From an optimization exercise on the open Yosys and OpenROAD flow, aimed at small area, a short achievable clock period and few clock cycles per item; shortcuts taken in it are not production practice. At most, simulation tests tie the RTL to the original design; equivalence was not proved. Not every run is shown, and edits may drop behaviour that the tests do not exercise. Only the layout flow was run in runs 10 to 12; the RTL was not checked for function there.

### Final layout, run 1

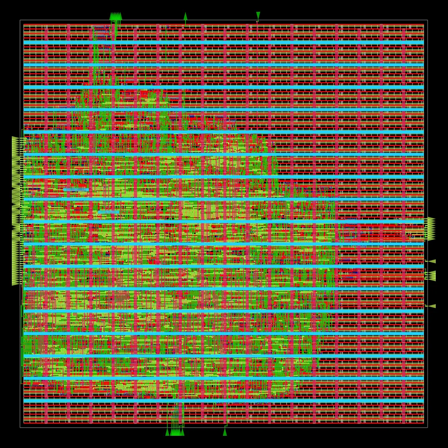
### Placed cells, one color a class, run 1

(3 px per um) Fill, decap, tap and diode cells in gray.
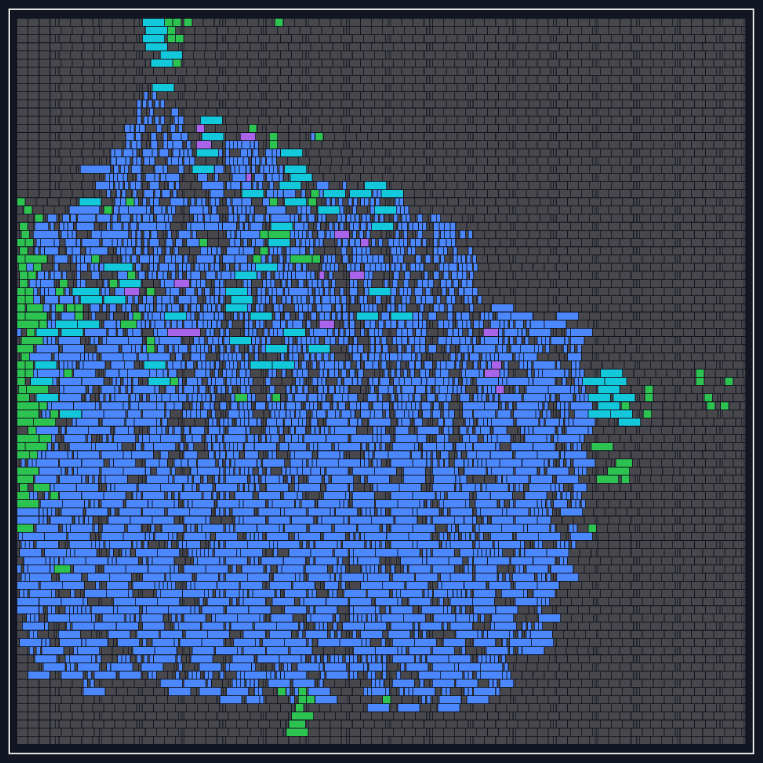
### Signal routing as the flow saved it, run 1

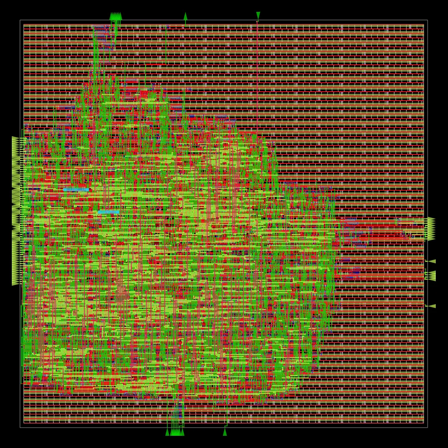
### Clock network drawn from the DEF, run 1

(2 px per um)
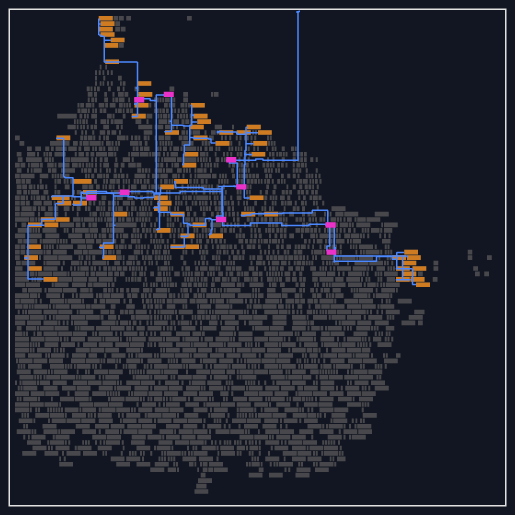
==> design/flow/design.v <==
`timescale 1ns / 1ps
module multiplierIEEE754_verilog(
    op1,
    op2,
    in_rdy,
    res,
    res_rdy,
    clk,
    rst
    );
    input  wire [31:0] op1, op2;
    input  wire clk, in_rdy, rst;
    output reg  [31:0] res;
    output reg  res_rdy;
    wire [7:0]  e1 = op1[30:23];
    wire [7:0]  e2 = op2[30:23];
    wire [22:0] f1 = op1[22:0];
    wire [22:0] f2 = op2[22:0];
    wire        s1 = op1[31];
    wire        s2 = op2[31];
    wire        s  = s1 ^ s2;
    wire e1_max = &e1, e2_max = &e2;
    wire e1_0 = ~|e1, e2_0 = ~|e2;
    wire f1_0 = ~|f1, f2_0 = ~|f2;
    wire nan1 = e1_max & ~f1_0;
    wire nan2 = e2_max & ~f2_0;
    wire inf1 = e1_max & f1_0;
    wire inf2 = e2_max & f2_0;
    wire zer1 = e1_0 & f1_0;
    wire zer2 = e2_0 & f2_0;
    wire [8:0]  sum   = {1'b0, e1} + {1'b0, e2};
    wire [8:0]  t0    = sum - 9'd127;              
    wire        under = (sum < 9'd127);
    wire        dn    = e1_0 | e2_0;               
    wire        rare  = under | dn;
    wire [47:0] np;
    mul24 u_mul(.a({~e1_0, f1}), .b({~e2_0, f2}), .rn(rare), .p(np));
    wire [47:0] p = ~np;
    wire p47 = p[47];
    wire [22:0] fd = e1_0 ? f1 : f2;
    reg  [4:0]  lead;
    integer i;
    always @(*) begin
        lead = 5'd0;
        for (i = 0; i < 23; i = i + 1)
            if (fd[i]) lead = i[4:0];
    end
    wire [4:0]  a     = dn ? lead : 5'd0;
    wire [9:0]  b     = 10'd149 - {1'b0, sum};    
    wire        extra = b[9] | ({4'd0, a} > b[8:0]);
    wire [5:0]  rsh   = extra ? {1'b0, a} : b[5:0];
    wire        flush = ~extra & (b[8:0] >= 9'd48);
    wire [48:0] pv  = {p, 1'b0};
    wire [56:0] sh5 = rsh[5] ? {32'd0, pv[48:32]} : {8'd0, pv};
    wire [40:0] sh4 = rsh[4] ? sh5[56:16] : sh5[40:0];
    wire [32:0] sh3 = rsh[3] ? sh4[40:8]  : sh4[32:0];
    wire [28:0] sh2 = rsh[2] ? sh3[32:4]  : sh3[28:0];
    wire [26:0] sh1 = rsh[1] ? sh2[28:2]  : sh2[26:0];
    wire [25:0] sh0 = rsh[0] ? sh1[26:1]  : sh1[25:0];
    wire [25:0] y   = flush ? 26'd0 : sh0;
    wire        late  = extra & ~y[25];
    wire [24:0] qr    = late ? y[24:0] : y[25:1];
    reg         pend;
    reg  [24:0] qr_r;
    reg  [7:0]  eb_r;
    reg         s_r;
    wire [7:0]  eb_p = eb_r + 8'd1;
    wire [23:0] x  = pend ? qr_r[24:1] : p[47:24];
    wire        xc = pend ? qr_r[0] : (p[23] & p[22]);
    wire [24:0] q = {x, xc};
    wire [22:0] mr;
    wire        ovf;
    wire pc1;
    pnd u_pc1 (.a(q[1]), .b(q[0]), .y(pc1));
    wire pc2;
    pnd u_pc2 (.a(q[3]), .b(q[2]), .y(pc2));
    wire pc3;
    pnd u_pc3 (.a(q[5]), .b(q[4]), .y(pc3));
    wire pc4;
    pnd u_pc4 (.a(q[7]), .b(q[6]), .y(pc4));
    wire pc5;
    pnd u_pc5 (.a(q[9]), .b(q[8]), .y(pc5));
    wire pc6;
    pnd u_pc6 (.a(q[11]), .b(q[10]), .y(pc6));
    wire pc7;
    pnd u_pc7 (.a(q[13]), .b(q[12]), .y(pc7));
    wire pc8;
    pnd u_pc8 (.a(q[15]), .b(q[14]), .y(pc8));
    wire pc9;
    pnd u_pc9 (.a(q[17]), .b(q[16]), .y(pc9));
    wire pc10;
    pnd u_pc10 (.a(q[19]), .b(q[18]), .y(pc10));
    wire pc11;
    pnd u_pc11 (.a(q[21]), .b(q[20]), .y(pc11));
    wire pc12;
    pnd u_pc12 (.a(q[23]), .b(q[22]), .y(pc12));
    wire pc13;
    pan u_pc13 (.an(pc1), .b(q[2]), .y(pc13));
    wire pc14;
    pnr u_pc14 (.a(pc2), .b(pc1), .y(pc14));
    wire pc15;
    pan u_pc15 (.an(pc3), .b(q[6]), .y(pc15));
    wire pc16;
    pnr u_pc16 (.a(pc4), .b(pc3), .y(pc16));
    wire pc17;
    pan u_pc17 (.an(pc5), .b(q[10]), .y(pc17));
    wire pc18;
    pnr u_pc18 (.a(pc6), .b(pc5), .y(pc18));
    wire pc19;
    pan u_pc19 (.an(pc7), .b(q[14]), .y(pc19));
    wire pc20;
    pnr u_pc20 (.a(pc8), .b(pc7), .y(pc20));
    wire pc21;
    pan u_pc21 (.an(pc9), .b(q[18]), .y(pc21));
    wire pc22;
    pnr u_pc22 (.a(pc10), .b(pc9), .y(pc22));
    wire pc23;
    pan u_pc23 (.an(pc11), .b(q[22]), .y(pc23));
    wire pc24;
    pnr u_pc24 (.a(pc12), .b(pc11), .y(pc24));
    wire pc25;
    pnd u_pc25 (.a(q[4]), .b(pc14), .y(pc25));
    wire pc26;
    pan u_pc26 (.an(pc3), .b(pc14), .y(pc26));
    wire pc27;
    pnd u_pc27 (.a(pc15), .b(pc14), .y(pc27));
    wire pc28;
    pnd u_pc28 (.a(pc16), .b(pc14), .y(pc28));
    wire pc29;
    pnd u_pc29 (.a(q[12]), .b(pc18), .y(pc29));
    wire pc30;
    pan u_pc30 (.an(pc7), .b(pc18), .y(pc30));
    wire pc31;
    pnd u_pc31 (.a(pc19), .b(pc18), .y(pc31));
    wire pc32;
    pnd u_pc32 (.a(pc20), .b(pc18), .y(pc32));
    wire pc33;
    pnd u_pc33 (.a(q[20]), .b(pc22), .y(pc33));
    wire pc34;
    pan u_pc34 (.an(pc11), .b(pc22), .y(pc34));
    wire pc35;
    pnd u_pc35 (.a(pc23), .b(pc22), .y(pc35));
    wire pc36;
    pnd u_pc36 (.a(pc24), .b(pc22), .y(pc36));
    wire pc37;
    pan u_pc37 (.an(pc28), .b(q[8]), .y(pc37));
    wire pc38;
    pnr u_pc38 (.a(pc5), .b(pc28), .y(pc38));
    wire pc39;
    pan u_pc39 (.an(pc28), .b(pc17), .y(pc39));
    wire pc40;
    pan u_pc40 (.an(pc28), .b(pc18), .y(pc40));
    wire pc41;
    pnr u_pc41 (.a(pc29), .b(pc28), .y(pc41));
    wire pc42;
    pan u_pc42 (.an(pc28), .b(pc30), .y(pc42));
    wire pc43;
    pnr u_pc43 (.a(pc31), .b(pc28), .y(pc43));
    wire pc44;
    pnr u_pc44 (.a(pc32), .b(pc28), .y(pc44));
    wire pc45;
    pan u_pc45 (.an(pc36), .b(q[24]), .y(pc45));
    wire pc46;
    pnd u_pc46 (.a(q[16]), .b(pc44), .y(pc46));
    wire pc47;
    pan u_pc47 (.an(pc9), .b(pc44), .y(pc47));
    wire pc48;
    pnd u_pc48 (.a(pc21), .b(pc44), .y(pc48));
    wire pc49;
    pnd u_pc49 (.a(pc22), .b(pc44), .y(pc49));
    wire pc50;
    pan u_pc50 (.an(pc33), .b(pc44), .y(pc50));
    wire pc51;
    pnd u_pc51 (.a(pc34), .b(pc44), .y(pc51));
    wire pc52;
    pan u_pc52 (.an(pc35), .b(pc44), .y(pc52));
    wire pc53;
    pan u_pc53 (.an(pc36), .b(pc44), .y(pc53));
    wire pc54;
    pnd u_pc54 (.a(pc45), .b(pc44), .y(pc54));
    assign mr[0] = x[0] ^ q[0];
    assign mr[1] = ~(x[1] ^ pc1);
    assign mr[2] = x[2] ^ pc13;
    assign mr[3] = x[3] ^ pc14;
    assign mr[4] = ~(x[4] ^ pc25);
    assign mr[5] = x[5] ^ pc26;
    assign mr[6] = ~(x[6] ^ pc27);
    assign mr[7] = ~(x[7] ^ pc28);
    assign mr[8] = x[8] ^ pc37;
    assign mr[9] = x[9] ^ pc38;
    assign mr[10] = x[10] ^ pc39;
    assign mr[11] = x[11] ^ pc40;
    assign mr[12] = x[12] ^ pc41;
    assign mr[13] = x[13] ^ pc42;
    assign mr[14] = x[14] ^ pc43;
    assign mr[15] = x[15] ^ pc44;
    assign mr[16] = ~(x[16] ^ pc46);
    assign mr[17] = x[17] ^ pc47;
    assign mr[18] = ~(x[18] ^ pc48);
    assign mr[19] = ~(x[19] ^ pc49);
    assign mr[20] = x[20] ^ pc50;
    assign mr[21] = ~(x[21] ^ pc51);
    assign mr[22] = x[22] ^ pc52;
    assign ovf = ~pc54;
    wire        sh  = pend | p47;
    wire [22:0] mm  = sh ? mr : p[45:23];
    wire [7:0]  tx0 = t0[7:0];
    wire [7:0]  tx1 = t0[7:0] + 8'd1;
    wire [7:0]  tx2 = t0[7:0] + 8'd2;
    wire [7:0]  ab  = {3'd0, a} - b[7:0];
    wire [7:0]  abm = ab - 8'd1;
    wire [7:0]  eb  = ~extra ? 8'd0 : (late ? abm : ab);
    wire [7:0]  te0 = pend ? eb_r : (p47 ? tx1 : tx0);
    wire [7:0]  te1 = pend ? eb_p : tx2;
    wire [7:0]  te  = ovf ? te1 : te0;
    wire special = nan1 | nan2 | inf1 | inf2 | zer1 | zer2 | (e1_0 & e2_0);
    wire slow    = rare & ~special;
    reg [31:0] r;
    always @(*) begin
        if (pend | ~special)
            r = {pend ? s_r : s, te, mm};
        else if (nan1)
            r = {s1, 8'hFF, 1'b1, f1[21:0]};
        else if (nan2)
            r = {s2, 8'hFF, 1'b1, f2[21:0]};
        else if ((inf1 & zer2) | (zer1 & inf2))
            r = 32'hFFC00000;
        else if (inf1 | inf2)
            r = {s, 8'hFF, 23'd0};
        else
            r = {s, 31'd0};
    end
    always @(posedge clk) begin
        res  <= r;
        qr_r <= qr;
        eb_r <= eb;
        s_r  <= s;
    end
    always @(posedge clk, posedge rst)
        if (rst) begin
            pend    <= 1'b0;
            res_rdy <= 1'b0;
        end else begin
            pend    <= in_rdy & slow;
            res_rdy <= (in_rdy & ~slow) | pend;
        end
endmodule
module pnd(a, b, y);
    input  wire a, b;
    output wire y;
    assign y = ~(a & b);
endmodule
module pnr(a, b, y);
    input  wire a, b;
    output wire y;
    assign y = ~(a | b);
endmodule
module pan(an, b, y);
    input  wire an, b;
    output wire y;
    assign y = ~an & b;
endmodule
module mul24(a, b, rn, p);
    input  wire [23:0] a;
    input  wire [23:0] b;
    input  wire rn;        
    output wire [47:0] p;
    wire pp0_0 = ~(a[0] & b[0]);
    wire pp0_1 = ~(a[0] & b[1]);
    wire pp0_2 = ~(a[0] & b[2]);
    wire pp0_3 = ~(a[0] & b[3]);
    wire pp0_4 = ~(a[0] & b[4]);
    wire pp0_5 = ~(a[0] & b[5]);
    wire pp0_6 = ~(a[0] & b[6]);
    wire pp0_7 = ~(a[0] & b[7]);
    wire pp0_8 = ~(a[0] & b[8]);
    wire pp0_9 = ~(a[0] & b[9]);
    wire pp0_10 = ~(a[0] & b[10]);
    wire pp0_11 = ~(a[0] & b[11]);
    wire pp0_12 = ~(a[0] & b[12]);
    wire pp0_13 = ~(a[0] & b[13]);
    wire pp0_14 = ~(a[0] & b[14]);
    wire pp0_15 = ~(a[0] & b[15]);
    wire pp0_16 = ~(a[0] & b[16]);
    wire pp0_17 = ~(a[0] & b[17]);
    wire pp0_18 = ~(a[0] & b[18]);
    wire pp0_19 = ~(a[0] & b[19]);
    wire pp0_20 = ~(a[0] & b[20]);
    wire pp0_21 = ~(a[0] & b[21]);
    wire pp0_22 = ~(a[0] & b[22]);
    wire pp0_23 = ~(a[0] & b[23]);
    wire pp1_0 = ~(a[1] & b[0]);
    wire pp1_1 = ~(a[1] & b[1]);
    wire pp1_2 = ~(a[1] & b[2]);
    wire pp1_3 = ~(a[1] & b[3]);
    wire pp1_4 = ~(a[1] & b[4]);
    wire pp1_5 = ~(a[1] & b[5]);
    wire pp1_6 = ~(a[1] & b[6]);
    wire pp1_7 = ~(a[1] & b[7]);
    wire pp1_8 = ~(a[1] & b[8]);
    wire pp1_9 = ~(a[1] & b[9]);
    wire pp1_10 = ~(a[1] & b[10]);
    wire pp1_11 = ~(a[1] & b[11]);
    wire pp1_12 = ~(a[1] & b[12]);
    wire pp1_13 = ~(a[1] & b[13]);
    wire pp1_14 = ~(a[1] & b[14]);
    wire pp1_15 = ~(a[1] & b[15]);
    wire pp1_16 = ~(a[1] & b[16]);
    wire pp1_17 = ~(a[1] & b[17]);
    wire pp1_18 = ~(a[1] & b[18]);
    wire pp1_19 = ~(a[1] & b[19]);
    wire pp1_20 = ~(a[1] & b[20]);
    wire pp1_21 = ~(a[1] & b[21]);
    wire pp1_22 = ~(a[1] & b[22]);
    wire pp1_23 = ~(a[1] & b[23]);
    wire pp2_0 = ~(a[2] & b[0]);
    wire pp2_1 = ~(a[2] & b[1]);
    wire pp2_2 = ~(a[2] & b[2]);
    wire pp2_3 = ~(a[2] & b[3]);
    wire pp2_4 = ~(a[2] & b[4]);
    wire pp2_5 = ~(a[2] & b[5]);
    wire pp2_6 = ~(a[2] & b[6]);
    wire pp2_7 = ~(a[2] & b[7]);
    wire pp2_8 = ~(a[2] & b[8]);
    wire pp2_9 = ~(a[2] & b[9]);
    wire pp2_10 = ~(a[2] & b[10]);
    wire pp2_11 = ~(a[2] & b[11]);
    wire pp2_12 = ~(a[2] & b[12]);
    wire pp2_13 = ~(a[2] & b[13]);
    wire pp2_14 = ~(a[2] & b[14]);
    wire pp2_15 = ~(a[2] & b[15]);
    wire pp2_16 = ~(a[2] & b[16]);
    wire pp2_17 = ~(a[2] & b[17]);
    wire pp2_18 = ~(a[2] & b[18]);
    wire pp2_19 = ~(a[2] & b[19]);
    wire pp2_20 = ~(a[2] & b[20]);
    wire pp2_21 = ~(a[2] & b[21]);
    wire pp2_22 = ~(a[2] & b[22]);
    wire pp2_23 = ~(a[2] & b[23]);
    wire pp3_0 = ~(a[3] & b[0]);
    wire pp3_1 = ~(a[3] & b[1]);
    wire pp3_2 = ~(a[3] & b[2]);
    wire pp3_3 = ~(a[3] & b[3]);
    wire pp3_4 = ~(a[3] & b[4]);
    wire pp3_5 = ~(a[3] & b[5]);
    wire pp3_6 = ~(a[3] & b[6]);
    wire pp3_7 = ~(a[3] & b[7]);
    wire pp3_8 = ~(a[3] & b[8]);
    wire pp3_9 = ~(a[3] & b[9]);
    wire pp3_10 = ~(a[3] & b[10]);
    wire pp3_11 = ~(a[3] & b[11]);
    wire pp3_12 = ~(a[3] & b[12]);
    wire pp3_13 = ~(a[3] & b[13]);
    wire pp3_14 = ~(a[3] & b[14]);
    wire pp3_15 = ~(a[3] & b[15]);
    wire pp3_16 = ~(a[3] & b[16]);
    wire pp3_17 = ~(a[3] & b[17]);
    wire pp3_18 = ~(a[3] & b[18]);
    wire pp3_19 = ~(a[3] & b[19]);
    wire pp3_20 = ~(a[3] & b[20]);
    wire pp3_21 = ~(a[3] & b[21]);
    wire pp3_22 = ~(a[3] & b[22]);
    wire pp3_23 = ~(a[3] & b[23]);
    wire pp4_0 = ~(a[4] & b[0]);
    wire pp4_1 = ~(a[4] & b[1]);
    wire pp4_2 = ~(a[4] & b[2]);
    wire pp4_3 = ~(a[4] & b[3]);
    wire pp4_4 = ~(a[4] & b[4]);
    wire pp4_5 = ~(a[4] & b[5]);
    wire pp4_6 = ~(a[4] & b[6]);
    wire pp4_7 = ~(a[4] & b[7]);
    wire pp4_8 = ~(a[4] & b[8]);
    wire pp4_9 = ~(a[4] & b[9]);
    wire pp4_10 = ~(a[4] & b[10]);
    wire pp4_11 = ~(a[4] & b[11]);
    wire pp4_12 = ~(a[4] & b[12]);
    wire pp4_13 = ~(a[4] & b[13]);
    wire pp4_14 = ~(a[4] & b[14]);
    wire pp4_15 = ~(a[4] & b[15]);
    wire pp4_16 = ~(a[4] & b[16]);
    wire pp4_17 = ~(a[4] & b[17]);
    wire pp4_18 = ~(a[4] & b[18]);
    wire pp4_19 = ~(a[4] & b[19]);
    wire pp4_20 = ~(a[4] & b[20]);
    wire pp4_21 = ~(a[4] & b[21]);
    wire pp4_22 = ~(a[4] & b[22]);
    wire pp4_23 = ~(a[4] & b[23]);
    wire pp5_0 = ~(a[5] & b[0]);
    wire pp5_1 = ~(a[5] & b[1]);
    wire pp5_2 = ~(a[5] & b[2]);
    wire pp5_3 = ~(a[5] & b[3]);
    wire pp5_4 = ~(a[5] & b[4]);
    wire pp5_5 = ~(a[5] & b[5]);
    wire pp5_6 = ~(a[5] & b[6]);
    wire pp5_7 = ~(a[5] & b[7]);
    wire pp5_8 = ~(a[5] & b[8]);
    wire pp5_9 = ~(a[5] & b[9]);
    wire pp5_10 = ~(a[5] & b[10]);
    wire pp5_11 = ~(a[5] & b[11]);
    wire pp5_12 = ~(a[5] & b[12]);
    wire pp5_13 = ~(a[5] & b[13]);
    wire pp5_14 = ~(a[5] & b[14]);
    wire pp5_15 = ~(a[5] & b[15]);
    wire pp5_16 = ~(a[5] & b[16]);
    wire pp5_17 = ~(a[5] & b[17]);
    wire pp5_18 = ~(a[5] & b[18]);
    wire pp5_19 = ~(a[5] & b[19]);
    wire pp5_20 = ~(a[5] & b[20]);
    wire pp5_21 = ~(a[5] & b[21]);
    wire pp5_22 = ~(a[5] & b[22]);
    wire pp5_23 = ~(a[5] & b[23]);
    wire pp6_0 = ~(a[6] & b[0]);
    wire pp6_1 = ~(a[6] & b[1]);
    wire pp6_2 = ~(a[6] & b[2]);
    wire pp6_3 = ~(a[6] & b[3]);
    wire pp6_4 = ~(a[6] & b[4]);
    wire pp6_5 = ~(a[6] & b[5]);
    wire pp6_6 = ~(a[6] & b[6]);
    wire pp6_7 = ~(a[6] & b[7]);
    wire pp6_8 = ~(a[6] & b[8]);
    wire pp6_9 = ~(a[6] & b[9]);
    wire pp6_10 = ~(a[6] & b[10]);
    wire pp6_11 = ~(a[6] & b[11]);
    wire pp6_12 = ~(a[6] & b[12]);
    wire pp6_13 = ~(a[6] & b[13]);
    wire pp6_14 = ~(a[6] & b[14]);
    wire pp6_15 = ~(a[6] & b[15]);
    wire pp6_16 = ~(a[6] & b[16]);
    wire pp6_17 = ~(a[6] & b[17]);
    wire pp6_18 = ~(a[6] & b[18]);
    wire pp6_19 = ~(a[6] & b[19]);
    wire pp6_20 = ~(a[6] & b[20]);
    wire pp6_21 = ~(a[6] & b[21]);
    wire pp6_22 = ~(a[6] & b[22]);
    wire pp6_23 = ~(a[6] & b[23]);
    wire pp7_0 = ~(a[7] & b[0]);
    wire pp7_1 = ~(a[7] & b[1]);
    wire pp7_2 = ~(a[7] & b[2]);
    wire pp7_3 = ~(a[7] & b[3]);
    wire pp7_4 = ~(a[7] & b[4]);
    wire pp7_5 = ~(a[7] & b[5]);
    wire pp7_6 = ~(a[7] & b[6]);
    wire pp7_7 = ~(a[7] & b[7]);
    wire pp7_8 = ~(a[7] & b[8]);
    wire pp7_9 = ~(a[7] & b[9]);
    wire pp7_10 = ~(a[7] & b[10]);
    wire pp7_11 = ~(a[7] & b[11]);
    wire pp7_12 = ~(a[7] & b[12]);
    wire pp7_13 = ~(a[7] & b[13]);
    wire pp7_14 = ~(a[7] & b[14]);
    wire pp7_15 = ~(a[7] & b[15]);
    wire pp7_16 = ~(a[7] & b[16]);
    wire pp7_17 = ~(a[7] & b[17]);
    wire pp7_18 = ~(a[7] & b[18]);
    wire pp7_19 = ~(a[7] & b[19]);
    wire pp7_20 = ~(a[7] & b[20]);
    wire pp7_21 = ~(a[7] & b[21]);
    wire pp7_22 = ~(a[7] & b[22]);
    wire pp7_23 = ~(a[7] & b[23]);
    wire pp8_0 = ~(a[8] & b[0]);
    wire pp8_1 = ~(a[8] & b[1]);
    wire pp8_2 = ~(a[8] & b[2]);
    wire pp8_3 = ~(a[8] & b[3]);
    wire pp8_4 = ~(a[8] & b[4]);
    wire pp8_5 = ~(a[8] & b[5]);
    wire pp8_6 = ~(a[8] & b[6]);
    wire pp8_7 = ~(a[8] & b[7]);
    wire pp8_8 = ~(a[8] & b[8]);
    wire pp8_9 = ~(a[8] & b[9]);
    wire pp8_10 = ~(a[8] & b[10]);
    wire pp8_11 = ~(a[8] & b[11]);
    wire pp8_12 = ~(a[8] & b[12]);
    wire pp8_13 = ~(a[8] & b[13]);
    wire pp8_14 = ~(a[8] & b[14]);
    wire pp8_15 = ~(a[8] & b[15]);
    wire pp8_16 = ~(a[8] & b[16]);
    wire pp8_17 = ~(a[8] & b[17]);
    wire pp8_18 = ~(a[8] & b[18]);
    wire pp8_19 = ~(a[8] & b[19]);
    wire pp8_20 = ~(a[8] & b[20]);
    wire pp8_21 = ~(a[8] & b[21]);
    wire pp8_22 = ~(a[8] & b[22]);
    wire pp8_23 = ~(a[8] & b[23]);
    wire pp9_0 = ~(a[9] & b[0]);
    wire pp9_1 = ~(a[9] & b[1]);
    wire pp9_2 = ~(a[9] & b[2]);
    wire pp9_3 = ~(a[9] & b[3]);
    wire pp9_4 = ~(a[9] & b[4]);
    wire pp9_5 = ~(a[9] & b[5]);
    wire pp9_6 = ~(a[9] & b[6]);
    wire pp9_7 = ~(a[9] & b[7]);
    wire pp9_8 = ~(a[9] & b[8]);
    wire pp9_9 = ~(a[9] & b[9]);
    wire pp9_10 = ~(a[9] & b[10]);
    wire pp9_11 = ~(a[9] & b[11]);
    wire pp9_12 = ~(a[9] & b[12]);
    wire pp9_13 = ~(a[9] & b[13]);
    wire pp9_14 = ~(a[9] & b[14]);
    wire pp9_15 = ~(a[9] & b[15]);
    wire pp9_16 = ~(a[9] & b[16]);
    wire pp9_17 = ~(a[9] & b[17]);
    wire pp9_18 = ~(a[9] & b[18]);
    wire pp9_19 = ~(a[9] & b[19]);
    wire pp9_20 = ~(a[9] & b[20]);
    wire pp9_21 = ~(a[9] & b[21]);
    wire pp9_22 = ~(a[9] & b[22]);
    wire pp9_23 = ~(a[9] & b[23]);
    wire pp10_0 = ~(a[10] & b[0]);
    wire pp10_1 = ~(a[10] & b[1]);
    wire pp10_2 = ~(a[10] & b[2]);
    wire pp10_3 = ~(a[10] & b[3]);
    wire pp10_4 = ~(a[10] & b[4]);
    wire pp10_5 = ~(a[10] & b[5]);
    wire pp10_6 = ~(a[10] & b[6]);
    wire pp10_7 = ~(a[10] & b[7]);
    wire pp10_8 = ~(a[10] & b[8]);
    wire pp10_9 = ~(a[10] & b[9]);
    wire pp10_10 = ~(a[10] & b[10]);
    wire pp10_11 = ~(a[10] & b[11]);
    wire pp10_12 = ~(a[10] & b[12]);
    wire pp10_13 = ~(a[10] & b[13]);
    wire pp10_14 = ~(a[10] & b[14]);
    wire pp10_15 = ~(a[10] & b[15]);
    wire pp10_16 = ~(a[10] & b[16]);
    wire pp10_17 = ~(a[10] & b[17]);
    wire pp10_18 = ~(a[10] & b[18]);
    wire pp10_19 = ~(a[10] & b[19]);
    wire pp10_20 = ~(a[10] & b[20]);
    wire pp10_21 = ~(a[10] & b[21]);
    wire pp10_22 = ~(a[10] & b[22]);
    wire pp10_23 = ~(a[10] & b[23]);
    wire pp11_0 = ~(a[11] & b[0]);
    wire pp11_1 = ~(a[11] & b[1]);
    wire pp11_2 = ~(a[11] & b[2]);
    wire pp11_3 = ~(a[11] & b[3]);
    wire pp11_4 = ~(a[11] & b[4]);
    wire pp11_5 = ~(a[11] & b[5]);
    wire pp11_6 = ~(a[11] & b[6]);
    wire pp11_7 = ~(a[11] & b[7]);
    wire pp11_8 = ~(a[11] & b[8]);
    wire pp11_9 = ~(a[11] & b[9]);
    wire pp11_10 = ~(a[11] & b[10]);
    wire pp11_11 = ~(a[11] & b[11]);
    wire pp11_12 = ~(a[11] & b[12]);
    wire pp11_13 = ~(a[11] & b[13]);
    wire pp11_14 = ~(a[11] & b[14]);
    wire pp11_15 = ~(a[11] & b[15]);
    wire pp11_16 = ~(a[11] & b[16]);
    wire pp11_17 = ~(a[11] & b[17]);
    wire pp11_18 = ~(a[11] & b[18]);
    wire pp11_19 = ~(a[11] & b[19]);
    wire pp11_20 = ~(a[11] & b[20]);
    wire pp11_21 = ~(a[11] & b[21]);
    wire pp11_22 = ~(a[11] & b[22]);
    wire pp11_23 = ~(a[11] & b[23]);
    wire pp12_0 = ~(a[12] & b[0]);
    wire pp12_1 = ~(a[12] & b[1]);
    wire pp12_2 = ~(a[12] & b[2]);
    wire pp12_3 = ~(a[12] & b[3]);
    wire pp12_4 = ~(a[12] & b[4]);
    wire pp12_5 = ~(a[12] & b[5]);
    wire pp12_6 = ~(a[12] & b[6]);
    wire pp12_7 = ~(a[12] & b[7]);
    wire pp12_8 = ~(a[12] & b[8]);
    wire pp12_9 = ~(a[12] & b[9]);
    wire pp12_10 = ~(a[12] & b[10]);
    wire pp12_11 = ~(a[12] & b[11]);
    wire pp12_12 = ~(a[12] & b[12]);
    wire pp12_13 = ~(a[12] & b[13]);
    wire pp12_14 = ~(a[12] & b[14]);
    wire pp12_15 = ~(a[12] & b[15]);
    wire pp12_16 = ~(a[12] & b[16]);
    wire pp12_17 = ~(a[12] & b[17]);
    wire pp12_18 = ~(a[12] & b[18]);
    wire pp12_19 = ~(a[12] & b[19]);
    wire pp12_20 = ~(a[12] & b[20]);
    wire pp12_21 = ~(a[12] & b[21]);
    wire pp12_22 = ~(a[12] & b[22]);
    wire pp12_23 = ~(a[12] & b[23]);
    wire pp13_0 = ~(a[13] & b[0]);
    wire pp13_1 = ~(a[13] & b[1]);
    wire pp13_2 = ~(a[13] & b[2]);
    wire pp13_3 = ~(a[13] & b[3]);
    wire pp13_4 = ~(a[13] & b[4]);
    wire pp13_5 = ~(a[13] & b[5]);
    wire pp13_6 = ~(a[13] & b[6]);
    wire pp13_7 = ~(a[13] & b[7]);
    wire pp13_8 = ~(a[13] & b[8]);
    wire pp13_9 = ~(a[13] & b[9]);
    wire pp13_10 = ~(a[13] & b[10]);
    wire pp13_11 = ~(a[13] & b[11]);
    wire pp13_12 = ~(a[13] & b[12]);
    wire pp13_13 = ~(a[13] & b[13]);
    wire pp13_14 = ~(a[13] & b[14]);
    wire pp13_15 = ~(a[13] & b[15]);
    wire pp13_16 = ~(a[13] & b[16]);
    wire pp13_17 = ~(a[13] & b[17]);
    wire pp13_18 = ~(a[13] & b[18]);
    wire pp13_19 = ~(a[13] & b[19]);
    wire pp13_20 = ~(a[13] & b[20]);
    wire pp13_21 = ~(a[13] & b[21]);
    wire pp13_22 = ~(a[13] & b[22]);
    wire pp13_23 = ~(a[13] & b[23]);
    wire pp14_0 = ~(a[14] & b[0]);
    wire pp14_1 = ~(a[14] & b[1]);
    wire pp14_2 = ~(a[14] & b[2]);
    wire pp14_3 = ~(a[14] & b[3]);
    wire pp14_4 = ~(a[14] & b[4]);
    wire pp14_5 = ~(a[14] & b[5]);
    wire pp14_6 = ~(a[14] & b[6]);
    wire pp14_7 = ~(a[14] & b[7]);
    wire pp14_8 = ~(a[14] & b[8]);
    wire pp14_9 = ~(a[14] & b[9]);
    wire pp14_10 = ~(a[14] & b[10]);
    wire pp14_11 = ~(a[14] & b[11]);
    wire pp14_12 = ~(a[14] & b[12]);
    wire pp14_13 = ~(a[14] & b[13]);
    wire pp14_14 = ~(a[14] & b[14]);
    wire pp14_15 = ~(a[14] & b[15]);
    wire pp14_16 = ~(a[14] & b[16]);
    wire pp14_17 = ~(a[14] & b[17]);
    wire pp14_18 = ~(a[14] & b[18]);
    wire pp14_19 = ~(a[14] & b[19]);
    wire pp14_20 = ~(a[14] & b[20]);
    wire pp14_21 = ~(a[14] & b[21]);
    wire pp14_22 = ~(a[14] & b[22]);
    wire pp14_23 = ~(a[14] & b[23]);
    wire pp15_0 = ~(a[15] & b[0]);
    wire pp15_1 = ~(a[15] & b[1]);
    wire pp15_2 = ~(a[15] & b[2]);
    wire pp15_3 = ~(a[15] & b[3]);
    wire pp15_4 = ~(a[15] & b[4]);
    wire pp15_5 = ~(a[15] & b[5]);
    wire pp15_6 = ~(a[15] & b[6]);
    wire pp15_7 = ~(a[15] & b[7]);
    wire pp15_8 = ~(a[15] & b[8]);
    wire pp15_9 = ~(a[15] & b[9]);
    wire pp15_10 = ~(a[15] & b[10]);
    wire pp15_11 = ~(a[15] & b[11]);
    wire pp15_12 = ~(a[15] & b[12]);
    wire pp15_13 = ~(a[15] & b[13]);
    wire pp15_14 = ~(a[15] & b[14]);
    wire pp15_15 = ~(a[15] & b[15]);
    wire pp15_16 = ~(a[15] & b[16]);
    wire pp15_17 = ~(a[15] & b[17]);
    wire pp15_18 = ~(a[15] & b[18]);
    wire pp15_19 = ~(a[15] & b[19]);
    wire pp15_20 = ~(a[15] & b[20]);
    wire pp15_21 = ~(a[15] & b[21]);
    wire pp15_22 = ~(a[15] & b[22]);
    wire pp15_23 = ~(a[15] & b[23]);
    wire pp16_0 = ~(a[16] & b[0]);
    wire pp16_1 = ~(a[16] & b[1]);
    wire pp16_2 = ~(a[16] & b[2]);
    wire pp16_3 = ~(a[16] & b[3]);
    wire pp16_4 = ~(a[16] & b[4]);
    wire pp16_5 = ~(a[16] & b[5]);
    wire pp16_6 = ~(a[16] & b[6]);
    wire pp16_7 = ~(a[16] & b[7]);
    wire pp16_8 = ~(a[16] & b[8]);
    wire pp16_9 = ~(a[16] & b[9]);
    wire pp16_10 = ~(a[16] & b[10]);
    wire pp16_11 = ~(a[16] & b[11]);
    wire pp16_12 = ~(a[16] & b[12]);
    wire pp16_13 = ~(a[16] & b[13]);
    wire pp16_14 = ~(a[16] & b[14]);
    wire pp16_15 = ~(a[16] & b[15]);
    wire pp16_16 = ~(a[16] & b[16]);
    wire pp16_17 = ~(a[16] & b[17]);
    wire pp16_18 = ~(a[16] & b[18]);
    wire pp16_19 = ~(a[16] & b[19]);
    wire pp16_20 = ~(a[16] & b[20]);
    wire pp16_21 = ~(a[16] & b[21]);
    wire pp16_22 = ~(a[16] & b[22]);
    wire pp16_23 = ~(a[16] & b[23]);
    wire pp17_0 = ~(a[17] & b[0]);
    wire pp17_1 = ~(a[17] & b[1]);
    wire pp17_2 = ~(a[17] & b[2]);
    wire pp17_3 = ~(a[17] & b[3]);
    wire pp17_4 = ~(a[17] & b[4]);
    wire pp17_5 = ~(a[17] & b[5]);
    wire pp17_6 = ~(a[17] & b[6]);
    wire pp17_7 = ~(a[17] & b[7]);
    wire pp17_8 = ~(a[17] & b[8]);
    wire pp17_9 = ~(a[17] & b[9]);
    wire pp17_10 = ~(a[17] & b[10]);
    wire pp17_11 = ~(a[17] & b[11]);
    wire pp17_12 = ~(a[17] & b[12]);
    wire pp17_13 = ~(a[17] & b[13]);
    wire pp17_14 = ~(a[17] & b[14]);
    wire pp17_15 = ~(a[17] & b[15]);
    wire pp17_16 = ~(a[17] & b[16]);
    wire pp17_17 = ~(a[17] & b[17]);
    wire pp17_18 = ~(a[17] & b[18]);
    wire pp17_19 = ~(a[17] & b[19]);
    wire pp17_20 = ~(a[17] & b[20]);
    wire pp17_21 = ~(a[17] & b[21]);
    wire pp17_22 = ~(a[17] & b[22]);
    wire pp17_23 = ~(a[17] & b[23]);
    wire pp18_0 = ~(a[18] & b[0]);
    wire pp18_1 = ~(a[18] & b[1]);
    wire pp18_2 = ~(a[18] & b[2]);
    wire pp18_3 = ~(a[18] & b[3]);
    wire pp18_4 = ~(a[18] & b[4]);
    wire pp18_5 = ~(a[18] & b[5]);
    wire pp18_6 = ~(a[18] & b[6]);
    wire pp18_7 = ~(a[18] & b[7]);
    wire pp18_8 = ~(a[18] & b[8]);
    wire pp18_9 = ~(a[18] & b[9]);
    wire pp18_10 = ~(a[18] & b[10]);
    wire pp18_11 = ~(a[18] & b[11]);
    wire pp18_12 = ~(a[18] & b[12]);
    wire pp18_13 = ~(a[18] & b[13]);
    wire pp18_14 = ~(a[18] & b[14]);
    wire pp18_15 = ~(a[18] & b[15]);
    wire pp18_16 = ~(a[18] & b[16]);
    wire pp18_17 = ~(a[18] & b[17]);
    wire pp18_18 = ~(a[18] & b[18]);
    wire pp18_19 = ~(a[18] & b[19]);
    wire pp18_20 = ~(a[18] & b[20]);
    wire pp18_21 = ~(a[18] & b[21]);
    wire pp18_22 = ~(a[18] & b[22]);
    wire pp18_23 = ~(a[18] & b[23]);
    wire pp19_0 = ~(a[19] & b[0]);
    wire pp19_1 = ~(a[19] & b[1]);
    wire pp19_2 = ~(a[19] & b[2]);
    wire pp19_3 = ~(a[19] & b[3]);
    wire pp19_4 = ~(a[19] & b[4]);
    wire pp19_5 = ~(a[19] & b[5]);
    wire pp19_6 = ~(a[19] & b[6]);
    wire pp19_7 = ~(a[19] & b[7]);
    wire pp19_8 = ~(a[19] & b[8]);
    wire pp19_9 = ~(a[19] & b[9]);
    wire pp19_10 = ~(a[19] & b[10]);
    wire pp19_11 = ~(a[19] & b[11]);
    wire pp19_12 = ~(a[19] & b[12]);
    wire pp19_13 = ~(a[19] & b[13]);
    wire pp19_14 = ~(a[19] & b[14]);
    wire pp19_15 = ~(a[19] & b[15]);
    wire pp19_16 = ~(a[19] & b[16]);
    wire pp19_17 = ~(a[19] & b[17]);
    wire pp19_18 = ~(a[19] & b[18]);
    wire pp19_19 = ~(a[19] & b[19]);
    wire pp19_20 = ~(a[19] & b[20]);
    wire pp19_21 = ~(a[19] & b[21]);
    wire pp19_22 = ~(a[19] & b[22]);
    wire pp19_23 = ~(a[19] & b[23]);
    wire pp20_0 = ~(a[20] & b[0]);
    wire pp20_1 = ~(a[20] & b[1]);
    wire pp20_2 = ~(a[20] & b[2]);
    wire pp20_3 = ~(a[20] & b[3]);
    wire pp20_4 = ~(a[20] & b[4]);
    wire pp20_5 = ~(a[20] & b[5]);
    wire pp20_6 = ~(a[20] & b[6]);
    wire pp20_7 = ~(a[20] & b[7]);
    wire pp20_8 = ~(a[20] & b[8]);
    wire pp20_9 = ~(a[20] & b[9]);
    wire pp20_10 = ~(a[20] & b[10]);
    wire pp20_11 = ~(a[20] & b[11]);
    wire pp20_12 = ~(a[20] & b[12]);
    wire pp20_13 = ~(a[20] & b[13]);
    wire pp20_14 = ~(a[20] & b[14]);
    wire pp20_15 = ~(a[20] & b[15]);
    wire pp20_16 = ~(a[20] & b[16]);
    wire pp20_17 = ~(a[20] & b[17]);
    wire pp20_18 = ~(a[20] & b[18]);
    wire pp20_19 = ~(a[20] & b[19]);
    wire pp20_20 = ~(a[20] & b[20]);
    wire pp20_21 = ~(a[20] & b[21]);
    wire pp20_22 = ~(a[20] & b[22]);
    wire pp20_23 = ~(a[20] & b[23]);
    wire pp21_0 = ~(a[21] & b[0]);
    wire pp21_1 = ~(a[21] & b[1]);
    wire pp21_2 = ~(a[21] & b[2]);
    wire pp21_3 = ~(a[21] & b[3]);
    wire pp21_4 = ~(a[21] & b[4]);
    wire pp21_5 = ~(a[21] & b[5]);
    wire pp21_6 = ~(a[21] & b[6]);
    wire pp21_7 = ~(a[21] & b[7]);
    wire pp21_8 = ~(a[21] & b[8]);
    wire pp21_9 = ~(a[21] & b[9]);
    wire pp21_10 = ~(a[21] & b[10]);
    wire pp21_11 = ~(a[21] & b[11]);
    wire pp21_12 = ~(a[21] & b[12]);
    wire pp21_13 = ~(a[21] & b[13]);
    wire pp21_14 = ~(a[21] & b[14]);
    wire pp21_15 = ~(a[21] & b[15]);
    wire pp21_16 = ~(a[21] & b[16]);
    wire pp21_17 = ~(a[21] & b[17]);
    wire pp21_18 = ~(a[21] & b[18]);
    wire pp21_19 = ~(a[21] & b[19]);
    wire pp21_20 = ~(a[21] & b[20]);
    wire pp21_21 = ~(a[21] & b[21]);
    wire pp21_22 = ~(a[21] & b[22]);
    wire pp21_23 = ~(a[21] & b[23]);
    wire pp22_0 = ~(a[22] & b[0]);
    wire pp22_1 = ~(a[22] & b[1]);
    wire pp22_2 = ~(a[22] & b[2]);
    wire pp22_3 = ~(a[22] & b[3]);
    wire pp22_4 = ~(a[22] & b[4]);
    wire pp22_5 = ~(a[22] & b[5]);
    wire pp22_6 = ~(a[22] & b[6]);
    wire pp22_7 = ~(a[22] & b[7]);
    wire pp22_8 = ~(a[22] & b[8]);
    wire pp22_9 = ~(a[22] & b[9]);
    wire pp22_10 = ~(a[22] & b[10]);
    wire pp22_11 = ~(a[22] & b[11]);
    wire pp22_12 = ~(a[22] & b[12]);
    wire pp22_13 = ~(a[22] & b[13]);
    wire pp22_14 = ~(a[22] & b[14]);
    wire pp22_15 = ~(a[22] & b[15]);
    wire pp22_16 = ~(a[22] & b[16]);
    wire pp22_17 = ~(a[22] & b[17]);
    wire pp22_18 = ~(a[22] & b[18]);
    wire pp22_19 = ~(a[22] & b[19]);
    wire pp22_20 = ~(a[22] & b[20]);
    wire pp22_21 = ~(a[22] & b[21]);
    wire pp22_22 = ~(a[22] & b[22]);
    wire pp22_23 = ~(a[22] & b[23]);
    wire pp23_0 = ~(a[23] & b[0]);
    wire pp23_1 = ~(a[23] & b[1]);
    wire pp23_2 = ~(a[23] & b[2]);
    wire pp23_3 = ~(a[23] & b[3]);
    wire pp23_4 = ~(a[23] & b[4]);
    wire pp23_5 = ~(a[23] & b[5]);
    wire pp23_6 = ~(a[23] & b[6]);
    wire pp23_7 = ~(a[23] & b[7]);
    wire pp23_8 = ~(a[23] & b[8]);
    wire pp23_9 = ~(a[23] & b[9]);
    wire pp23_10 = ~(a[23] & b[10]);
    wire pp23_11 = ~(a[23] & b[11]);
    wire pp23_12 = ~(a[23] & b[12]);
    wire pp23_13 = ~(a[23] & b[13]);
    wire pp23_14 = ~(a[23] & b[14]);
    wire pp23_15 = ~(a[23] & b[15]);
    wire pp23_16 = ~(a[23] & b[16]);
    wire pp23_17 = ~(a[23] & b[17]);
    wire pp23_18 = ~(a[23] & b[18]);
    wire pp23_19 = ~(a[23] & b[19]);
    wire pp23_20 = ~(a[23] & b[20]);
    wire pp23_21 = ~(a[23] & b[21]);
    wire pp23_22 = ~(a[23] & b[22]);
    wire pp23_23 = ~(a[23] & b[23]);
    wire t1, t2;
    hai u_t1 (.a(pp0_19), .b(pp1_18), .s(t1), .co(t2));
    wire t3, t4;
    fa u_t3 (.a(pp0_20), .b(pp1_19), .c(pp2_18), .s(t3), .co(t4));
    wire t5, t6;
    hai u_t5 (.a(pp3_17), .b(pp4_16), .s(t5), .co(t6));
    wire t7, t8;
    fa u_t7 (.a(pp0_21), .b(pp1_20), .c(pp2_19), .s(t7), .co(t8));
    wire t9, t10;
    fa u_t9 (.a(pp3_18), .b(pp4_17), .c(pp5_16), .s(t9), .co(t10));
    wire t11, t12;
    hai u_t11 (.a(pp6_15), .b(pp7_14), .s(t11), .co(t12));
    wire t13, t14;
    fa u_t13 (.a(pp0_22), .b(pp1_21), .c(pp2_20), .s(t13), .co(t14));
    wire t15, t16;
    fa u_t15 (.a(pp3_19), .b(pp4_18), .c(pp5_17), .s(t15), .co(t16));
    wire t17, t18;
    fa u_t17 (.a(pp6_16), .b(pp7_15), .c(pp8_14), .s(t17), .co(t18));
    wire t19, t20;
    fa u_t19 (.a(pp9_13), .b(pp10_12), .c(pp11_11), .s(t19), .co(t20));
    wire t21, t22;
    fa u_t21 (.a(pp1_22), .b(pp2_21), .c(pp3_20), .s(t21), .co(t22));
    wire t23, t24;
    fa u_t23 (.a(pp4_19), .b(pp5_18), .c(pp6_17), .s(t23), .co(t24));
    wire t25, t26;
    fa u_t25 (.a(pp7_16), .b(pp8_15), .c(pp9_14), .s(t25), .co(t26));
    wire t27, t28;
    fa u_t27 (.a(pp10_13), .b(pp11_12), .c(pp12_11), .s(t27), .co(t28));
    wire t29, t30;
    hai u_t29 (.a(pp13_10), .b(pp14_9), .s(t29), .co(t30));
    wire t31, t32;
    fa u_t31 (.a(pp2_22), .b(pp3_21), .c(pp4_20), .s(t31), .co(t32));
    wire t33, t34;
    fa u_t33 (.a(pp5_19), .b(pp6_18), .c(pp7_17), .s(t33), .co(t34));
    wire t35, t36;
    fa u_t35 (.a(pp8_16), .b(pp9_15), .c(pp10_14), .s(t35), .co(t36));
    wire t37, t38;
    fa u_t37 (.a(pp11_13), .b(pp12_12), .c(pp13_11), .s(t37), .co(t38));
    wire t39, t40;
    hai u_t39 (.a(pp14_10), .b(pp15_9), .s(t39), .co(t40));
    wire t41, t42;
    fa u_t41 (.a(pp3_22), .b(pp4_21), .c(pp5_20), .s(t41), .co(t42));
    wire t43, t44;
    fa u_t43 (.a(pp6_19), .b(pp7_18), .c(pp8_17), .s(t43), .co(t44));
    wire t45, t46;
    fa u_t45 (.a(pp9_16), .b(pp10_15), .c(pp11_14), .s(t45), .co(t46));
    wire t47, t48;
    fa u_t47 (.a(pp12_13), .b(pp13_12), .c(pp14_11), .s(t47), .co(t48));
    wire t49, t50;
    fa u_t49 (.a(pp4_22), .b(pp5_21), .c(pp6_20), .s(t49), .co(t50));
    wire t51, t52;
    fa u_t51 (.a(pp7_19), .b(pp8_18), .c(pp9_17), .s(t51), .co(t52));
    wire t53, t54;
    fa u_t53 (.a(pp10_16), .b(pp11_15), .c(pp12_14), .s(t53), .co(t54));
    wire t55, t56;
    fa u_t55 (.a(pp5_22), .b(pp6_21), .c(pp7_20), .s(t55), .co(t56));
    wire t57, t58;
    fa u_t57 (.a(pp8_19), .b(pp9_18), .c(pp10_17), .s(t57), .co(t58));
    wire t59, t60;
    fa u_t59 (.a(pp6_22), .b(pp7_21), .c(pp8_20), .s(t59), .co(t60));
    wire t61, t62;
    hai u_t61 (.a(pp0_13), .b(pp1_12), .s(t61), .co(t62));
    wire t63, t64;
    fa u_t63 (.a(pp0_14), .b(pp1_13), .c(pp2_12), .s(t63), .co(t64));
    wire t65, t66;
    hai u_t65 (.a(pp3_11), .b(pp4_10), .s(t65), .co(t66));
    wire t67, t68;
    fa u_t67 (.a(pp0_15), .b(pp1_14), .c(pp2_13), .s(t67), .co(t68));
    wire t69, t70;
    fa u_t69 (.a(pp3_12), .b(pp4_11), .c(pp5_10), .s(t69), .co(t70));
    wire t71, t72;
    hai u_t71 (.a(pp6_9), .b(pp7_8), .s(t71), .co(t72));
    wire t73, t74;
    fa u_t73 (.a(pp0_16), .b(pp1_15), .c(pp2_14), .s(t73), .co(t74));
    wire t75, t76;
    fa u_t75 (.a(pp3_13), .b(pp4_12), .c(pp5_11), .s(t75), .co(t76));
    wire t77, t78;
    fa u_t77 (.a(pp6_10), .b(pp7_9), .c(pp8_8), .s(t77), .co(t78));
    wire t79, t80;
    hai u_t79 (.a(pp9_7), .b(pp10_6), .s(t79), .co(t80));
    wire t81, t82;
    fa u_t81 (.a(pp0_17), .b(pp1_16), .c(pp2_15), .s(t81), .co(t82));
    wire t83, t84;
    fa u_t83 (.a(pp3_14), .b(pp4_13), .c(pp5_12), .s(t83), .co(t84));
    wire t85, t86;
    fa u_t85 (.a(pp6_11), .b(pp7_10), .c(pp8_9), .s(t85), .co(t86));
    wire t87, t88;
    fa u_t87 (.a(pp9_8), .b(pp10_7), .c(pp11_6), .s(t87), .co(t88));
    wire t89, t90;
    hai u_t89 (.a(pp12_5), .b(pp13_4), .s(t89), .co(t90));
    wire t91, t92;
    fa u_t91 (.a(pp0_18), .b(pp1_17), .c(pp2_16), .s(t91), .co(t92));
    wire t93, t94;
    fa u_t93 (.a(pp3_15), .b(pp4_14), .c(pp5_13), .s(t93), .co(t94));
    wire t95, t96;
    fa u_t95 (.a(pp6_12), .b(pp7_11), .c(pp8_10), .s(t95), .co(t96));
    wire t97, t98;
    fa u_t97 (.a(pp9_9), .b(pp10_8), .c(pp11_7), .s(t97), .co(t98));
    wire t99, t100;
    fa u_t99 (.a(pp12_6), .b(pp13_5), .c(pp14_4), .s(t99), .co(t100));
    wire t101, t102;
    hai u_t101 (.a(pp15_3), .b(pp16_2), .s(t101), .co(t102));
    wire t103, t104;
    fa u_t103 (.a(pp2_17), .b(pp3_16), .c(pp4_15), .s(t103), .co(t104));
    wire t105, t106;
    fa u_t105 (.a(pp5_14), .b(pp6_13), .c(pp7_12), .s(t105), .co(t106));
    wire t107, t108;
    fa u_t107 (.a(pp8_11), .b(pp9_10), .c(pp10_9), .s(t107), .co(t108));
    wire t109, t110;
    fa u_t109 (.a(pp11_8), .b(pp12_7), .c(pp13_6), .s(t109), .co(t110));
    wire t111, t112;
    fa u_t111 (.a(pp14_5), .b(pp15_4), .c(pp16_3), .s(t111), .co(t112));
    wire t113, t114;
    fa u_t113 (.a(pp17_2), .b(pp18_1), .c(pp19_0), .s(t113), .co(t114));
    wire t115, t116;
    fa u_t115 (.a(pp5_15), .b(pp6_14), .c(pp7_13), .s(t115), .co(t116));
    wire t117, t118;
    fa u_t117 (.a(pp8_12), .b(pp9_11), .c(pp10_10), .s(t117), .co(t118));
    wire t119, t120;
    fa u_t119 (.a(pp11_9), .b(pp12_8), .c(pp13_7), .s(t119), .co(t120));
    wire t121, t122;
    fa u_t121 (.a(pp14_6), .b(pp15_5), .c(pp16_4), .s(t121), .co(t122));
    wire t123, t124;
    fa u_t123 (.a(pp17_3), .b(pp18_2), .c(pp19_1), .s(t123), .co(t124));
    wire t125, t126;
    fa u_t125 (.a(pp20_0), .b(t2), .c(t5), .s(t125), .co(t126));
    wire t127, t128;
    fa u_t127 (.a(pp8_13), .b(pp9_12), .c(pp10_11), .s(t127), .co(t128));
    wire t129, t130;
    fa u_t129 (.a(pp11_10), .b(pp12_9), .c(pp13_8), .s(t129), .co(t130));
    wire t131, t132;
    fa u_t131 (.a(pp14_7), .b(pp15_6), .c(pp16_5), .s(t131), .co(t132));
    wire t133, t134;
    fa u_t133 (.a(pp17_4), .b(pp18_3), .c(pp19_2), .s(t133), .co(t134));
    wire t135, t136;
    fa u_t135 (.a(pp20_1), .b(pp21_0), .c(t6), .s(t135), .co(t136));
    wire t137, t138;
    fa u_t137 (.a(t11), .b(t4), .c(t7), .s(t137), .co(t138));
    wire t139, t140;
    fa u_t139 (.a(pp12_10), .b(pp13_9), .c(pp14_8), .s(t139), .co(t140));
    wire t141, t142;
    fa u_t141 (.a(pp15_7), .b(pp16_6), .c(pp17_5), .s(t141), .co(t142));
    wire t143, t144;
    fa u_t143 (.a(pp18_4), .b(pp19_3), .c(pp20_2), .s(t143), .co(t144));
    wire t145, t146;
    fa u_t145 (.a(pp21_1), .b(pp22_0), .c(t12), .s(t145), .co(t146));
    wire t147, t148;
    fa u_t147 (.a(t8), .b(t10), .c(t13), .s(t147), .co(t148));
    wire t149, t150;
    fa u_t149 (.a(t15), .b(t17), .c(t19), .s(t149), .co(t150));
    wire t151, t152;
    fa u_t151 (.a(pp15_8), .b(pp16_7), .c(pp17_6), .s(t151), .co(t152));
    wire t153, t154;
    fa u_t153 (.a(pp18_5), .b(pp19_4), .c(pp20_3), .s(t153), .co(t154));
    wire t155, t156;
    fa u_t155 (.a(pp21_2), .b(pp22_1), .c(t29), .s(t155), .co(t156));
    wire t157, t158;
    fa u_t157 (.a(t14), .b(t16), .c(t18), .s(t157), .co(t158));
    wire t159, t160;
    fa u_t159 (.a(t20), .b(t21), .c(t23), .s(t159), .co(t160));
    wire t161, t162;
    fa u_t161 (.a(t25), .b(t27), .c(pp0_23), .s(t161), .co(t162));
    wire t163, t164;
    fa u_t163 (.a(pp16_8), .b(pp17_7), .c(pp18_6), .s(t163), .co(t164));
    wire t165, t166;
    fa u_t165 (.a(pp19_5), .b(pp20_4), .c(pp21_3), .s(t165), .co(t166));
    wire t167, t168;
    fa u_t167 (.a(pp22_2), .b(t30), .c(t39), .s(t167), .co(t168));
    wire t169, t170;
    fa u_t169 (.a(t22), .b(t24), .c(t26), .s(t169), .co(t170));
    wire t171, t172;
    fa u_t171 (.a(t28), .b(t31), .c(t33), .s(t171), .co(t172));
    wire t173, t174;
    fa u_t173 (.a(t35), .b(t37), .c(pp1_23), .s(t173), .co(t174));
    wire t175, t176;
    fa u_t175 (.a(pp15_10), .b(pp16_9), .c(pp17_8), .s(t175), .co(t176));
    wire t177, t178;
    fa u_t177 (.a(pp18_7), .b(pp19_6), .c(pp20_5), .s(t177), .co(t178));
    wire t179, t180;
    fa u_t179 (.a(pp21_4), .b(pp22_3), .c(t40), .s(t179), .co(t180));
    wire t181, t182;
    fa u_t181 (.a(t32), .b(t34), .c(t36), .s(t181), .co(t182));
    wire t183, t184;
    fa u_t183 (.a(t38), .b(t41), .c(t43), .s(t183), .co(t184));
    wire t185, t186;
    fa u_t185 (.a(t45), .b(t47), .c(pp2_23), .s(t185), .co(t186));
    wire t187, t188;
    fa u_t187 (.a(pp13_13), .b(pp14_12), .c(pp15_11), .s(t187), .co(t188));
    wire t189, t190;
    fa u_t189 (.a(pp16_10), .b(pp17_9), .c(pp18_8), .s(t189), .co(t190));
    wire t191, t192;
    fa u_t191 (.a(pp19_7), .b(pp20_6), .c(pp21_5), .s(t191), .co(t192));
    wire t193, t194;
    fa u_t193 (.a(pp22_4), .b(t42), .c(t44), .s(t193), .co(t194));
    wire t195, t196;
    fa u_t195 (.a(t46), .b(t48), .c(t49), .s(t195), .co(t196));
    wire t197, t198;
    fa u_t197 (.a(t51), .b(t53), .c(pp3_23), .s(t197), .co(t198));
    wire t199, t200;
    fa u_t199 (.a(pp11_16), .b(pp12_15), .c(pp13_14), .s(t199), .co(t200));
    wire t201, t202;
    fa u_t201 (.a(pp14_13), .b(pp15_12), .c(pp16_11), .s(t201), .co(t202));
    wire t203, t204;
    fa u_t203 (.a(pp17_10), .b(pp18_9), .c(pp19_8), .s(t203), .co(t204));
    wire t205, t206;
    fa u_t205 (.a(pp20_7), .b(pp21_6), .c(pp22_5), .s(t205), .co(t206));
    wire t207, t208;
    fa u_t207 (.a(t50), .b(t52), .c(t54), .s(t207), .co(t208));
    wire t209, t210;
    fa u_t209 (.a(t55), .b(t57), .c(pp4_23), .s(t209), .co(t210));
    wire t211, t212;
    fa u_t211 (.a(pp9_19), .b(pp10_18), .c(pp11_17), .s(t211), .co(t212));
    wire t213, t214;
    fa u_t213 (.a(pp12_16), .b(pp13_15), .c(pp14_14), .s(t213), .co(t214));
    wire t215, t216;
    fa u_t215 (.a(pp15_13), .b(pp16_12), .c(pp17_11), .s(t215), .co(t216));
    wire t217, t218;
    fa u_t217 (.a(pp18_10), .b(pp19_9), .c(pp20_8), .s(t217), .co(t218));
    wire t219, t220;
    fa u_t219 (.a(pp21_7), .b(pp22_6), .c(t56), .s(t219), .co(t220));
    wire t221, t222;
    fa u_t221 (.a(t58), .b(t59), .c(pp5_23), .s(t221), .co(t222));
    wire t223, t224;
    fa u_t223 (.a(pp7_22), .b(pp8_21), .c(pp9_20), .s(t223), .co(t224));
    wire t225, t226;
    fa u_t225 (.a(pp10_19), .b(pp11_18), .c(pp12_17), .s(t225), .co(t226));
    wire t227, t228;
    fa u_t227 (.a(pp13_16), .b(pp14_15), .c(pp15_14), .s(t227), .co(t228));
    wire t229, t230;
    fa u_t229 (.a(pp16_13), .b(pp17_12), .c(pp18_11), .s(t229), .co(t230));
    wire t231, t232;
    fa u_t231 (.a(pp19_10), .b(pp20_9), .c(pp21_8), .s(t231), .co(t232));
    wire t233, t234;
    fa u_t233 (.a(pp22_7), .b(t60), .c(pp6_23), .s(t233), .co(t234));
    wire t235, t236;
    fa u_t235 (.a(pp8_22), .b(pp9_21), .c(pp10_20), .s(t235), .co(t236));
    wire t237, t238;
    fa u_t237 (.a(pp11_19), .b(pp12_18), .c(pp13_17), .s(t237), .co(t238));
    wire t239, t240;
    fa u_t239 (.a(pp14_16), .b(pp15_15), .c(pp16_14), .s(t239), .co(t240));
    wire t241, t242;
    fa u_t241 (.a(pp17_13), .b(pp18_12), .c(pp19_11), .s(t241), .co(t242));
    wire t243, t244;
    fa u_t243 (.a(pp20_10), .b(pp21_9), .c(pp22_8), .s(t243), .co(t244));
    wire t245, t246;
    fa u_t245 (.a(pp9_22), .b(pp10_21), .c(pp11_20), .s(t245), .co(t246));
    wire t247, t248;
    fa u_t247 (.a(pp12_19), .b(pp13_18), .c(pp14_17), .s(t247), .co(t248));
    wire t249, t250;
    fa u_t249 (.a(pp15_16), .b(pp16_15), .c(pp17_14), .s(t249), .co(t250));
    wire t251, t252;
    fa u_t251 (.a(pp18_13), .b(pp19_12), .c(pp20_11), .s(t251), .co(t252));
    wire t253, t254;
    fa u_t253 (.a(pp10_22), .b(pp11_21), .c(pp12_20), .s(t253), .co(t254));
    wire t255, t256;
    fa u_t255 (.a(pp13_19), .b(pp14_18), .c(pp15_17), .s(t255), .co(t256));
    wire t257, t258;
    fa u_t257 (.a(pp16_16), .b(pp17_15), .c(pp18_14), .s(t257), .co(t258));
    wire t259, t260;
    fa u_t259 (.a(pp11_22), .b(pp12_21), .c(pp13_20), .s(t259), .co(t260));
    wire t261, t262;
    fa u_t261 (.a(pp14_19), .b(pp15_18), .c(pp16_17), .s(t261), .co(t262));
    wire t263, t264;
    fa u_t263 (.a(pp12_22), .b(pp13_21), .c(pp14_20), .s(t263), .co(t264));
    wire t265, t266;
    hai u_t265 (.a(pp0_9), .b(pp1_8), .s(t265), .co(t266));
    wire t267, t268;
    fa u_t267 (.a(pp0_10), .b(pp1_9), .c(pp2_8), .s(t267), .co(t268));
    wire t269, t270;
    hai u_t269 (.a(pp3_7), .b(pp4_6), .s(t269), .co(t270));
    wire t271, t272;
    fa u_t271 (.a(pp0_11), .b(pp1_10), .c(pp2_9), .s(t271), .co(t272));
    wire t273, t274;
    fa u_t273 (.a(pp3_8), .b(pp4_7), .c(pp5_6), .s(t273), .co(t274));
    wire t275, t276;
    hai u_t275 (.a(pp6_5), .b(pp7_4), .s(t275), .co(t276));
    wire t277, t278;
    fa u_t277 (.a(pp0_12), .b(pp1_11), .c(pp2_10), .s(t277), .co(t278));
    wire t279, t280;
    fa u_t279 (.a(pp3_9), .b(pp4_8), .c(pp5_7), .s(t279), .co(t280));
    wire t281, t282;
    fa u_t281 (.a(pp6_6), .b(pp7_5), .c(pp8_4), .s(t281), .co(t282));
    wire t283, t284;
    hai u_t283 (.a(pp9_3), .b(pp10_2), .s(t283), .co(t284));
    wire t285, t286;
    fa u_t285 (.a(pp2_11), .b(pp3_10), .c(pp4_9), .s(t285), .co(t286));
    wire t287, t288;
    fa u_t287 (.a(pp5_8), .b(pp6_7), .c(pp7_6), .s(t287), .co(t288));
    wire t289, t290;
    fa u_t289 (.a(pp8_5), .b(pp9_4), .c(pp10_3), .s(t289), .co(t290));
    wire t291, t292;
    fa u_t291 (.a(pp11_2), .b(pp12_1), .c(pp13_0), .s(t291), .co(t292));
    wire t293, t294;
    fa u_t293 (.a(pp5_9), .b(pp6_8), .c(pp7_7), .s(t293), .co(t294));
    wire t295, t296;
    fa u_t295 (.a(pp8_6), .b(pp9_5), .c(pp10_4), .s(t295), .co(t296));
    wire t297, t298;
    fa u_t297 (.a(pp11_3), .b(pp12_2), .c(pp13_1), .s(t297), .co(t298));
    wire t299, t300;
    fa u_t299 (.a(pp14_0), .b(t62), .c(t65), .s(t299), .co(t300));
    wire t301, t302;
    fa u_t301 (.a(pp8_7), .b(pp9_6), .c(pp10_5), .s(t301), .co(t302));
    wire t303, t304;
    fa u_t303 (.a(pp11_4), .b(pp12_3), .c(pp13_2), .s(t303), .co(t304));
    wire t305, t306;
    fa u_t305 (.a(pp14_1), .b(pp15_0), .c(t66), .s(t305), .co(t306));
    wire t307, t308;
    fa u_t307 (.a(t71), .b(t64), .c(t67), .s(t307), .co(t308));
    wire t309, t310;
    fa u_t309 (.a(pp11_5), .b(pp12_4), .c(pp13_3), .s(t309), .co(t310));
    wire t311, t312;
    fa u_t311 (.a(pp14_2), .b(pp15_1), .c(pp16_0), .s(t311), .co(t312));
    wire t313, t314;
    fa u_t313 (.a(t72), .b(t79), .c(t68), .s(t313), .co(t314));
    wire t315, t316;
    fa u_t315 (.a(t70), .b(t73), .c(t75), .s(t315), .co(t316));
    wire t317, t318;
    fa u_t317 (.a(pp14_3), .b(pp15_2), .c(pp16_1), .s(t317), .co(t318));
    wire t319, t320;
    fa u_t319 (.a(pp17_0), .b(t80), .c(t89), .s(t319), .co(t320));
    wire t321, t322;
    fa u_t321 (.a(t74), .b(t76), .c(t78), .s(t321), .co(t322));
    wire t323, t324;
    fa u_t323 (.a(t81), .b(t83), .c(t85), .s(t323), .co(t324));
    wire t325, t326;
    fa u_t325 (.a(pp17_1), .b(pp18_0), .c(t90), .s(t325), .co(t326));
    wire t327, t328;
    fa u_t327 (.a(t101), .b(t82), .c(t84), .s(t327), .co(t328));
    wire t329, t330;
    fa u_t329 (.a(t86), .b(t88), .c(t91), .s(t329), .co(t330));
    wire t331, t332;
    fa u_t331 (.a(t93), .b(t95), .c(t97), .s(t331), .co(t332));
    wire t333, t334;
    fa u_t333 (.a(t102), .b(t1), .c(t92), .s(t333), .co(t334));
    wire t335, t336;
    fa u_t335 (.a(t94), .b(t96), .c(t98), .s(t335), .co(t336));
    wire t337, t338;
    fa u_t337 (.a(t100), .b(t103), .c(t105), .s(t337), .co(t338));
    wire t339, t340;
    fa u_t339 (.a(t107), .b(t109), .c(t111), .s(t339), .co(t340));
    wire t341, t342;
    fa u_t341 (.a(t104), .b(t106), .c(t108), .s(t341), .co(t342));
    wire t343, t344;
    fa u_t343 (.a(t110), .b(t112), .c(t114), .s(t343), .co(t344));
    wire t345, t346;
    fa u_t345 (.a(t115), .b(t117), .c(t119), .s(t345), .co(t346));
    wire t347, t348;
    fa u_t347 (.a(t121), .b(t123), .c(t3), .s(t347), .co(t348));
    wire t349, t350;
    fa u_t349 (.a(t116), .b(t118), .c(t120), .s(t349), .co(t350));
    wire t351, t352;
    fa u_t351 (.a(t122), .b(t124), .c(t127), .s(t351), .co(t352));
    wire t353, t354;
    fa u_t353 (.a(t129), .b(t131), .c(t133), .s(t353), .co(t354));
    wire t355, t356;
    fa u_t355 (.a(t9), .b(t126), .c(t135), .s(t355), .co(t356));
    wire t357, t358;
    fa u_t357 (.a(t128), .b(t130), .c(t132), .s(t357), .co(t358));
    wire t359, t360;
    fa u_t359 (.a(t134), .b(t139), .c(t141), .s(t359), .co(t360));
    wire t361, t362;
    fa u_t361 (.a(t143), .b(t136), .c(t145), .s(t361), .co(t362));
    wire t363, t364;
    fa u_t363 (.a(t138), .b(t147), .c(t149), .s(t363), .co(t364));
    wire t365, t366;
    fa u_t365 (.a(t140), .b(t142), .c(t144), .s(t365), .co(t366));
    wire t367, t368;
    fa u_t367 (.a(t151), .b(t153), .c(pp23_0), .s(t367), .co(t368));
    wire t369, t370;
    fa u_t369 (.a(t146), .b(t155), .c(t148), .s(t369), .co(t370));
    wire t371, t372;
    fa u_t371 (.a(t150), .b(t157), .c(t159), .s(t371), .co(t372));
    wire t373, t374;
    fa u_t373 (.a(t152), .b(t154), .c(t163), .s(t373), .co(t374));
    wire t375, t376;
    fa u_t375 (.a(t165), .b(pp23_1), .c(t156), .s(t375), .co(t376));
    wire t377, t378;
    fa u_t377 (.a(t167), .b(t158), .c(t160), .s(t377), .co(t378));
    wire t379, t380;
    fa u_t379 (.a(t162), .b(t169), .c(t171), .s(t379), .co(t380));
    wire t381, t382;
    fa u_t381 (.a(t164), .b(t166), .c(t175), .s(t381), .co(t382));
    wire t383, t384;
    fa u_t383 (.a(t177), .b(pp23_2), .c(t168), .s(t383), .co(t384));
    wire t385, t386;
    fa u_t385 (.a(t179), .b(t170), .c(t172), .s(t385), .co(t386));
    wire t387, t388;
    fa u_t387 (.a(t174), .b(t181), .c(t183), .s(t387), .co(t388));
    wire t389, t390;
    fa u_t389 (.a(t176), .b(t178), .c(t187), .s(t389), .co(t390));
    wire t391, t392;
    fa u_t391 (.a(t189), .b(t191), .c(pp23_3), .s(t391), .co(t392));
    wire t393, t394;
    fa u_t393 (.a(t180), .b(t182), .c(t193), .s(t393), .co(t394));
    wire t395, t396;
    fa u_t395 (.a(t184), .b(t186), .c(t195), .s(t395), .co(t396));
    wire t397, t398;
    fa u_t397 (.a(t188), .b(t190), .c(t192), .s(t397), .co(t398));
    wire t399, t400;
    fa u_t399 (.a(t199), .b(t201), .c(t203), .s(t399), .co(t400));
    wire t401, t402;
    fa u_t401 (.a(t205), .b(pp23_4), .c(t194), .s(t401), .co(t402));
    wire t403, t404;
    fa u_t403 (.a(t196), .b(t198), .c(t207), .s(t403), .co(t404));
    wire t405, t406;
    fa u_t405 (.a(t200), .b(t202), .c(t204), .s(t405), .co(t406));
    wire t407, t408;
    fa u_t407 (.a(t206), .b(t211), .c(t213), .s(t407), .co(t408));
    wire t409, t410;
    fa u_t409 (.a(t215), .b(t217), .c(pp23_5), .s(t409), .co(t410));
    wire t411, t412;
    fa u_t411 (.a(t208), .b(t219), .c(t210), .s(t411), .co(t412));
    wire t413, t414;
    fa u_t413 (.a(t212), .b(t214), .c(t216), .s(t413), .co(t414));
    wire t415, t416;
    fa u_t415 (.a(t218), .b(t223), .c(t225), .s(t415), .co(t416));
    wire t417, t418;
    fa u_t417 (.a(t227), .b(t229), .c(t231), .s(t417), .co(t418));
    wire t419, t420;
    fa u_t419 (.a(pp23_6), .b(t220), .c(t222), .s(t419), .co(t420));
    wire t421, t422;
    fa u_t421 (.a(t224), .b(t226), .c(t228), .s(t421), .co(t422));
    wire t423, t424;
    fa u_t423 (.a(t230), .b(t232), .c(t235), .s(t423), .co(t424));
    wire t425, t426;
    fa u_t425 (.a(t237), .b(t239), .c(t241), .s(t425), .co(t426));
    wire t427, t428;
    fa u_t427 (.a(t243), .b(pp7_23), .c(pp23_7), .s(t427), .co(t428));
    wire t429, t430;
    fa u_t429 (.a(pp21_10), .b(pp22_9), .c(t236), .s(t429), .co(t430));
    wire t431, t432;
    fa u_t431 (.a(t238), .b(t240), .c(t242), .s(t431), .co(t432));
    wire t433, t434;
    fa u_t433 (.a(t244), .b(t245), .c(t247), .s(t433), .co(t434));
    wire t435, t436;
    fa u_t435 (.a(t249), .b(t251), .c(pp8_23), .s(t435), .co(t436));
    wire t437, t438;
    fa u_t437 (.a(pp19_13), .b(pp20_12), .c(pp21_11), .s(t437), .co(t438));
    wire t439, t440;
    fa u_t439 (.a(pp22_10), .b(t246), .c(t248), .s(t439), .co(t440));
    wire t441, t442;
    fa u_t441 (.a(t250), .b(t252), .c(t253), .s(t441), .co(t442));
    wire t443, t444;
    fa u_t443 (.a(t255), .b(t257), .c(pp9_23), .s(t443), .co(t444));
    wire t445, t446;
    fa u_t445 (.a(pp17_16), .b(pp18_15), .c(pp19_14), .s(t445), .co(t446));
    wire t447, t448;
    fa u_t447 (.a(pp20_13), .b(pp21_12), .c(pp22_11), .s(t447), .co(t448));
    wire t449, t450;
    fa u_t449 (.a(t254), .b(t256), .c(t258), .s(t449), .co(t450));
    wire t451, t452;
    fa u_t451 (.a(t259), .b(t261), .c(pp10_23), .s(t451), .co(t452));
    wire t453, t454;
    fa u_t453 (.a(pp15_19), .b(pp16_18), .c(pp17_17), .s(t453), .co(t454));
    wire t455, t456;
    fa u_t455 (.a(pp18_16), .b(pp19_15), .c(pp20_14), .s(t455), .co(t456));
    wire t457, t458;
    fa u_t457 (.a(pp21_13), .b(pp22_12), .c(t260), .s(t457), .co(t458));
    wire t459, t460;
    fa u_t459 (.a(t262), .b(t263), .c(pp11_23), .s(t459), .co(t460));
    wire t461, t462;
    fa u_t461 (.a(pp13_22), .b(pp14_21), .c(pp15_20), .s(t461), .co(t462));
    wire t463, t464;
    fa u_t463 (.a(pp16_19), .b(pp17_18), .c(pp18_17), .s(t463), .co(t464));
    wire t465, t466;
    fa u_t465 (.a(pp19_16), .b(pp20_15), .c(pp21_14), .s(t465), .co(t466));
    wire t467, t468;
    fa u_t467 (.a(pp22_13), .b(t264), .c(pp12_23), .s(t467), .co(t468));
    wire t469, t470;
    fa u_t469 (.a(pp14_22), .b(pp15_21), .c(pp16_20), .s(t469), .co(t470));
    wire t471, t472;
    fa u_t471 (.a(pp17_19), .b(pp18_18), .c(pp19_17), .s(t471), .co(t472));
    wire t473, t474;
    fa u_t473 (.a(pp20_16), .b(pp21_15), .c(pp22_14), .s(t473), .co(t474));
    wire t475, t476;
    fa u_t475 (.a(pp15_22), .b(pp16_21), .c(pp17_20), .s(t475), .co(t476));
    wire t477, t478;
    fa u_t477 (.a(pp18_19), .b(pp19_18), .c(pp20_17), .s(t477), .co(t478));
    wire t479, t480;
    fa u_t479 (.a(pp16_22), .b(pp17_21), .c(pp18_20), .s(t479), .co(t480));
    wire t481, t482;
    hai u_t481 (.a(pp0_6), .b(pp1_5), .s(t481), .co(t482));
    wire t483, t484;
    fa u_t483 (.a(pp0_7), .b(pp1_6), .c(pp2_5), .s(t483), .co(t484));
    wire t485, t486;
    hai u_t485 (.a(pp3_4), .b(pp4_3), .s(t485), .co(t486));
    wire t487, t488;
    fa u_t487 (.a(pp0_8), .b(pp1_7), .c(pp2_6), .s(t487), .co(t488));
    wire t489, t490;
    fa u_t489 (.a(pp3_5), .b(pp4_4), .c(pp5_3), .s(t489), .co(t490));
    wire t491, t492;
    hai u_t491 (.a(pp6_2), .b(pp7_1), .s(t491), .co(t492));
    wire t493, t494;
    fa u_t493 (.a(pp2_7), .b(pp3_6), .c(pp4_5), .s(t493), .co(t494));
    wire t495, t496;
    fa u_t495 (.a(pp5_4), .b(pp6_3), .c(pp7_2), .s(t495), .co(t496));
    wire t497, t498;
    fa u_t497 (.a(pp8_1), .b(pp9_0), .c(t265), .s(t497), .co(t498));
    wire t499, t500;
    fa u_t499 (.a(pp5_5), .b(pp6_4), .c(pp7_3), .s(t499), .co(t500));
    wire t501, t502;
    fa u_t501 (.a(pp8_2), .b(pp9_1), .c(pp10_0), .s(t501), .co(t502));
    wire t503, t504;
    fa u_t503 (.a(t266), .b(t269), .c(t267), .s(t503), .co(t504));
    wire t505, t506;
    fa u_t505 (.a(pp8_3), .b(pp9_2), .c(pp10_1), .s(t505), .co(t506));
    wire t507, t508;
    fa u_t507 (.a(pp11_0), .b(t270), .c(t275), .s(t507), .co(t508));
    wire t509, t510;
    fa u_t509 (.a(t268), .b(t271), .c(t273), .s(t509), .co(t510));
    wire t511, t512;
    fa u_t511 (.a(pp11_1), .b(pp12_0), .c(t276), .s(t511), .co(t512));
    wire t513, t514;
    fa u_t513 (.a(t283), .b(t272), .c(t274), .s(t513), .co(t514));
    wire t515, t516;
    fa u_t515 (.a(t277), .b(t279), .c(t281), .s(t515), .co(t516));
    wire t517, t518;
    fa u_t517 (.a(t284), .b(t61), .c(t278), .s(t517), .co(t518));
    wire t519, t520;
    fa u_t519 (.a(t280), .b(t282), .c(t285), .s(t519), .co(t520));
    wire t521, t522;
    fa u_t521 (.a(t287), .b(t289), .c(t291), .s(t521), .co(t522));
    wire t523, t524;
    fa u_t523 (.a(t286), .b(t288), .c(t290), .s(t523), .co(t524));
    wire t525, t526;
    fa u_t525 (.a(t292), .b(t293), .c(t295), .s(t525), .co(t526));
    wire t527, t528;
    fa u_t527 (.a(t297), .b(t63), .c(t299), .s(t527), .co(t528));
    wire t529, t530;
    fa u_t529 (.a(t294), .b(t296), .c(t298), .s(t529), .co(t530));
    wire t531, t532;
    fa u_t531 (.a(t301), .b(t303), .c(t69), .s(t531), .co(t532));
    wire t533, t534;
    fa u_t533 (.a(t300), .b(t305), .c(t307), .s(t533), .co(t534));
    wire t535, t536;
    fa u_t535 (.a(t302), .b(t304), .c(t309), .s(t535), .co(t536));
    wire t537, t538;
    fa u_t537 (.a(t311), .b(t77), .c(t306), .s(t537), .co(t538));
    wire t539, t540;
    fa u_t539 (.a(t308), .b(t313), .c(t315), .s(t539), .co(t540));
    wire t541, t542;
    fa u_t541 (.a(t310), .b(t312), .c(t317), .s(t541), .co(t542));
    wire t543, t544;
    fa u_t543 (.a(t87), .b(t314), .c(t319), .s(t543), .co(t544));
    wire t545, t546;
    fa u_t545 (.a(t316), .b(t321), .c(t323), .s(t545), .co(t546));
    wire t547, t548;
    fa u_t547 (.a(t318), .b(t99), .c(t320), .s(t547), .co(t548));
    wire t549, t550;
    fa u_t549 (.a(t325), .b(t322), .c(t327), .s(t549), .co(t550));
    wire t551, t552;
    fa u_t551 (.a(t324), .b(t329), .c(t331), .s(t551), .co(t552));
    wire t553, t554;
    fa u_t553 (.a(t113), .b(t326), .c(t328), .s(t553), .co(t554));
    wire t555, t556;
    fa u_t555 (.a(t330), .b(t333), .c(t332), .s(t555), .co(t556));
    wire t557, t558;
    fa u_t557 (.a(t335), .b(t337), .c(t339), .s(t557), .co(t558));
    wire t559, t560;
    fa u_t559 (.a(t334), .b(t125), .c(t336), .s(t559), .co(t560));
    wire t561, t562;
    fa u_t561 (.a(t338), .b(t340), .c(t341), .s(t561), .co(t562));
    wire t563, t564;
    fa u_t563 (.a(t343), .b(t345), .c(t347), .s(t563), .co(t564));
    wire t565, t566;
    fa u_t565 (.a(t342), .b(t344), .c(t346), .s(t565), .co(t566));
    wire t567, t568;
    fa u_t567 (.a(t348), .b(t349), .c(t351), .s(t567), .co(t568));
    wire t569, t570;
    fa u_t569 (.a(t137), .b(t353), .c(t355), .s(t569), .co(t570));
    wire t571, t572;
    fa u_t571 (.a(t350), .b(t352), .c(t354), .s(t571), .co(t572));
    wire t573, t574;
    fa u_t573 (.a(t357), .b(t359), .c(t356), .s(t573), .co(t574));
    wire t575, t576;
    fa u_t575 (.a(t361), .b(t363), .c(rn), .s(t575), .co(t576));
    wire t577, t578;
    fa u_t577 (.a(t358), .b(t360), .c(t365), .s(t577), .co(t578));
    wire t579, t580;
    fa u_t579 (.a(t367), .b(t161), .c(t362), .s(t579), .co(t580));
    wire t581, t582;
    fa u_t581 (.a(t369), .b(t364), .c(t371), .s(t581), .co(t582));
    wire t583, t584;
    fa u_t583 (.a(t366), .b(t368), .c(t373), .s(t583), .co(t584));
    wire t585, t586;
    fa u_t585 (.a(t173), .b(t375), .c(t370), .s(t585), .co(t586));
    wire t587, t588;
    fa u_t587 (.a(t372), .b(t377), .c(t379), .s(t587), .co(t588));
    wire t589, t590;
    fa u_t589 (.a(t374), .b(t381), .c(t185), .s(t589), .co(t590));
    wire t591, t592;
    fa u_t591 (.a(t376), .b(t383), .c(t378), .s(t591), .co(t592));
    wire t593, t594;
    fa u_t593 (.a(t380), .b(t385), .c(t387), .s(t593), .co(t594));
    wire t595, t596;
    fa u_t595 (.a(t382), .b(t389), .c(t391), .s(t595), .co(t596));
    wire t597, t598;
    fa u_t597 (.a(t197), .b(t384), .c(t386), .s(t597), .co(t598));
    wire t599, t600;
    fa u_t599 (.a(t388), .b(t393), .c(t395), .s(t599), .co(t600));
    wire t601, t602;
    fa u_t601 (.a(t390), .b(t392), .c(t397), .s(t601), .co(t602));
    wire t603, t604;
    fa u_t603 (.a(t399), .b(t209), .c(t394), .s(t603), .co(t604));
    wire t605, t606;
    fa u_t605 (.a(t401), .b(t396), .c(t403), .s(t605), .co(t606));
    wire t607, t608;
    fa u_t607 (.a(t398), .b(t400), .c(t405), .s(t607), .co(t608));
    wire t609, t610;
    fa u_t609 (.a(t407), .b(t221), .c(t409), .s(t609), .co(t610));
    wire t611, t612;
    fa u_t611 (.a(t402), .b(t404), .c(t411), .s(t611), .co(t612));
    wire t613, t614;
    fa u_t613 (.a(t406), .b(t408), .c(t410), .s(t613), .co(t614));
    wire t615, t616;
    fa u_t615 (.a(t413), .b(t415), .c(t233), .s(t615), .co(t616));
    wire t617, t618;
    fa u_t617 (.a(t417), .b(t412), .c(t419), .s(t617), .co(t618));
    wire t619, t620;
    fa u_t619 (.a(t414), .b(t416), .c(t234), .s(t619), .co(t620));
    wire t621, t622;
    fa u_t621 (.a(t418), .b(t421), .c(t423), .s(t621), .co(t622));
    wire t623, t624;
    fa u_t623 (.a(t425), .b(t427), .c(t420), .s(t623), .co(t624));
    wire t625, t626;
    fa u_t625 (.a(pp23_8), .b(t422), .c(t424), .s(t625), .co(t626));
    wire t627, t628;
    fa u_t627 (.a(t429), .b(t426), .c(t431), .s(t627), .co(t628));
    wire t629, t630;
    fa u_t629 (.a(t428), .b(t433), .c(t435), .s(t629), .co(t630));
    wire t631, t632;
    fa u_t631 (.a(t437), .b(pp23_9), .c(t430), .s(t631), .co(t632));
    wire t633, t634;
    fa u_t633 (.a(t432), .b(t439), .c(t434), .s(t633), .co(t634));
    wire t635, t636;
    fa u_t635 (.a(t436), .b(t441), .c(t443), .s(t635), .co(t636));
    wire t637, t638;
    fa u_t637 (.a(t438), .b(t445), .c(t447), .s(t637), .co(t638));
    wire t639, t640;
    fa u_t639 (.a(pp23_10), .b(t440), .c(t442), .s(t639), .co(t640));
    wire t641, t642;
    fa u_t641 (.a(t444), .b(t449), .c(t451), .s(t641), .co(t642));
    wire t643, t644;
    fa u_t643 (.a(t446), .b(t448), .c(t453), .s(t643), .co(t644));
    wire t645, t646;
    fa u_t645 (.a(t455), .b(pp23_11), .c(t450), .s(t645), .co(t646));
    wire t647, t648;
    fa u_t647 (.a(t457), .b(t452), .c(t459), .s(t647), .co(t648));
    wire t649, t650;
    fa u_t649 (.a(t454), .b(t456), .c(t461), .s(t649), .co(t650));
    wire t651, t652;
    fa u_t651 (.a(t463), .b(t465), .c(pp23_12), .s(t651), .co(t652));
    wire t653, t654;
    fa u_t653 (.a(t458), .b(t460), .c(t467), .s(t653), .co(t654));
    wire t655, t656;
    fa u_t655 (.a(t462), .b(t464), .c(t466), .s(t655), .co(t656));
    wire t657, t658;
    fa u_t657 (.a(t469), .b(t471), .c(t473), .s(t657), .co(t658));
    wire t659, t660;
    fa u_t659 (.a(pp13_23), .b(pp23_13), .c(t468), .s(t659), .co(t660));
    wire t661, t662;
    fa u_t661 (.a(pp21_16), .b(pp22_15), .c(t470), .s(t661), .co(t662));
    wire t663, t664;
    fa u_t663 (.a(t472), .b(t474), .c(t475), .s(t663), .co(t664));
    wire t665, t666;
    fa u_t665 (.a(t477), .b(pp14_23), .c(pp23_14), .s(t665), .co(t666));
    wire t667, t668;
    fa u_t667 (.a(pp19_19), .b(pp20_18), .c(pp21_17), .s(t667), .co(t668));
    wire t669, t670;
    fa u_t669 (.a(pp22_16), .b(t476), .c(t478), .s(t669), .co(t670));
    wire t671, t672;
    fa u_t671 (.a(t479), .b(pp15_23), .c(pp23_15), .s(t671), .co(t672));
    wire t673, t674;
    fa u_t673 (.a(pp17_22), .b(pp18_21), .c(pp19_20), .s(t673), .co(t674));
    wire t675, t676;
    fa u_t675 (.a(pp20_19), .b(pp21_18), .c(pp22_17), .s(t675), .co(t676));
    wire t677, t678;
    fa u_t677 (.a(t480), .b(pp16_23), .c(pp23_16), .s(t677), .co(t678));
    wire t679, t680;
    fa u_t679 (.a(pp18_22), .b(pp19_21), .c(pp20_20), .s(t679), .co(t680));
    wire t681, t682;
    fa u_t681 (.a(pp21_19), .b(pp22_18), .c(pp17_23), .s(t681), .co(t682));
    wire t683, t684;
    fa u_t683 (.a(pp19_22), .b(pp20_21), .c(pp21_20), .s(t683), .co(t684));
    wire t685, t686;
    hai u_t685 (.a(pp0_4), .b(pp1_3), .s(t685), .co(t686));
    wire t687, t688;
    fa u_t687 (.a(pp0_5), .b(pp1_4), .c(pp2_3), .s(t687), .co(t688));
    wire t689, t690;
    hai u_t689 (.a(pp3_2), .b(pp4_1), .s(t689), .co(t690));
    wire t691, t692;
    fa u_t691 (.a(pp2_4), .b(pp3_3), .c(pp4_2), .s(t691), .co(t692));
    wire t693, t694;
    fa u_t693 (.a(pp5_1), .b(pp6_0), .c(t481), .s(t693), .co(t694));
    wire t695, t696;
    fa u_t695 (.a(pp5_2), .b(pp6_1), .c(pp7_0), .s(t695), .co(t696));
    wire t697, t698;
    fa u_t697 (.a(t482), .b(t485), .c(t483), .s(t697), .co(t698));
    wire t699, t700;
    fa u_t699 (.a(pp8_0), .b(t486), .c(t491), .s(t699), .co(t700));
    wire t701, t702;
    fa u_t701 (.a(t484), .b(t487), .c(t489), .s(t701), .co(t702));
    wire t703, t704;
    fa u_t703 (.a(t492), .b(t488), .c(t490), .s(t703), .co(t704));
    wire t705, t706;
    fa u_t705 (.a(t493), .b(t495), .c(t497), .s(t705), .co(t706));
    wire t707, t708;
    fa u_t707 (.a(t494), .b(t496), .c(t499), .s(t707), .co(t708));
    wire t709, t710;
    fa u_t709 (.a(t501), .b(t498), .c(t503), .s(t709), .co(t710));
    wire t711, t712;
    fa u_t711 (.a(t500), .b(t502), .c(t505), .s(t711), .co(t712));
    wire t713, t714;
    fa u_t713 (.a(t507), .b(t504), .c(t509), .s(t713), .co(t714));
    wire t715, t716;
    fa u_t715 (.a(t506), .b(t508), .c(t511), .s(t715), .co(t716));
    wire t717, t718;
    fa u_t717 (.a(t513), .b(t510), .c(t515), .s(t717), .co(t718));
    wire t719, t720;
    fa u_t719 (.a(t512), .b(t514), .c(t517), .s(t719), .co(t720));
    wire t721, t722;
    fa u_t721 (.a(t516), .b(t519), .c(t521), .s(t721), .co(t722));
    wire t723, t724;
    fa u_t723 (.a(t518), .b(t520), .c(t522), .s(t723), .co(t724));
    wire t725, t726;
    fa u_t725 (.a(t523), .b(t525), .c(t527), .s(t725), .co(t726));
    wire t727, t728;
    fa u_t727 (.a(t524), .b(t526), .c(t529), .s(t727), .co(t728));
    wire t729, t730;
    fa u_t729 (.a(t531), .b(t528), .c(t533), .s(t729), .co(t730));
    wire t731, t732;
    fa u_t731 (.a(t530), .b(t532), .c(t535), .s(t731), .co(t732));
    wire t733, t734;
    fa u_t733 (.a(t537), .b(t534), .c(t539), .s(t733), .co(t734));
    wire t735, t736;
    fa u_t735 (.a(t536), .b(t538), .c(t541), .s(t735), .co(t736));
    wire t737, t738;
    fa u_t737 (.a(t543), .b(t540), .c(t545), .s(t737), .co(t738));
    wire t739, t740;
    fa u_t739 (.a(t542), .b(t544), .c(t547), .s(t739), .co(t740));
    wire t741, t742;
    fa u_t741 (.a(t549), .b(t546), .c(t551), .s(t741), .co(t742));
    wire t743, t744;
    fa u_t743 (.a(t548), .b(t550), .c(t553), .s(t743), .co(t744));
    wire t745, t746;
    fa u_t745 (.a(t552), .b(t555), .c(t557), .s(t745), .co(t746));
    wire t747, t748;
    fa u_t747 (.a(t554), .b(t556), .c(t559), .s(t747), .co(t748));
    wire t749, t750;
    fa u_t749 (.a(t558), .b(t561), .c(t563), .s(t749), .co(t750));
    wire t751, t752;
    fa u_t751 (.a(t560), .b(t562), .c(t565), .s(t751), .co(t752));
    wire t753, t754;
    fa u_t753 (.a(t564), .b(t567), .c(t569), .s(t753), .co(t754));
    wire t755, t756;
    fa u_t755 (.a(t566), .b(t568), .c(t571), .s(t755), .co(t756));
    wire t757, t758;
    fa u_t757 (.a(t570), .b(t573), .c(t575), .s(t757), .co(t758));
    wire t759, t760;
    fa u_t759 (.a(t572), .b(t577), .c(t574), .s(t759), .co(t760));
    wire t761, t762;
    fa u_t761 (.a(t579), .b(t581), .c(t576), .s(t761), .co(t762));
    wire t763, t764;
    fa u_t763 (.a(t578), .b(t580), .c(t583), .s(t763), .co(t764));
    wire t765, t766;
    fa u_t765 (.a(t585), .b(t582), .c(t587), .s(t765), .co(t766));
    wire t767, t768;
    fa u_t767 (.a(t584), .b(t589), .c(t586), .s(t767), .co(t768));
    wire t769, t770;
    fa u_t769 (.a(t591), .b(t588), .c(t593), .s(t769), .co(t770));
    wire t771, t772;
    fa u_t771 (.a(t590), .b(t595), .c(t592), .s(t771), .co(t772));
    wire t773, t774;
    fa u_t773 (.a(t597), .b(t594), .c(t599), .s(t773), .co(t774));
    wire t775, t776;
    fa u_t775 (.a(t596), .b(t601), .c(t598), .s(t775), .co(t776));
    wire t777, t778;
    fa u_t777 (.a(t603), .b(t600), .c(t605), .s(t777), .co(t778));
    wire t779, t780;
    fa u_t779 (.a(t602), .b(t607), .c(t609), .s(t779), .co(t780));
    wire t781, t782;
    fa u_t781 (.a(t604), .b(t606), .c(t611), .s(t781), .co(t782));
    wire t783, t784;
    fa u_t783 (.a(t608), .b(t613), .c(t610), .s(t783), .co(t784));
    wire t785, t786;
    fa u_t785 (.a(t615), .b(t612), .c(t617), .s(t785), .co(t786));
    wire t787, t788;
    fa u_t787 (.a(t614), .b(t616), .c(t619), .s(t787), .co(t788));
    wire t789, t790;
    fa u_t789 (.a(t621), .b(t623), .c(t618), .s(t789), .co(t790));
    wire t791, t792;
    fa u_t791 (.a(t620), .b(t622), .c(t625), .s(t791), .co(t792));
    wire t793, t794;
    fa u_t793 (.a(t627), .b(t629), .c(t624), .s(t793), .co(t794));
    wire t795, t796;
    fa u_t795 (.a(t626), .b(t631), .c(t628), .s(t795), .co(t796));
    wire t797, t798;
    fa u_t797 (.a(t633), .b(t630), .c(t635), .s(t797), .co(t798));
    wire t799, t800;
    fa u_t799 (.a(t637), .b(t632), .c(t634), .s(t799), .co(t800));
    wire t801, t802;
    fa u_t801 (.a(t639), .b(t636), .c(t641), .s(t801), .co(t802));
    wire t803, t804;
    fa u_t803 (.a(t638), .b(t643), .c(t640), .s(t803), .co(t804));
    wire t805, t806;
    fa u_t805 (.a(t645), .b(t642), .c(t647), .s(t805), .co(t806));
    wire t807, t808;
    fa u_t807 (.a(t644), .b(t649), .c(t651), .s(t807), .co(t808));
    wire t809, t810;
    fa u_t809 (.a(t646), .b(t648), .c(t653), .s(t809), .co(t810));
    wire t811, t812;
    fa u_t811 (.a(t650), .b(t652), .c(t655), .s(t811), .co(t812));
    wire t813, t814;
    fa u_t813 (.a(t657), .b(t654), .c(t659), .s(t813), .co(t814));
    wire t815, t816;
    fa u_t815 (.a(t656), .b(t661), .c(t658), .s(t815), .co(t816));
    wire t817, t818;
    fa u_t817 (.a(t663), .b(t665), .c(t660), .s(t817), .co(t818));
    wire t819, t820;
    fa u_t819 (.a(t667), .b(t662), .c(t664), .s(t819), .co(t820));
    wire t821, t822;
    fa u_t821 (.a(t669), .b(t666), .c(t671), .s(t821), .co(t822));
    wire t823, t824;
    fa u_t823 (.a(t668), .b(t673), .c(t675), .s(t823), .co(t824));
    wire t825, t826;
    fa u_t825 (.a(t670), .b(t672), .c(t677), .s(t825), .co(t826));
    wire t827, t828;
    fa u_t827 (.a(t674), .b(t676), .c(t679), .s(t827), .co(t828));
    wire t829, t830;
    fa u_t829 (.a(pp23_17), .b(t678), .c(t681), .s(t829), .co(t830));
    wire t831, t832;
    fa u_t831 (.a(pp22_19), .b(t680), .c(t683), .s(t831), .co(t832));
    wire t833, t834;
    fa u_t833 (.a(pp18_23), .b(pp23_18), .c(t682), .s(t833), .co(t834));
    wire t835, t836;
    fa u_t835 (.a(pp20_22), .b(pp21_21), .c(pp22_20), .s(t835), .co(t836));
    wire t837, t838;
    fa u_t837 (.a(t684), .b(pp19_23), .c(pp23_19), .s(t837), .co(t838));
    wire t839, t840;
    fa u_t839 (.a(pp21_22), .b(pp22_21), .c(pp20_23), .s(t839), .co(t840));
    wire t841, t842;
    hai u_t841 (.a(pp0_3), .b(pp1_2), .s(t841), .co(t842));
    wire t843, t844;
    fa u_t843 (.a(pp2_2), .b(pp3_1), .c(pp4_0), .s(t843), .co(t844));
    wire t845, t846;
    fa u_t845 (.a(pp5_0), .b(t686), .c(t689), .s(t845), .co(t846));
    wire t847, t848;
    fa u_t847 (.a(t690), .b(t688), .c(t691), .s(t847), .co(t848));
    wire t849, t850;
    fa u_t849 (.a(t692), .b(t695), .c(t694), .s(t849), .co(t850));
    wire t851, t852;
    fa u_t851 (.a(t696), .b(t699), .c(t698), .s(t851), .co(t852));
    wire t853, t854;
    fa u_t853 (.a(t700), .b(t703), .c(t702), .s(t853), .co(t854));
    wire t855, t856;
    fa u_t855 (.a(t704), .b(t707), .c(t706), .s(t855), .co(t856));
    wire t857, t858;
    fa u_t857 (.a(t708), .b(t711), .c(t710), .s(t857), .co(t858));
    wire t859, t860;
    fa u_t859 (.a(t712), .b(t715), .c(t714), .s(t859), .co(t860));
    wire t861, t862;
    fa u_t861 (.a(t716), .b(t719), .c(t718), .s(t861), .co(t862));
    wire t863, t864;
    fa u_t863 (.a(t720), .b(t722), .c(t723), .s(t863), .co(t864));
    wire t865, t866;
    fa u_t865 (.a(t724), .b(t727), .c(t726), .s(t865), .co(t866));
    wire t867, t868;
    fa u_t867 (.a(t728), .b(t731), .c(t730), .s(t867), .co(t868));
    wire t869, t870;
    fa u_t869 (.a(t732), .b(t735), .c(t734), .s(t869), .co(t870));
    wire t871, t872;
    fa u_t871 (.a(t736), .b(t739), .c(t738), .s(t871), .co(t872));
    wire t873, t874;
    fa u_t873 (.a(t740), .b(t743), .c(t742), .s(t873), .co(t874));
    wire t875, t876;
    fa u_t875 (.a(t744), .b(t747), .c(t746), .s(t875), .co(t876));
    wire t877, t878;
    fa u_t877 (.a(t748), .b(t751), .c(t750), .s(t877), .co(t878));
    wire t879, t880;
    fa u_t879 (.a(t752), .b(t755), .c(t754), .s(t879), .co(t880));
    wire t881, t882;
    fa u_t881 (.a(t756), .b(t759), .c(t758), .s(t881), .co(t882));
    wire t883, t884;
    fa u_t883 (.a(t760), .b(t763), .c(t765), .s(t883), .co(t884));
    wire t885, t886;
    fa u_t885 (.a(t764), .b(t767), .c(t766), .s(t885), .co(t886));
    wire t887, t888;
    fa u_t887 (.a(t768), .b(t771), .c(t770), .s(t887), .co(t888));
    wire t889, t890;
    fa u_t889 (.a(t772), .b(t775), .c(t774), .s(t889), .co(t890));
    wire t891, t892;
    fa u_t891 (.a(t776), .b(t779), .c(t778), .s(t891), .co(t892));
    wire t893, t894;
    fa u_t893 (.a(t780), .b(t783), .c(t782), .s(t893), .co(t894));
    wire t895, t896;
    fa u_t895 (.a(t784), .b(t787), .c(t786), .s(t895), .co(t896));
    wire t897, t898;
    fa u_t897 (.a(t788), .b(t791), .c(t793), .s(t897), .co(t898));
    wire t899, t900;
    fa u_t899 (.a(t792), .b(t795), .c(t797), .s(t899), .co(t900));
    wire t901, t902;
    fa u_t901 (.a(t796), .b(t799), .c(t798), .s(t901), .co(t902));
    wire t903, t904;
    fa u_t903 (.a(t800), .b(t803), .c(t802), .s(t903), .co(t904));
    wire t905, t906;
    fa u_t905 (.a(t807), .b(t804), .c(t806), .s(t905), .co(t906));
    wire t907, t908;
    fa u_t907 (.a(t808), .b(t811), .c(t810), .s(t907), .co(t908));
    wire t909, t910;
    fa u_t909 (.a(t812), .b(t815), .c(t817), .s(t909), .co(t910));
    wire t911, t912;
    fa u_t911 (.a(t816), .b(t819), .c(t821), .s(t911), .co(t912));
    wire t913, t914;
    fa u_t913 (.a(t823), .b(t820), .c(t822), .s(t913), .co(t914));
    wire t915, t916;
    fa u_t915 (.a(t824), .b(t827), .c(t826), .s(t915), .co(t916));
    wire t917, t918;
    fa u_t917 (.a(t828), .b(t831), .c(t830), .s(t917), .co(t918));
    wire t919, t920;
    fa u_t919 (.a(t835), .b(t832), .c(t837), .s(t919), .co(t920));
    wire t921, t922;
    fa u_t921 (.a(t836), .b(pp23_20), .c(t838), .s(t921), .co(t922));
    wire t923, t924;
    fa u_t923 (.a(pp22_22), .b(pp21_23), .c(pp23_21), .s(t923), .co(t924));
    wire t925, t926;
    hai u_t925 (.a(pp0_2), .b(pp1_1), .s(t925), .co(t926));
    wire t927, t928;
    fa u_t927 (.a(pp2_1), .b(pp3_0), .c(t841), .s(t927), .co(t928));
    wire t929, t930;
    fa u_t929 (.a(t842), .b(t685), .c(t843), .s(t929), .co(t930));
    wire t931, t932;
    fa u_t931 (.a(t844), .b(t687), .c(t845), .s(t931), .co(t932));
    wire t933, t934;
    fa u_t933 (.a(t846), .b(t693), .c(t847), .s(t933), .co(t934));
    wire t935, t936;
    fa u_t935 (.a(t848), .b(t697), .c(t849), .s(t935), .co(t936));
    wire t937, t938;
    fa u_t937 (.a(t701), .b(t850), .c(t851), .s(t937), .co(t938));
    wire t939, t940;
    fa u_t939 (.a(t852), .b(t705), .c(t853), .s(t939), .co(t940));
    wire t941, t942;
    fa u_t941 (.a(t854), .b(t709), .c(t855), .s(t941), .co(t942));
    wire t943, t944;
    fa u_t943 (.a(t713), .b(t856), .c(t857), .s(t943), .co(t944));
    wire t945, t946;
    fa u_t945 (.a(t717), .b(t858), .c(t859), .s(t945), .co(t946));
    wire t947, t948;
    fa u_t947 (.a(t721), .b(t860), .c(t861), .s(t947), .co(t948));
    wire t949, t950;
    fa u_t949 (.a(t725), .b(t862), .c(t863), .s(t949), .co(t950));
    wire t951, t952;
    fa u_t951 (.a(t864), .b(t729), .c(t865), .s(t951), .co(t952));
    wire t953, t954;
    fa u_t953 (.a(t733), .b(t866), .c(t867), .s(t953), .co(t954));
    wire t955, t956;
    fa u_t955 (.a(t737), .b(t868), .c(t869), .s(t955), .co(t956));
    wire t957, t958;
    fa u_t957 (.a(t741), .b(t870), .c(t871), .s(t957), .co(t958));
    wire t959, t960;
    fa u_t959 (.a(t745), .b(t872), .c(t873), .s(t959), .co(t960));
    wire t961, t962;
    fa u_t961 (.a(t749), .b(t874), .c(t875), .s(t961), .co(t962));
    wire t963, t964;
    fa u_t963 (.a(t753), .b(t876), .c(t877), .s(t963), .co(t964));
    wire t965, t966;
    fa u_t965 (.a(t878), .b(t879), .c(t757), .s(t965), .co(t966));
    wire t967, t968;
    fa u_t967 (.a(t880), .b(t761), .c(t881), .s(t967), .co(t968));
    wire t969, t970;
    fa u_t969 (.a(t883), .b(t762), .c(t882), .s(t969), .co(t970));
    wire t971, t972;
    fa u_t971 (.a(t769), .b(t884), .c(t885), .s(t971), .co(t972));
    wire t973, t974;
    fa u_t973 (.a(t773), .b(t886), .c(t887), .s(t973), .co(t974));
    wire t975, t976;
    fa u_t975 (.a(t777), .b(t888), .c(t889), .s(t975), .co(t976));
    wire t977, t978;
    fa u_t977 (.a(t781), .b(t890), .c(t891), .s(t977), .co(t978));
    wire t979, t980;
    fa u_t979 (.a(t785), .b(t892), .c(t893), .s(t979), .co(t980));
    wire t981, t982;
    fa u_t981 (.a(t789), .b(t894), .c(t895), .s(t981), .co(t982));
    wire t983, t984;
    fa u_t983 (.a(t790), .b(t897), .c(t896), .s(t983), .co(t984));
    wire t985, t986;
    fa u_t985 (.a(t794), .b(t899), .c(t898), .s(t985), .co(t986));
    wire t987, t988;
    fa u_t987 (.a(t801), .b(t900), .c(t901), .s(t987), .co(t988));
    wire t989, t990;
    fa u_t989 (.a(t805), .b(t902), .c(t903), .s(t989), .co(t990));
    wire t991, t992;
    fa u_t991 (.a(t809), .b(t904), .c(t905), .s(t991), .co(t992));
    wire t993, t994;
    fa u_t993 (.a(t813), .b(t906), .c(t907), .s(t993), .co(t994));
    wire t995, t996;
    fa u_t995 (.a(t814), .b(t909), .c(t908), .s(t995), .co(t996));
    wire t997, t998;
    fa u_t997 (.a(t818), .b(t911), .c(t910), .s(t997), .co(t998));
    wire t999, t1000;
    fa u_t999 (.a(t825), .b(t912), .c(t913), .s(t999), .co(t1000));
    wire t1001, t1002;
    fa u_t1001 (.a(t829), .b(t914), .c(t915), .s(t1001), .co(t1002));
    wire t1003, t1004;
    fa u_t1003 (.a(t833), .b(t916), .c(t917), .s(t1003), .co(t1004));
    wire t1005, t1006;
    fa u_t1005 (.a(t834), .b(t919), .c(t918), .s(t1005), .co(t1006));
    wire t1007, t1008;
    fa u_t1007 (.a(t839), .b(t920), .c(t921), .s(t1007), .co(t1008));
    wire t1009, t1010;
    fa u_t1009 (.a(t840), .b(t923), .c(t922), .s(t1009), .co(t1010));
    wire t1011, t1012;
    fa u_t1011 (.a(pp22_23), .b(pp23_22), .c(t924), .s(t1011), .co(t1012));
    wire [47:0] r0 = {1'b1, t1012, t1010, t1008, t1006, t1004, t1002, t1000, t998, t996, t994, t992, t990, t988, t986, t984, t982, t980, t978, t976, t974, t972, t970, t968, t966, t964, t962, t960, t958, t956, t954, t952, t950, t948, t946, t944, t942, t940, t938, t936, t934, t932, t930, t928, t926, t925, pp0_1, pp0_0};
    wire [47:0] r1 = {1'b1, pp23_23, t1011, t1009, t1007, t1005, t1003, t1001, t999, t997, t995, t993, t991, t989, t987, t985, t983, t981, t979, t977, t975, t973, t971, t969, t967, t965, t963, t961, t959, t957, t955, t953, t951, t949, t947, t945, t943, t941, t939, t937, t935, t933, t931, t929, t927, pp2_0, pp1_0, 1'b1};
    mul24_add u_add(.a(r0), .b(r1), .s(p));
endmodule
module mul24_add(a, b, s);
    input  wire [47:0] a, b;
    output wire [47:0] s;
    wire [47:0] p = a ^ b;
    wire [47:0] g0 = {a[47:1] & b[47:1], a[0] | b[0]};
    wire G1 = g0[1] | (p[1] & g0[0]);
    wire G2 = g0[3] | (p[3] & g0[2]);
    wire P2 = p[3] & p[2];
    wire G3 = g0[5] | (p[5] & g0[4]);
    wire P3 = p[5] & p[4];
    wire G4 = g0[7] | (p[7] & g0[6]);
    wire P4 = p[7] & p[6];
    wire G5 = g0[9] | (p[9] & g0[8]);
    wire P5 = p[9] & p[8];
    wire G6 = g0[11] | (p[11] & g0[10]);
    wire P6 = p[11] & p[10];
    wire G7 = g0[13] | (p[13] & g0[12]);
    wire P7 = p[13] & p[12];
    wire G8 = g0[15] | (p[15] & g0[14]);
    wire P8 = p[15] & p[14];
    wire G9 = g0[17] | (p[17] & g0[16]);
    wire P9 = p[17] & p[16];
    wire G10 = g0[19] | (p[19] & g0[18]);
    wire P10 = p[19] & p[18];
    wire G11 = g0[21] | (p[21] & g0[20]);
    wire P11 = p[21] & p[20];
    wire G12 = g0[23] | (p[23] & g0[22]);
    wire P12 = p[23] & p[22];
    wire G13 = g0[25] | (p[25] & g0[24]);
    wire P13 = p[25] & p[24];
    wire G14 = g0[27] | (p[27] & g0[26]);
    wire P14 = p[27] & p[26];
    wire G15 = g0[29] | (p[29] & g0[28]);
    wire P15 = p[29] & p[28];
    wire G16 = g0[31] | (p[31] & g0[30]);
    wire P16 = p[31] & p[30];
    wire G17 = g0[33] | (p[33] & g0[32]);
    wire P17 = p[33] & p[32];
    wire G18 = g0[35] | (p[35] & g0[34]);
    wire P18 = p[35] & p[34];
    wire G19 = g0[37] | (p[37] & g0[36]);
    wire P19 = p[37] & p[36];
    wire G20 = g0[39] | (p[39] & g0[38]);
    wire P20 = p[39] & p[38];
    wire G21 = g0[41] | (p[41] & g0[40]);
    wire P21 = p[41] & p[40];
    wire G22 = g0[43] | (p[43] & g0[42]);
    wire P22 = p[43] & p[42];
    wire G23 = g0[45] | (p[45] & g0[44]);
    wire P23 = p[45] & p[44];
    wire G24 = g0[47] | (p[47] & g0[46]);
    wire P24 = p[47] & p[46];
    wire G25 = G2 | (P2 & G1);
    wire G26 = G4 | (P4 & G3);
    wire P26 = P4 & P3;
    wire G27 = G6 | (P6 & G5);
    wire P27 = P6 & P5;
    wire G28 = G8 | (P8 & G7);
    wire P28 = P8 & P7;
    wire G29 = G10 | (P10 & G9);
    wire P29 = P10 & P9;
    wire G30 = G12 | (P12 & G11);
    wire P30 = P12 & P11;
    wire G31 = G14 | (P14 & G13);
    wire P31 = P14 & P13;
    wire G32 = G16 | (P16 & G15);
    wire P32 = P16 & P15;
    wire G33 = G18 | (P18 & G17);
    wire P33 = P18 & P17;
    wire G34 = G20 | (P20 & G19);
    wire P34 = P20 & P19;
    wire G35 = G22 | (P22 & G21);
    wire P35 = P22 & P21;
    wire G36 = G24 | (P24 & G23);
    wire P36 = P24 & P23;
    wire G37 = G26 | (P26 & G25);
    wire G38 = G28 | (P28 & G27);
    wire P38 = P28 & P27;
    wire G39 = G30 | (P30 & G29);
    wire P39 = P30 & P29;
    wire G40 = G32 | (P32 & G31);
    wire P40 = P32 & P31;
    wire G41 = G34 | (P34 & G33);
    wire P41 = P34 & P33;
    wire G42 = G36 | (P36 & G35);
    wire P42 = P36 & P35;
    wire G43 = G38 | (P38 & G37);
    wire G44 = G40 | (P40 & G39);
    wire P44 = P40 & P39;
    wire G45 = G42 | (P42 & G41);
    wire P45 = P42 & P41;
    wire G46 = G44 | (P44 & G43);
    wire G47 = G45 | (P45 & G46);
    wire G48 = G39 | (P39 & G43);
    wire G49 = G41 | (P41 & G46);
    wire G50 = G27 | (P27 & G37);
    wire G51 = G29 | (P29 & G43);
    wire G52 = G31 | (P31 & G48);
    wire G53 = G33 | (P33 & G46);
    wire G54 = G35 | (P35 & G49);
    wire G55 = G3 | (P3 & G25);
    wire G56 = G5 | (P5 & G37);
    wire G57 = G7 | (P7 & G50);
    wire G58 = G9 | (P9 & G43);
    wire G59 = G11 | (P11 & G51);
    wire G60 = G13 | (P13 & G48);
    wire G61 = G15 | (P15 & G52);
    wire G62 = G17 | (P17 & G46);
    wire G63 = G19 | (P19 & G53);
    wire G64 = G21 | (P21 & G49);
    wire G65 = G23 | (P23 & G54);
    wire G66 = g0[2] | (p[2] & G1);
    wire G67 = g0[4] | (p[4] & G25);
    wire G68 = g0[6] | (p[6] & G55);
    wire G69 = g0[8] | (p[8] & G37);
    wire G70 = g0[10] | (p[10] & G56);
    wire G71 = g0[12] | (p[12] & G50);
    wire G72 = g0[14] | (p[14] & G57);
    wire G73 = g0[16] | (p[16] & G43);
    wire G74 = g0[18] | (p[18] & G58);
    wire G75 = g0[20] | (p[20] & G51);
    wire G76 = g0[22] | (p[22] & G59);
    wire G77 = g0[24] | (p[24] & G48);
    wire G78 = g0[26] | (p[26] & G60);
    wire G79 = g0[28] | (p[28] & G52);
    wire G80 = g0[30] | (p[30] & G61);
    wire G81 = g0[32] | (p[32] & G46);
    wire G82 = g0[34] | (p[34] & G62);
    wire G83 = g0[36] | (p[36] & G53);
    wire G84 = g0[38] | (p[38] & G63);
    wire G85 = g0[40] | (p[40] & G49);
    wire G86 = g0[42] | (p[42] & G64);
    wire G87 = g0[44] | (p[44] & G54);
    wire G88 = g0[46] | (p[46] & G65);
    assign s = {p[47] ^ G88, p[46] ^ G65, p[45] ^ G87, p[44] ^ G54, p[43] ^ G86, p[42] ^ G64, p[41] ^ G85, p[40] ^ G49, p[39] ^ G84, p[38] ^ G63, p[37] ^ G83, p[36] ^ G53, p[35] ^ G82, p[34] ^ G62, p[33] ^ G81, p[32] ^ G46, p[31] ^ G80, p[30] ^ G61, p[29] ^ G79, p[28] ^ G52, p[27] ^ G78, p[26] ^ G60, p[25] ^ G77, p[24] ^ G48, p[23] ^ G76, p[22] ^ G59, p[21] ^ G75, p[20] ^ G51, p[19] ^ G74, p[18] ^ G58, p[17] ^ G73, p[16] ^ G43, p[15] ^ G72, p[14] ^ G57, p[13] ^ G71, p[12] ^ G50, p[11] ^ G70, p[10] ^ G56, p[9] ^ G69, p[8] ^ G37, p[7] ^ G68, p[6] ^ G55, p[5] ^ G67, p[4] ^ G25, p[3] ^ G66, p[2] ^ G1, p[1] ^ g0[0], ~p[0]};
endmodule
module fa(a, b, c, s, co);
    input  wire a, b, c;
    output wire s, co;
    assign s  = a ^ b ^ c;
    assign co = (a & b) | (a & c) | (b & c);
endmodule
module ha(a, b, s, co);
    input  wire a, b;
    output wire s, co;
    assign s  = a ^ b;
    assign co = a & b;
endmodule
module hai(a, b, s, co);
    input  wire a, b;
    output wire s, co;
    assign s  = ~(a ^ b);
    assign co = a | b;
endmodule
==> design/flow/flow/run.sh <==
#!/bin/bash
# The standard layout (standard.sh, all of ORFS from synthesis to
# finish), except that the input and output ports are buffered with buf_4
# cells instead of the cell buffer_ports picks by itself.
set -euo pipefail
bash standard.sh "BUFFER_PORTS_ARGS=-buffer_cell sky130_fd_sc_hd__buf_4" finish > standard_flow.log 2>&1
==> design/flow/standard.sh <==
#!/bin/bash
# synth_recipe.tcl (not shown) runs the flow's synth.tcl, then flattens the netlist and writes it again
# the make line also repeats each setting of config.mk as NAME=value (left out here)
make -C /OpenROAD-flow-scripts/flow DESIGN_CONFIG=/design/flow/config.mk WORK_HOME=/design/flow/orfs CLKGATE_MAP_FILE= SYNTH_SCRIPT=/design/flow/synth_recipe.tcl "${@:-finish}"
==> design/flow/config.mk <==
export PLATFORM = sky130hd
export DESIGN_NAME = multiplierIEEE754_verilog
export DESIGN_NICKNAME = multiplierIEEE754_verilog
export VERILOG_FILES = /design/flow/design.v
export SDC_FILE = /design/flow/constraint.sdc
export NUM_CORES = 4
export LEC_CHECK = 0
export ABC_AREA = 1
export CAP_MARGIN = 20
export CORE_MARGIN = 2
export CORE_UTILIZATION = 40
export CTS_BUF_LIST = sky130_fd_sc_hd__clkbuf_4 sky130_fd_sc_hd__clkbuf_8
export PLACE_DENSITY = 0.85
export SETUP_SLACK_MARGIN = 2.5
export SLEW_MARGIN = 20
export SYNTH_HIERARCHICAL = 1
==> design/flow/constraint.sdc <==
create_clock -name core_clock -period 12.0 [get_ports {clk}]
set_input_delay 2.4000 -clock core_clock [delete_from_list [all_inputs] [get_ports {clk}]]
set_output_delay 2.4000 -clock core_clock [all_outputs]
set_load 0.01 [all_outputs]
==> impl_metrics.xml, run 1 <==
<?xml version="1.0" encoding="UTF-8"?>
<metrics>
  <group name="worst_setup_path">
    <metric name="timing.critical_path.arrival" unit="ps">9570</metric>
    <metric name="critPathKind" unit="">in2reg</metric>
    <metric name="worst_path_largest_cell_delay" unit="ps">590</metric>
    <metric name="path_common_cell" unit="">sky130_fd_sc_hd__fa_1</metric>
    <metric name="setup.worst_path.end_class" unit="">flop</metric>
    <metric name="critical_path.max_fanout" unit="">27</metric>
    <metric name="critical_path.slowest_cell" unit="">sky130_fd_sc_hd__fa_1</metric>
    <metric name="critical_path_required" unit="ps">12280</metric>
    <metric name="cp-start-kind" unit="">primary input</metric>
  </group>
  <group name="logic_synthesis">
    <metric name="synth.distinct_cells" unit="">61</metric>
    <metric name="synth_seq_cells" unit="">68</metric>
    <metric name="synth-seq-area-share" unit="%">5.78</metric>
    <metric name="yosysWarnings" unit="">7</metric>
    <metric name="synthCells" unit="">2952</metric>
    <metric name="netlist_area" unit="sq mm">0.0237</metric>
    <metric name="avg_cell_area_syn" unit="sq um">8.04</metric>
  </group>
  <group name="timing">
    <metric name="rsz0062_at_grt" unit="">no</metric>
    <metric name="layout_worst_path_cycle_share" unit="%">77.4</metric>
    <metric name="transition_time_at_the_pin_with_the_least_slew_margin" unit="ps">943</metric>
    <metric name="final_max_slew_viol_count" unit="">0</metric>
    <metric name="finalSetupViolations" unit="">0</metric>
    <metric name="hold_viol" unit="">0</metric>
    <metric name="maxClockFrequency" unit="MHz">108</metric>
    <metric name="slew_headroom" unit="%">37.0</metric>
    <metric name="post-route-min-period" unit="ps">9290</metric>
    <metric name="post-route-worst-setup-slack" unit="ps">2710</metric>
    <metric name="final.setup.tns" unit="ps">0</metric>
  </group>
  <group name="place">
    <metric name="placed_cell_area" unit="sq mm">0.0241</metric>
    <metric name="place.port_buffers" unit="">99</metric>
    <metric name="dp.final_hpwl" unit="um">53500</metric>
    <metric name="dp_worst_setup_slack" unit="ps">1700</metric>
    <metric name="place.gp.congestion" unit="">0.989</metric>
  </group>
  <group name="global_route">
    <metric name="grt_pass1_vias" unit="">22249</metric>
    <metric name="groute.usage.overall" unit="%">24.9</metric>
    <metric name="number_of_antenna_violations_at_the_first_check_in_global_routing" unit="">3</metric>
    <metric name="grt.overflow.total" unit="">0</metric>
    <metric name="grt_max_degree" unit="">64</metric>
    <metric name="grt_first_pass_wirelength" unit="um">119000</metric>
  </group>
  <group name="clocking">
    <metric name="cts.path.max_buffers" unit="">2</metric>
    <metric name="clk_root_buf" unit="">sky130_fd_sc_hd__clkbuf_8</metric>
    <metric name="numCtsBuffers" unit="">9</metric>
    <metric name="worst_skew_pair.late_latency" unit="ps">390</metric>
    <metric name="htreeDepth" unit="">3</metric>
    <metric name="cts_tree" unit="">done</metric>
    <metric name="clk_pin_slew" unit="ps">90</metric>
    <metric name="clkSinkCount" unit="">68</metric>
  </group>
  <group name="job">
    <metric name="max_cap_viol_count" unit="">0</metric>
  </group>
  <group name="routing">
    <metric name="vias_per_cell" unit="">5.83</metric>
    <metric name="vias_after_detailed_routing" unit="">21595</metric>
    <metric name="drtIter0Drc" unit="">2858</metric>
    <metric name="postRouteAntennaNets" unit="">0</metric>
    <metric name="firstDrtPassIters" unit="">8</metric>
    <metric name="remaining_drcs" unit="">0</metric>
    <metric name="routed_wl" unit="um">76100</metric>
  </group>
  <group name="final_layout">
    <metric name="drive_above_1_share" unit="%">8.91</metric>
    <metric name="num-nets-final" unit="">3587</metric>
    <metric name="syn2layout_area_growth" unit="%">4.94</metric>
    <metric name="most_common_cell_after_layout_fill_and_taps_aside" unit="">sky130_fd_sc_hd__nand2_1</metric>
    <metric name="antennaDiodeCount" unit="">0</metric>
    <metric name="final_cell_mix" unit="">sky130_fd_sc_hd__nand2_1 (1128), sky130_fd_sc_hd__fa_1 (509), sky130_fd_sc_hd__inv_1 (255)</metric>
  </group>
  <group name="run_status">
    <metric name="result_of_the_run" unit="">finished clean</metric>
  </group>
  <group name="die">
    <metric name="floorplan.die_area" unit="sq mm">0.0613</metric>
    <metric name="die-width" unit="um">248</metric>
    <metric name="starting_utilization_of_the_core_area" unit="%">40.4</metric>
    <metric name="ioPinCount" unit="">100</metric>
    <metric name="die_height" unit="um">248</metric>
  </group>
  <group name="worst_hold_path">
    <metric name="min-delay-path-class" unit="">reg2reg</metric>
  </group>
</metrics>
Testbench counts for the RTL of run 1, summed over its fixed seeds: cycles 6,488, items 3,200.
## Picture notes: 'Final layout'
non-filler cells in the finished layout: 3702
utilization of the core after routing: 42.3%
area of all placed cells without fillers: 0.0249 sq mm

## Picture notes: 'Placed cells, one color a class'
| color | class | cells |
|---|---|---|
| purple | clock drivers and dummy loads | 16 |
| blue | all other logic | 2719 |
| green | other buffers and delay cells | 126 |
| cyan | flip-flops | 68 |
standard cell core area: 0.0588 sq mm
number of placement rows: 89
sequential cell area share: 5.51%

## Picture notes: 'Signal routing as the flow saved it'
routed length per placed instance: 20.6 um
met3 routed WL: 10600 um

## Picture notes: 'Clock network drawn from the DEF'
[blue] clock wires | length: 1200 um
[orange] flip-flops | count: 68
[magenta] cells driving clock nets | count: 9
routed clock nets: 10
worst-case clock skew: 18.4 ps

==> run 1: worst max-delay path: cells and delay by family <==
family                     cells  cell delay, ps
buffers and inverters          3             470
AOI/OAI and AO/OA              3             670
and+or+nand+nor               15            1640
xor gates and xnor gates       1             160
adders and majority gates      9            4190
==> run 1: cell usage after synthesis (all sizes together) <==
library cell / n / share of area (%)
o21bai: 9 / 0.35
a31o: 4 / 0.15
o311ai: 1 / 0.037
nor2: 131 / 2.3
and2: 4 / 0.11
a21o: 3 / 0.095
mux2i: 5 / 0.21
nand3: 171 / 3.8
a211oi: 2 / 0.063
nor4: 14 / 0.37
clkinv: 2 / 0.032
xnor2: 26 / 0.99
or2: 4 / 0.11
o21a: 3 / 0.095
or4: 2 / 0.063
clkbuf: 29 / 0.46
a22oi: 20 / 0.63
dfrtp: 2 / 0.21
xor2: 49 / 2.0
ha: 86 / 4.5
nand2: 1156 / 19
o22ai: 2 / 0.053
nand3b: 9 / 0.28
inv: 266 / 4.2
o221ai: 3 / 0.11
nand4: 17 / 0.45
nor3: 5 / 0.11
fa: 510 / 43
o21ai: 131 / 2.9
dfxtp: 66 / 5.6
conb: 1 / 0.016
o211ai: 33 / 1.1
a32o: 1 / 0.042
a31oi: 2 / 0.053
a221oi: 1 / 0.037
o31ai: 2 / 0.063
a21oi: 41 / 1.0
buf: 139 / 5.8
==> run 1: layout make-up <==
cell class              count  area, sq um
clock buffers              10          131
clock inverters             6         63.8
fillers                  5662        33900
inverters                 268         1020
multi-input cells        2451        20100
flip-flops and latches     68         1370
well taps                 773          967
repair buffers            126         1280
==> run 1: per-module statistics from Yosys (local to each module, per instance) <==
module,cell area (sq um),times used
mul24,3250,1
pan,10.0,17
multiplierIEEE754_verilog,7830,1
mul24_add,2050,1
pnd,3.75,26
hai,27.5,22
fa,20.0,484
pnr,3.75,10
==> run 1: cells by family after synthesis <==
family	after synthesis	synth area share (%)
compound gates	258	6.76
xor+xnor	75	3.01
fa+ha+maj	596	47.6
buf+inv	436	10.5
flops	68	5.78
mux	5	0.211
other cells	1	0.0158
simple gates	1513	26.2
==> run 1: per-layer routing <==
layer / track usage [%] / vias to the layer above / share of wire, % / wire [um]
met5: 0 / - / 0.032 / 24
met4: 11.7 / 4 / 5.4 / 4080
met3: 7.12 / 386 / 14 / 10600
met2: 39.0 / 1761 / 45 / 34000
met1: 31.9 / 10371 / 36 / 27400
li1: - / 9073 / - / -
==> run 1: flip-flops by register name (all words and copies together) (netlist names) <==
register	cells
res_rdy	1
pend	1
s_r	1
eb_r	8
qr_r	25
res	32
==> run 1: final timing paths <==
path / startpoint / end / slack, ps / depth (start not counted)
max: op1[5] / res[24] / 2710 / 31
min: s_r / res[31] / 470 / 2
max reg2reg: pend / res[22] / 8800 / 16
min reg2reg: s_r / res[31] / 470 / 2
max in group asynchronous: rst / pend / 10020 / 2
min in group asynchronous: rst / res_rdy / 1860 / 2
==> run 1: through the flow <==
| stage | instances | utilization (%) | hold slack [ps] |
|---|---|---|---|
| 3_5_place_dp | 3675 | 41.0 | 462 |
| 2_1_floorplan | 2954 | - | 433 |
| 6_report | 3702 | 42.3 | 475 |
| 5_1_grt | 3702 | 42.3 | 481 |
| 3_3_place_gp | 3675 | 41.0 | 452 |
| 4_1_cts | 3692 | 41.5 | 475 |
==> run 1: timing repair <==
| action | CTS | global route |
|---|---|---|
| pin swaps | 1 | 5 |
| gates cloned | 1 | 0 |
| resized for setup | 31 | 118 |
| hold endpoints to repair | 0 | 0 |
| hold buffers | 0 | 0 |
| setup endpoints to repair | 44 | 64 |
| setup buffers | 0 | 10 |
### Sequential cells colored by netlist name, run 1

(2 px per um)
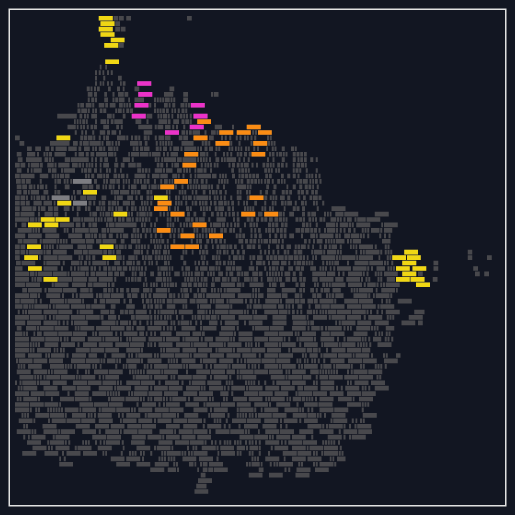

==> run 2: changes to the inputs <==
--- a/design/flow/config.mk
+++ b/design/flow/config.mk
@@ -10,7 +10,7 @@
 export CORE_MARGIN = 2
 export CORE_UTILIZATION = 40
 export CTS_BUF_LIST = sky130_fd_sc_hd__clkbuf_4 sky130_fd_sc_hd__clkbuf_8
-export PLACE_DENSITY = 0.85
+export PLACE_DENSITY = 0.7
 export SETUP_SLACK_MARGIN = 2.5
 export SLEW_MARGIN = 20
 export SYNTH_HIERARCHICAL = 1
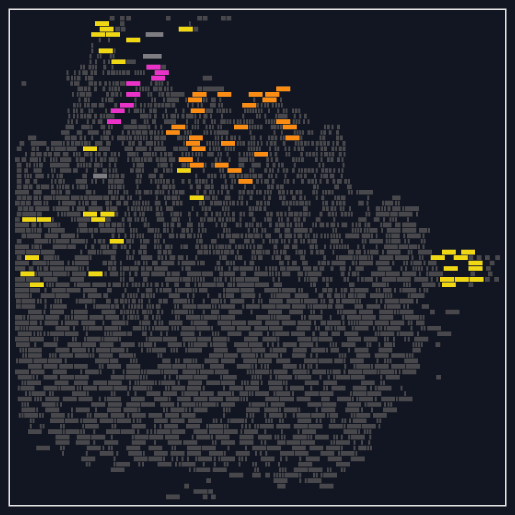
*Sequential cells colored by netlist name, run 2*
(2 px per um)
| color | name in the netlist | sequential cells |
|---|---|---|
| magenta | eb_r | 8 |
| orange | qr_r | 25 |
| yellow | res | 32 |
not colored: 3

==> run 2 against run 1 <==
Die area unchanged; first-iteration DRC count shrank 27%; highest routed layer is now met4; still clean on timing, DRC and antenna; flip-flop and latch count stayed put; non-clock buffer count up 1; cell count about the same.
==> impl_metrics.xml, run 2 <==
<?xml version="1.0" encoding="UTF-8"?>
<metrics>
  <group name="global_route">
    <metric name="number_of_antenna_violations_at_the_first_check_in_global_routing" unit="">0</metric>
    <metric name="grt_max_degree" unit="">64</metric>
    <metric name="grt.overflow.total" unit="">0</metric>
    <metric name="grt_first_pass_wirelength" unit="um">119000</metric>
    <metric name="groute.usage.overall" unit="%">25.2</metric>
  </group>
  <group name="logic_synthesis">
    <metric name="synth_top_cell_by_area" unit="">sky130_fd_sc_hd__fa_1</metric>
    <metric name="synth_top_family_by_area" unit="">adder cells</metric>
    <metric name="commonest_register_cell_after_synthesis" unit="">sky130_fd_sc_hd__dfxtp_1</metric>
    <metric name="netlist_area" unit="sq mm">0.0237</metric>
    <metric name="synth_area_leaders" unit="">sky130_fd_sc_hd__fa_1 (43%), sky130_fd_sc_hd__nand2_1 (18%), sky130_fd_sc_hd__dfxtp_1 (5.6%)</metric>
    <metric name="synth_most_common_cell" unit="">sky130_fd_sc_hd__nand2_1</metric>
    <metric name="synth.top_cells.by_count" unit="">sky130_fd_sc_hd__nand2_1 (1136), sky130_fd_sc_hd__fa_1 (510), sky130_fd_sc_hd__inv_1 (257)</metric>
    <metric name="synth_xor_area_share" unit="%">3.01</metric>
    <metric name="synth_simple_gate_area_share" unit="%">26.2</metric>
    <metric name="synth-compound-area-share" unit="%">6.76</metric>
    <metric name="synth-adder-area-share" unit="%">47.6</metric>
    <metric name="synth-edff-count" unit="">0</metric>
    <metric name="yosysWarnings" unit="">7</metric>
    <metric name="synth_seq_cells" unit="">68</metric>
    <metric name="synth.distinct_cells" unit="">61</metric>
  </group>
  <group name="timing">
    <metric name="post-route-worst-setup-slack" unit="ps">2860</metric>
    <metric name="fin_worst_hold_slack" unit="ps">645</metric>
    <metric name="final.setup.tns" unit="ps">0</metric>
    <metric name="finalSetupViolations" unit="">0</metric>
    <metric name="rsz0062_at_grt" unit="">no</metric>
    <metric name="slew_headroom" unit="%">35.2</metric>
    <metric name="final_max_slew_viol_count" unit="">0</metric>
    <metric name="post-route-min-period" unit="ps">9140</metric>
    <metric name="maxClockFrequency" unit="MHz">109</metric>
    <metric name="transition_time_at_the_pin_with_the_least_slew_margin" unit="ps">960</metric>
    <metric name="hold_viol" unit="">0</metric>
  </group>
  <group name="routing">
    <metric name="vias_per_cell" unit="">5.60</metric>
    <metric name="firstDrtPassIters" unit="">6</metric>
    <metric name="drtIter0Drc" unit="">2077</metric>
    <metric name="vias_after_detailed_routing" unit="">20746</metric>
  </group>
  <group name="worst_hold_path">
    <metric name="min-delay-path-class" unit="">reg2reg</metric>
    <metric name="hold_path.startpoint" unit="">eb_r[7]</metric>
  </group>
  <group name="final_layout">
    <metric name="antennaDiodeCount" unit="">0</metric>
    <metric name="drive_above_1_share" unit="%">8.87</metric>
    <metric name="num-nets-final" unit="">3588</metric>
    <metric name="largest_registers" unit="">res x32, qr_r x25, eb_r x8</metric>
    <metric name="finish.instance_area" unit="sq mm">0.0249</metric>
    <metric name="final_cell_mix" unit="">sky130_fd_sc_hd__nand2_1 (1131), sky130_fd_sc_hd__fa_1 (508), sky130_fd_sc_hd__inv_1 (255)</metric>
    <metric name="largest_register" unit="">res</metric>
    <metric name="max_ffs_per_register" unit="">32</metric>
    <metric name="most_common_cell_after_layout_fill_and_taps_aside" unit="">sky130_fd_sc_hd__nand2_1</metric>
  </group>
  <group name="worst_setup_path">
    <metric name="cp-start-kind" unit="">primary input</metric>
    <metric name="setup.worst_path.end_class" unit="">flop</metric>
    <metric name="setup.worst_path.start" unit="">op2[20]</metric>
    <metric name="critPathKind" unit="">in2reg</metric>
    <metric name="critical_path.max_fanout" unit="">27</metric>
    <metric name="path_common_cell" unit="">sky130_fd_sc_hd__fa_1</metric>
    <metric name="timing.critical_path.arrival" unit="ps">9440</metric>
    <metric name="worst_path_largest_cell_delay" unit="ps">720</metric>
    <metric name="critical_path_required" unit="ps">12300</metric>
    <metric name="regToRegStartpoint" unit="">pend</metric>
  </group>
  <group name="place">
    <metric name="place.gp.congestion" unit="">0.935</metric>
    <metric name="place.port_buffers" unit="">99</metric>
    <metric name="dp_worst_setup_slack" unit="ps">1750</metric>
    <metric name="placed_cell_area" unit="sq mm">0.0241</metric>
    <metric name="dp.final_hpwl" unit="um">54200</metric>
  </group>
  <group name="die">
    <metric name="starting_utilization_of_the_core_area" unit="%">40.4</metric>
    <metric name="ioPinCount" unit="">100</metric>
    <metric name="floorplan.die_area" unit="sq mm">0.0613</metric>
    <metric name="die_height" unit="um">248</metric>
    <metric name="design.core.area" unit="sq mm">0.0588</metric>
    <metric name="die-width" unit="um">248</metric>
  </group>
  <group name="clocking">
    <metric name="numCtsBuffers" unit="">9</metric>
    <metric name="clk_pin_slew" unit="ps">90</metric>
    <metric name="cts.path.max_buffers" unit="">2</metric>
    <metric name="worst_skew_pair.late_latency" unit="ps">410</metric>
    <metric name="clkSinkCount" unit="">68</metric>
    <metric name="clk_root_buf" unit="">sky130_fd_sc_hd__clkbuf_8</metric>
    <metric name="cts-hold-fix-buffers" unit="">0</metric>
    <metric name="htreeDepth" unit="">3</metric>
  </group>
  <group name="job">
    <metric name="max_cap_viol_count" unit="">0</metric>
  </group>
  <group name="run_status">
    <metric name="result_of_the_run" unit="">finished clean</metric>
  </group>
</metrics>
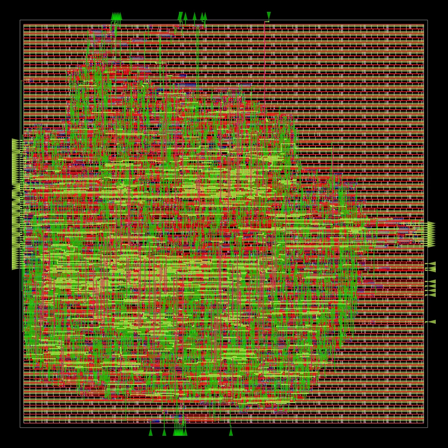
*Signal routing as the flow saved it, run 2*
routed length per placed instance: 20.4 um
final wirelength: 75400 um
uppermost metal layer occupied by signal nets: met4
met2 wire len: 34200 um
post-route met1 wirelength: 30000 um

==> run 2: cell counts after synthesis <==
Identical to the previous run, type by type.
==> run 2: worst max-delay path, delay by kind of cell <==
family | cells | cell delay, ps
adders and majority gates | 9 | 4370
buffers and inverters | 3 | 450
and+or+nand+nor | 16 | 1700
AOI/OAI and AO/OA | 3 | 490
==> run 2: worst paths after layout <==
| kind | endpoint | slack, ps | cells past startpoint |
|---|---|---|---|
| max | qr_r[9] | 2860 | 31 |
| min | res[30] | 640 | 4 |
| max reg2reg | res[12] | 8920 | 11 |
| min reg2reg | res[30] | 640 | 4 |
| max in group asynchronous | pend | 10020 | 2 |
| min in group asynchronous | res_rdy | 1850 | 2 |
==> run 2: per-stage QoR <==
step	util (%)	cells
after floorplan	-	2954
after global placement	41.0	3675
after detailed placement	41.0	3675
after CTS	41.5	3692
after global routing	42.4	3703
final	42.4	3703
==> run 2: repair_timing <==
| item | in CTS | in global routing |
|---|---|---|
| pin swaps | 1 | 7 |
| setup buffers | 0 | 10 |
| endpoints found under the setup margin | 36 | 64 |
| endpoints found under the hold margin | 0 | 0 |
| gates resized for setup | 24 | 117 |
| cloned | 1 | 0 |
==> run 2: cell families after synthesis <==
| group | Yosys count |
|---|---|
| fa+ha+maj | 596 |
| other cells | 1 |
| compound gates | 258 |
| xor+xnor | 75 |
| flops | 68 |
| mux | 5 |
| buf+inv | 436 |
| simple gates | 1513 |
==> run 2: layer usage <==
layer	vias to the layer above	global-route usage [%]	part of all wire (%)	routed length, um
met1	10153	33.3	40	30000
li1	9086	-	-	-
met2	1268	39.9	45	34200
met4	0	9.21	4.0	3000
met5	-	0	0	0
met3	239	6.39	11	8180
==> run 2: per-module statistics from Yosys, one instance, submodules excluded <==
module / cells / cell area [sq um] / copies in the design
pnd: 1 / 3.75 / 26
hai: 5 / 27.5 / 22
pnr: 1 / 3.75 / 10
fa: 1 / 20.0 / 484
mul24: 673 / 3250 / 1
pan: 2 / 10.0 / 17
multiplierIEEE754_verilog: 1349 / 7830 / 1
mul24_add: 266 / 2050 / 1
==> run 2: cell type report <==
class                   count  area (sq um)
clock inverters             7          83.8
clock buffers               9           124
multi-input cells        2451         20000
well taps                 773           967
fillers                  5898         33900
repair buffers            127          1310
flip-flops and latches     68          1370
inverters                 268          1020
### Placed cells, one color a class, run 2

(3 px per um) Fill, decap, tap and diode cells in gray.
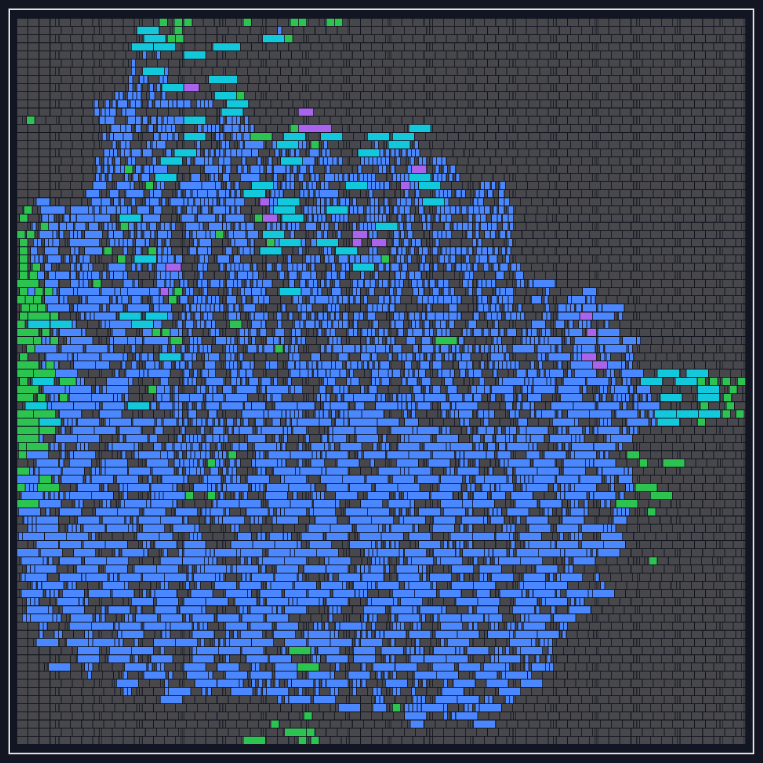

==> run 3: changes to the inputs <==
--- a/design/flow/config.mk
+++ b/design/flow/config.mk
@@ -14,3 +14,4 @@
 export SETUP_SLACK_MARGIN = 2.5
 export SLEW_MARGIN = 20
 export SYNTH_HIERARCHICAL = 1
+export TNS_END_PERCENT = 10
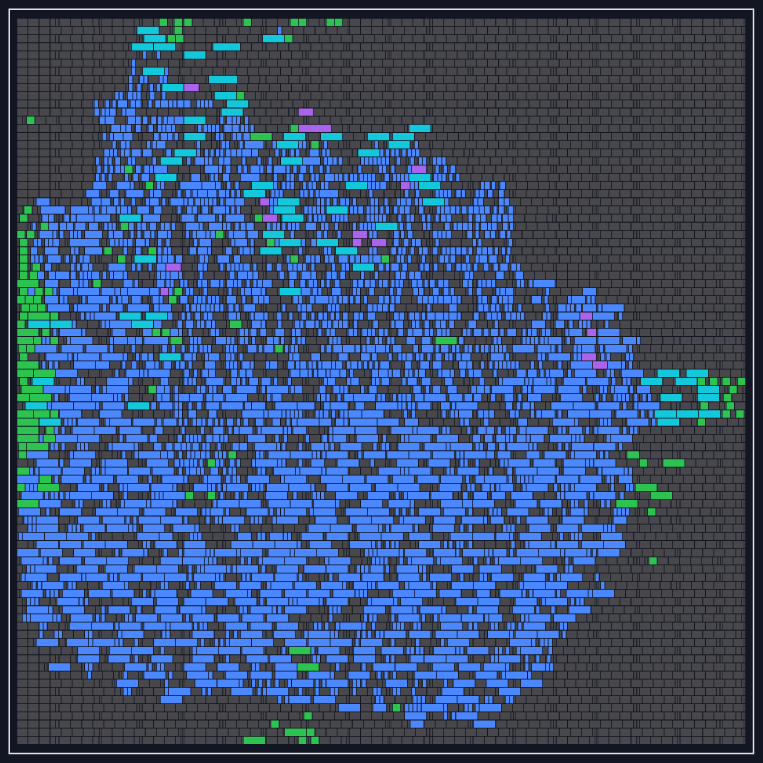
*Placed cells, one color a class, run 3*
(3 px per um) Fill, decap, tap and diode cells in gray.
| color | class | cells |
|---|---|---|
| blue | all other logic | 2719 |
| purple | clock drivers and dummy loads | 16 |
| cyan | flip-flops | 68 |
| green | other buffers and delay cells | 128 |
utilization of the core after routing: 42.4%
area of all placed cells without fillers: 0.0249 sq mm

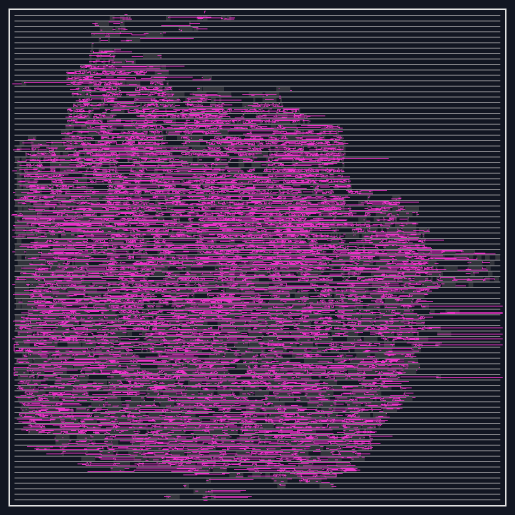
*Metal 1, run 3*
(2 px per um) Supply wires on this layer in gray.
longest straight run: 85.6 um
main direction: horizontal
wire length on this layer: 30.1 mm
nets with wire on the layer: 3238

==> run 3 against run 2 <==
Hold slack worse by 2.4 ps; design area hardly changed; routed wire length hardly changed; cell count hardly changed; flip-flop and latch count stayed put; highest routed layer unchanged.
==> impl_metrics.xml, run 3 <==
<?xml version="1.0" encoding="UTF-8"?>
<metrics>
  <group name="logic_synthesis">
    <metric name="synth-edff-count" unit="">0</metric>
    <metric name="synth_most_common_cell" unit="">sky130_fd_sc_hd__nand2_1</metric>
    <metric name="commonest_register_cell_after_synthesis" unit="">sky130_fd_sc_hd__dfxtp_1</metric>
    <metric name="synth.top_cells.by_count" unit="">sky130_fd_sc_hd__nand2_1 (1136), sky130_fd_sc_hd__fa_1 (510), sky130_fd_sc_hd__inv_1 (257)</metric>
    <metric name="yosysWarnings" unit="">7</metric>
    <metric name="synth_area_leaders" unit="">sky130_fd_sc_hd__fa_1 (43%), sky130_fd_sc_hd__nand2_1 (18%), sky130_fd_sc_hd__dfxtp_1 (5.6%)</metric>
  </group>
  <group name="clocking">
    <metric name="clk_pin_slew" unit="ps">90</metric>
    <metric name="htreeDepth" unit="">3</metric>
    <metric name="numCtsBuffers" unit="">9</metric>
    <metric name="clkSinkCount" unit="">68</metric>
    <metric name="clk_root_buf" unit="">sky130_fd_sc_hd__clkbuf_8</metric>
  </group>
  <group name="final_layout">
    <metric name="num-nets-final" unit="">3589</metric>
    <metric name="most_common_cell_after_layout_fill_and_taps_aside" unit="">sky130_fd_sc_hd__nand2_1</metric>
    <metric name="drive_above_1_share" unit="%">8.94</metric>
    <metric name="final_cell_mix" unit="">sky130_fd_sc_hd__nand2_1 (1130), sky130_fd_sc_hd__fa_1 (508), sky130_fd_sc_hd__inv_1 (255)</metric>
    <metric name="max_ffs_per_register" unit="">32</metric>
  </group>
  <group name="die">
    <metric name="floorplan.die_area" unit="sq mm">0.0613</metric>
    <metric name="design.core.area" unit="sq mm">0.0588</metric>
    <metric name="ioPinCount" unit="">100</metric>
    <metric name="starting_utilization_of_the_core_area" unit="%">40.4</metric>
  </group>
  <group name="global_route">
    <metric name="groute.usage.overall" unit="%">25.2</metric>
    <metric name="grt_first_pass_wirelength" unit="um">119000</metric>
    <metric name="grt_max_degree" unit="">64</metric>
  </group>
  <group name="timing">
    <metric name="post-route-worst-setup-slack" unit="ps">2840</metric>
    <metric name="post-route-min-period" unit="ps">9160</metric>
    <metric name="hold_viol" unit="">0</metric>
  </group>
  <group name="worst_setup_path">
    <metric name="worst_path_largest_cell_delay" unit="ps">540</metric>
    <metric name="setup.worst_path.end_class" unit="">flop</metric>
    <metric name="cp-start-kind" unit="">primary input</metric>
    <metric name="path_depth" unit="">33</metric>
  </group>
  <group name="worst_hold_path">
    <metric name="min-delay-path-class" unit="">reg2reg</metric>
    <metric name="worst_hold_path.num_cells" unit="">4</metric>
  </group>
  <group name="routing">
    <metric name="vias_after_detailed_routing" unit="">20762</metric>
    <metric name="routed_wl" unit="um">75300</metric>
    <metric name="vias_per_cell" unit="">5.61</metric>
    <metric name="drtIter0Drc" unit="">1975</metric>
    <metric name="firstDrtPassIters" unit="">8</metric>
  </group>
  <group name="run_status">
    <metric name="result_of_the_run" unit="">finished clean</metric>
  </group>
  <group name="place">
    <metric name="dp_worst_setup_slack" unit="ps">1750</metric>
    <metric name="dp.final_hpwl" unit="um">54200</metric>
  </group>
  <group name="job">
    <metric name="max_cap_viol_count" unit="">0</metric>
  </group>
</metrics>
==> run 3: cell counts after synthesis <==
Identical to the previous run, type by type.
==> run 3: worst register-to-register path: stages, from the launching register on <==
cell,delay (ps)
sky130_fd_sc_hd__dfrtp_2,350
sky130_fd_sc_hd__buf_4,530
sky130_fd_sc_hd__inv_1,220
sky130_fd_sc_hd__o21ai_0,380
sky130_fd_sc_hd__inv_1,100
sky130_fd_sc_hd__nand2_1,200
sky130_fd_sc_hd__nor2_4,80
sky130_fd_sc_hd__nand2_2,200
sky130_fd_sc_hd__nor2_1,90
sky130_fd_sc_hd__xor2_1,160
sky130_fd_sc_hd__o211ai_1,310
sky130_fd_sc_hd__o21ai_0,290
==> run 3: stage by stage <==
step                cells  hold WS (ps)  cell area (sq um)  util (%)
finish               3704           642              24900      42.4
CTS                  3692           646              24400      41.5
floorplan            2954           433              23700         -
global placement     3675           628              24100      41.0
global route         3704           686              24900      42.4
detailed placement   3675           611              24100      41.0
==> run 3: layout make-up <==
type                    count  area, sq um  area share [%]
well taps                 773          967            3.88
inverters                 268         1020            4.11
clock inverters             7         83.8           0.336
flip-flops and latches     68         1370            5.51
multi-input cells        2451        20000            80.4
repair buffers            128         1310            5.24
clock buffers               9          124           0.497
==> run 3: layer usage <==
| metal | vias to the layer above | wire [um] | GRT usage [%] |
|---|---|---|---|
| li1 | 9090 | - | - |
| met1 | 10175 | 30100 | 33.3 |
| met2 | 1267 | 33900 | 39.9 |
| met3 | 230 | 8290 | 6.39 |
| met4 | 0 | 3030 | 9.23 |
| met5 | - | 0 | 0 |
==> run 3: path summary, 6_finish.rpt <==
| check | startpoint | end | slack [ps] |
|---|---|---|---|
| setup / recovery | op1[13] | qr_r[9] | 2840 |
| hold / removal | eb_r[7] | res[30] | 640 |
| setup reg to reg | pend | res[12] | 8920 |
| hold reg to reg | eb_r[7] | res[30] | 640 |
| max in group asynchronous | rst | pend | 10020 |
| min in group asynchronous | rst | res_rdy | 1850 |
==> run 3: Yosys stat by module, one instance, submodules excluded <==
| module | flops+latches | area [sq um] | cells inside | times used |
|---|---|---|---|---|
| pnr | 0 | 3.75 | 1 | 10 |
| hai | 0 | 27.5 | 5 | 22 |
| mul24_add | 0 | 2050 | 266 | 1 |
| multiplierIEEE754_verilog | 68 | 7830 | 1349 | 1 |
| fa | 0 | 20.0 | 1 | 484 |
| pnd | 0 | 3.75 | 1 | 26 |
| pan | 0 | 10.0 | 2 | 17 |
| mul24 | 0 | 3250 | 673 | 1 |
==> run 3: cells by family (layout without fill, tap and decap cells) <==
logic type / count (synthesis) / in the layout / synth area share (%)
AOI/OAI and AO/OA: 258 / 258 / 6.76
muxes: 5 / 5 / 0.211
xor gates and xnor gates: 75 / 75 / 3.01
other: 1 / 3 / 0.0158
buffers and inverters: 436 / 412 / 10.5
adders and majority gates: 596 / 596 / 47.6
and+or+nand+nor: 1513 / 1514 / 26.2
DFF: 68 / 68 / 5.78
==> run 3: timing repair <==
action,4_1_cts,5_1_grt
cloned,1,0
buffers inserted,0,11
pin swaps,1,8
resized for setup,23,121
endpoints found under the setup margin,36,64
### Final layout, run 3

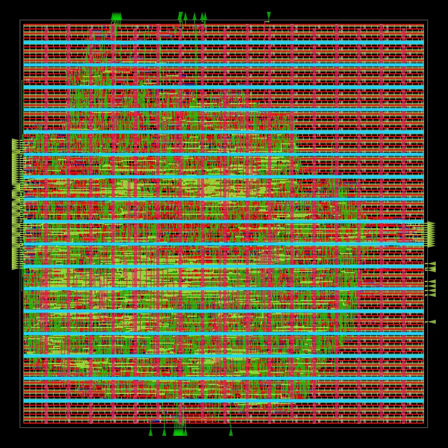

==> run 4: changes to the inputs <==
--- a/design/flow/config.mk
+++ b/design/flow/config.mk
@@ -14,4 +14,4 @@
 export SETUP_SLACK_MARGIN = 2.5
 export SLEW_MARGIN = 20
 export SYNTH_HIERARCHICAL = 1
-export TNS_END_PERCENT = 10
+export TNS_END_PERCENT = 0
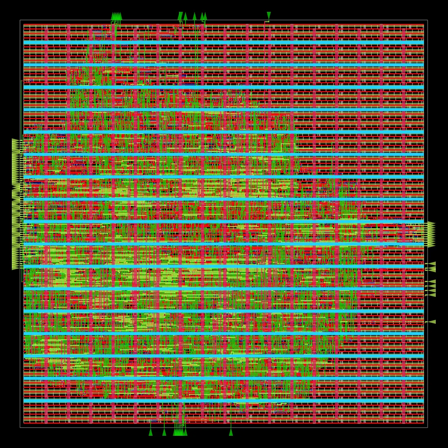
*Final layout, run 4*
Die X: 248 um
Die Outline Area: 0.0613 sq mm
area of all placed cells without fillers: 0.0248 sq mm
final wirelength: 75200 um
utilization of the core after routing: 42.2%

==> run 4 against run 3 <==
Still clean; flip-flop and latch count is the same; maximum frequency decreased by 0.78%; routed wire length down 0.23%; global-route usage unchanged; design area shrank 0.52%; non-clock buffer count down 2; first-iteration DRC count up 1.5%.
==> impl_metrics.xml, run 4 <==
<?xml version="1.0" encoding="UTF-8"?>
<metrics>
  <group name="final_layout">
    <metric name="largest_register" unit="">res</metric>
    <metric name="max_ffs_per_register" unit="">32</metric>
    <metric name="n_fill_cell" unit="">5920</metric>
    <metric name="final_cell_mix" unit="">sky130_fd_sc_hd__nand2_1 (1132), sky130_fd_sc_hd__fa_1 (508), sky130_fd_sc_hd__inv_1 (255)</metric>
    <metric name="num-nets-final" unit="">3587</metric>
    <metric name="finish.cell_count_without_fillers" unit="">3702</metric>
    <metric name="drive_above_1_share" unit="%">8.74</metric>
    <metric name="syn2layout_area_growth" unit="%">4.48</metric>
    <metric name="most_common_cell_after_layout_fill_and_taps_aside" unit="">sky130_fd_sc_hd__nand2_1</metric>
    <metric name="largest_registers" unit="">res x32, qr_r x25, eb_r x8</metric>
    <metric name="antennaDiodeCount" unit="">0</metric>
  </group>
  <group name="timing">
    <metric name="hold_viol" unit="">0</metric>
    <metric name="finalSetupViolations" unit="">0</metric>
    <metric name="slew_headroom" unit="%">37.5</metric>
    <metric name="finClkSkew" unit="ps">25.2</metric>
    <metric name="fin_worst_hold_slack" unit="ps">642</metric>
    <metric name="maxClockFrequency" unit="MHz">108</metric>
    <metric name="transition_time_at_the_pin_with_the_least_slew_margin" unit="ps">935</metric>
    <metric name="final_max_slew_viol_count" unit="">0</metric>
    <metric name="rsz0062_at_grt" unit="">yes</metric>
    <metric name="post-route-min-period" unit="ps">9230</metric>
    <metric name="layout_worst_path_cycle_share" unit="%">76.9</metric>
    <metric name="final.setup.tns" unit="ps">0</metric>
  </group>
  <group name="global_route">
    <metric name="grt_max_degree" unit="">64</metric>
    <metric name="groute.usage.overall" unit="%">25.2</metric>
    <metric name="grt.overflow.total" unit="">0</metric>
    <metric name="grt_first_pass_wirelength" unit="um">119000</metric>
    <metric name="number_of_antenna_violations_at_the_first_check_in_global_routing" unit="">0</metric>
    <metric name="grt_pass1_vias" unit="">21186</metric>
  </group>
  <group name="clocking">
    <metric name="clkSinkCount" unit="">68</metric>
    <metric name="clk_pin_slew" unit="ps">90</metric>
    <metric name="numCtsBuffers" unit="">9</metric>
    <metric name="cts-hold-fix-buffers" unit="">0</metric>
    <metric name="cts_tree" unit="">done</metric>
    <metric name="cts.path.max_buffers" unit="">2</metric>
    <metric name="worst_skew_pair.late_latency" unit="ps">410</metric>
    <metric name="clk_root_buf" unit="">sky130_fd_sc_hd__clkbuf_8</metric>
    <metric name="htreeDepth" unit="">3</metric>
  </group>
  <group name="worst_hold_path">
    <metric name="min-delay-path-class" unit="">reg2reg</metric>
  </group>
  <group name="logic_synthesis">
    <metric name="synth_area_leaders" unit="">sky130_fd_sc_hd__fa_1 (43%), sky130_fd_sc_hd__nand2_1 (18%), sky130_fd_sc_hd__dfxtp_1 (5.6%)</metric>
    <metric name="netlist_area" unit="sq mm">0.0237</metric>
    <metric name="synth_seq_cells" unit="">68</metric>
    <metric name="netlist.area_leader.share" unit="%">43.0</metric>
    <metric name="synth.top_cells.by_count" unit="">sky130_fd_sc_hd__nand2_1 (1136), sky130_fd_sc_hd__fa_1 (510), sky130_fd_sc_hd__inv_1 (257)</metric>
    <metric name="async_flop_share" unit="%">2.94</metric>
    <metric name="synth.distinct_cells" unit="">61</metric>
    <metric name="synth-seq-area-share" unit="%">5.78</metric>
    <metric name="synth_most_common_cell" unit="">sky130_fd_sc_hd__nand2_1</metric>
    <metric name="synth-edff-count" unit="">0</metric>
    <metric name="yosysWarnings" unit="">7</metric>
    <metric name="avg_cell_area_syn" unit="sq um">8.04</metric>
    <metric name="synthCells" unit="">2952</metric>
    <metric name="commonest_register_cell_after_synthesis" unit="">sky130_fd_sc_hd__dfxtp_1</metric>
    <metric name="synth_top_cell_by_area" unit="">sky130_fd_sc_hd__fa_1</metric>
  </group>
  <group name="place">
    <metric name="place.gp.congestion" unit="">0.935</metric>
    <metric name="placed_cells_incl_taps" unit="">3675</metric>
    <metric name="dp.final_hpwl" unit="um">54200</metric>
    <metric name="placed_cell_area" unit="sq mm">0.0241</metric>
    <metric name="place.port_buffers" unit="">99</metric>
  </group>
  <group name="routing">
    <metric name="routed_wire_length_per_instance" unit="um">20.3</metric>
    <metric name="drtIter0Drc" unit="">2004</metric>
    <metric name="vias_after_detailed_routing" unit="">20614</metric>
    <metric name="remaining_drcs" unit="">0</metric>
    <metric name="vias_per_cell" unit="">5.57</metric>
    <metric name="firstDrtPassIters" unit="">6</metric>
    <metric name="postRouteAntennaNets" unit="">0</metric>
  </group>
  <group name="worst_setup_path">
    <metric name="critical_path_required" unit="ps">12300</metric>
    <metric name="cp-start-kind" unit="">primary input</metric>
    <metric name="setup.worst_path.end_class" unit="">flop</metric>
    <metric name="worst_path_largest_cell_delay" unit="ps">570</metric>
    <metric name="timing.critical_path.arrival" unit="ps">9530</metric>
    <metric name="path_common_cell" unit="">sky130_fd_sc_hd__nand2_1</metric>
    <metric name="critical_path.slowest_cell" unit="">sky130_fd_sc_hd__fa_1</metric>
    <metric name="critical_path.max_fanout" unit="">27</metric>
    <metric name="critPathKind" unit="">in2reg</metric>
  </group>
  <group name="die">
    <metric name="ioPinCount" unit="">100</metric>
    <metric name="std_cell_rows" unit="">89</metric>
    <metric name="design.core.area" unit="sq mm">0.0588</metric>
    <metric name="starting_utilization_of_the_core_area" unit="%">40.4</metric>
  </group>
  <group name="job">
    <metric name="max_cap_viol_count" unit="">0</metric>
  </group>
  <group name="run_status">
    <metric name="result_of_the_run" unit="">finished clean</metric>
  </group>
</metrics>
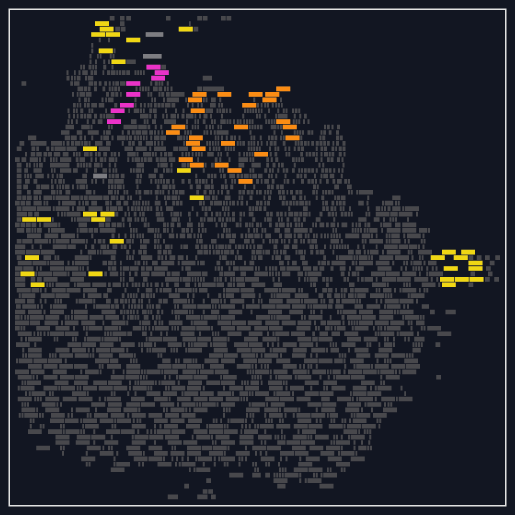
*Sequential cells colored by netlist name, run 4*
(2 px per um)
| color | name in the netlist | sequential cells |
|---|---|---|
| yellow | res | 32 |
| magenta | eb_r | 8 |
| orange | qr_r | 25 |
not colored: 3

run 4: routing by layer:
| layer | vias to the layer above | wire (um) | track usage [%] |
|---|---|---|---|
| li1 | 9089 | - | - |
| met1 | 10155 | 30300 | 33.3 |
| met2 | 1179 | 34300 | 39.9 |
| met3 | 191 | 7940 | 6.39 |
| met4 | 0 | 2690 | 9.23 |
| met5 | - | 0 | 0 |
run 4: per-module statistics from Yosys (local to each module, per instance):
| module | times used | cells inside | cell area (sq um) | flip-flops and latches |
|---|---|---|---|---|
| fa | 484 | 1 | 20.0 | 0 |
| hai | 22 | 5 | 27.5 | 0 |
| mul24 | 1 | 673 | 3250 | 0 |
| mul24_add | 1 | 266 | 2050 | 0 |
| multiplierIEEE754_verilog | 1 | 1349 | 7830 | 68 |
| pan | 17 | 2 | 10.0 | 0 |
| pnd | 26 | 1 | 3.75 | 0 |
| pnr | 10 | 1 | 3.75 | 0 |
run 4: layout make-up:
class	count	area, sq um	area share (%)
Clock buffer	9	124	0.500
Tap cell	773	967	3.90
Sequential cell	68	1370	5.54
Timing Repair Buffer	126	1210	4.88
Multi-Input combinational cell	2451	20000	80.7
Clock inverter	7	83.8	0.338
Inverter	268	1020	4.11
run 4: logic make-up (layout without fill, tap and decap cells):
logic type / count (synthesis) / count (layout) / synth area share (%)
and+or+nand+nor: 1513 / 1514 / 26.2
DFF: 68 / 68 / 5.78
buffers and inverters: 436 / 410 / 10.5
muxes: 5 / 5 / 0.211
AOI/OAI and AO/OA: 258 / 258 / 6.76
xor gates and xnor gates: 75 / 75 / 3.01
other: 1 / 3 / 0.0158
adders and majority gates: 596 / 596 / 47.6
run 4: final timing paths:
| check | slack (ps) | depth (start not counted) | startpoint | to |
|---|---|---|---|---|
| max | 2770 | 33 | op1[6] | qr_r[9] |
| min | 640 | 4 | eb_r[7] | res[30] |
| max reg2reg | 8920 | 11 | pend | res[12] |
| min reg2reg | 640 | 4 | eb_r[7] | res[30] |
| max in group asynchronous | 10020 | 2 | rst | pend |
| min in group asynchronous | 1850 | 2 | rst | res_rdy |
run 4: worst max-delay path: cells and delay by family:
kind | cells | cell delay (ps)
adders and majority gates | 9 | 4190
and+or+nand+nor | 17 | 1580
buffers and inverters | 3 | 580
xor gates and xnor gates | 1 | 270
AOI/OAI and AO/OA | 3 | 490
run 4: metrics by stage:
step | setup slack, ps
final | 2770
after global routing | 2410
after CTS | 2490
after detailed placement | 1750
after global placement | 1740
after floorplan | 2740
run 4: repair_timing:
action,4_1_cts,5_1_grt
setup buffers,0,9
endpoints found under the setup margin,36,64
pin swaps,1,7
cloned,1,0
resized for setup,23,94
### Placed cells, one color a class, run 4

(3 px per um) Fill, decap, tap and diode cells in gray.
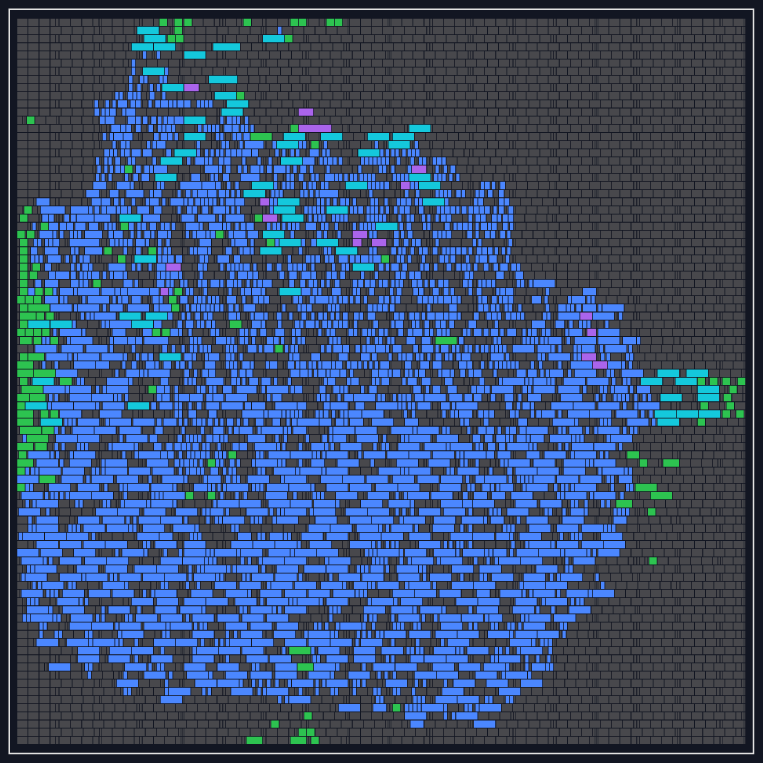

==> run 5: changes to the inputs <==
--- a/design/flow/config.mk
+++ b/design/flow/config.mk
@@ -11,7 +11,7 @@
 export CORE_UTILIZATION = 40
 export CTS_BUF_LIST = sky130_fd_sc_hd__clkbuf_4 sky130_fd_sc_hd__clkbuf_8
 export PLACE_DENSITY = 0.7
-export SETUP_SLACK_MARGIN = 2.5
+export SETUP_SLACK_MARGIN = 3
 export SLEW_MARGIN = 20
 export SYNTH_HIERARCHICAL = 1
 export TNS_END_PERCENT = 0
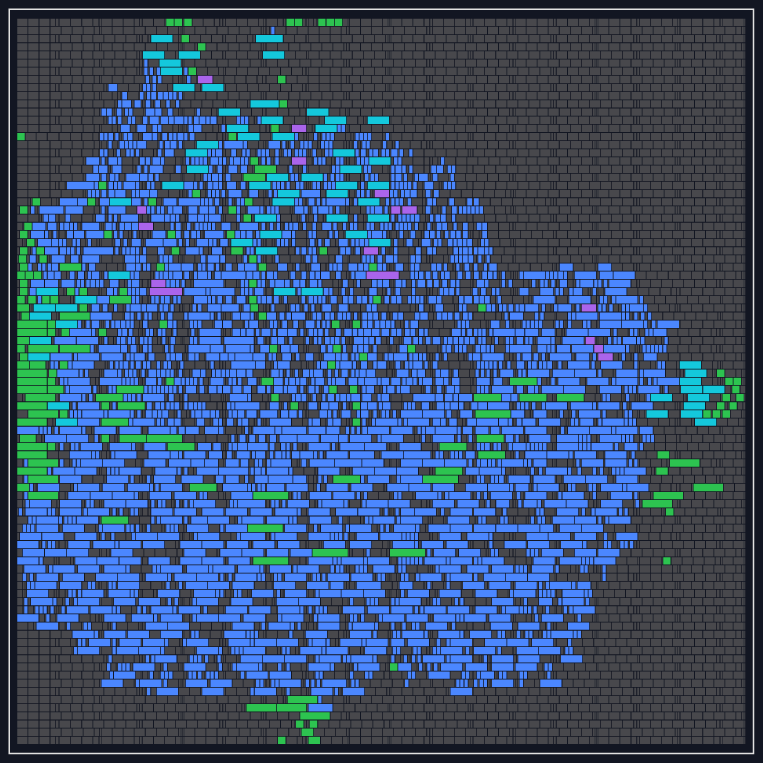
*Placed cells, one color a class, run 5*
(3 px per um) Fill, decap, tap and diode cells in gray.
| color | class | cells |
|---|---|---|
| blue | all other logic | 2723 |
| purple | clock drivers and dummy loads | 16 |
| green | other buffers and delay cells | 176 |
| cyan | flip-flops | 68 |

==> run 5 against run 4 <==
Non-clock buffer count is 50 higher; flip-flop and latch count unchanged; utilization up 2.9 points; setup slack gained 190 ps; largest cell class unchanged; still clean on timing, DRC and antenna; first-iteration DRC count is 42% higher.
==> impl_metrics.xml, run 5 <==
<?xml version="1.0" encoding="UTF-8"?>
<metrics>
  <group name="final_layout">
    <metric name="syn2layout_area_growth" unit="%">11.6</metric>
    <metric name="largest_registers" unit="">res x32, qr_r x25, eb_r x8</metric>
    <metric name="final_cell_mix" unit="">sky130_fd_sc_hd__nand2_1 (1119), sky130_fd_sc_hd__fa_1 (493), sky130_fd_sc_hd__inv_1 (250)</metric>
    <metric name="max_ffs_per_register" unit="">32</metric>
    <metric name="finish.cell_count_without_fillers" unit="">3761</metric>
    <metric name="largest_register" unit="">res</metric>
    <metric name="multiInputGateArea" unit="sq mm">0.0204</metric>
    <metric name="finish.instance_area" unit="sq mm">0.0265</metric>
    <metric name="n_fill_cell" unit="">5653</metric>
  </group>
  <group name="worst_setup_path">
    <metric name="timing.critical_path.arrival" unit="ps">9230</metric>
    <metric name="critical_path_required" unit="ps">12190</metric>
    <metric name="setup.worst_path.end_class" unit="">flop</metric>
    <metric name="regToRegStartpoint" unit="">pend</metric>
    <metric name="critical_path.max_fanout" unit="">14</metric>
    <metric name="cp-start-kind" unit="">primary input</metric>
    <metric name="crit_buf_inv" unit="">2</metric>
    <metric name="critical_path.slowest_cell" unit="">sky130_fd_sc_hd__fa_1</metric>
  </group>
  <group name="place">
    <metric name="dp.final_hpwl" unit="um">54300</metric>
    <metric name="dp_worst_setup_slack" unit="ps">1430</metric>
    <metric name="placed_cells_incl_taps" unit="">3671</metric>
    <metric name="place.port_buffers" unit="">99</metric>
    <metric name="place.gp.congestion" unit="">0.964</metric>
  </group>
  <group name="timing">
    <metric name="post-route-min-period" unit="ps">9050</metric>
    <metric name="layout_worst_path_cycle_share" unit="%">75.4</metric>
    <metric name="post-route-worst-setup-slack" unit="ps">2950</metric>
    <metric name="final.setup.tns" unit="ps">0</metric>
    <metric name="slew_headroom" unit="%">37.8</metric>
    <metric name="final_max_slew_viol_count" unit="">0</metric>
    <metric name="finClkSkew" unit="ps">25.1</metric>
    <metric name="finalSetupViolations" unit="">0</metric>
  </group>
  <group name="clocking">
    <metric name="clk_pin_slew" unit="ps">90</metric>
    <metric name="cts_tree" unit="">done</metric>
    <metric name="clk_root_buf" unit="">sky130_fd_sc_hd__clkbuf_8</metric>
    <metric name="cts-hold-fix-buffers" unit="">0</metric>
    <metric name="worst_skew_pair.late_latency" unit="ps">410</metric>
  </group>
  <group name="global_route">
    <metric name="grt_max_degree" unit="">65</metric>
    <metric name="grt_pass1_vias" unit="">22080</metric>
    <metric name="number_of_antenna_violations_at_the_first_check_in_global_routing" unit="">7</metric>
  </group>
  <group name="logic_synthesis">
    <metric name="synth_area_leaders" unit="">sky130_fd_sc_hd__fa_1 (43%), sky130_fd_sc_hd__nand2_1 (18%), sky130_fd_sc_hd__dfxtp_1 (5.6%)</metric>
    <metric name="synth.distinct_cells" unit="">61</metric>
    <metric name="synth.mux.area_fraction" unit="%">0.211</metric>
    <metric name="netlist_area" unit="sq mm">0.0237</metric>
    <metric name="netlist.area_leader.share" unit="%">43.0</metric>
    <metric name="avg_cell_area_syn" unit="sq um">8.04</metric>
    <metric name="yosysWarnings" unit="">7</metric>
    <metric name="synth-adder-area-share" unit="%">47.6</metric>
    <metric name="synth-compound-area-share" unit="%">6.76</metric>
    <metric name="synth-edff-count" unit="">0</metric>
    <metric name="synth_seq_cells" unit="">68</metric>
    <metric name="synth_top_cell_by_area" unit="">sky130_fd_sc_hd__fa_1</metric>
    <metric name="synthCells" unit="">2952</metric>
    <metric name="synth_top_family_by_area" unit="">adder cells</metric>
    <metric name="synth_xor_area_share" unit="%">3.01</metric>
  </group>
  <group name="run_status">
    <metric name="result_of_the_run" unit="">finished clean</metric>
  </group>
  <group name="routing">
    <metric name="routed_wire_length_per_instance" unit="um">23.0</metric>
    <metric name="firstDrtPassIters" unit="">6</metric>
    <metric name="drtIter0Drc" unit="">2853</metric>
    <metric name="routed_wl" unit="um">86300</metric>
    <metric name="remaining_drcs" unit="">0</metric>
  </group>
  <group name="worst_hold_path">
    <metric name="end_point_of_the_most_critical_hold_path" unit="">res[30]</metric>
    <metric name="min-delay-path-class" unit="">reg2reg</metric>
    <metric name="worst_hold_path.num_cells" unit="">4</metric>
  </group>
  <group name="die">
    <metric name="ioPinCount" unit="">100</metric>
    <metric name="std_cell_rows" unit="">89</metric>
  </group>
</metrics>
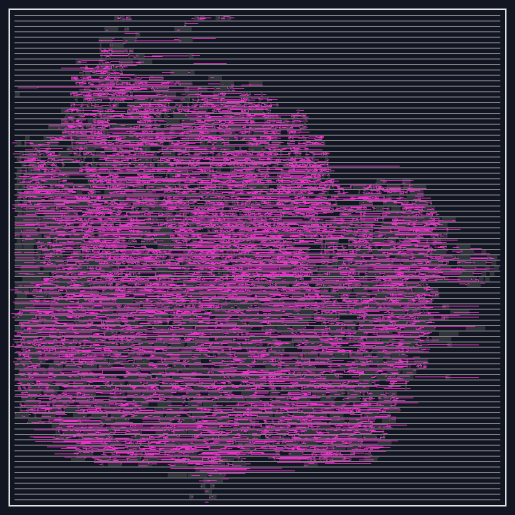
*Metal 1, run 5*
(2 px per um) Supply wires on this layer in gray.
nets with wire on the layer: 3272
main direction: horizontal
wire length on this layer: 30.6 mm
longest straight run: 77.7 um

[run 5: cell count changes in the layout (fill, tap and decap cells not counted), sizes merged, moves of 2 or more]
cell	previous run	this run
buf	126	151
bufbuf	0	8
clkbuf	9	27
diode	0	5
inv	268	265
nor2	131	133
[run 5: area by class of cell]
cell class / instances / area share, %
Multi-Input combinational cell: 2454 / 77.1
Timing Repair Buffer: 176 / 9.25
Sequential cell: 68 / 5.18
Inverter: 268 / 3.87
Tap cell: 773 / 3.65
Clock buffer: 10 / 0.520
Clock inverter: 6 / 0.359
Antenna cell: 5 / 0.0473
Timing Repair inverter: 1 / 0.0189
[run 5: kinds of logic after synthesis]
kind of cell               after synthesis
DFF                                     68
AOI/OAI and AO/OA                      258
adders and majority gates              596
buffers and inverters                  436
xor gates and xnor gates                75
and+or+nand+nor                       1513
muxes                                    5
other                                    1
[run 5: Yosys stat by module (local to each module, per instance)]
module / cells / times used / area, sq um
mul24_add: 266 / 1 / 2050
pnr: 1 / 10 / 3.75
multiplierIEEE754_verilog: 1349 / 1 / 7830
pnd: 1 / 26 / 3.75
pan: 2 / 17 / 10.0
hai: 5 / 22 / 27.5
fa: 1 / 484 / 20.0
mul24: 673 / 1 / 3250
[run 5: worst register-to-register path, stage by stage (launching register included)]
cell and delay [ps]:
sky130_fd_sc_hd__dfrtp_2 340, sky130_fd_sc_hd__buf_4 620, sky130_fd_sc_hd__inv_1 230, sky130_fd_sc_hd__o21ai_0 320
sky130_fd_sc_hd__inv_1 110, sky130_fd_sc_hd__nand2_1 190, sky130_fd_sc_hd__nor2_4 90, sky130_fd_sc_hd__nand2_4 140
sky130_fd_sc_hd__nor2_4 50, sky130_fd_sc_hd__buf_6 130, sky130_fd_sc_hd__xor2_1 160, sky130_fd_sc_hd__o211ai_1 180
sky130_fd_sc_hd__o21ai_0 280
[run 5: how the worst max path moves through the flow]
| stage | startpoint | endpoint | slack, ps | depth (start not counted) |
|---|---|---|---|---|
| after floorplan | op1[3] | res[30] | 3010 | 29 |
| after global placement | op1[29] | qr_r[0] | 1560 | 38 |
| after detailed placement | op1[24] | res[27] | 1430 | 32 |
| after CTS | op1[13] | res[27] | 3030 | 34 |
| after global routing | op1[23] | res[20] | 2750 | 37 |
| final | op2[17] | res[15] | 2950 | 28 |
[run 5: metal layers]
| metal | part of all wire (%) | track usage, % | vias to the layer above |
|---|---|---|---|
| met4 | 6.7 | 12.0 | 10 |
| met5 | 0.071 | 0 | - |
| met3 | 15 | 8.51 | 414 |
| met1 | 35 | 34.5 | 10717 |
| met2 | 43 | 42.4 | 1629 |
| li1 | - | - | 9217 |
[run 5: what timing repair did]
item | CTS | global route
resized for setup | 159 | 117
pin swaps | 12 | 36
endpoints found under the setup margin | 64 | 64
cloned | 12 | 18
buffers inserted | 20 | 19
### Sequential cells colored by netlist name, run 5

(2 px per um)
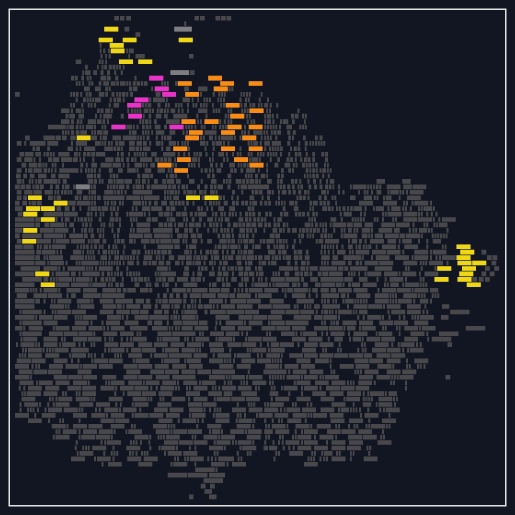

==> run 6: changes to the inputs <==
--- a/design/flow/config.mk
+++ b/design/flow/config.mk
@@ -11,7 +11,7 @@
 export CORE_UTILIZATION = 40
 export CTS_BUF_LIST = sky130_fd_sc_hd__clkbuf_4 sky130_fd_sc_hd__clkbuf_8
 export PLACE_DENSITY = 0.7
-export SETUP_SLACK_MARGIN = 3
+export SETUP_SLACK_MARGIN = 2.75
 export SLEW_MARGIN = 20
 export SYNTH_HIERARCHICAL = 1
 export TNS_END_PERCENT = 0
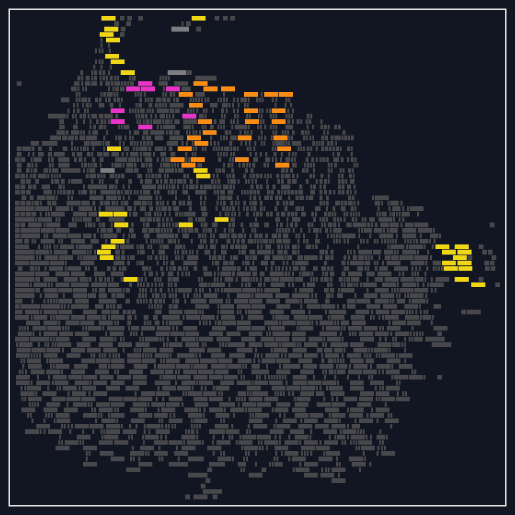
*Sequential cells colored by netlist name, run 6*
(2 px per um)
| color | name in the netlist | sequential cells |
|---|---|---|
| orange | qr_r | 25 |
| yellow | res | 32 |
| magenta | eb_r | 8 |

==> run 6 against run 5 <==
Global-route usage down 1.8 points; register-to-register slack worse by 300 ps; routed wire length down 6.8%; hold slack better by 30 ps; clock skew down 2.6 ps; critical endpoint is now qr_r[24].
==> impl_metrics.xml, run 6 <==
<?xml version="1.0" encoding="UTF-8"?>
<metrics>
  <group name="timing">
    <metric name="final.setup.tns" unit="ps">0</metric>
    <metric name="layout_worst_path_cycle_share" unit="%">75.9</metric>
    <metric name="hold_viol" unit="">0</metric>
    <metric name="slew_headroom" unit="%">27.0</metric>
    <metric name="finalSetupViolations" unit="">0</metric>
    <metric name="post-route-worst-setup-slack" unit="ps">2890</metric>
    <metric name="maxClockFrequency" unit="MHz">110</metric>
    <metric name="rsz0062_at_grt" unit="">yes</metric>
    <metric name="finClkSkew" unit="ps">22.4</metric>
    <metric name="transition_time_at_the_pin_with_the_least_slew_margin" unit="ps">1080</metric>
    <metric name="fin_worst_hold_slack" unit="ps">668</metric>
    <metric name="post-route-min-period" unit="ps">9110</metric>
    <metric name="final_max_slew_viol_count" unit="">0</metric>
  </group>
  <group name="logic_synthesis">
    <metric name="commonest_register_cell_after_synthesis" unit="">sky130_fd_sc_hd__dfxtp_1</metric>
    <metric name="synth_top_cell_by_area" unit="">sky130_fd_sc_hd__fa_1</metric>
    <metric name="synth_area_leaders" unit="">sky130_fd_sc_hd__fa_1 (43%), sky130_fd_sc_hd__nand2_1 (18%), sky130_fd_sc_hd__dfxtp_1 (5.6%)</metric>
    <metric name="synth.distinct_cells" unit="">61</metric>
    <metric name="netlist.area_leader.share" unit="%">43.0</metric>
    <metric name="synth.top_cells.by_count" unit="">sky130_fd_sc_hd__nand2_1 (1136), sky130_fd_sc_hd__fa_1 (510), sky130_fd_sc_hd__inv_1 (257)</metric>
    <metric name="netlist_area" unit="sq mm">0.0237</metric>
    <metric name="synthCells" unit="">2952</metric>
    <metric name="synth_seq_cells" unit="">68</metric>
    <metric name="async_flop_share" unit="%">2.94</metric>
    <metric name="yosysWarnings" unit="">7</metric>
    <metric name="synth-edff-count" unit="">0</metric>
    <metric name="synth_most_common_cell" unit="">sky130_fd_sc_hd__nand2_1</metric>
    <metric name="avg_cell_area_syn" unit="sq um">8.04</metric>
  </group>
  <group name="final_layout">
    <metric name="largest_register" unit="">res</metric>
    <metric name="drive_above_1_share" unit="%">11.5</metric>
    <metric name="num-nets-final" unit="">3612</metric>
    <metric name="finish.cell_count_without_fillers" unit="">3729</metric>
    <metric name="syn2layout_area_growth" unit="%">8.98</metric>
    <metric name="largest_registers" unit="">res x32, qr_r x25, eb_r x8</metric>
    <metric name="most_common_cell_after_layout_fill_and_taps_aside" unit="">sky130_fd_sc_hd__nand2_1</metric>
    <metric name="n_fill_cell" unit="">5749</metric>
    <metric name="final_cell_mix" unit="">sky130_fd_sc_hd__nand2_1 (1122), sky130_fd_sc_hd__fa_1 (492), sky130_fd_sc_hd__inv_1 (250)</metric>
    <metric name="max_ffs_per_register" unit="">32</metric>
  </group>
  <group name="place">
    <metric name="place.port_buffers" unit="">99</metric>
    <metric name="dp_worst_setup_slack" unit="ps">1550</metric>
    <metric name="placed_cells_incl_taps" unit="">3672</metric>
    <metric name="place.gp.congestion" unit="">0.955</metric>
    <metric name="dp.final_hpwl" unit="um">53800</metric>
  </group>
  <group name="job">
    <metric name="max_cap_viol_count" unit="">0</metric>
  </group>
  <group name="worst_setup_path">
    <metric name="critical_path.max_fanout" unit="">27</metric>
    <metric name="critical_path.slowest_cell" unit="">sky130_fd_sc_hd__fa_1</metric>
    <metric name="critical_path_required" unit="ps">12300</metric>
    <metric name="timing.critical_path.arrival" unit="ps">9410</metric>
    <metric name="worst_path_largest_cell_delay" unit="ps">600</metric>
    <metric name="setup.worst_path.end_class" unit="">flop</metric>
    <metric name="critPathKind" unit="">in2reg</metric>
    <metric name="cp-start-kind" unit="">primary input</metric>
  </group>
  <group name="clocking">
    <metric name="clk_root_buf" unit="">sky130_fd_sc_hd__clkbuf_8</metric>
    <metric name="clk_pin_slew" unit="ps">90</metric>
    <metric name="cts.path.max_buffers" unit="">2</metric>
    <metric name="cts-hold-fix-buffers" unit="">0</metric>
    <metric name="htreeDepth" unit="">3</metric>
    <metric name="worst_skew_pair.late_latency" unit="ps">400</metric>
    <metric name="clkSinkCount" unit="">68</metric>
    <metric name="cts_tree" unit="">done</metric>
  </group>
  <group name="global_route">
    <metric name="grt.overflow.total" unit="">0</metric>
    <metric name="grt_pass1_vias" unit="">21537</metric>
    <metric name="groute.usage.overall" unit="%">25.4</metric>
    <metric name="number_of_antenna_violations_at_the_first_check_in_global_routing" unit="">0</metric>
    <metric name="global_route.usage.met2" unit="%">40.2</metric>
    <metric name="busiest_layer" unit="">met2</metric>
    <metric name="grt_max_degree" unit="">64</metric>
    <metric name="grtUsageMet1" unit="%">33.2</metric>
    <metric name="gr-usage-met3" unit="%">6.99</metric>
  </group>
  <group name="routing">
    <metric name="firstDrtPassIters" unit="">6</metric>
    <metric name="routed_wire_length_per_instance" unit="um">21.6</metric>
    <metric name="vias_after_detailed_routing" unit="">21239</metric>
    <metric name="remaining_drcs" unit="">0</metric>
    <metric name="drtIter0Drc" unit="">2201</metric>
    <metric name="postRouteAntennaNets" unit="">0</metric>
    <metric name="vias_per_cell" unit="">5.70</metric>
  </group>
  <group name="die">
    <metric name="die_height" unit="um">248</metric>
    <metric name="starting_utilization_of_the_core_area" unit="%">40.4</metric>
    <metric name="std_cell_rows" unit="">89</metric>
    <metric name="floorplan.die_area" unit="sq mm">0.0613</metric>
    <metric name="die-width" unit="um">248</metric>
    <metric name="design.core.area" unit="sq mm">0.0588</metric>
  </group>
  <group name="worst_hold_path">
    <metric name="min-delay-path-class" unit="">reg2reg</metric>
  </group>
  <group name="run_status">
    <metric name="result_of_the_run" unit="">finished clean</metric>
  </group>
</metrics>
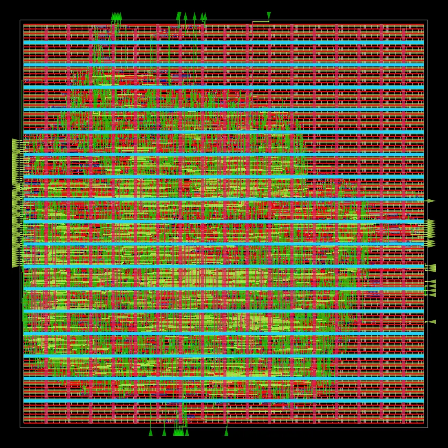
*Final layout, run 6*
final wirelength: 80500 um
Top Ports: 100

## run 6: cell counts after synthesis
Identical to the previous run, type by type.
## run 6: modules after synthesis, one instance, submodules excluded, excerpt
module,cells,area (sq um),times used
hai,5,27.5,22
mul24_add,266,2050,1
multiplierIEEE754_verilog,1349,7830,1
pan,2,10.0,17
pnd,1,3.75,26
pnr,1,3.75,10
## run 6: critical path: cells and delay by family
family / cells / cell delay (ps)
buffers and inverters: 5 / 690
adder cells (fa/ha/maj): 9 / 4150
AND/OR/NAND/NOR: 12 / 1260
AO/OA/AOI/OAI: 4 / 540
XOR/XNOR: 1 / 340
## run 6: path summary, 6_finish.rpt
check,cells past startpoint,slack [ps],from,endpoint
worst max-delay path,31,2890,op2[19],qr_r[24]
worst min-delay path,4,670,eb_r[7],res[30]
worst max register to register,12,8640,pend,res[8]
worst min register to register,4,670,eb_r[7],res[30]
max in group asynchronous,2,10010,rst,pend
min in group asynchronous,2,1870,rst,res_rdy
## run 6: timing repair
| item | CTS | global route |
|---|---|---|
| gates cloned | 1 | 15 |
| pin swaps | 3 | 23 |
| resized for setup | 86 | 159 |
| endpoints found under the setup margin | 64 | 64 |
| endpoints found under the hold margin | 0 | 0 |
| buffers inserted | 7 | 16 |
## run 6: cell type report
class / instances / area, sq um / area share (%)
well taps: 773 / 967 / 3.74
diodes: 2 / 5.00 / 0.0194
inverters: 268 / 1020 / 3.94
clock buffers: 9 / 124 / 0.479
flip-flops and latches: 68 / 1370 / 5.31
clock inverters: 7 / 82.6 / 0.319
multi-input cells: 2452 / 20300 / 78.6
repair buffers: 150 / 1950 / 7.55
## run 6: kinds of logic after synthesis
family / share of synthesized area (%)
other: 0.0158
xor gates and xnor gates: 3.01
and+or+nand+nor: 26.2
DFF: 5.78
adders and majority gates: 47.6
AOI/OAI and AO/OA: 6.76
muxes: 0.211
buffers and inverters: 10.5
## run 6: metal layers
layer  vias up  wire length (um)
met1     10446             31200
met2      1405             35500
met3       257             10300
met4         0              3450
li1       9131                 -
met5         -                 0
## run 6: stage by stage
stage	area (sq um)	utilization (%)
after detailed placement	24100	41.0
after CTS	24600	41.9
after global routing	25900	44.0
after floorplan	23700	-
after global placement	24100	41.0
final	25900	44.0
### Signal routing as the flow saved it, run 6

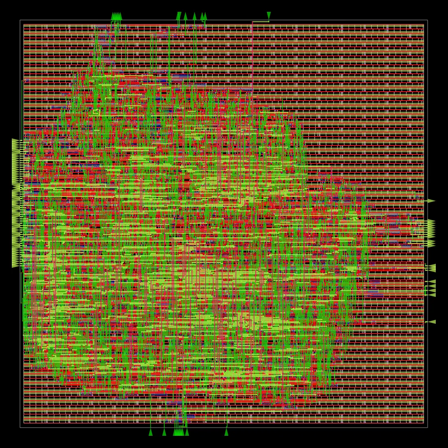

==> run 7: changes to the inputs <==
--- a/design/flow/config.mk
+++ b/design/flow/config.mk
@@ -11,7 +11,6 @@
 export CORE_UTILIZATION = 40
 export CTS_BUF_LIST = sky130_fd_sc_hd__clkbuf_4 sky130_fd_sc_hd__clkbuf_8
 export PLACE_DENSITY = 0.7
-export SETUP_SLACK_MARGIN = 2.75
+export SETUP_SLACK_MARGIN = 2.25
 export SLEW_MARGIN = 20
 export SYNTH_HIERARCHICAL = 1
-export TNS_END_PERCENT = 0
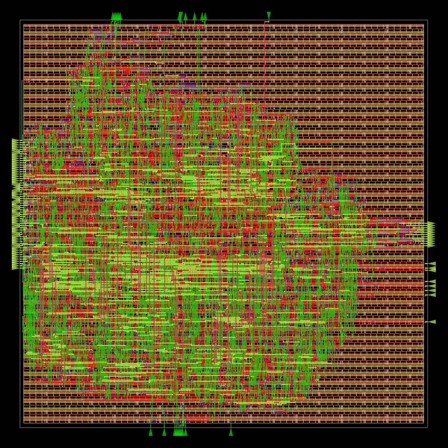
*Signal routing as the flow saved it, run 7*
met3 routed WL: 8060 um
all-layer global routing usage: 25.2%

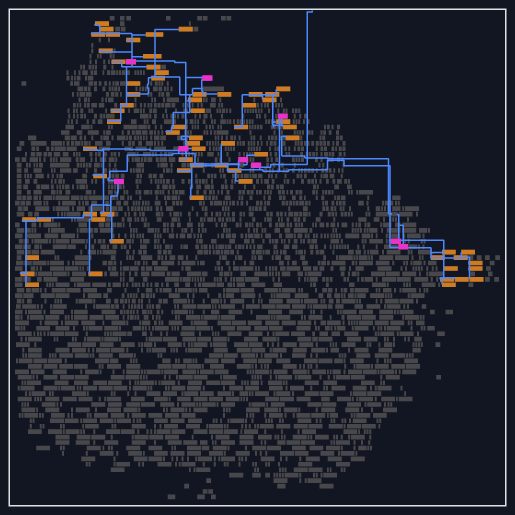
*Clock network drawn from the DEF, run 7*
(2 px per um)
[magenta] cells driving clock nets | count: 9
[blue] clock wires | length: 1410 um
[orange] flip-flops | count: 68
routed clock nets: 10

==> run 7 against run 6 <==
Still clean; die area did not move; flip-flop and latch count did not move; area after synthesis did not move; critical path type unchanged; critical endpoint is now res[1]; largest cell class unchanged; highest routed layer unchanged.
==> impl_metrics.xml, run 7 <==
<?xml version="1.0" encoding="UTF-8"?>
<metrics>
  <group name="run_status">
    <metric name="result_of_the_run" unit="">finished clean</metric>
  </group>
  <group name="die">
    <metric name="std_cell_rows" unit="">89</metric>
    <metric name="ioPinCount" unit="">100</metric>
    <metric name="floorplan.die_area" unit="sq mm">0.0613</metric>
    <metric name="starting_utilization_of_the_core_area" unit="%">40.4</metric>
    <metric name="design.core.area" unit="sq mm">0.0588</metric>
    <metric name="die_height" unit="um">248</metric>
    <metric name="die-width" unit="um">248</metric>
  </group>
  <group name="final_layout">
    <metric name="area.sequential" unit="sq mm">0.00137</metric>
    <metric name="syn2layout_area_growth" unit="%">3.63</metric>
    <metric name="n_fill_cell" unit="">5949</metric>
    <metric name="largest_register" unit="">res</metric>
    <metric name="num-nets-final" unit="">3584</metric>
    <metric name="max_ffs_per_register" unit="">32</metric>
    <metric name="most_common_cell_after_layout_fill_and_taps_aside" unit="">sky130_fd_sc_hd__nand2_1</metric>
    <metric name="multiInputGateArea" unit="sq mm">0.0200</metric>
    <metric name="drive_above_1_share" unit="%">8.48</metric>
    <metric name="largest_registers" unit="">res x32, qr_r x25, eb_r x8</metric>
    <metric name="finalCoreUtilization" unit="%">41.8</metric>
    <metric name="final_cell_mix" unit="">sky130_fd_sc_hd__nand2_1 (1133), sky130_fd_sc_hd__fa_1 (509), sky130_fd_sc_hd__inv_1 (255)</metric>
  </group>
  <group name="timing">
    <metric name="hold_viol" unit="">0</metric>
    <metric name="maxClockFrequency" unit="MHz">106</metric>
    <metric name="final.setup.tns" unit="ps">0</metric>
    <metric name="finalSetupViolations" unit="">0</metric>
    <metric name="final_max_slew_viol_count" unit="">0</metric>
    <metric name="rsz0062_at_grt" unit="">yes</metric>
    <metric name="slew_headroom" unit="%">26.5</metric>
    <metric name="post-route-min-period" unit="ps">9460</metric>
    <metric name="finClkSkew" unit="ps">23.3</metric>
    <metric name="transition_time_at_the_pin_with_the_least_slew_margin" unit="ps">1090</metric>
    <metric name="layout_worst_path_cycle_share" unit="%">78.9</metric>
  </group>
  <group name="logic_synthesis">
    <metric name="netlist_area" unit="sq mm">0.0237</metric>
    <metric name="async_flop_share" unit="%">2.94</metric>
    <metric name="avg_cell_area_syn" unit="sq um">8.04</metric>
    <metric name="commonest_register_cell_after_synthesis" unit="">sky130_fd_sc_hd__dfxtp_1</metric>
    <metric name="synth.distinct_cells" unit="">61</metric>
    <metric name="synth_seq_cells" unit="">68</metric>
    <metric name="yosysWarnings" unit="">7</metric>
    <metric name="synth-edff-count" unit="">0</metric>
    <metric name="synth.top_cells.by_count" unit="">sky130_fd_sc_hd__nand2_1 (1136), sky130_fd_sc_hd__fa_1 (510), sky130_fd_sc_hd__inv_1 (257)</metric>
    <metric name="synth_top_cell_by_area" unit="">sky130_fd_sc_hd__fa_1</metric>
    <metric name="synthCells" unit="">2952</metric>
    <metric name="synth_most_common_cell" unit="">sky130_fd_sc_hd__nand2_1</metric>
    <metric name="synth_area_leaders" unit="">sky130_fd_sc_hd__fa_1 (43%), sky130_fd_sc_hd__nand2_1 (18%), sky130_fd_sc_hd__dfxtp_1 (5.6%)</metric>
    <metric name="synth-seq-area-share" unit="%">5.78</metric>
    <metric name="netlist.area_leader.share" unit="%">43.0</metric>
  </group>
  <group name="clocking">
    <metric name="cts.path.max_buffers" unit="">2</metric>
    <metric name="clkSinkCount" unit="">68</metric>
    <metric name="cts_tree" unit="">done</metric>
    <metric name="cts-hold-fix-buffers" unit="">0</metric>
    <metric name="worst_skew_pair.late_latency" unit="ps">410</metric>
    <metric name="numCtsBuffers" unit="">9</metric>
    <metric name="clk_pin_slew" unit="ps">100</metric>
    <metric name="htreeDepth" unit="">3</metric>
    <metric name="clk_root_buf" unit="">sky130_fd_sc_hd__clkbuf_8</metric>
  </group>
  <group name="place">
    <metric name="place.gp.congestion" unit="">0.935</metric>
    <metric name="dp.final_hpwl" unit="um">54200</metric>
    <metric name="place.port_buffers" unit="">99</metric>
  </group>
  <group name="global_route">
    <metric name="grt_first_pass_wirelength" unit="um">119000</metric>
    <metric name="grt_max_degree" unit="">64</metric>
    <metric name="number_of_antenna_violations_at_the_first_check_in_global_routing" unit="">0</metric>
    <metric name="grt.overflow.total" unit="">0</metric>
    <metric name="grt_pass1_vias" unit="">21167</metric>
  </group>
  <group name="routing">
    <metric name="drtIter0Drc" unit="">1975</metric>
    <metric name="postRouteAntennaNets" unit="">0</metric>
    <metric name="routed_wl" unit="um">75200</metric>
    <metric name="vias_per_cell" unit="">5.56</metric>
    <metric name="firstDrtPassIters" unit="">6</metric>
    <metric name="remaining_drcs" unit="">0</metric>
    <metric name="vias_after_detailed_routing" unit="">20565</metric>
    <metric name="routed_wire_length_per_instance" unit="um">20.3</metric>
  </group>
  <group name="worst_setup_path">
    <metric name="critPathKind" unit="">in2reg</metric>
    <metric name="critical_path.max_fanout" unit="">38</metric>
    <metric name="cp-start-kind" unit="">primary input</metric>
    <metric name="critical_path.slowest_cell" unit="">sky130_fd_sc_hd__fa_1</metric>
    <metric name="setup.worst_path.end_class" unit="">flop</metric>
    <metric name="worst_path_largest_cell_delay" unit="ps">520</metric>
    <metric name="critical_path_required" unit="ps">12260</metric>
    <metric name="timing.critical_path.arrival" unit="ps">9730</metric>
  </group>
  <group name="worst_hold_path">
    <metric name="min-delay-path-class" unit="">reg2reg</metric>
  </group>
  <group name="job">
    <metric name="max_cap_viol_count" unit="">0</metric>
  </group>
</metrics>
[run 7: cells by family after synthesis]
group                    Yosys count  share of synthesized area [%]
XOR/XNOR                          75                           3.01
adder cells (fa/ha/maj)          596                           47.6
other                              1                         0.0158
AO/OA/AOI/OAI                    258                           6.76
buffers and inverters            436                           10.5
multiplexers                       5                          0.211
flip-flops                        68                           5.78
AND/OR/NAND/NOR                 1513                           26.2
[run 7: per-layer routing]
metal / vias up / global-route usage, % / routed length, um / share of wire (%)
li1: 9077 / - / - / -
met1: 10098 / 33.3 / 30200 / 40
met2: 1189 / 39.9 / 34100 / 45
met3: 201 / 6.33 / 8060 / 11
met4: 0 / 9.26 / 2850 / 3.8
met5: - / 0 / 0 / 0
[run 7: path summary, 6_finish.rpt]
check	start	to	slack [ps]	depth (start not counted)
setup / recovery	op1[13]	res[1]	2540	29
hold / removal	eb_r[7]	res[30]	640	4
setup reg to reg	pend	res[23]	8860	15
hold reg to reg	eb_r[7]	res[30]	640	4
max in group asynchronous	rst	pend	10020	2
min in group asynchronous	rst	res_rdy	1850	2
[run 7: cell type report]
type	count	share of cell area, %
multi-input combinational	2451	81.3
clock buffer	9	0.504
timing repair buffer	123	4.22
sequential	68	5.58
tap	773	3.93
antenna	1	0.0102
inverter	268	4.14
clock inverter	7	0.341
[run 7: repair_timing]
item,4_1_cts,5_1_grt
setup endpoints to repair,3,63
gates cloned,0,1
gates resized for setup,3,69
buffers inserted,0,6
endpoints found under the hold margin,0,0
pin swaps,0,2
[run 7: Yosys stat by module (local to each module, per instance), excerpt]
module / cell area, sq um / cells / copies in the design / flip-flops and latches
pnr: 3.75 / 1 / 10 / 0
hai: 27.5 / 5 / 22 / 0
fa: 20.0 / 1 / 484 / 0
multiplierIEEE754_verilog: 7830 / 1349 / 1 / 68
mul24_add: 2050 / 266 / 1 / 0
pan: 10.0 / 2 / 17 / 0
pnd: 3.75 / 1 / 26 / 0
[run 7: worst max-delay path, delay by kind of cell]
family | cells | cell delay (ps)
AO/OA/AOI/OAI | 2 | 770
XOR/XNOR | 1 | 280
adder cells (fa/ha/maj) | 9 | 3810
buffers and inverters | 3 | 980
AND/OR/NAND/NOR | 14 | 1430
[run 7: stage by stage]
stage | std cells | cell area [sq um] | hold WS, ps | setup WS [ps]
finish | 3700 | 24600 | 644 | 2540
global route | 3699 | 24600 | 686 | 2230
global placement | 3675 | 24100 | 628 | 1740
CTS | 3691 | 24300 | 646 | 2270
floorplan | 2954 | 23700 | 433 | 2740
detailed placement | 3675 | 24100 | 611 | 1750
### Placed cells, one color a class, run 7

(3 px per um) Fill, decap, tap and diode cells in gray.
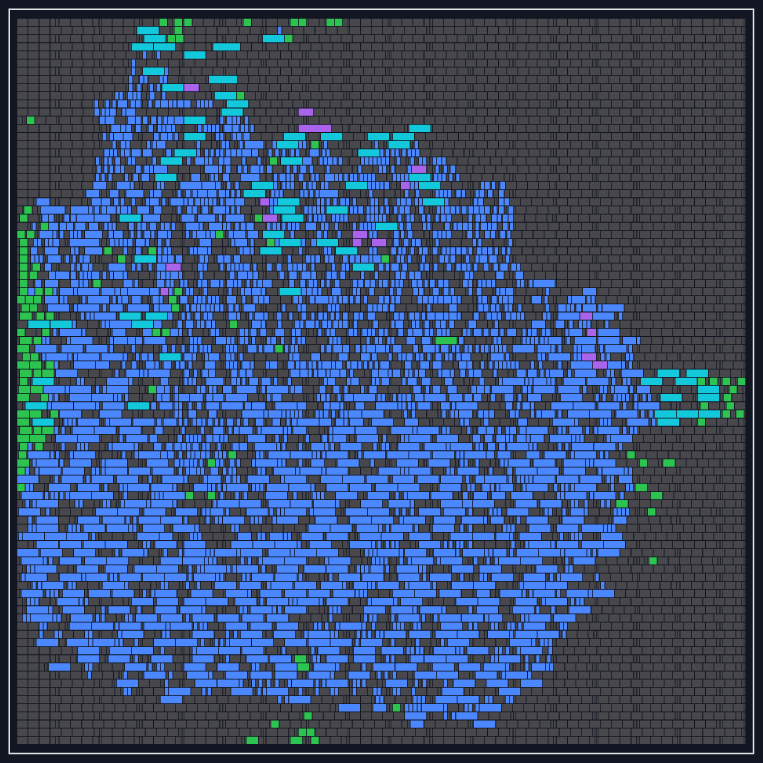

==> run 8: changes to the inputs <==
--- a/design/flow/config.mk
+++ b/design/flow/config.mk
@@ -10,7 +10,8 @@
 export CORE_MARGIN = 2
 export CORE_UTILIZATION = 40
 export CTS_BUF_LIST = sky130_fd_sc_hd__clkbuf_4 sky130_fd_sc_hd__clkbuf_8
+export GPL_ROUTABILITY_DRIVEN = 0
 export PLACE_DENSITY = 0.7
-export SETUP_SLACK_MARGIN = 2.25
+export SETUP_SLACK_MARGIN = 2.5
 export SLEW_MARGIN = 20
 export SYNTH_HIERARCHICAL = 1
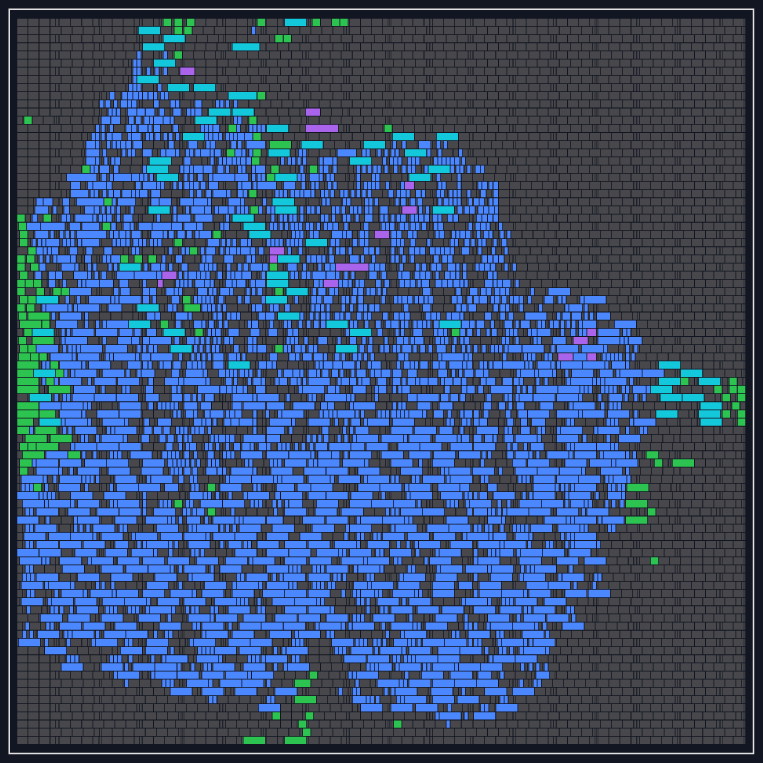
*Placed cells, one color a class, run 8*
(3 px per um) Fill, decap, tap and diode cells in gray.
| color | class | cells |
|---|---|---|
| green | other buffers and delay cells | 134 |
| blue | all other logic | 2720 |
| cyan | flip-flops | 68 |
| purple | clock drivers and dummy loads | 16 |

==> run 8 against run 7 <==
Flip-flop and latch count is the same; cell count grew 0.30%; critical endpoint is now eb_r[2]; first-iteration DRC count grew 18%; synthesized cell count is the same; register-to-register slack gained 120 ps; still clean; design area grew 1.7%; clock-buffer cell count is the same; sequential share of layout area shrank 0.091 points.
==> impl_metrics.xml, run 8 <==
<?xml version="1.0" encoding="UTF-8"?>
<metrics>
  <group name="run_status">
    <metric name="result_of_the_run" unit="">finished clean</metric>
  </group>
  <group name="logic_synthesis">
    <metric name="netlist_area" unit="sq mm">0.0237</metric>
    <metric name="async_flop_share" unit="%">2.94</metric>
    <metric name="avg_cell_area_syn" unit="sq um">8.04</metric>
    <metric name="synth.distinct_cells" unit="">61</metric>
    <metric name="synthCells" unit="">2952</metric>
    <metric name="synth_most_common_cell" unit="">sky130_fd_sc_hd__nand2_1</metric>
    <metric name="synth.top_cells.by_count" unit="">sky130_fd_sc_hd__nand2_1 (1136), sky130_fd_sc_hd__fa_1 (510), sky130_fd_sc_hd__inv_1 (257)</metric>
    <metric name="synth-seq-area-share" unit="%">5.78</metric>
    <metric name="synth_area_leaders" unit="">sky130_fd_sc_hd__fa_1 (43%), sky130_fd_sc_hd__nand2_1 (18%), sky130_fd_sc_hd__dfxtp_1 (5.6%)</metric>
    <metric name="yosysWarnings" unit="">7</metric>
    <metric name="synth-edff-count" unit="">0</metric>
    <metric name="netlist.area_leader.share" unit="%">43.0</metric>
    <metric name="synth_seq_cells" unit="">68</metric>
    <metric name="commonest_register_cell_after_synthesis" unit="">sky130_fd_sc_hd__dfxtp_1</metric>
  </group>
  <group name="worst_setup_path">
    <metric name="critPathKind" unit="">in2reg</metric>
    <metric name="setup.worst_path.end_class" unit="">flop</metric>
    <metric name="critical_path.max_fanout" unit="">27</metric>
    <metric name="worst_path_largest_cell_delay" unit="ps">560</metric>
    <metric name="cp_top_family" unit="">adder cells</metric>
    <metric name="path_depth" unit="">35</metric>
    <metric name="cp-start-kind" unit="">primary input</metric>
    <metric name="crit_buf_inv" unit="">5</metric>
    <metric name="r2r.worst_path.cells" unit="">12</metric>
    <metric name="critical_path_required" unit="ps">12300</metric>
    <metric name="critical_path.slowest_cell" unit="">sky130_fd_sc_hd__fa_1</metric>
  </group>
  <group name="timing">
    <metric name="rsz0062_at_grt" unit="">no</metric>
    <metric name="layout_worst_path_cycle_share" unit="%">77.1</metric>
    <metric name="finalSetupViolations" unit="">0</metric>
    <metric name="hold_viol" unit="">0</metric>
    <metric name="finClkSkew" unit="ps">23.5</metric>
    <metric name="final.setup.tns" unit="ps">0</metric>
    <metric name="transition_time_at_the_pin_with_the_least_slew_margin" unit="ps">1010</metric>
    <metric name="post-route-min-period" unit="ps">9250</metric>
    <metric name="slew_headroom" unit="%">31.9</metric>
    <metric name="final_max_slew_viol_count" unit="">0</metric>
    <metric name="fin_worst_hold_slack" unit="ps">618</metric>
  </group>
  <group name="global_route">
    <metric name="grt_pass1_vias" unit="">20973</metric>
    <metric name="number_of_antenna_violations_at_the_first_check_in_global_routing" unit="">3</metric>
    <metric name="grt_first_pass_wirelength" unit="um">119000</metric>
    <metric name="grt_max_degree" unit="">64</metric>
    <metric name="grt.overflow.total" unit="">0</metric>
    <metric name="groute.usage.overall" unit="%">25.2</metric>
  </group>
  <group name="die">
    <metric name="starting_utilization_of_the_core_area" unit="%">40.4</metric>
    <metric name="design.core.area" unit="sq mm">0.0588</metric>
    <metric name="die_height" unit="um">248</metric>
    <metric name="std_cell_rows" unit="">89</metric>
    <metric name="ioPinCount" unit="">100</metric>
    <metric name="die-width" unit="um">248</metric>
    <metric name="floorplan.die_area" unit="sq mm">0.0613</metric>
  </group>
  <group name="final_layout">
    <metric name="finish.cell_count_without_fillers" unit="">3711</metric>
    <metric name="antennaDiodeCount" unit="">0</metric>
    <metric name="max_ffs_per_register" unit="">32</metric>
    <metric name="drive_above_1_share" unit="%">9.19</metric>
    <metric name="syn2layout_area_growth" unit="%">5.34</metric>
    <metric name="largest_register" unit="">res</metric>
    <metric name="n_fill_cell" unit="">5906</metric>
    <metric name="largest_registers" unit="">res x32, qr_r x25, eb_r x8</metric>
    <metric name="finalCoreUtilization" unit="%">42.5</metric>
  </group>
  <group name="routing">
    <metric name="vias_after_detailed_routing" unit="">20845</metric>
    <metric name="routed_wire_length_per_instance" unit="um">20.5</metric>
    <metric name="routed_wl" unit="um">75900</metric>
    <metric name="postRouteAntennaNets" unit="">0</metric>
    <metric name="remaining_drcs" unit="">0</metric>
    <metric name="drtIter0Drc" unit="">2321</metric>
    <metric name="firstDrtPassIters" unit="">8</metric>
  </group>
  <group name="place">
    <metric name="place.port_buffers" unit="">99</metric>
    <metric name="placed_cells_incl_taps" unit="">3676</metric>
  </group>
  <group name="clocking">
    <metric name="clk_pin_slew" unit="ps">90</metric>
    <metric name="clk_root_buf" unit="">sky130_fd_sc_hd__clkbuf_8</metric>
    <metric name="htreeDepth" unit="">3</metric>
    <metric name="worst_skew_pair.late_latency" unit="ps">420</metric>
    <metric name="cts.path.max_buffers" unit="">2</metric>
    <metric name="cts_tree" unit="">done</metric>
    <metric name="numCtsBuffers" unit="">9</metric>
    <metric name="clkSinkCount" unit="">68</metric>
    <metric name="cts-hold-fix-buffers" unit="">0</metric>
  </group>
  <group name="worst_hold_path">
    <metric name="min-delay-path-class" unit="">reg2reg</metric>
  </group>
  <group name="job">
    <metric name="max_cap_viol_count" unit="">0</metric>
  </group>
</metrics>
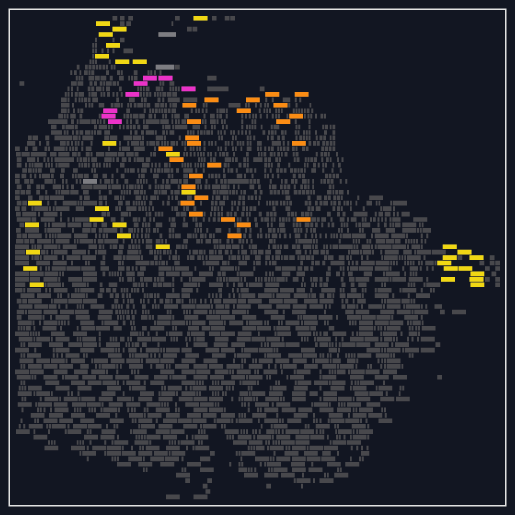
*Sequential cells colored by netlist name, run 8*
(2 px per um)
| color | name in the netlist | sequential cells |
|---|---|---|
| yellow | res | 32 |
| orange | qr_r | 25 |
| magenta | eb_r | 8 |
not colored: 3

==> run 8: cell counts after synthesis <==
Identical to the previous run, type by type.
==> run 8: kinds of logic (layout without fill, tap and decap cells) <==
family | Yosys count | count (layout) | share of synthesized area (%)
adder cells (fa/ha/maj) | 596 | 596 | 47.6
other | 1 | 3 | 0.0158
multiplexers | 5 | 5 | 0.211
XOR/XNOR | 75 | 75 | 3.01
AO/OA/AOI/OAI | 258 | 258 | 6.76
buffers and inverters | 436 | 418 | 10.5
AND/OR/NAND/NOR | 1513 | 1515 | 26.2
flip-flops | 68 | 68 | 5.78
==> run 8: Yosys stat by module, one instance, submodules excluded <==
module,copies in the design,flip-flops and latches
multiplierIEEE754_verilog,1,68
mul24,1,0
mul24_add,1,0
hai,22,0
fa,484,0
pan,17,0
pnd,26,0
pnr,10,0
==> run 8: layer usage <==
metal	track usage (%)	vias up	wire [um]	share of wire, %
met5	0	-	13	0.017
li1	-	9086	-	-
met4	8.56	2	2720	3.6
met1	35.3	10207	30700	40
met2	38.9	1354	33700	44
met3	5.27	196	8770	12
==> run 8: worst paths after layout <==
kind,slack [ps],end,from
min reg2reg,620,res[30],eb_r[7]
min,620,res[30],eb_r[7]
max,2750,eb_r[2],op1[5]
max in group asynchronous,10040,pend,rst
max reg2reg,8980,res[14],pend
min in group asynchronous,1840,res_rdy,rst
==> run 8: worst min-delay path, stage by stage, from the launching register on <==
cell and delay (ps):
sky130_fd_sc_hd__dfxtp_1 360, sky130_fd_sc_hd__o211ai_1 90, sky130_fd_sc_hd__nand2_1 60, sky130_fd_sc_hd__nand2_1 40, sky130_fd_sc_hd__nand2_1 40
==> run 8: through the flow <==
step	area [sq um]	setup WS (ps)
after CTS	24500	2540
after detailed placement	24100	1610
final	25000	2750
after global routing	25000	2460
after global placement	24100	1690
after floorplan	23700	2740
==> run 8: area by class of cell <==
class,instances,area (sq um),share of cell area [%]
tap,773,967,3.87
inverter,268,1020,4.08
sequential,68,1370,5.49
timing repair buffer,134,1340,5.35
clock inverter,7,98.8,0.395
clock buffer,9,124,0.496
multi-input combinational,2452,20100,80.3
==> run 8: timing repair <==
action	4_1_cts	5_1_grt
endpoints found under the setup margin	49	64
pin swaps	1	7
gates resized for setup	42	98
cloned	1	1
buffers inserted	3	14
### Metal 1, run 8

(2 px per um) Supply wires on this layer in gray.
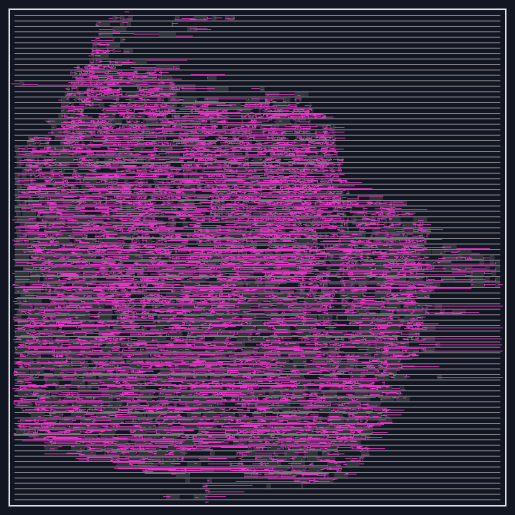

==> run 9: changes to the inputs <==
==> design/flow/flow/run.sh (replaced) <==
#!/bin/bash
# The standard layout (standard.sh, all of ORFS from synthesis to
# finish), except that the input and output ports are buffered with buf_8
# cells instead of the cell buffer_ports picks by itself.
set -euo pipefail
bash standard.sh "BUFFER_PORTS_ARGS=-buffer_cell sky130_fd_sc_hd__buf_8" finish > standard_flow.log 2>&1
--- a/design/flow/config.mk
+++ b/design/flow/config.mk
@@ -10,7 +10,6 @@
 export CORE_MARGIN = 2
 export CORE_UTILIZATION = 40
 export CTS_BUF_LIST = sky130_fd_sc_hd__clkbuf_4 sky130_fd_sc_hd__clkbuf_8
-export GPL_ROUTABILITY_DRIVEN = 0
 export PLACE_DENSITY = 0.7
 export SETUP_SLACK_MARGIN = 2.5
 export SLEW_MARGIN = 20
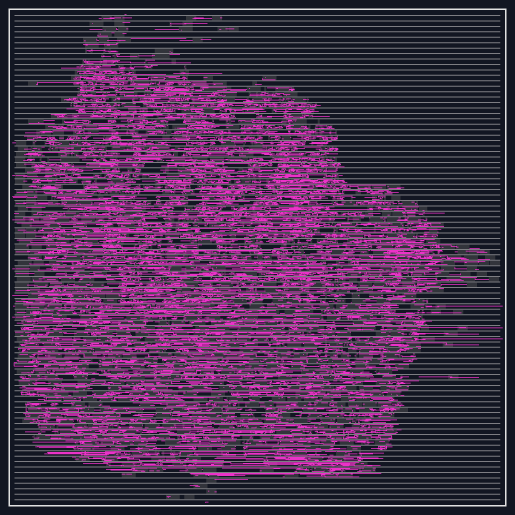
*Metal 1, run 9*
(2 px per um) Supply wires on this layer in gray.
nets with wire on the layer: 3238
share of all routed wire: 40%
longest straight run: 70.4 um
main direction: horizontal

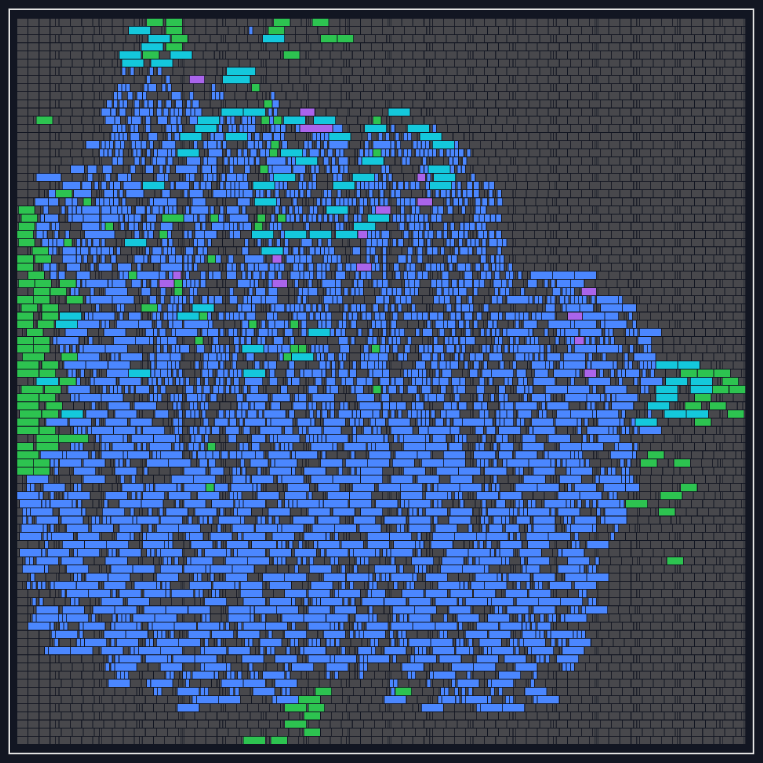
*Placed cells, one color a class, run 9*
(3 px per um) Fill, decap, tap and diode cells in gray.
| color | class | cells |
|---|---|---|
| cyan | flip-flops | 68 |
| blue | all other logic | 2720 |
| purple | clock drivers and dummy loads | 16 |
| green | other buffers and delay cells | 133 |

==> run 9 against run 8 <==
Non-clock buffer count decreased by 1; clock-buffer cell count is the same; critical endpoint is now res[3]; critical path depth decreased by 5; cell count barely moved; highest routed layer is now met4; register-to-register slack worse by 190 ps; area after synthesis stayed put; routed wire length grew 0.85%; largest cell class unchanged.
==> impl_metrics.xml, run 9 <==
<?xml version="1.0" encoding="UTF-8"?>
<metrics>
  <group name="final_layout">
    <metric name="syn2layout_area_growth" unit="%">7.60</metric>
    <metric name="drive_above_1_share" unit="%">9.36</metric>
    <metric name="antennaDiodeCount" unit="">0</metric>
    <metric name="largest_registers" unit="">res x32, qr_r x25, eb_r x8</metric>
    <metric name="max_ffs_per_register" unit="">32</metric>
    <metric name="finalCoreUtilization" unit="%">43.4</metric>
    <metric name="largest_register" unit="">res</metric>
  </group>
  <group name="clocking">
    <metric name="clk_root_buf" unit="">sky130_fd_sc_hd__clkbuf_8</metric>
    <metric name="clk_pin_slew" unit="ps">110</metric>
    <metric name="numCtsBuffers" unit="">9</metric>
    <metric name="cts.path.max_buffers" unit="">2</metric>
    <metric name="worst_skew_pair.late_latency" unit="ps">420</metric>
    <metric name="htreeDepth" unit="">3</metric>
    <metric name="clkSinkCount" unit="">68</metric>
    <metric name="cts_tree" unit="">done</metric>
  </group>
  <group name="logic_synthesis">
    <metric name="commonest_register_cell_after_synthesis" unit="">sky130_fd_sc_hd__dfxtp_1</metric>
    <metric name="synthCells" unit="">2952</metric>
    <metric name="netlist_area" unit="sq mm">0.0237</metric>
    <metric name="async_flop_share" unit="%">2.94</metric>
    <metric name="synth.distinct_cells" unit="">61</metric>
    <metric name="synth_most_common_cell" unit="">sky130_fd_sc_hd__nand2_1</metric>
    <metric name="synth-seq-area-share" unit="%">5.78</metric>
    <metric name="synth_area_leaders" unit="">sky130_fd_sc_hd__fa_1 (43%), sky130_fd_sc_hd__nand2_1 (18%), sky130_fd_sc_hd__dfxtp_1 (5.6%)</metric>
    <metric name="netlist.area_leader.share" unit="%">43.0</metric>
    <metric name="synth-edff-count" unit="">0</metric>
    <metric name="yosysWarnings" unit="">7</metric>
  </group>
  <group name="worst_hold_path">
    <metric name="min-delay-path-class" unit="">reg2reg</metric>
    <metric name="hold_path.startpoint" unit="">eb_r[7]</metric>
  </group>
  <group name="timing">
    <metric name="layout_worst_path_cycle_share" unit="%">77.9</metric>
    <metric name="finalSetupViolations" unit="">0</metric>
    <metric name="final.setup.tns" unit="ps">0</metric>
    <metric name="transition_time_at_the_pin_with_the_least_slew_margin" unit="ps">1040</metric>
    <metric name="slew_headroom" unit="%">29.6</metric>
    <metric name="post-route-min-period" unit="ps">9350</metric>
    <metric name="rsz0062_at_grt" unit="">no</metric>
    <metric name="hold_viol" unit="">0</metric>
    <metric name="finClkSkew" unit="ps">26.4</metric>
    <metric name="final_max_slew_viol_count" unit="">0</metric>
  </group>
  <group name="routing">
    <metric name="drtIter0Drc" unit="">2301</metric>
    <metric name="vias_after_detailed_routing" unit="">20864</metric>
    <metric name="postRouteAntennaNets" unit="">0</metric>
    <metric name="routed_wl" unit="um">76500</metric>
    <metric name="firstDrtPassIters" unit="">8</metric>
  </group>
  <group name="global_route">
    <metric name="grt_first_pass_wirelength" unit="um">120000</metric>
    <metric name="grt_max_degree" unit="">64</metric>
    <metric name="number_of_antenna_violations_at_the_first_check_in_global_routing" unit="">1</metric>
    <metric name="groute.usage.overall" unit="%">25.5</metric>
    <metric name="grt.overflow.total" unit="">0</metric>
  </group>
  <group name="die">
    <metric name="design.core.area" unit="sq mm">0.0588</metric>
    <metric name="die_height" unit="um">248</metric>
    <metric name="starting_utilization_of_the_core_area" unit="%">40.4</metric>
    <metric name="floorplan.die_area" unit="sq mm">0.0613</metric>
  </group>
  <group name="worst_setup_path">
    <metric name="cp-start-kind" unit="">primary input</metric>
    <metric name="worst_r2r_endpoint" unit="">res[25]</metric>
    <metric name="critical_path.slowest_cell" unit="">sky130_fd_sc_hd__fa_1</metric>
    <metric name="crit_buf_inv" unit="">5</metric>
    <metric name="path_depth" unit="">30</metric>
    <metric name="setup.worst_path.end_class" unit="">flop</metric>
    <metric name="critical_path_required" unit="ps">12240</metric>
    <metric name="r2r.worst_path.cells" unit="">16</metric>
    <metric name="regToRegStartpoint" unit="">pend</metric>
    <metric name="critPathKind" unit="">in2reg</metric>
    <metric name="cp_top_family" unit="">adder cells</metric>
    <metric name="critical_path.max_fanout" unit="">29</metric>
    <metric name="reg2reg_setup_slack" unit="ps">8790</metric>
  </group>
  <group name="job">
    <metric name="max_cap_viol_count" unit="">0</metric>
  </group>
  <group name="run_status">
    <metric name="result_of_the_run" unit="">finished clean</metric>
  </group>
</metrics>
## run 9: Yosys stat by module, one instance, submodules excluded
module,times used,cells
mul24_add,1,266
pan,17,2
pnd,26,1
multiplierIEEE754_verilog,1,1349
mul24,1,673
fa,484,1
pnr,10,1
hai,22,5
## run 9: worst min-delay path, delay by kind of cell (launching register included)
family | cells | cell delay, ps
and+or+nand+nor | 3 | 170
AOI/OAI and AO/OA | 1 | 100
DFF | 1 | 400
## run 9: worst max-delay path by stage
stage            start        to  slack [ps]
2_1_floorplan  op1[23]   res[30]        2740
3_3_place_gp   op1[23]   res[25]        1870
3_5_place_dp   op1[23]   res[27]        1680
4_1_cts        op1[23]   qr_r[0]        2510
5_1_grt         op1[0]  qr_r[18]        2490
6_report       op2[21]    res[3]        2650
## run 9: cells by family after synthesis
family | Yosys count | share of synthesized area (%)
flip-flops | 68 | 5.78
other | 1 | 0.0158
adder cells (fa/ha/maj) | 596 | 47.6
multiplexers | 5 | 0.211
buffers and inverters | 436 | 10.5
AO/OA/AOI/OAI | 258 | 6.76
AND/OR/NAND/NOR | 1513 | 26.2
XOR/XNOR | 75 | 3.01
## run 9: stage by stage
stage               cell area (sq um)  setup WS [ps]  cells  hold WS (ps)
floorplan                       23700           2740   2954           433
global placement                24800           1870   3674           654
detailed placement              24800           1680   3674           655
CTS                             25100           2510   3691           682
global route                    25500           2490   3710           747
finish                          25500           2650   3710           689
## run 9: per-layer routing
layer	wire length [um]	vias up	GRT usage, %
met4	3600	0	10.7
met1	30300	10233	34.2
met5	0	-	0
li1	-	9096	-
met3	8600	256	5.84
met2	34000	1279	39.8
## run 9: area by class of cell
type | count | area (sq um)
fill | 5917 | 33300
sequential | 68 | 1370
inverter | 268 | 1020
multi-input combinational | 2451 | 20100
clock buffer | 9 | 124
tap | 773 | 967
timing repair buffer | 133 | 1860
timing repair inverter | 1 | 8.76
clock inverter | 7 | 82.6
## run 9: what timing repair did
action	CTS	global route
gates resized for setup	13	79
buffers inserted	0	18
hold buffers	0	0
cloned	1	1
setup endpoints to repair	40	64
pin swaps	1	8
### Signal routing as the flow saved it, run 9

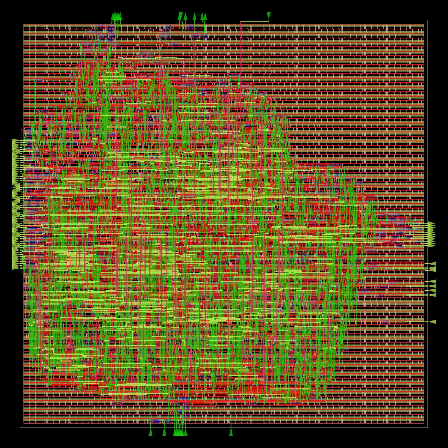

==> run 10: changes to the inputs <==
--- a/design/flow/design.v
+++ b/design/flow/design.v
@@ -58,13 +58,15 @@
     wire [26:0] sh1 = rsh[1] ? sh2[28:2]  : sh2[26:0];
     wire [25:0] sh0 = rsh[0] ? sh1[26:1]  : sh1[25:0];
     wire [25:0] y   = flush ? 26'd0 : sh0;
-    wire        late  = extra & ~y[25];
-    wire [24:0] qr    = late ? y[24:0] : y[25:1];
     reg         pend;
-    reg  [24:0] qr_r;
-    reg  [7:0]  eb_r;
+    reg  [25:0] y_r;
+    reg         extra_r;
+    reg  [7:0]  ab_r;
     reg         s_r;
-    wire [7:0]  eb_p = eb_r + 8'd1;
+    wire        late = extra_r & ~y_r[25];
+    wire [24:0] qr_r = late ? y_r[24:0] : y_r[25:1];
+    wire [7:0]  eb_r = ~extra_r ? 8'd0 : (late ? ab_r - 8'd1 : ab_r);
+    wire [7:0]  eb_p = ~extra_r ? 8'd1 : (late ? ab_r : ab_r + 8'd1);
     wire [23:0] x  = pend ? qr_r[24:1] : p[47:24];
     wire        xc = pend ? qr_r[0] : (p[23] & p[22]);
     wire [24:0] q = {x, xc};
@@ -208,8 +210,6 @@
     wire [7:0]  tx1 = t0[7:0] + 8'd1;
     wire [7:0]  tx2 = t0[7:0] + 8'd2;
     wire [7:0]  ab  = {3'd0, a} - b[7:0];
-    wire [7:0]  abm = ab - 8'd1;
-    wire [7:0]  eb  = ~extra ? 8'd0 : (late ? abm : ab);
     wire [7:0]  te0 = pend ? eb_r : (p47 ? tx1 : tx0);
     wire [7:0]  te1 = pend ? eb_p : tx2;
     wire [7:0]  te  = ovf ? te1 : te0;
@@ -232,9 +232,10 @@
     end
     always @(posedge clk) begin
         res  <= r;
-        qr_r <= qr;
-        eb_r <= eb;
-        s_r  <= s;
+        y_r     <= y;
+        extra_r <= extra;
+        ab_r    <= ab;
+        s_r     <= s;
     end
     always @(posedge clk, posedge rst)
         if (rst) begin
==> design/flow/flow/run.sh (replaced) <==
#!/bin/bash
# The standard layout (standard.sh, all of ORFS from synthesis to
# finish), except that the input and output ports are buffered with buf_4
# cells instead of the cell buffer_ports picks by itself.
set -euo pipefail
bash standard.sh "BUFFER_PORTS_ARGS=-buffer_cell sky130_fd_sc_hd__buf_4" finish > standard_flow.log 2>&1
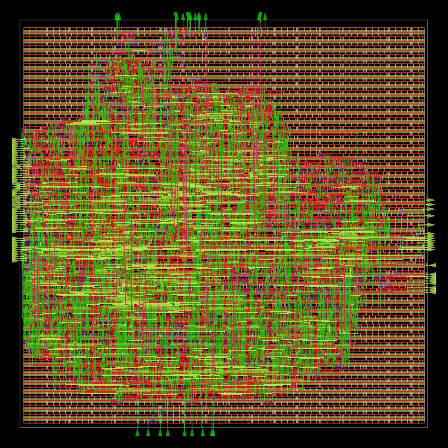
*Signal routing as the flow saved it, run 10*
post-route met1 wirelength: 31700 um
met3 routed WL: 9680 um
final wirelength: 79000 um
all-layer global routing usage: 26.4%

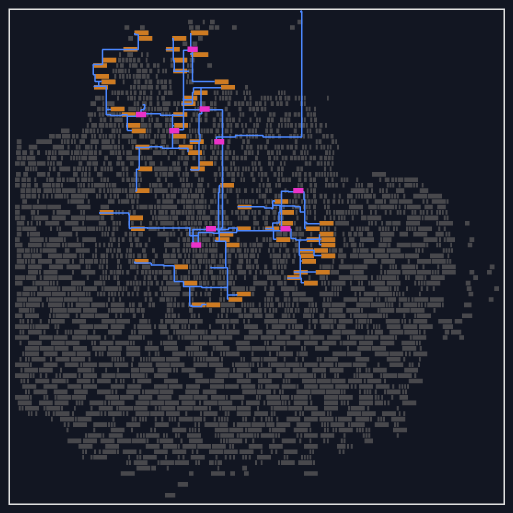
*Clock network drawn from the DEF, run 10*
(2 px per um)
[orange] flip-flops | count: 70
[blue] clock wires | length: 1140 um
[magenta] cells driving clock nets | count: 9
routed clock nets: 10

==> run 10 against run 9 <==
Maximum frequency is 0.59% higher; utilization is 0.85 points lower; flip-flop and latch count is 2 higher; register-to-register slack worse by 360 ps; clock-buffer cell count is 1 higher; clock skew is 4.6 ps lower; non-clock buffer count is 4 higher; design area is 3.2% lower; hold slack worse by 130 ps; critical path type unchanged.
==> impl_metrics.xml, run 10 <==
<?xml version="1.0" encoding="UTF-8"?>
<metrics>
  <group name="final_layout">
    <metric name="final_cell_mix" unit="">sky130_fd_sc_hd__nand2_1 (988), sky130_fd_sc_hd__fa_1 (504), sky130_fd_sc_hd__inv_1 (291)</metric>
    <metric name="drive_above_1_share" unit="%">8.92</metric>
    <metric name="largest_registers" unit="">res x32, y_r x26, ab_r x8</metric>
    <metric name="max_ffs_per_register" unit="">32</metric>
    <metric name="finish.cell_count_without_fillers" unit="">3714</metric>
    <metric name="multiInputGateArea" unit="sq mm">0.0198</metric>
    <metric name="syn2layout_area_growth" unit="%">4.83</metric>
    <metric name="most_common_cell_after_layout_fill_and_taps_aside" unit="">sky130_fd_sc_hd__nand2_1</metric>
    <metric name="area.sequential" unit="sq mm">0.00141</metric>
    <metric name="antennaDiodeCount" unit="">0</metric>
    <metric name="n_fill_cell" unit="">5784</metric>
    <metric name="largest_register" unit="">res</metric>
    <metric name="finalCoreUtilization" unit="%">42.6</metric>
    <metric name="finish.instance_area" unit="sq mm">0.0247</metric>
  </group>
  <group name="routing">
    <metric name="remaining_drcs" unit="">0</metric>
    <metric name="drtIter0Drc" unit="">2437</metric>
    <metric name="vias_after_detailed_routing" unit="">21336</metric>
    <metric name="firstDrtPassIters" unit="">6</metric>
    <metric name="postRouteAntennaNets" unit="">0</metric>
  </group>
  <group name="global_route">
    <metric name="grt_first_pass_wirelength" unit="um">124000</metric>
    <metric name="grt.overflow.total" unit="">0</metric>
    <metric name="grt_max_degree" unit="">62</metric>
    <metric name="number_of_antenna_violations_at_the_first_check_in_global_routing" unit="">0</metric>
  </group>
  <group name="die">
    <metric name="starting_utilization_of_the_core_area" unit="%">40.6</metric>
    <metric name="design.core.area" unit="sq mm">0.0580</metric>
    <metric name="die_height" unit="um">247</metric>
    <metric name="floorplan.die_area" unit="sq mm">0.0609</metric>
    <metric name="std_cell_rows" unit="">88</metric>
    <metric name="die-width" unit="um">247</metric>
  </group>
  <group name="logic_synthesis">
    <metric name="netlist_area" unit="sq mm">0.0236</metric>
    <metric name="netlist.area_leader.share" unit="%">43.2</metric>
    <metric name="synth-seq-area-share" unit="%">5.99</metric>
    <metric name="synthCells" unit="">2960</metric>
    <metric name="synth_seq_cells" unit="">70</metric>
    <metric name="commonest_register_cell_after_synthesis" unit="">sky130_fd_sc_hd__dfxtp_1</metric>
    <metric name="synth_most_common_cell" unit="">sky130_fd_sc_hd__nand2_1</metric>
    <metric name="synth.distinct_cells" unit="">56</metric>
    <metric name="avg_cell_area_syn" unit="sq um">7.96</metric>
    <metric name="yosysWarnings" unit="">7</metric>
    <metric name="synth-edff-count" unit="">0</metric>
    <metric name="async_flop_share" unit="%">2.86</metric>
    <metric name="synth_area_leaders" unit="">sky130_fd_sc_hd__fa_1 (43%), sky130_fd_sc_hd__nand2_1 (16%), sky130_fd_sc_hd__dfxtp_1 (5.8%)</metric>
  </group>
  <group name="worst_hold_path">
    <metric name="worst_hold_path.num_cells" unit="">1</metric>
    <metric name="hold_path.startpoint" unit="">s_r</metric>
    <metric name="min-delay-path-class" unit="">reg2reg</metric>
    <metric name="end_point_of_the_most_critical_hold_path" unit="">res[31]</metric>
  </group>
  <group name="place">
    <metric name="placed_cells_incl_taps" unit="">3671</metric>
    <metric name="dp.final_hpwl" unit="um">55600</metric>
    <metric name="placed_cell_area" unit="sq mm">0.0239</metric>
    <metric name="dp_worst_setup_slack" unit="ps">1260</metric>
    <metric name="place.gp.congestion" unit="">0.975</metric>
  </group>
  <group name="worst_setup_path">
    <metric name="regToRegStartpoint" unit="">y_r[25]</metric>
    <metric name="timing.critical_path.arrival" unit="ps">9530</metric>
    <metric name="r2r.worst_path.cells" unit="">17</metric>
    <metric name="path_common_cell" unit="">sky130_fd_sc_hd__fa_1</metric>
    <metric name="cp-start-kind" unit="">primary input</metric>
    <metric name="worst_path_largest_cell_delay" unit="ps">510</metric>
    <metric name="critical_path.max_fanout" unit="">28</metric>
    <metric name="reg2reg_setup_slack" unit="ps">8430</metric>
    <metric name="critical_path.slowest_cell" unit="">sky130_fd_sc_hd__fa_1</metric>
    <metric name="critPathKind" unit="">in2reg</metric>
    <metric name="critical_path_required" unit="ps">12240</metric>
    <metric name="worst_r2r_endpoint" unit="">res[26]</metric>
    <metric name="setup.worst_path.end_class" unit="">flop</metric>
  </group>
  <group name="timing">
    <metric name="finalSetupViolations" unit="">0</metric>
    <metric name="fin_worst_hold_slack" unit="ps">558</metric>
    <metric name="transition_time_at_the_pin_with_the_least_slew_margin" unit="ps">1010</metric>
    <metric name="hold_viol" unit="">0</metric>
    <metric name="rsz0062_at_grt" unit="">yes</metric>
    <metric name="slew_headroom" unit="%">32.0</metric>
    <metric name="post-route-worst-setup-slack" unit="ps">2710</metric>
    <metric name="post-route-min-period" unit="ps">9290</metric>
    <metric name="final_max_slew_viol_count" unit="">0</metric>
    <metric name="layout_worst_path_cycle_share" unit="%">77.4</metric>
    <metric name="maxClockFrequency" unit="MHz">108</metric>
    <metric name="final.setup.tns" unit="ps">0</metric>
    <metric name="finClkSkew" unit="ps">21.8</metric>
  </group>
  <group name="clocking">
    <metric name="clk_root_buf" unit="">sky130_fd_sc_hd__clkbuf_8</metric>
    <metric name="numCtsBuffers" unit="">9</metric>
    <metric name="htreeDepth" unit="">3</metric>
    <metric name="clk_pin_slew" unit="ps">80</metric>
    <metric name="worst_skew_pair.late_latency" unit="ps">390</metric>
    <metric name="cts_tree" unit="">done</metric>
    <metric name="cts-hold-fix-buffers" unit="">0</metric>
    <metric name="cts.path.max_buffers" unit="">2</metric>
    <metric name="clkSinkCount" unit="">70</metric>
  </group>
  <group name="run_status">
    <metric name="result_of_the_run" unit="">finished clean</metric>
  </group>
  <group name="job">
    <metric name="max_cap_viol_count" unit="">0</metric>
  </group>
</metrics>
-- run 10: changes by cell type after synthesis, moves of 6 or more --
cell / before / now
sky130_fd_sc_hd__a21oi_1: 34 / 43
sky130_fd_sc_hd__nand2_1: 1136 / 997
sky130_fd_sc_hd__nand3b_1: 9 / 3
sky130_fd_sc_hd__o211ai_1: 32 / 4
sky130_fd_sc_hd__nand3_1: 165 / 242
sky130_fd_sc_hd__o21ai_0: 101 / 116
sky130_fd_sc_hd__a31oi_1: 2 / 8
sky130_fd_sc_hd__a22oi_1: 20 / 0
sky130_fd_sc_hd__nor3_1: 5 / 11
sky130_fd_sc_hd__o21ai_1: 23 / 17
sky130_fd_sc_hd__nand4_1: 17 / 34
sky130_fd_sc_hd__o22ai_1: 2 / 34
sky130_fd_sc_hd__inv_1: 257 / 293
sky130_fd_sc_hd__nor2_1: 111 / 157
-- run 10: critical path: cells and delay by family --
family,cells,cell delay (ps)
AO/OA/AOI/OAI,2,440
XOR/XNOR,1,170
adder cells (fa/ha/maj),7,3240
buffers and inverters,6,820
AND/OR/NAND/NOR,17,2410
-- run 10: repair_timing --
action,in CTS,in global routing
pin swaps,2,14
setup endpoints to repair,46,40
resized for setup,46,53
setup buffers,1,23
cloned,2,1
hold endpoints to repair,0,0
-- run 10: cells by family (layout without fill, tap and decap cells) --
kind of cell	after synthesis	in the layout	share of synthesized area (%)
muxes	1	1	0.0425
AOI/OAI and AO/OA	263	263	6.55
and+or+nand+nor	1499	1500	26.3
adders and majority gates	595	595	47.8
DFF	70	70	5.99
buffers and inverters	470	456	11.0
xor gates and xnor gates	61	61	2.30
other	1	3	0.0159
-- run 10: how the worst max path moves through the flow --
stage	startpoint	end	slack, ps	cells after the start
2_1_floorplan	op1[23]	res[26]	2610	38
3_3_place_gp	op1[23]	res[26]	1410	36
3_5_place_dp	op1[23]	res[26]	1260	40
4_1_cts	op1[13]	res[5]	2560	30
5_1_grt	op1[23]	res[26]	2430	39
6_report	op1[24]	res[26]	2710	33
-- run 10: final cells by class --
cell class,count,area share (%)
flip-flops and latches,70,5.71
multi-input cells,2423,80.2
clock inverters,6,0.187
inverters,302,4.63
clock buffers,10,0.532
well taps,765,3.87
repair inverters,1,0.0304
repair buffers,137,4.86
-- run 10: Yosys stat by module (local to each module, per instance) --
module / cells / flops+latches / copies in the design / area (sq um)
pan: 2 / 0 / 17 / 10.0
pnd: 1 / 0 / 26 / 3.75
hai: 5 / 0 / 22 / 27.5
mul24: 673 / 0 / 1 / 3250
pnr: 1 / 0 / 10 / 3.75
mul24_add: 266 / 0 / 1 / 2050
fa: 1 / 0 / 484 / 20.0
multiplierIEEE754_verilog: 1357 / 70 / 1 / 7670
-- run 10: metal layers --
layer  wire length, um  part of all wire (%)  global-route usage (%)  vias up
li1                  -                     -                       -     9183
met1             31700                    40                    36.4    10514
met2             34700                    44                    40.8     1442
met3              9680                    12                    5.94      197
met4              2910                   3.7                    9.50        0
met5                 0                     0                       0        -
### Placed cells, one color a class, run 10

(3 px per um) Fill, decap, tap and diode cells in gray.
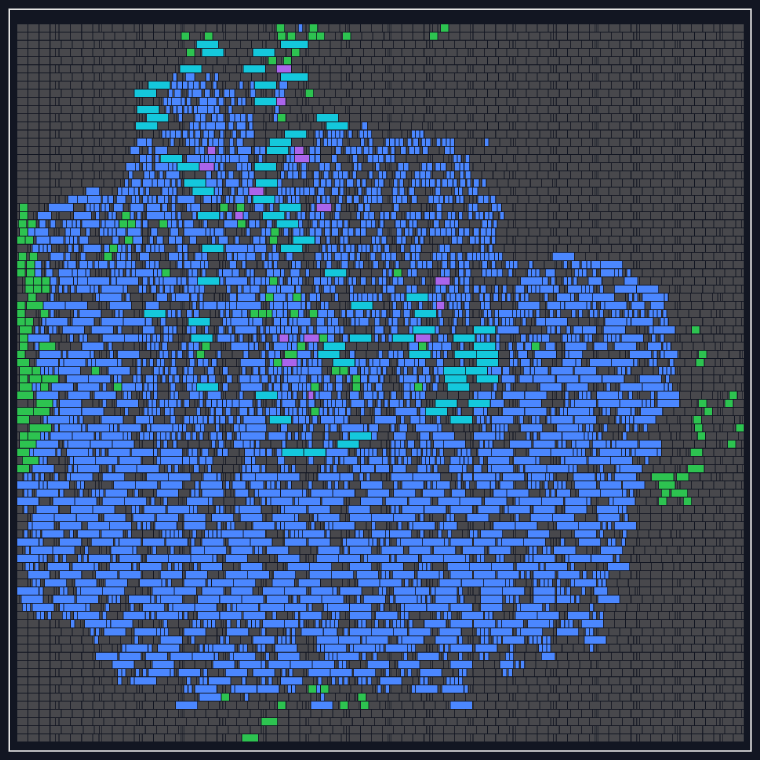

==> run 11: changes to the inputs <==
--- a/design/flow/design.v
+++ b/design/flow/design.v
@@ -53,18 +53,18 @@
     wire [48:0] pv  = {p, 1'b0};
     wire [56:0] sh5 = rsh[5] ? {32'd0, pv[48:32]} : {8'd0, pv};
     wire [40:0] sh4 = rsh[4] ? sh5[56:16] : sh5[40:0];
-    wire [32:0] sh3 = rsh[3] ? sh4[40:8]  : sh4[32:0];
-    wire [28:0] sh2 = rsh[2] ? sh3[32:4]  : sh3[28:0];
-    wire [26:0] sh1 = rsh[1] ? sh2[28:2]  : sh2[26:0];
-    wire [25:0] sh0 = rsh[0] ? sh1[26:1]  : sh1[25:0];
-    wire [25:0] y   = flush ? 26'd0 : sh0;
+    wire [32:0] sh3 = flush ? 33'd0 : (rsh[3] ? sh4[40:8] : sh4[32:0]);
     reg         pend;
-    reg  [25:0] y_r;
+    reg  [32:0] sh3_r;
+    reg  [2:0]  rsh_r;
     reg         extra_r;
     reg  [7:0]  ab_r;
     reg         s_r;
-    wire        late = extra_r & ~y_r[25];
-    wire [24:0] qr_r = late ? y_r[24:0] : y_r[25:1];
+    wire [28:0] sh2 = rsh_r[2] ? sh3_r[32:4] : sh3_r[28:0];
+    wire [26:0] sh1 = rsh_r[1] ? sh2[28:2]   : sh2[26:0];
+    wire [25:0] y   = rsh_r[0] ? sh1[26:1]   : sh1[25:0];
+    wire        late = extra_r & ~y[25];
+    wire [24:0] qr_r = late ? y[24:0] : y[25:1];
     wire [7:0]  eb_r = ~extra_r ? 8'd0 : (late ? ab_r - 8'd1 : ab_r);
     wire [7:0]  eb_p = ~extra_r ? 8'd1 : (late ? ab_r : ab_r + 8'd1);
     wire [23:0] x  = pend ? qr_r[24:1] : p[47:24];
@@ -209,7 +209,7 @@
     wire [7:0]  tx0 = t0[7:0];
     wire [7:0]  tx1 = t0[7:0] + 8'd1;
     wire [7:0]  tx2 = t0[7:0] + 8'd2;
-    wire [7:0]  ab  = {3'd0, a} - b[7:0];
+    wire [7:0]  ab  = {3'd0, a} - b[7:0];      
     wire [7:0]  te0 = pend ? eb_r : (p47 ? tx1 : tx0);
     wire [7:0]  te1 = pend ? eb_p : tx2;
     wire [7:0]  te  = ovf ? te1 : te0;
@@ -232,7 +232,8 @@
     end
     always @(posedge clk) begin
         res  <= r;
-        y_r     <= y;
+        sh3_r   <= sh3;
+        rsh_r   <= rsh[2:0];
         extra_r <= extra;
         ab_r    <= ab;
         s_r     <= s;
--- a/design/flow/config.mk
+++ b/design/flow/config.mk
@@ -9,8 +9,6 @@
 export CAP_MARGIN = 20
 export CORE_MARGIN = 2
 export CORE_UTILIZATION = 40
-export CTS_BUF_LIST = sky130_fd_sc_hd__clkbuf_4 sky130_fd_sc_hd__clkbuf_8
-export PLACE_DENSITY = 0.7
 export SETUP_SLACK_MARGIN = 2.5
 export SLEW_MARGIN = 20
 export SYNTH_HIERARCHICAL = 1
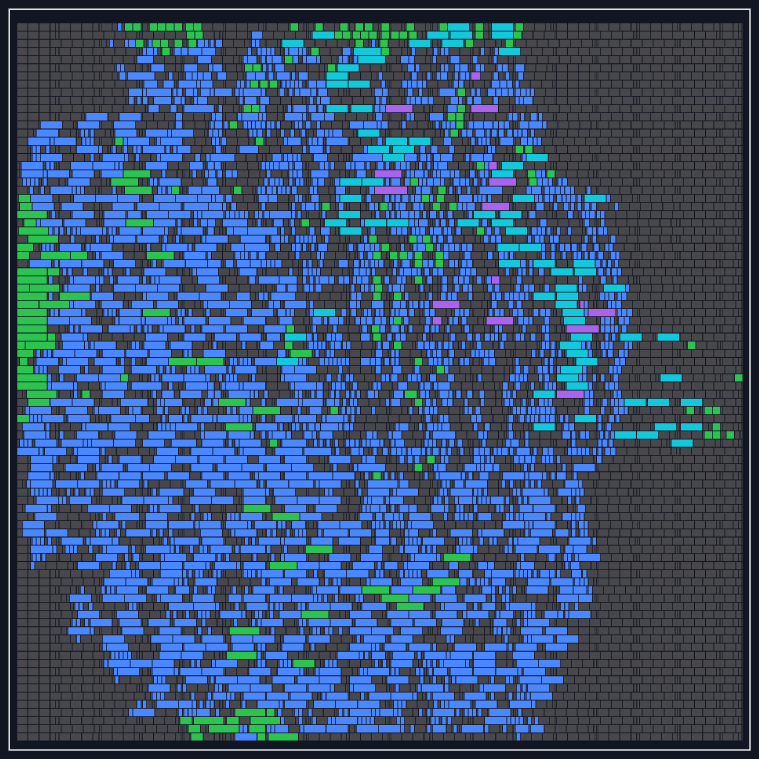
*Placed cells, one color a class, run 11*
(3 px per um) Fill, decap, tap and diode cells in gray.
| color | class | cells |
|---|---|---|
| blue | all other logic | 2673 |
| green | other buffers and delay cells | 194 |
| cyan | flip-flops | 80 |
| purple | clock drivers and dummy loads | 16 |
area of all placed cells without fillers: 0.0264 sq mm
number of placement rows: 88
standard cell core area: 0.0579 sq mm
sequential cell area share: 6.10%
utilization of the core after routing: 45.7%

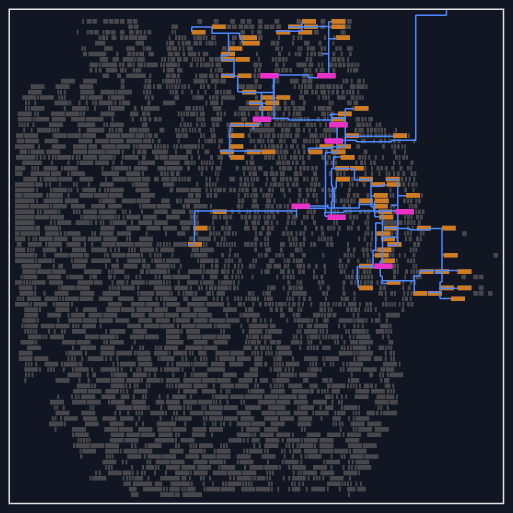
*Clock network drawn from the DEF, run 11*
(2 px per um)
[blue] clock wires | length: 1260 um
[magenta] cells driving clock nets | count: 9
[orange] flip-flops | count: 80
routed clock nets: 10

==> run 11 against run 10 <==
Clock skew shrank 11 ps; register-to-register slack lost 1100 ps; setup slack gained 9.3 ps; first-iteration DRC count grew 11%; utilization grew 3.1 points; die area shrank 0.27%; global-route usage grew 0.93 points; via count grew 0.30%; highest routed layer unchanged; routed wire length grew 11%; still clean; maximum frequency is essentially flat; critical path type unchanged.
==> impl_metrics.xml, run 11 <==
<?xml version="1.0" encoding="UTF-8"?>
<metrics>
  <group name="run_status">
    <metric name="result_of_the_run" unit="">finished clean</metric>
  </group>
  <group name="worst_setup_path">
    <metric name="cp-start-kind" unit="">primary input</metric>
    <metric name="regToRegStartpoint" unit="">rsh_r[2]</metric>
    <metric name="reg2reg_setup_slack" unit="ps">7340</metric>
    <metric name="path_common_cell" unit="">sky130_fd_sc_hd__nand2_1</metric>
    <metric name="critical_path.max_fanout" unit="">27</metric>
    <metric name="setup.worst_path.start" unit="">op2[5]</metric>
    <metric name="critical_path_required" unit="ps">12260</metric>
  </group>
  <group name="timing">
    <metric name="rsz0062_at_grt" unit="">yes</metric>
    <metric name="final_max_slew_viol_count" unit="">0</metric>
    <metric name="slew_headroom" unit="%">20.4</metric>
    <metric name="maxClockFrequency" unit="MHz">108</metric>
    <metric name="finClkSkew" unit="ps">10.6</metric>
    <metric name="final.setup.tns" unit="ps">0</metric>
    <metric name="post-route-min-period" unit="ps">9280</metric>
    <metric name="hold_viol" unit="">0</metric>
  </group>
  <group name="final_layout">
    <metric name="area.sequential" unit="sq mm">0.00161</metric>
    <metric name="drive_above_1_share" unit="%">12.7</metric>
    <metric name="largest_registers" unit="">sh3_r x33, res x32, ab_r x8</metric>
    <metric name="antennaDiodeCount" unit="">0</metric>
  </group>
  <group name="clocking">
    <metric name="htreeDepth" unit="">3</metric>
    <metric name="cts-hold-fix-buffers" unit="">0</metric>
    <metric name="clk_root_buf" unit="">sky130_fd_sc_hd__clkbuf_16</metric>
  </group>
  <group name="die">
    <metric name="floorplan.die_area" unit="sq mm">0.0607</metric>
    <metric name="starting_utilization_of_the_core_area" unit="%">40.6</metric>
    <metric name="die_height" unit="um">246</metric>
    <metric name="die-width" unit="um">246</metric>
  </group>
  <group name="routing">
    <metric name="vias_after_detailed_routing" unit="">21400</metric>
    <metric name="routed_wl" unit="um">88000</metric>
    <metric name="remaining_drcs" unit="">0</metric>
    <metric name="drtIter0Drc" unit="">2696</metric>
  </group>
  <group name="logic_synthesis">
    <metric name="netlist.area_leader.share" unit="%">43.4</metric>
    <metric name="commonest_register_cell_after_synthesis" unit="">sky130_fd_sc_hd__dfxtp_1</metric>
    <metric name="synthCells" unit="">2917</metric>
    <metric name="synth_most_common_cell" unit="">sky130_fd_sc_hd__nand2_1</metric>
    <metric name="synth-edff-count" unit="">0</metric>
    <metric name="async_flop_share" unit="%">2.50</metric>
    <metric name="synth_seq_cells" unit="">80</metric>
    <metric name="avg_cell_area_syn" unit="sq um">8.06</metric>
  </group>
  <group name="global_route">
    <metric name="grt_max_degree" unit="">48</metric>
    <metric name="grt.overflow.total" unit="">0</metric>
  </group>
  <group name="place">
    <metric name="place.gp.congestion" unit="">0.952</metric>
  </group>
</metrics>
## run 11: changes by cell type in the layout (fill, tap and decap cells not counted), moves of 23 or more
cell                        previous run  this run
sky130_fd_sc_hd__clkbuf_16             0        31
sky130_fd_sc_hd__a21oi_1              41       133
sky130_fd_sc_hd__nor2_1              151       101
sky130_fd_sc_hd__fa_2                  5        28
sky130_fd_sc_hd__nand3_1             242       113
sky130_fd_sc_hd__buf_16                0        25
## run 11: worst min-delay path by stage
stage / to / slack (ps) / cells after the start / from
floorplan: res[31] / 430 / 2 / s_r
global placement: res[31] / 440 / 2 / s_r
detailed placement: res[31] / 470 / 2 / s_r
CTS: res[31] / 480 / 2 / s_r
global route: res[31] / 500 / 2 / s_r
finish: res[31] / 470 / 2 / s_r
## run 11: timing repair
item                       4_1_cts  5_1_grt
gates cloned                     0       22
setup buffers                   30       25
resized for setup               92      176
setup endpoints to repair       21       24
pin swaps                       19       43
## run 11: cells by family (layout without fill, tap and decap cells)
kind of cell | after synthesis | count (layout) | synth area share, %
compound gates | 380 | 380 | 9.45
xor+xnor | 54 | 54 | 2.12
fa+ha+maj | 596 | 596 | 48.0
buf+inv | 486 | 530 | 11.0
flops | 80 | 80 | 6.86
other cells | 1 | 3 | 0.0160
simple gates | 1320 | 1320 | 22.5
## run 11: modules after synthesis, one instance, submodules excluded
module,cell area (sq um),flops+latches
hai,27.5,0
pnd,3.75,0
mul24_add,2050,0
pnr,3.75,0
multiplierIEEE754_verilog,7600,80
fa,20.0,0
pan,10.0,0
mul24,3250,0
## run 11: stage by stage
step	worst slack, ps	std cells	area [sq um]	hold slack (ps)
6_report	2720	3728	26400	472
5_1_grt	2430	3728	26400	502
4_1_cts	2500	3681	24900	482
3_5_place_dp	1190	3635	24000	466
3_3_place_gp	1280	3635	24000	443
2_1_floorplan	2620	2919	23500	433
## run 11: cell type report
| type | count | share of cell area [%] |
|---|---|---|
| repair buffers | 194 | 9.36 |
| flip-flops and latches | 80 | 6.10 |
| clock buffers | 10 | 0.866 |
| clock inverters | 6 | 0.350 |
| well taps | 765 | 3.62 |
| multi-input cells | 2353 | 75.1 |
| inverters | 320 | 4.58 |
## run 11: layer usage
layer | global-route usage, % | vias up | share of wire (%)
met3 | 4.97 | 200 | 11
li1 | - | 9146 | -
met4 | 7.16 | 0 | 3.2
met2 | 44.1 | 1270 | 46
met1 | 37.9 | 10784 | 40
met5 | 0 | - | 0
## run 11: worst max-delay path, delay by kind of cell
kind	cells	cell delay, ps
compound gates	8	1280
simple gates	14	1170
fa+ha+maj	8	3850
buf+inv	4	570
xor+xnor	1	240
### Signal routing as the flow saved it, run 11

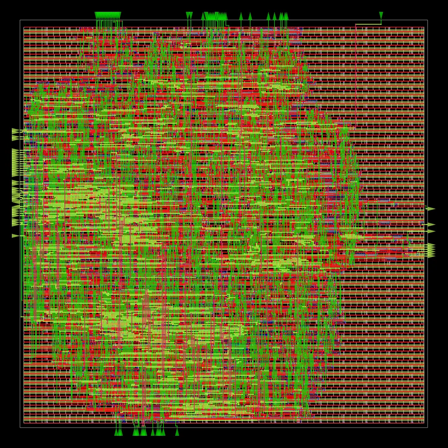

==> run 12: too many edits to list; what changed since run 11 <==
design/flow/design.v: 2015 -> 2013 lines; modules unchanged: 7
  multiplierIEEE754_verilog: edited, 248 -> 246 lines
  mul24: edited, 1597 -> 1597 lines
--- a/design/flow/config.mk
+++ b/design/flow/config.mk
@@ -10,4 +10,5 @@
 export CORE_MARGIN = 2
 export CORE_UTILIZATION = 40
+export CTS_BUF_LIST = sky130_fd_sc_hd__clkbuf_4 sky130_fd_sc_hd__clkbuf_8
 export SETUP_SLACK_MARGIN = 2.5
 export SLEW_MARGIN = 20
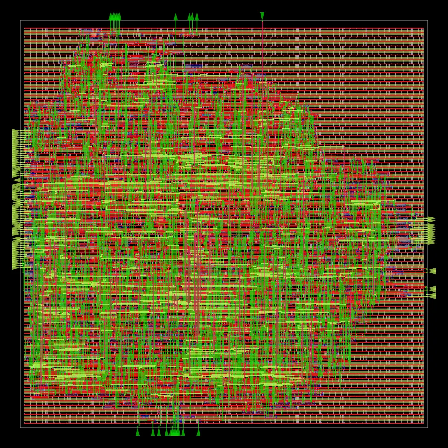
*Signal routing as the flow saved it, run 12*
post-route met1 wirelength: 32600 um
final wirelength: 80600 um
all-layer global routing usage: 27.1%
met2 wire len: 37100 um

==> run 12 against run 11 <==
Register-to-register slack gained 1000 ps; critical path type unchanged; sequential share of layout area shrank 0.59 points; design area shrank 5.6%; highest routed layer unchanged; hold slack gained 200 ps; area after synthesis grew 0.26%; utilization shrank 2.6 points; flip-flop and latch count shrank 12; non-clock buffer count shrank 62.
==> impl_metrics.xml, run 12 <==
<?xml version="1.0" encoding="UTF-8"?>
<metrics>
  <group name="global_route">
    <metric name="number_of_antenna_violations_at_the_first_check_in_global_routing" unit="">0</metric>
    <metric name="grt_max_degree" unit="">64</metric>
    <metric name="grt_pass1_vias" unit="">21892</metric>
    <metric name="grt.overflow.total" unit="">0</metric>
    <metric name="grt_first_pass_wirelength" unit="um">125000</metric>
  </group>
  <group name="final_layout">
    <metric name="largest_register" unit="">res</metric>
    <metric name="most_common_cell_after_layout_fill_and_taps_aside" unit="">sky130_fd_sc_hd__nand2_1</metric>
    <metric name="n_fill_cell" unit="">5777</metric>
    <metric name="final_cell_mix" unit="">sky130_fd_sc_hd__nand2_1 (1128), sky130_fd_sc_hd__fa_1 (531), sky130_fd_sc_hd__inv_1 (166)</metric>
    <metric name="num-nets-final" unit="">3528</metric>
    <metric name="multiInputGateArea" unit="sq mm">0.0204</metric>
    <metric name="drive_above_1_share" unit="%">9.62</metric>
    <metric name="area.sequential" unit="sq mm">0.00137</metric>
    <metric name="antennaDiodeCount" unit="">0</metric>
    <metric name="largest_registers" unit="">res x32, qr_r x25, eb_r x8</metric>
    <metric name="syn2layout_area_growth" unit="%">5.91</metric>
    <metric name="max_ffs_per_register" unit="">32</metric>
  </group>
  <group name="clocking">
    <metric name="clkSinkCount" unit="">68</metric>
    <metric name="htreeDepth" unit="">3</metric>
    <metric name="cts-hold-fix-buffers" unit="">0</metric>
    <metric name="numCtsBuffers" unit="">9</metric>
    <metric name="cts.path.max_buffers" unit="">2</metric>
    <metric name="clk_root_buf" unit="">sky130_fd_sc_hd__clkbuf_8</metric>
    <metric name="cts_tree" unit="">done</metric>
    <metric name="worst_skew_pair.late_latency" unit="ps">410</metric>
    <metric name="clk_pin_slew" unit="ps">110</metric>
  </group>
  <group name="logic_synthesis">
    <metric name="synth-edff-count" unit="">0</metric>
    <metric name="async_flop_share" unit="%">2.94</metric>
    <metric name="synth-seq-area-share" unit="%">5.82</metric>
    <metric name="avg_cell_area_syn" unit="sq um">8.23</metric>
    <metric name="netlist_area" unit="sq mm">0.0236</metric>
    <metric name="commonest_register_cell_after_synthesis" unit="">sky130_fd_sc_hd__dfxtp_1</metric>
    <metric name="netlist.area_leader.share" unit="%">45.2</metric>
    <metric name="synthCells" unit="">2864</metric>
    <metric name="synth.distinct_cells" unit="">61</metric>
    <metric name="synth_area_leaders" unit="">sky130_fd_sc_hd__fa_1 (45%), sky130_fd_sc_hd__nand2_1 (18%), sky130_fd_sc_hd__dfxtp_1 (5.6%)</metric>
    <metric name="synth_most_common_cell" unit="">sky130_fd_sc_hd__nand2_1</metric>
    <metric name="synth_seq_cells" unit="">68</metric>
    <metric name="yosysWarnings" unit="">7</metric>
    <metric name="synth_top_cell_by_area" unit="">sky130_fd_sc_hd__fa_1</metric>
    <metric name="synth.top_cells.by_count" unit="">sky130_fd_sc_hd__nand2_1 (1136), sky130_fd_sc_hd__fa_1 (532), sky130_fd_sc_hd__inv_1 (169)</metric>
  </group>
  <group name="timing">
    <metric name="finClkSkew" unit="ps">23.8</metric>
    <metric name="finalSetupViolations" unit="">0</metric>
    <metric name="slew_headroom" unit="%">36.4</metric>
    <metric name="final.setup.tns" unit="ps">0</metric>
    <metric name="post-route-min-period" unit="ps">9310</metric>
    <metric name="hold_viol" unit="">0</metric>
    <metric name="layout_worst_path_cycle_share" unit="%">77.6</metric>
    <metric name="maxClockFrequency" unit="MHz">107</metric>
    <metric name="rsz0062_at_grt" unit="">yes</metric>
    <metric name="transition_time_at_the_pin_with_the_least_slew_margin" unit="ps">952</metric>
    <metric name="final_max_slew_viol_count" unit="">0</metric>
  </group>
  <group name="worst_setup_path">
    <metric name="timing.critical_path.arrival" unit="ps">9660</metric>
    <metric name="path_common_cell" unit="">sky130_fd_sc_hd__nand2_1</metric>
    <metric name="cp-start-kind" unit="">primary input</metric>
    <metric name="path_depth" unit="">32</metric>
    <metric name="setup.worst_path.start" unit="">op1[9]</metric>
    <metric name="r2r.worst_path.cells" unit="">16</metric>
    <metric name="regToRegStartpoint" unit="">pend</metric>
    <metric name="setup.worst_path.end_class" unit="">flop</metric>
    <metric name="critical_path.slowest_cell" unit="">sky130_fd_sc_hd__fa_1</metric>
    <metric name="critPathKind" unit="">in2reg</metric>
    <metric name="worst_path_largest_cell_delay" unit="ps">600</metric>
    <metric name="critical_path_required" unit="ps">12350</metric>
    <metric name="critical_path.max_fanout" unit="">26</metric>
    <metric name="crit_buf_inv" unit="">3</metric>
    <metric name="cp_top_family" unit="">adder cells</metric>
  </group>
  <group name="routing">
    <metric name="vias_per_cell" unit="">5.71</metric>
    <metric name="vias_after_detailed_routing" unit="">20744</metric>
    <metric name="postRouteAntennaNets" unit="">0</metric>
    <metric name="routed_wire_length_per_instance" unit="um">22.2</metric>
    <metric name="drtIter0Drc" unit="">2189</metric>
    <metric name="firstDrtPassIters" unit="">5</metric>
    <metric name="remaining_drcs" unit="">0</metric>
  </group>
  <group name="die">
    <metric name="floorplan.die_area" unit="sq mm">0.0609</metric>
    <metric name="starting_utilization_of_the_core_area" unit="%">40.7</metric>
    <metric name="design.core.area" unit="sq mm">0.0579</metric>
    <metric name="die_height" unit="um">247</metric>
    <metric name="std_cell_rows" unit="">88</metric>
    <metric name="die-width" unit="um">247</metric>
    <metric name="ioPinCount" unit="">100</metric>
  </group>
  <group name="place">
    <metric name="place.gp.congestion" unit="">0.931</metric>
    <metric name="place.port_buffers" unit="">99</metric>
    <metric name="dp.final_hpwl" unit="um">57600</metric>
  </group>
  <group name="worst_hold_path">
    <metric name="min-delay-path-class" unit="">reg2reg</metric>
    <metric name="hold_path.startpoint" unit="">s_r</metric>
    <metric name="worst_hold_path.num_cells" unit="">2</metric>
  </group>
  <group name="job">
    <metric name="max_cap_viol_count" unit="">0</metric>
  </group>
  <group name="run_status">
    <metric name="result_of_the_run" unit="">finished clean</metric>
  </group>
</metrics>
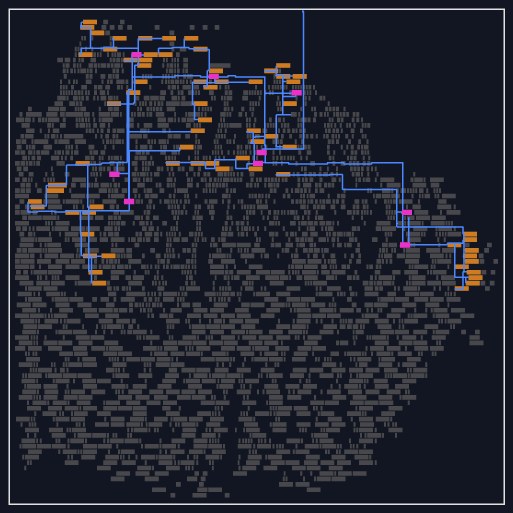
*Clock network drawn from the DEF, run 12*
(2 px per um)
[magenta] cells driving clock nets | count: 9
[blue] clock wires | length: 1440 um
[orange] flip-flops | count: 68
routed clock nets: 10

[run 12: cell count changes after synthesis, sizes merged, moves of 26 or more]
cell | previous run | this run
inv | 315 | 178
nand3 | 119 | 171
o211ai | 7 | 33
a21oi | 141 | 41
nand2 | 1021 | 1156
[run 12: kinds of logic after synthesis]
| group | synth area share [%] |
|---|---|
| xor gates and xnor gates | 3.03 |
| other | 0.0159 |
| buffers and inverters | 9.17 |
| muxes | 0.212 |
| DFF | 5.82 |
| adders and majority gates | 48.6 |
| AOI/OAI and AO/OA | 6.80 |
| and+or+nand+nor | 26.4 |
[run 12: modules after synthesis (local to each module, per instance), excerpt]
module / cells / copies in the design
multiplierIEEE754_verilog: 1349 / 1
pnr: 1 / 10
mul24_add: 266 / 1
fa: 1 / 506
pnd: 1 / 26
pan: 2 / 17
[run 12: area by class of cell]
class	count	share of cell area (%)
multi-input cells	2474	81.6
well taps	765	3.84
clock inverters	7	0.331
inverters	180	2.77
repair buffers	132	5.44
flip-flops and latches	68	5.50
clock buffers	9	0.496
[run 12: metrics by stage]
stage / util, % / cell area (sq um) / std cells / setup WS, ps / hold WS (ps)
6_report: 43.1 / 25000 / 3635 / 2690 / 670
5_1_grt: 43.1 / 25000 / 3635 / 2470 / 673
4_1_cts: 42.2 / 24500 / 3624 / 2510 / 681
3_5_place_dp: 41.5 / 24000 / 3603 / 1340 / 621
3_3_place_gp: 41.5 / 24000 / 3603 / 1510 / 630
2_1_floorplan: - / 23700 / 2888 / 2740 / 433
[run 12: metal layers]
metal	GRT usage (%)	share of wire, %	vias to the layer above
met5	0	0	-
met4	9.28	3.5	0
met3	4.83	10	192
met2	44.1	46	1263
met1	36.3	40	10380
li1	-	-	8909
[run 12: worst register-to-register path: stages (launching register included)]
cell                      delay, ps
sky130_fd_sc_hd__dfrtp_2        350
sky130_fd_sc_hd__buf_4          580
sky130_fd_sc_hd__inv_1          640
sky130_fd_sc_hd__nand2_1        170
sky130_fd_sc_hd__o21ai_0        140
sky130_fd_sc_hd__inv_1          120
sky130_fd_sc_hd__nand2_1        150
sky130_fd_sc_hd__nor2_4         240
sky130_fd_sc_hd__nand2_4        140
sky130_fd_sc_hd__nor2_2         180
sky130_fd_sc_hd__buf_4          200
sky130_fd_sc_hd__nand2_4        120
sky130_fd_sc_hd__inv_2          120
sky130_fd_sc_hd__o21ai_0        110
sky130_fd_sc_hd__o21ai_0        180
sky130_fd_sc_hd__nand2_1         70
sky130_fd_sc_hd__nand2_1         80
[run 12: worst paths after layout]
path	slack (ps)	end
setup / recovery	2690	res[25]
hold / removal	670	res[31]
setup reg to reg	8340	res[25]
hold reg to reg	670	res[31]
max in group asynchronous	10060	pend
min in group asynchronous	1820	res_rdy
[run 12: timing repair]
item,4_1_cts,5_1_grt
resized for setup,61,107
pin swaps,2,7
buffers inserted,4,10
endpoints found under the setup margin,54,59
cloned,1,1

separate check: timing with driven ports:
How much do the figures lean on ideal ports? The routed layouts below were timed once more, with nothing changed but the port constraints. Step 1 sets driving cells, clkbuf_16 on the clock port and buf_2 on the other inputs (assumed; they add their load-dependent delay and slew). Step 2 also shifts input and output timing later by t, the mid clock arrival at the registers, as if the neighbouring blocks saw the same clock. Slacks: ideal ports / drivers / drivers and shift; pairs: ideal ports / drivers.
| run | shift t [ns] | setup slack, ns | hold slack, ns | clock arrival spread, ns | slew at the worst register clock pin (ns) |
|---|---|---|---|---|---|
| run 1 | 0.418 | 2.709 / 2.692 / 2.274 | 0.475 / 0.475 / 0.475 | 0.019 / 0.018 | 0.09 / 0.09 |
| run 2 | 0.437 | 2.862 / 2.829 / 2.392 | 0.645 / 0.645 / 0.645 | 0.024 / 0.024 | 0.10 / 0.10 |
| run 3 | 0.435 | 2.839 / 2.825 / 2.389 | 0.642 / 0.642 / 0.642 | 0.025 / 0.025 | 0.10 / 0.10 |
| run 4 | 0.436 | 2.767 / 2.731 / 2.294 | 0.642 / 0.642 / 0.642 | 0.025 / 0.025 | 0.11 / 0.11 |
| run 5 | 0.430 | 2.953 / 2.724 / 2.294 | 0.638 / 0.638 / 0.638 | 0.026 / 0.026 | 0.10 / 0.10 |
| run 6 | 0.415 | 2.895 / 2.737 / 2.321 | 0.668 / 0.668 / 0.668 | 0.029 / 0.029 | 0.11 / 0.11 |
| run 7 | 0.438 | 2.536 / 2.538 / 2.101 | 0.644 / 0.644 / 0.644 | 0.023 / 0.023 | 0.10 / 0.10 |
| run 8 | 0.438 | 2.753 / 2.723 / 2.286 | 0.618 / 0.618 / 0.618 | 0.027 / 0.027 | 0.11 / 0.11 |
| run 9 | 0.436 | 2.653 / 2.632 / 2.196 | 0.689 / 0.689 / 0.689 | 0.027 / 0.026 | 0.11 / 0.11 |
| run 10 | 0.412 | 2.708 / 2.697 / 2.285 | 0.558 / 0.558 / 0.558 | 0.022 / 0.022 | 0.10 / 0.10 |
| run 11 | 0.390 | 2.718 / 2.584 / 2.194 | 0.472 / 0.472 / 0.472 | 0.011 / 0.010 | 0.07 / 0.07 |
| run 12 | 0.436 | 2.690 / 2.656 / 2.220 | 0.670 / 0.670 / 0.670 | 0.024 / 0.024 | 0.11 / 0.11 |
After both steps every run listed still meets setup and hold. For run 5, which loses most, drivers alone change the setup slack by -0.229 ns; drivers and shift together by -0.659 ns.
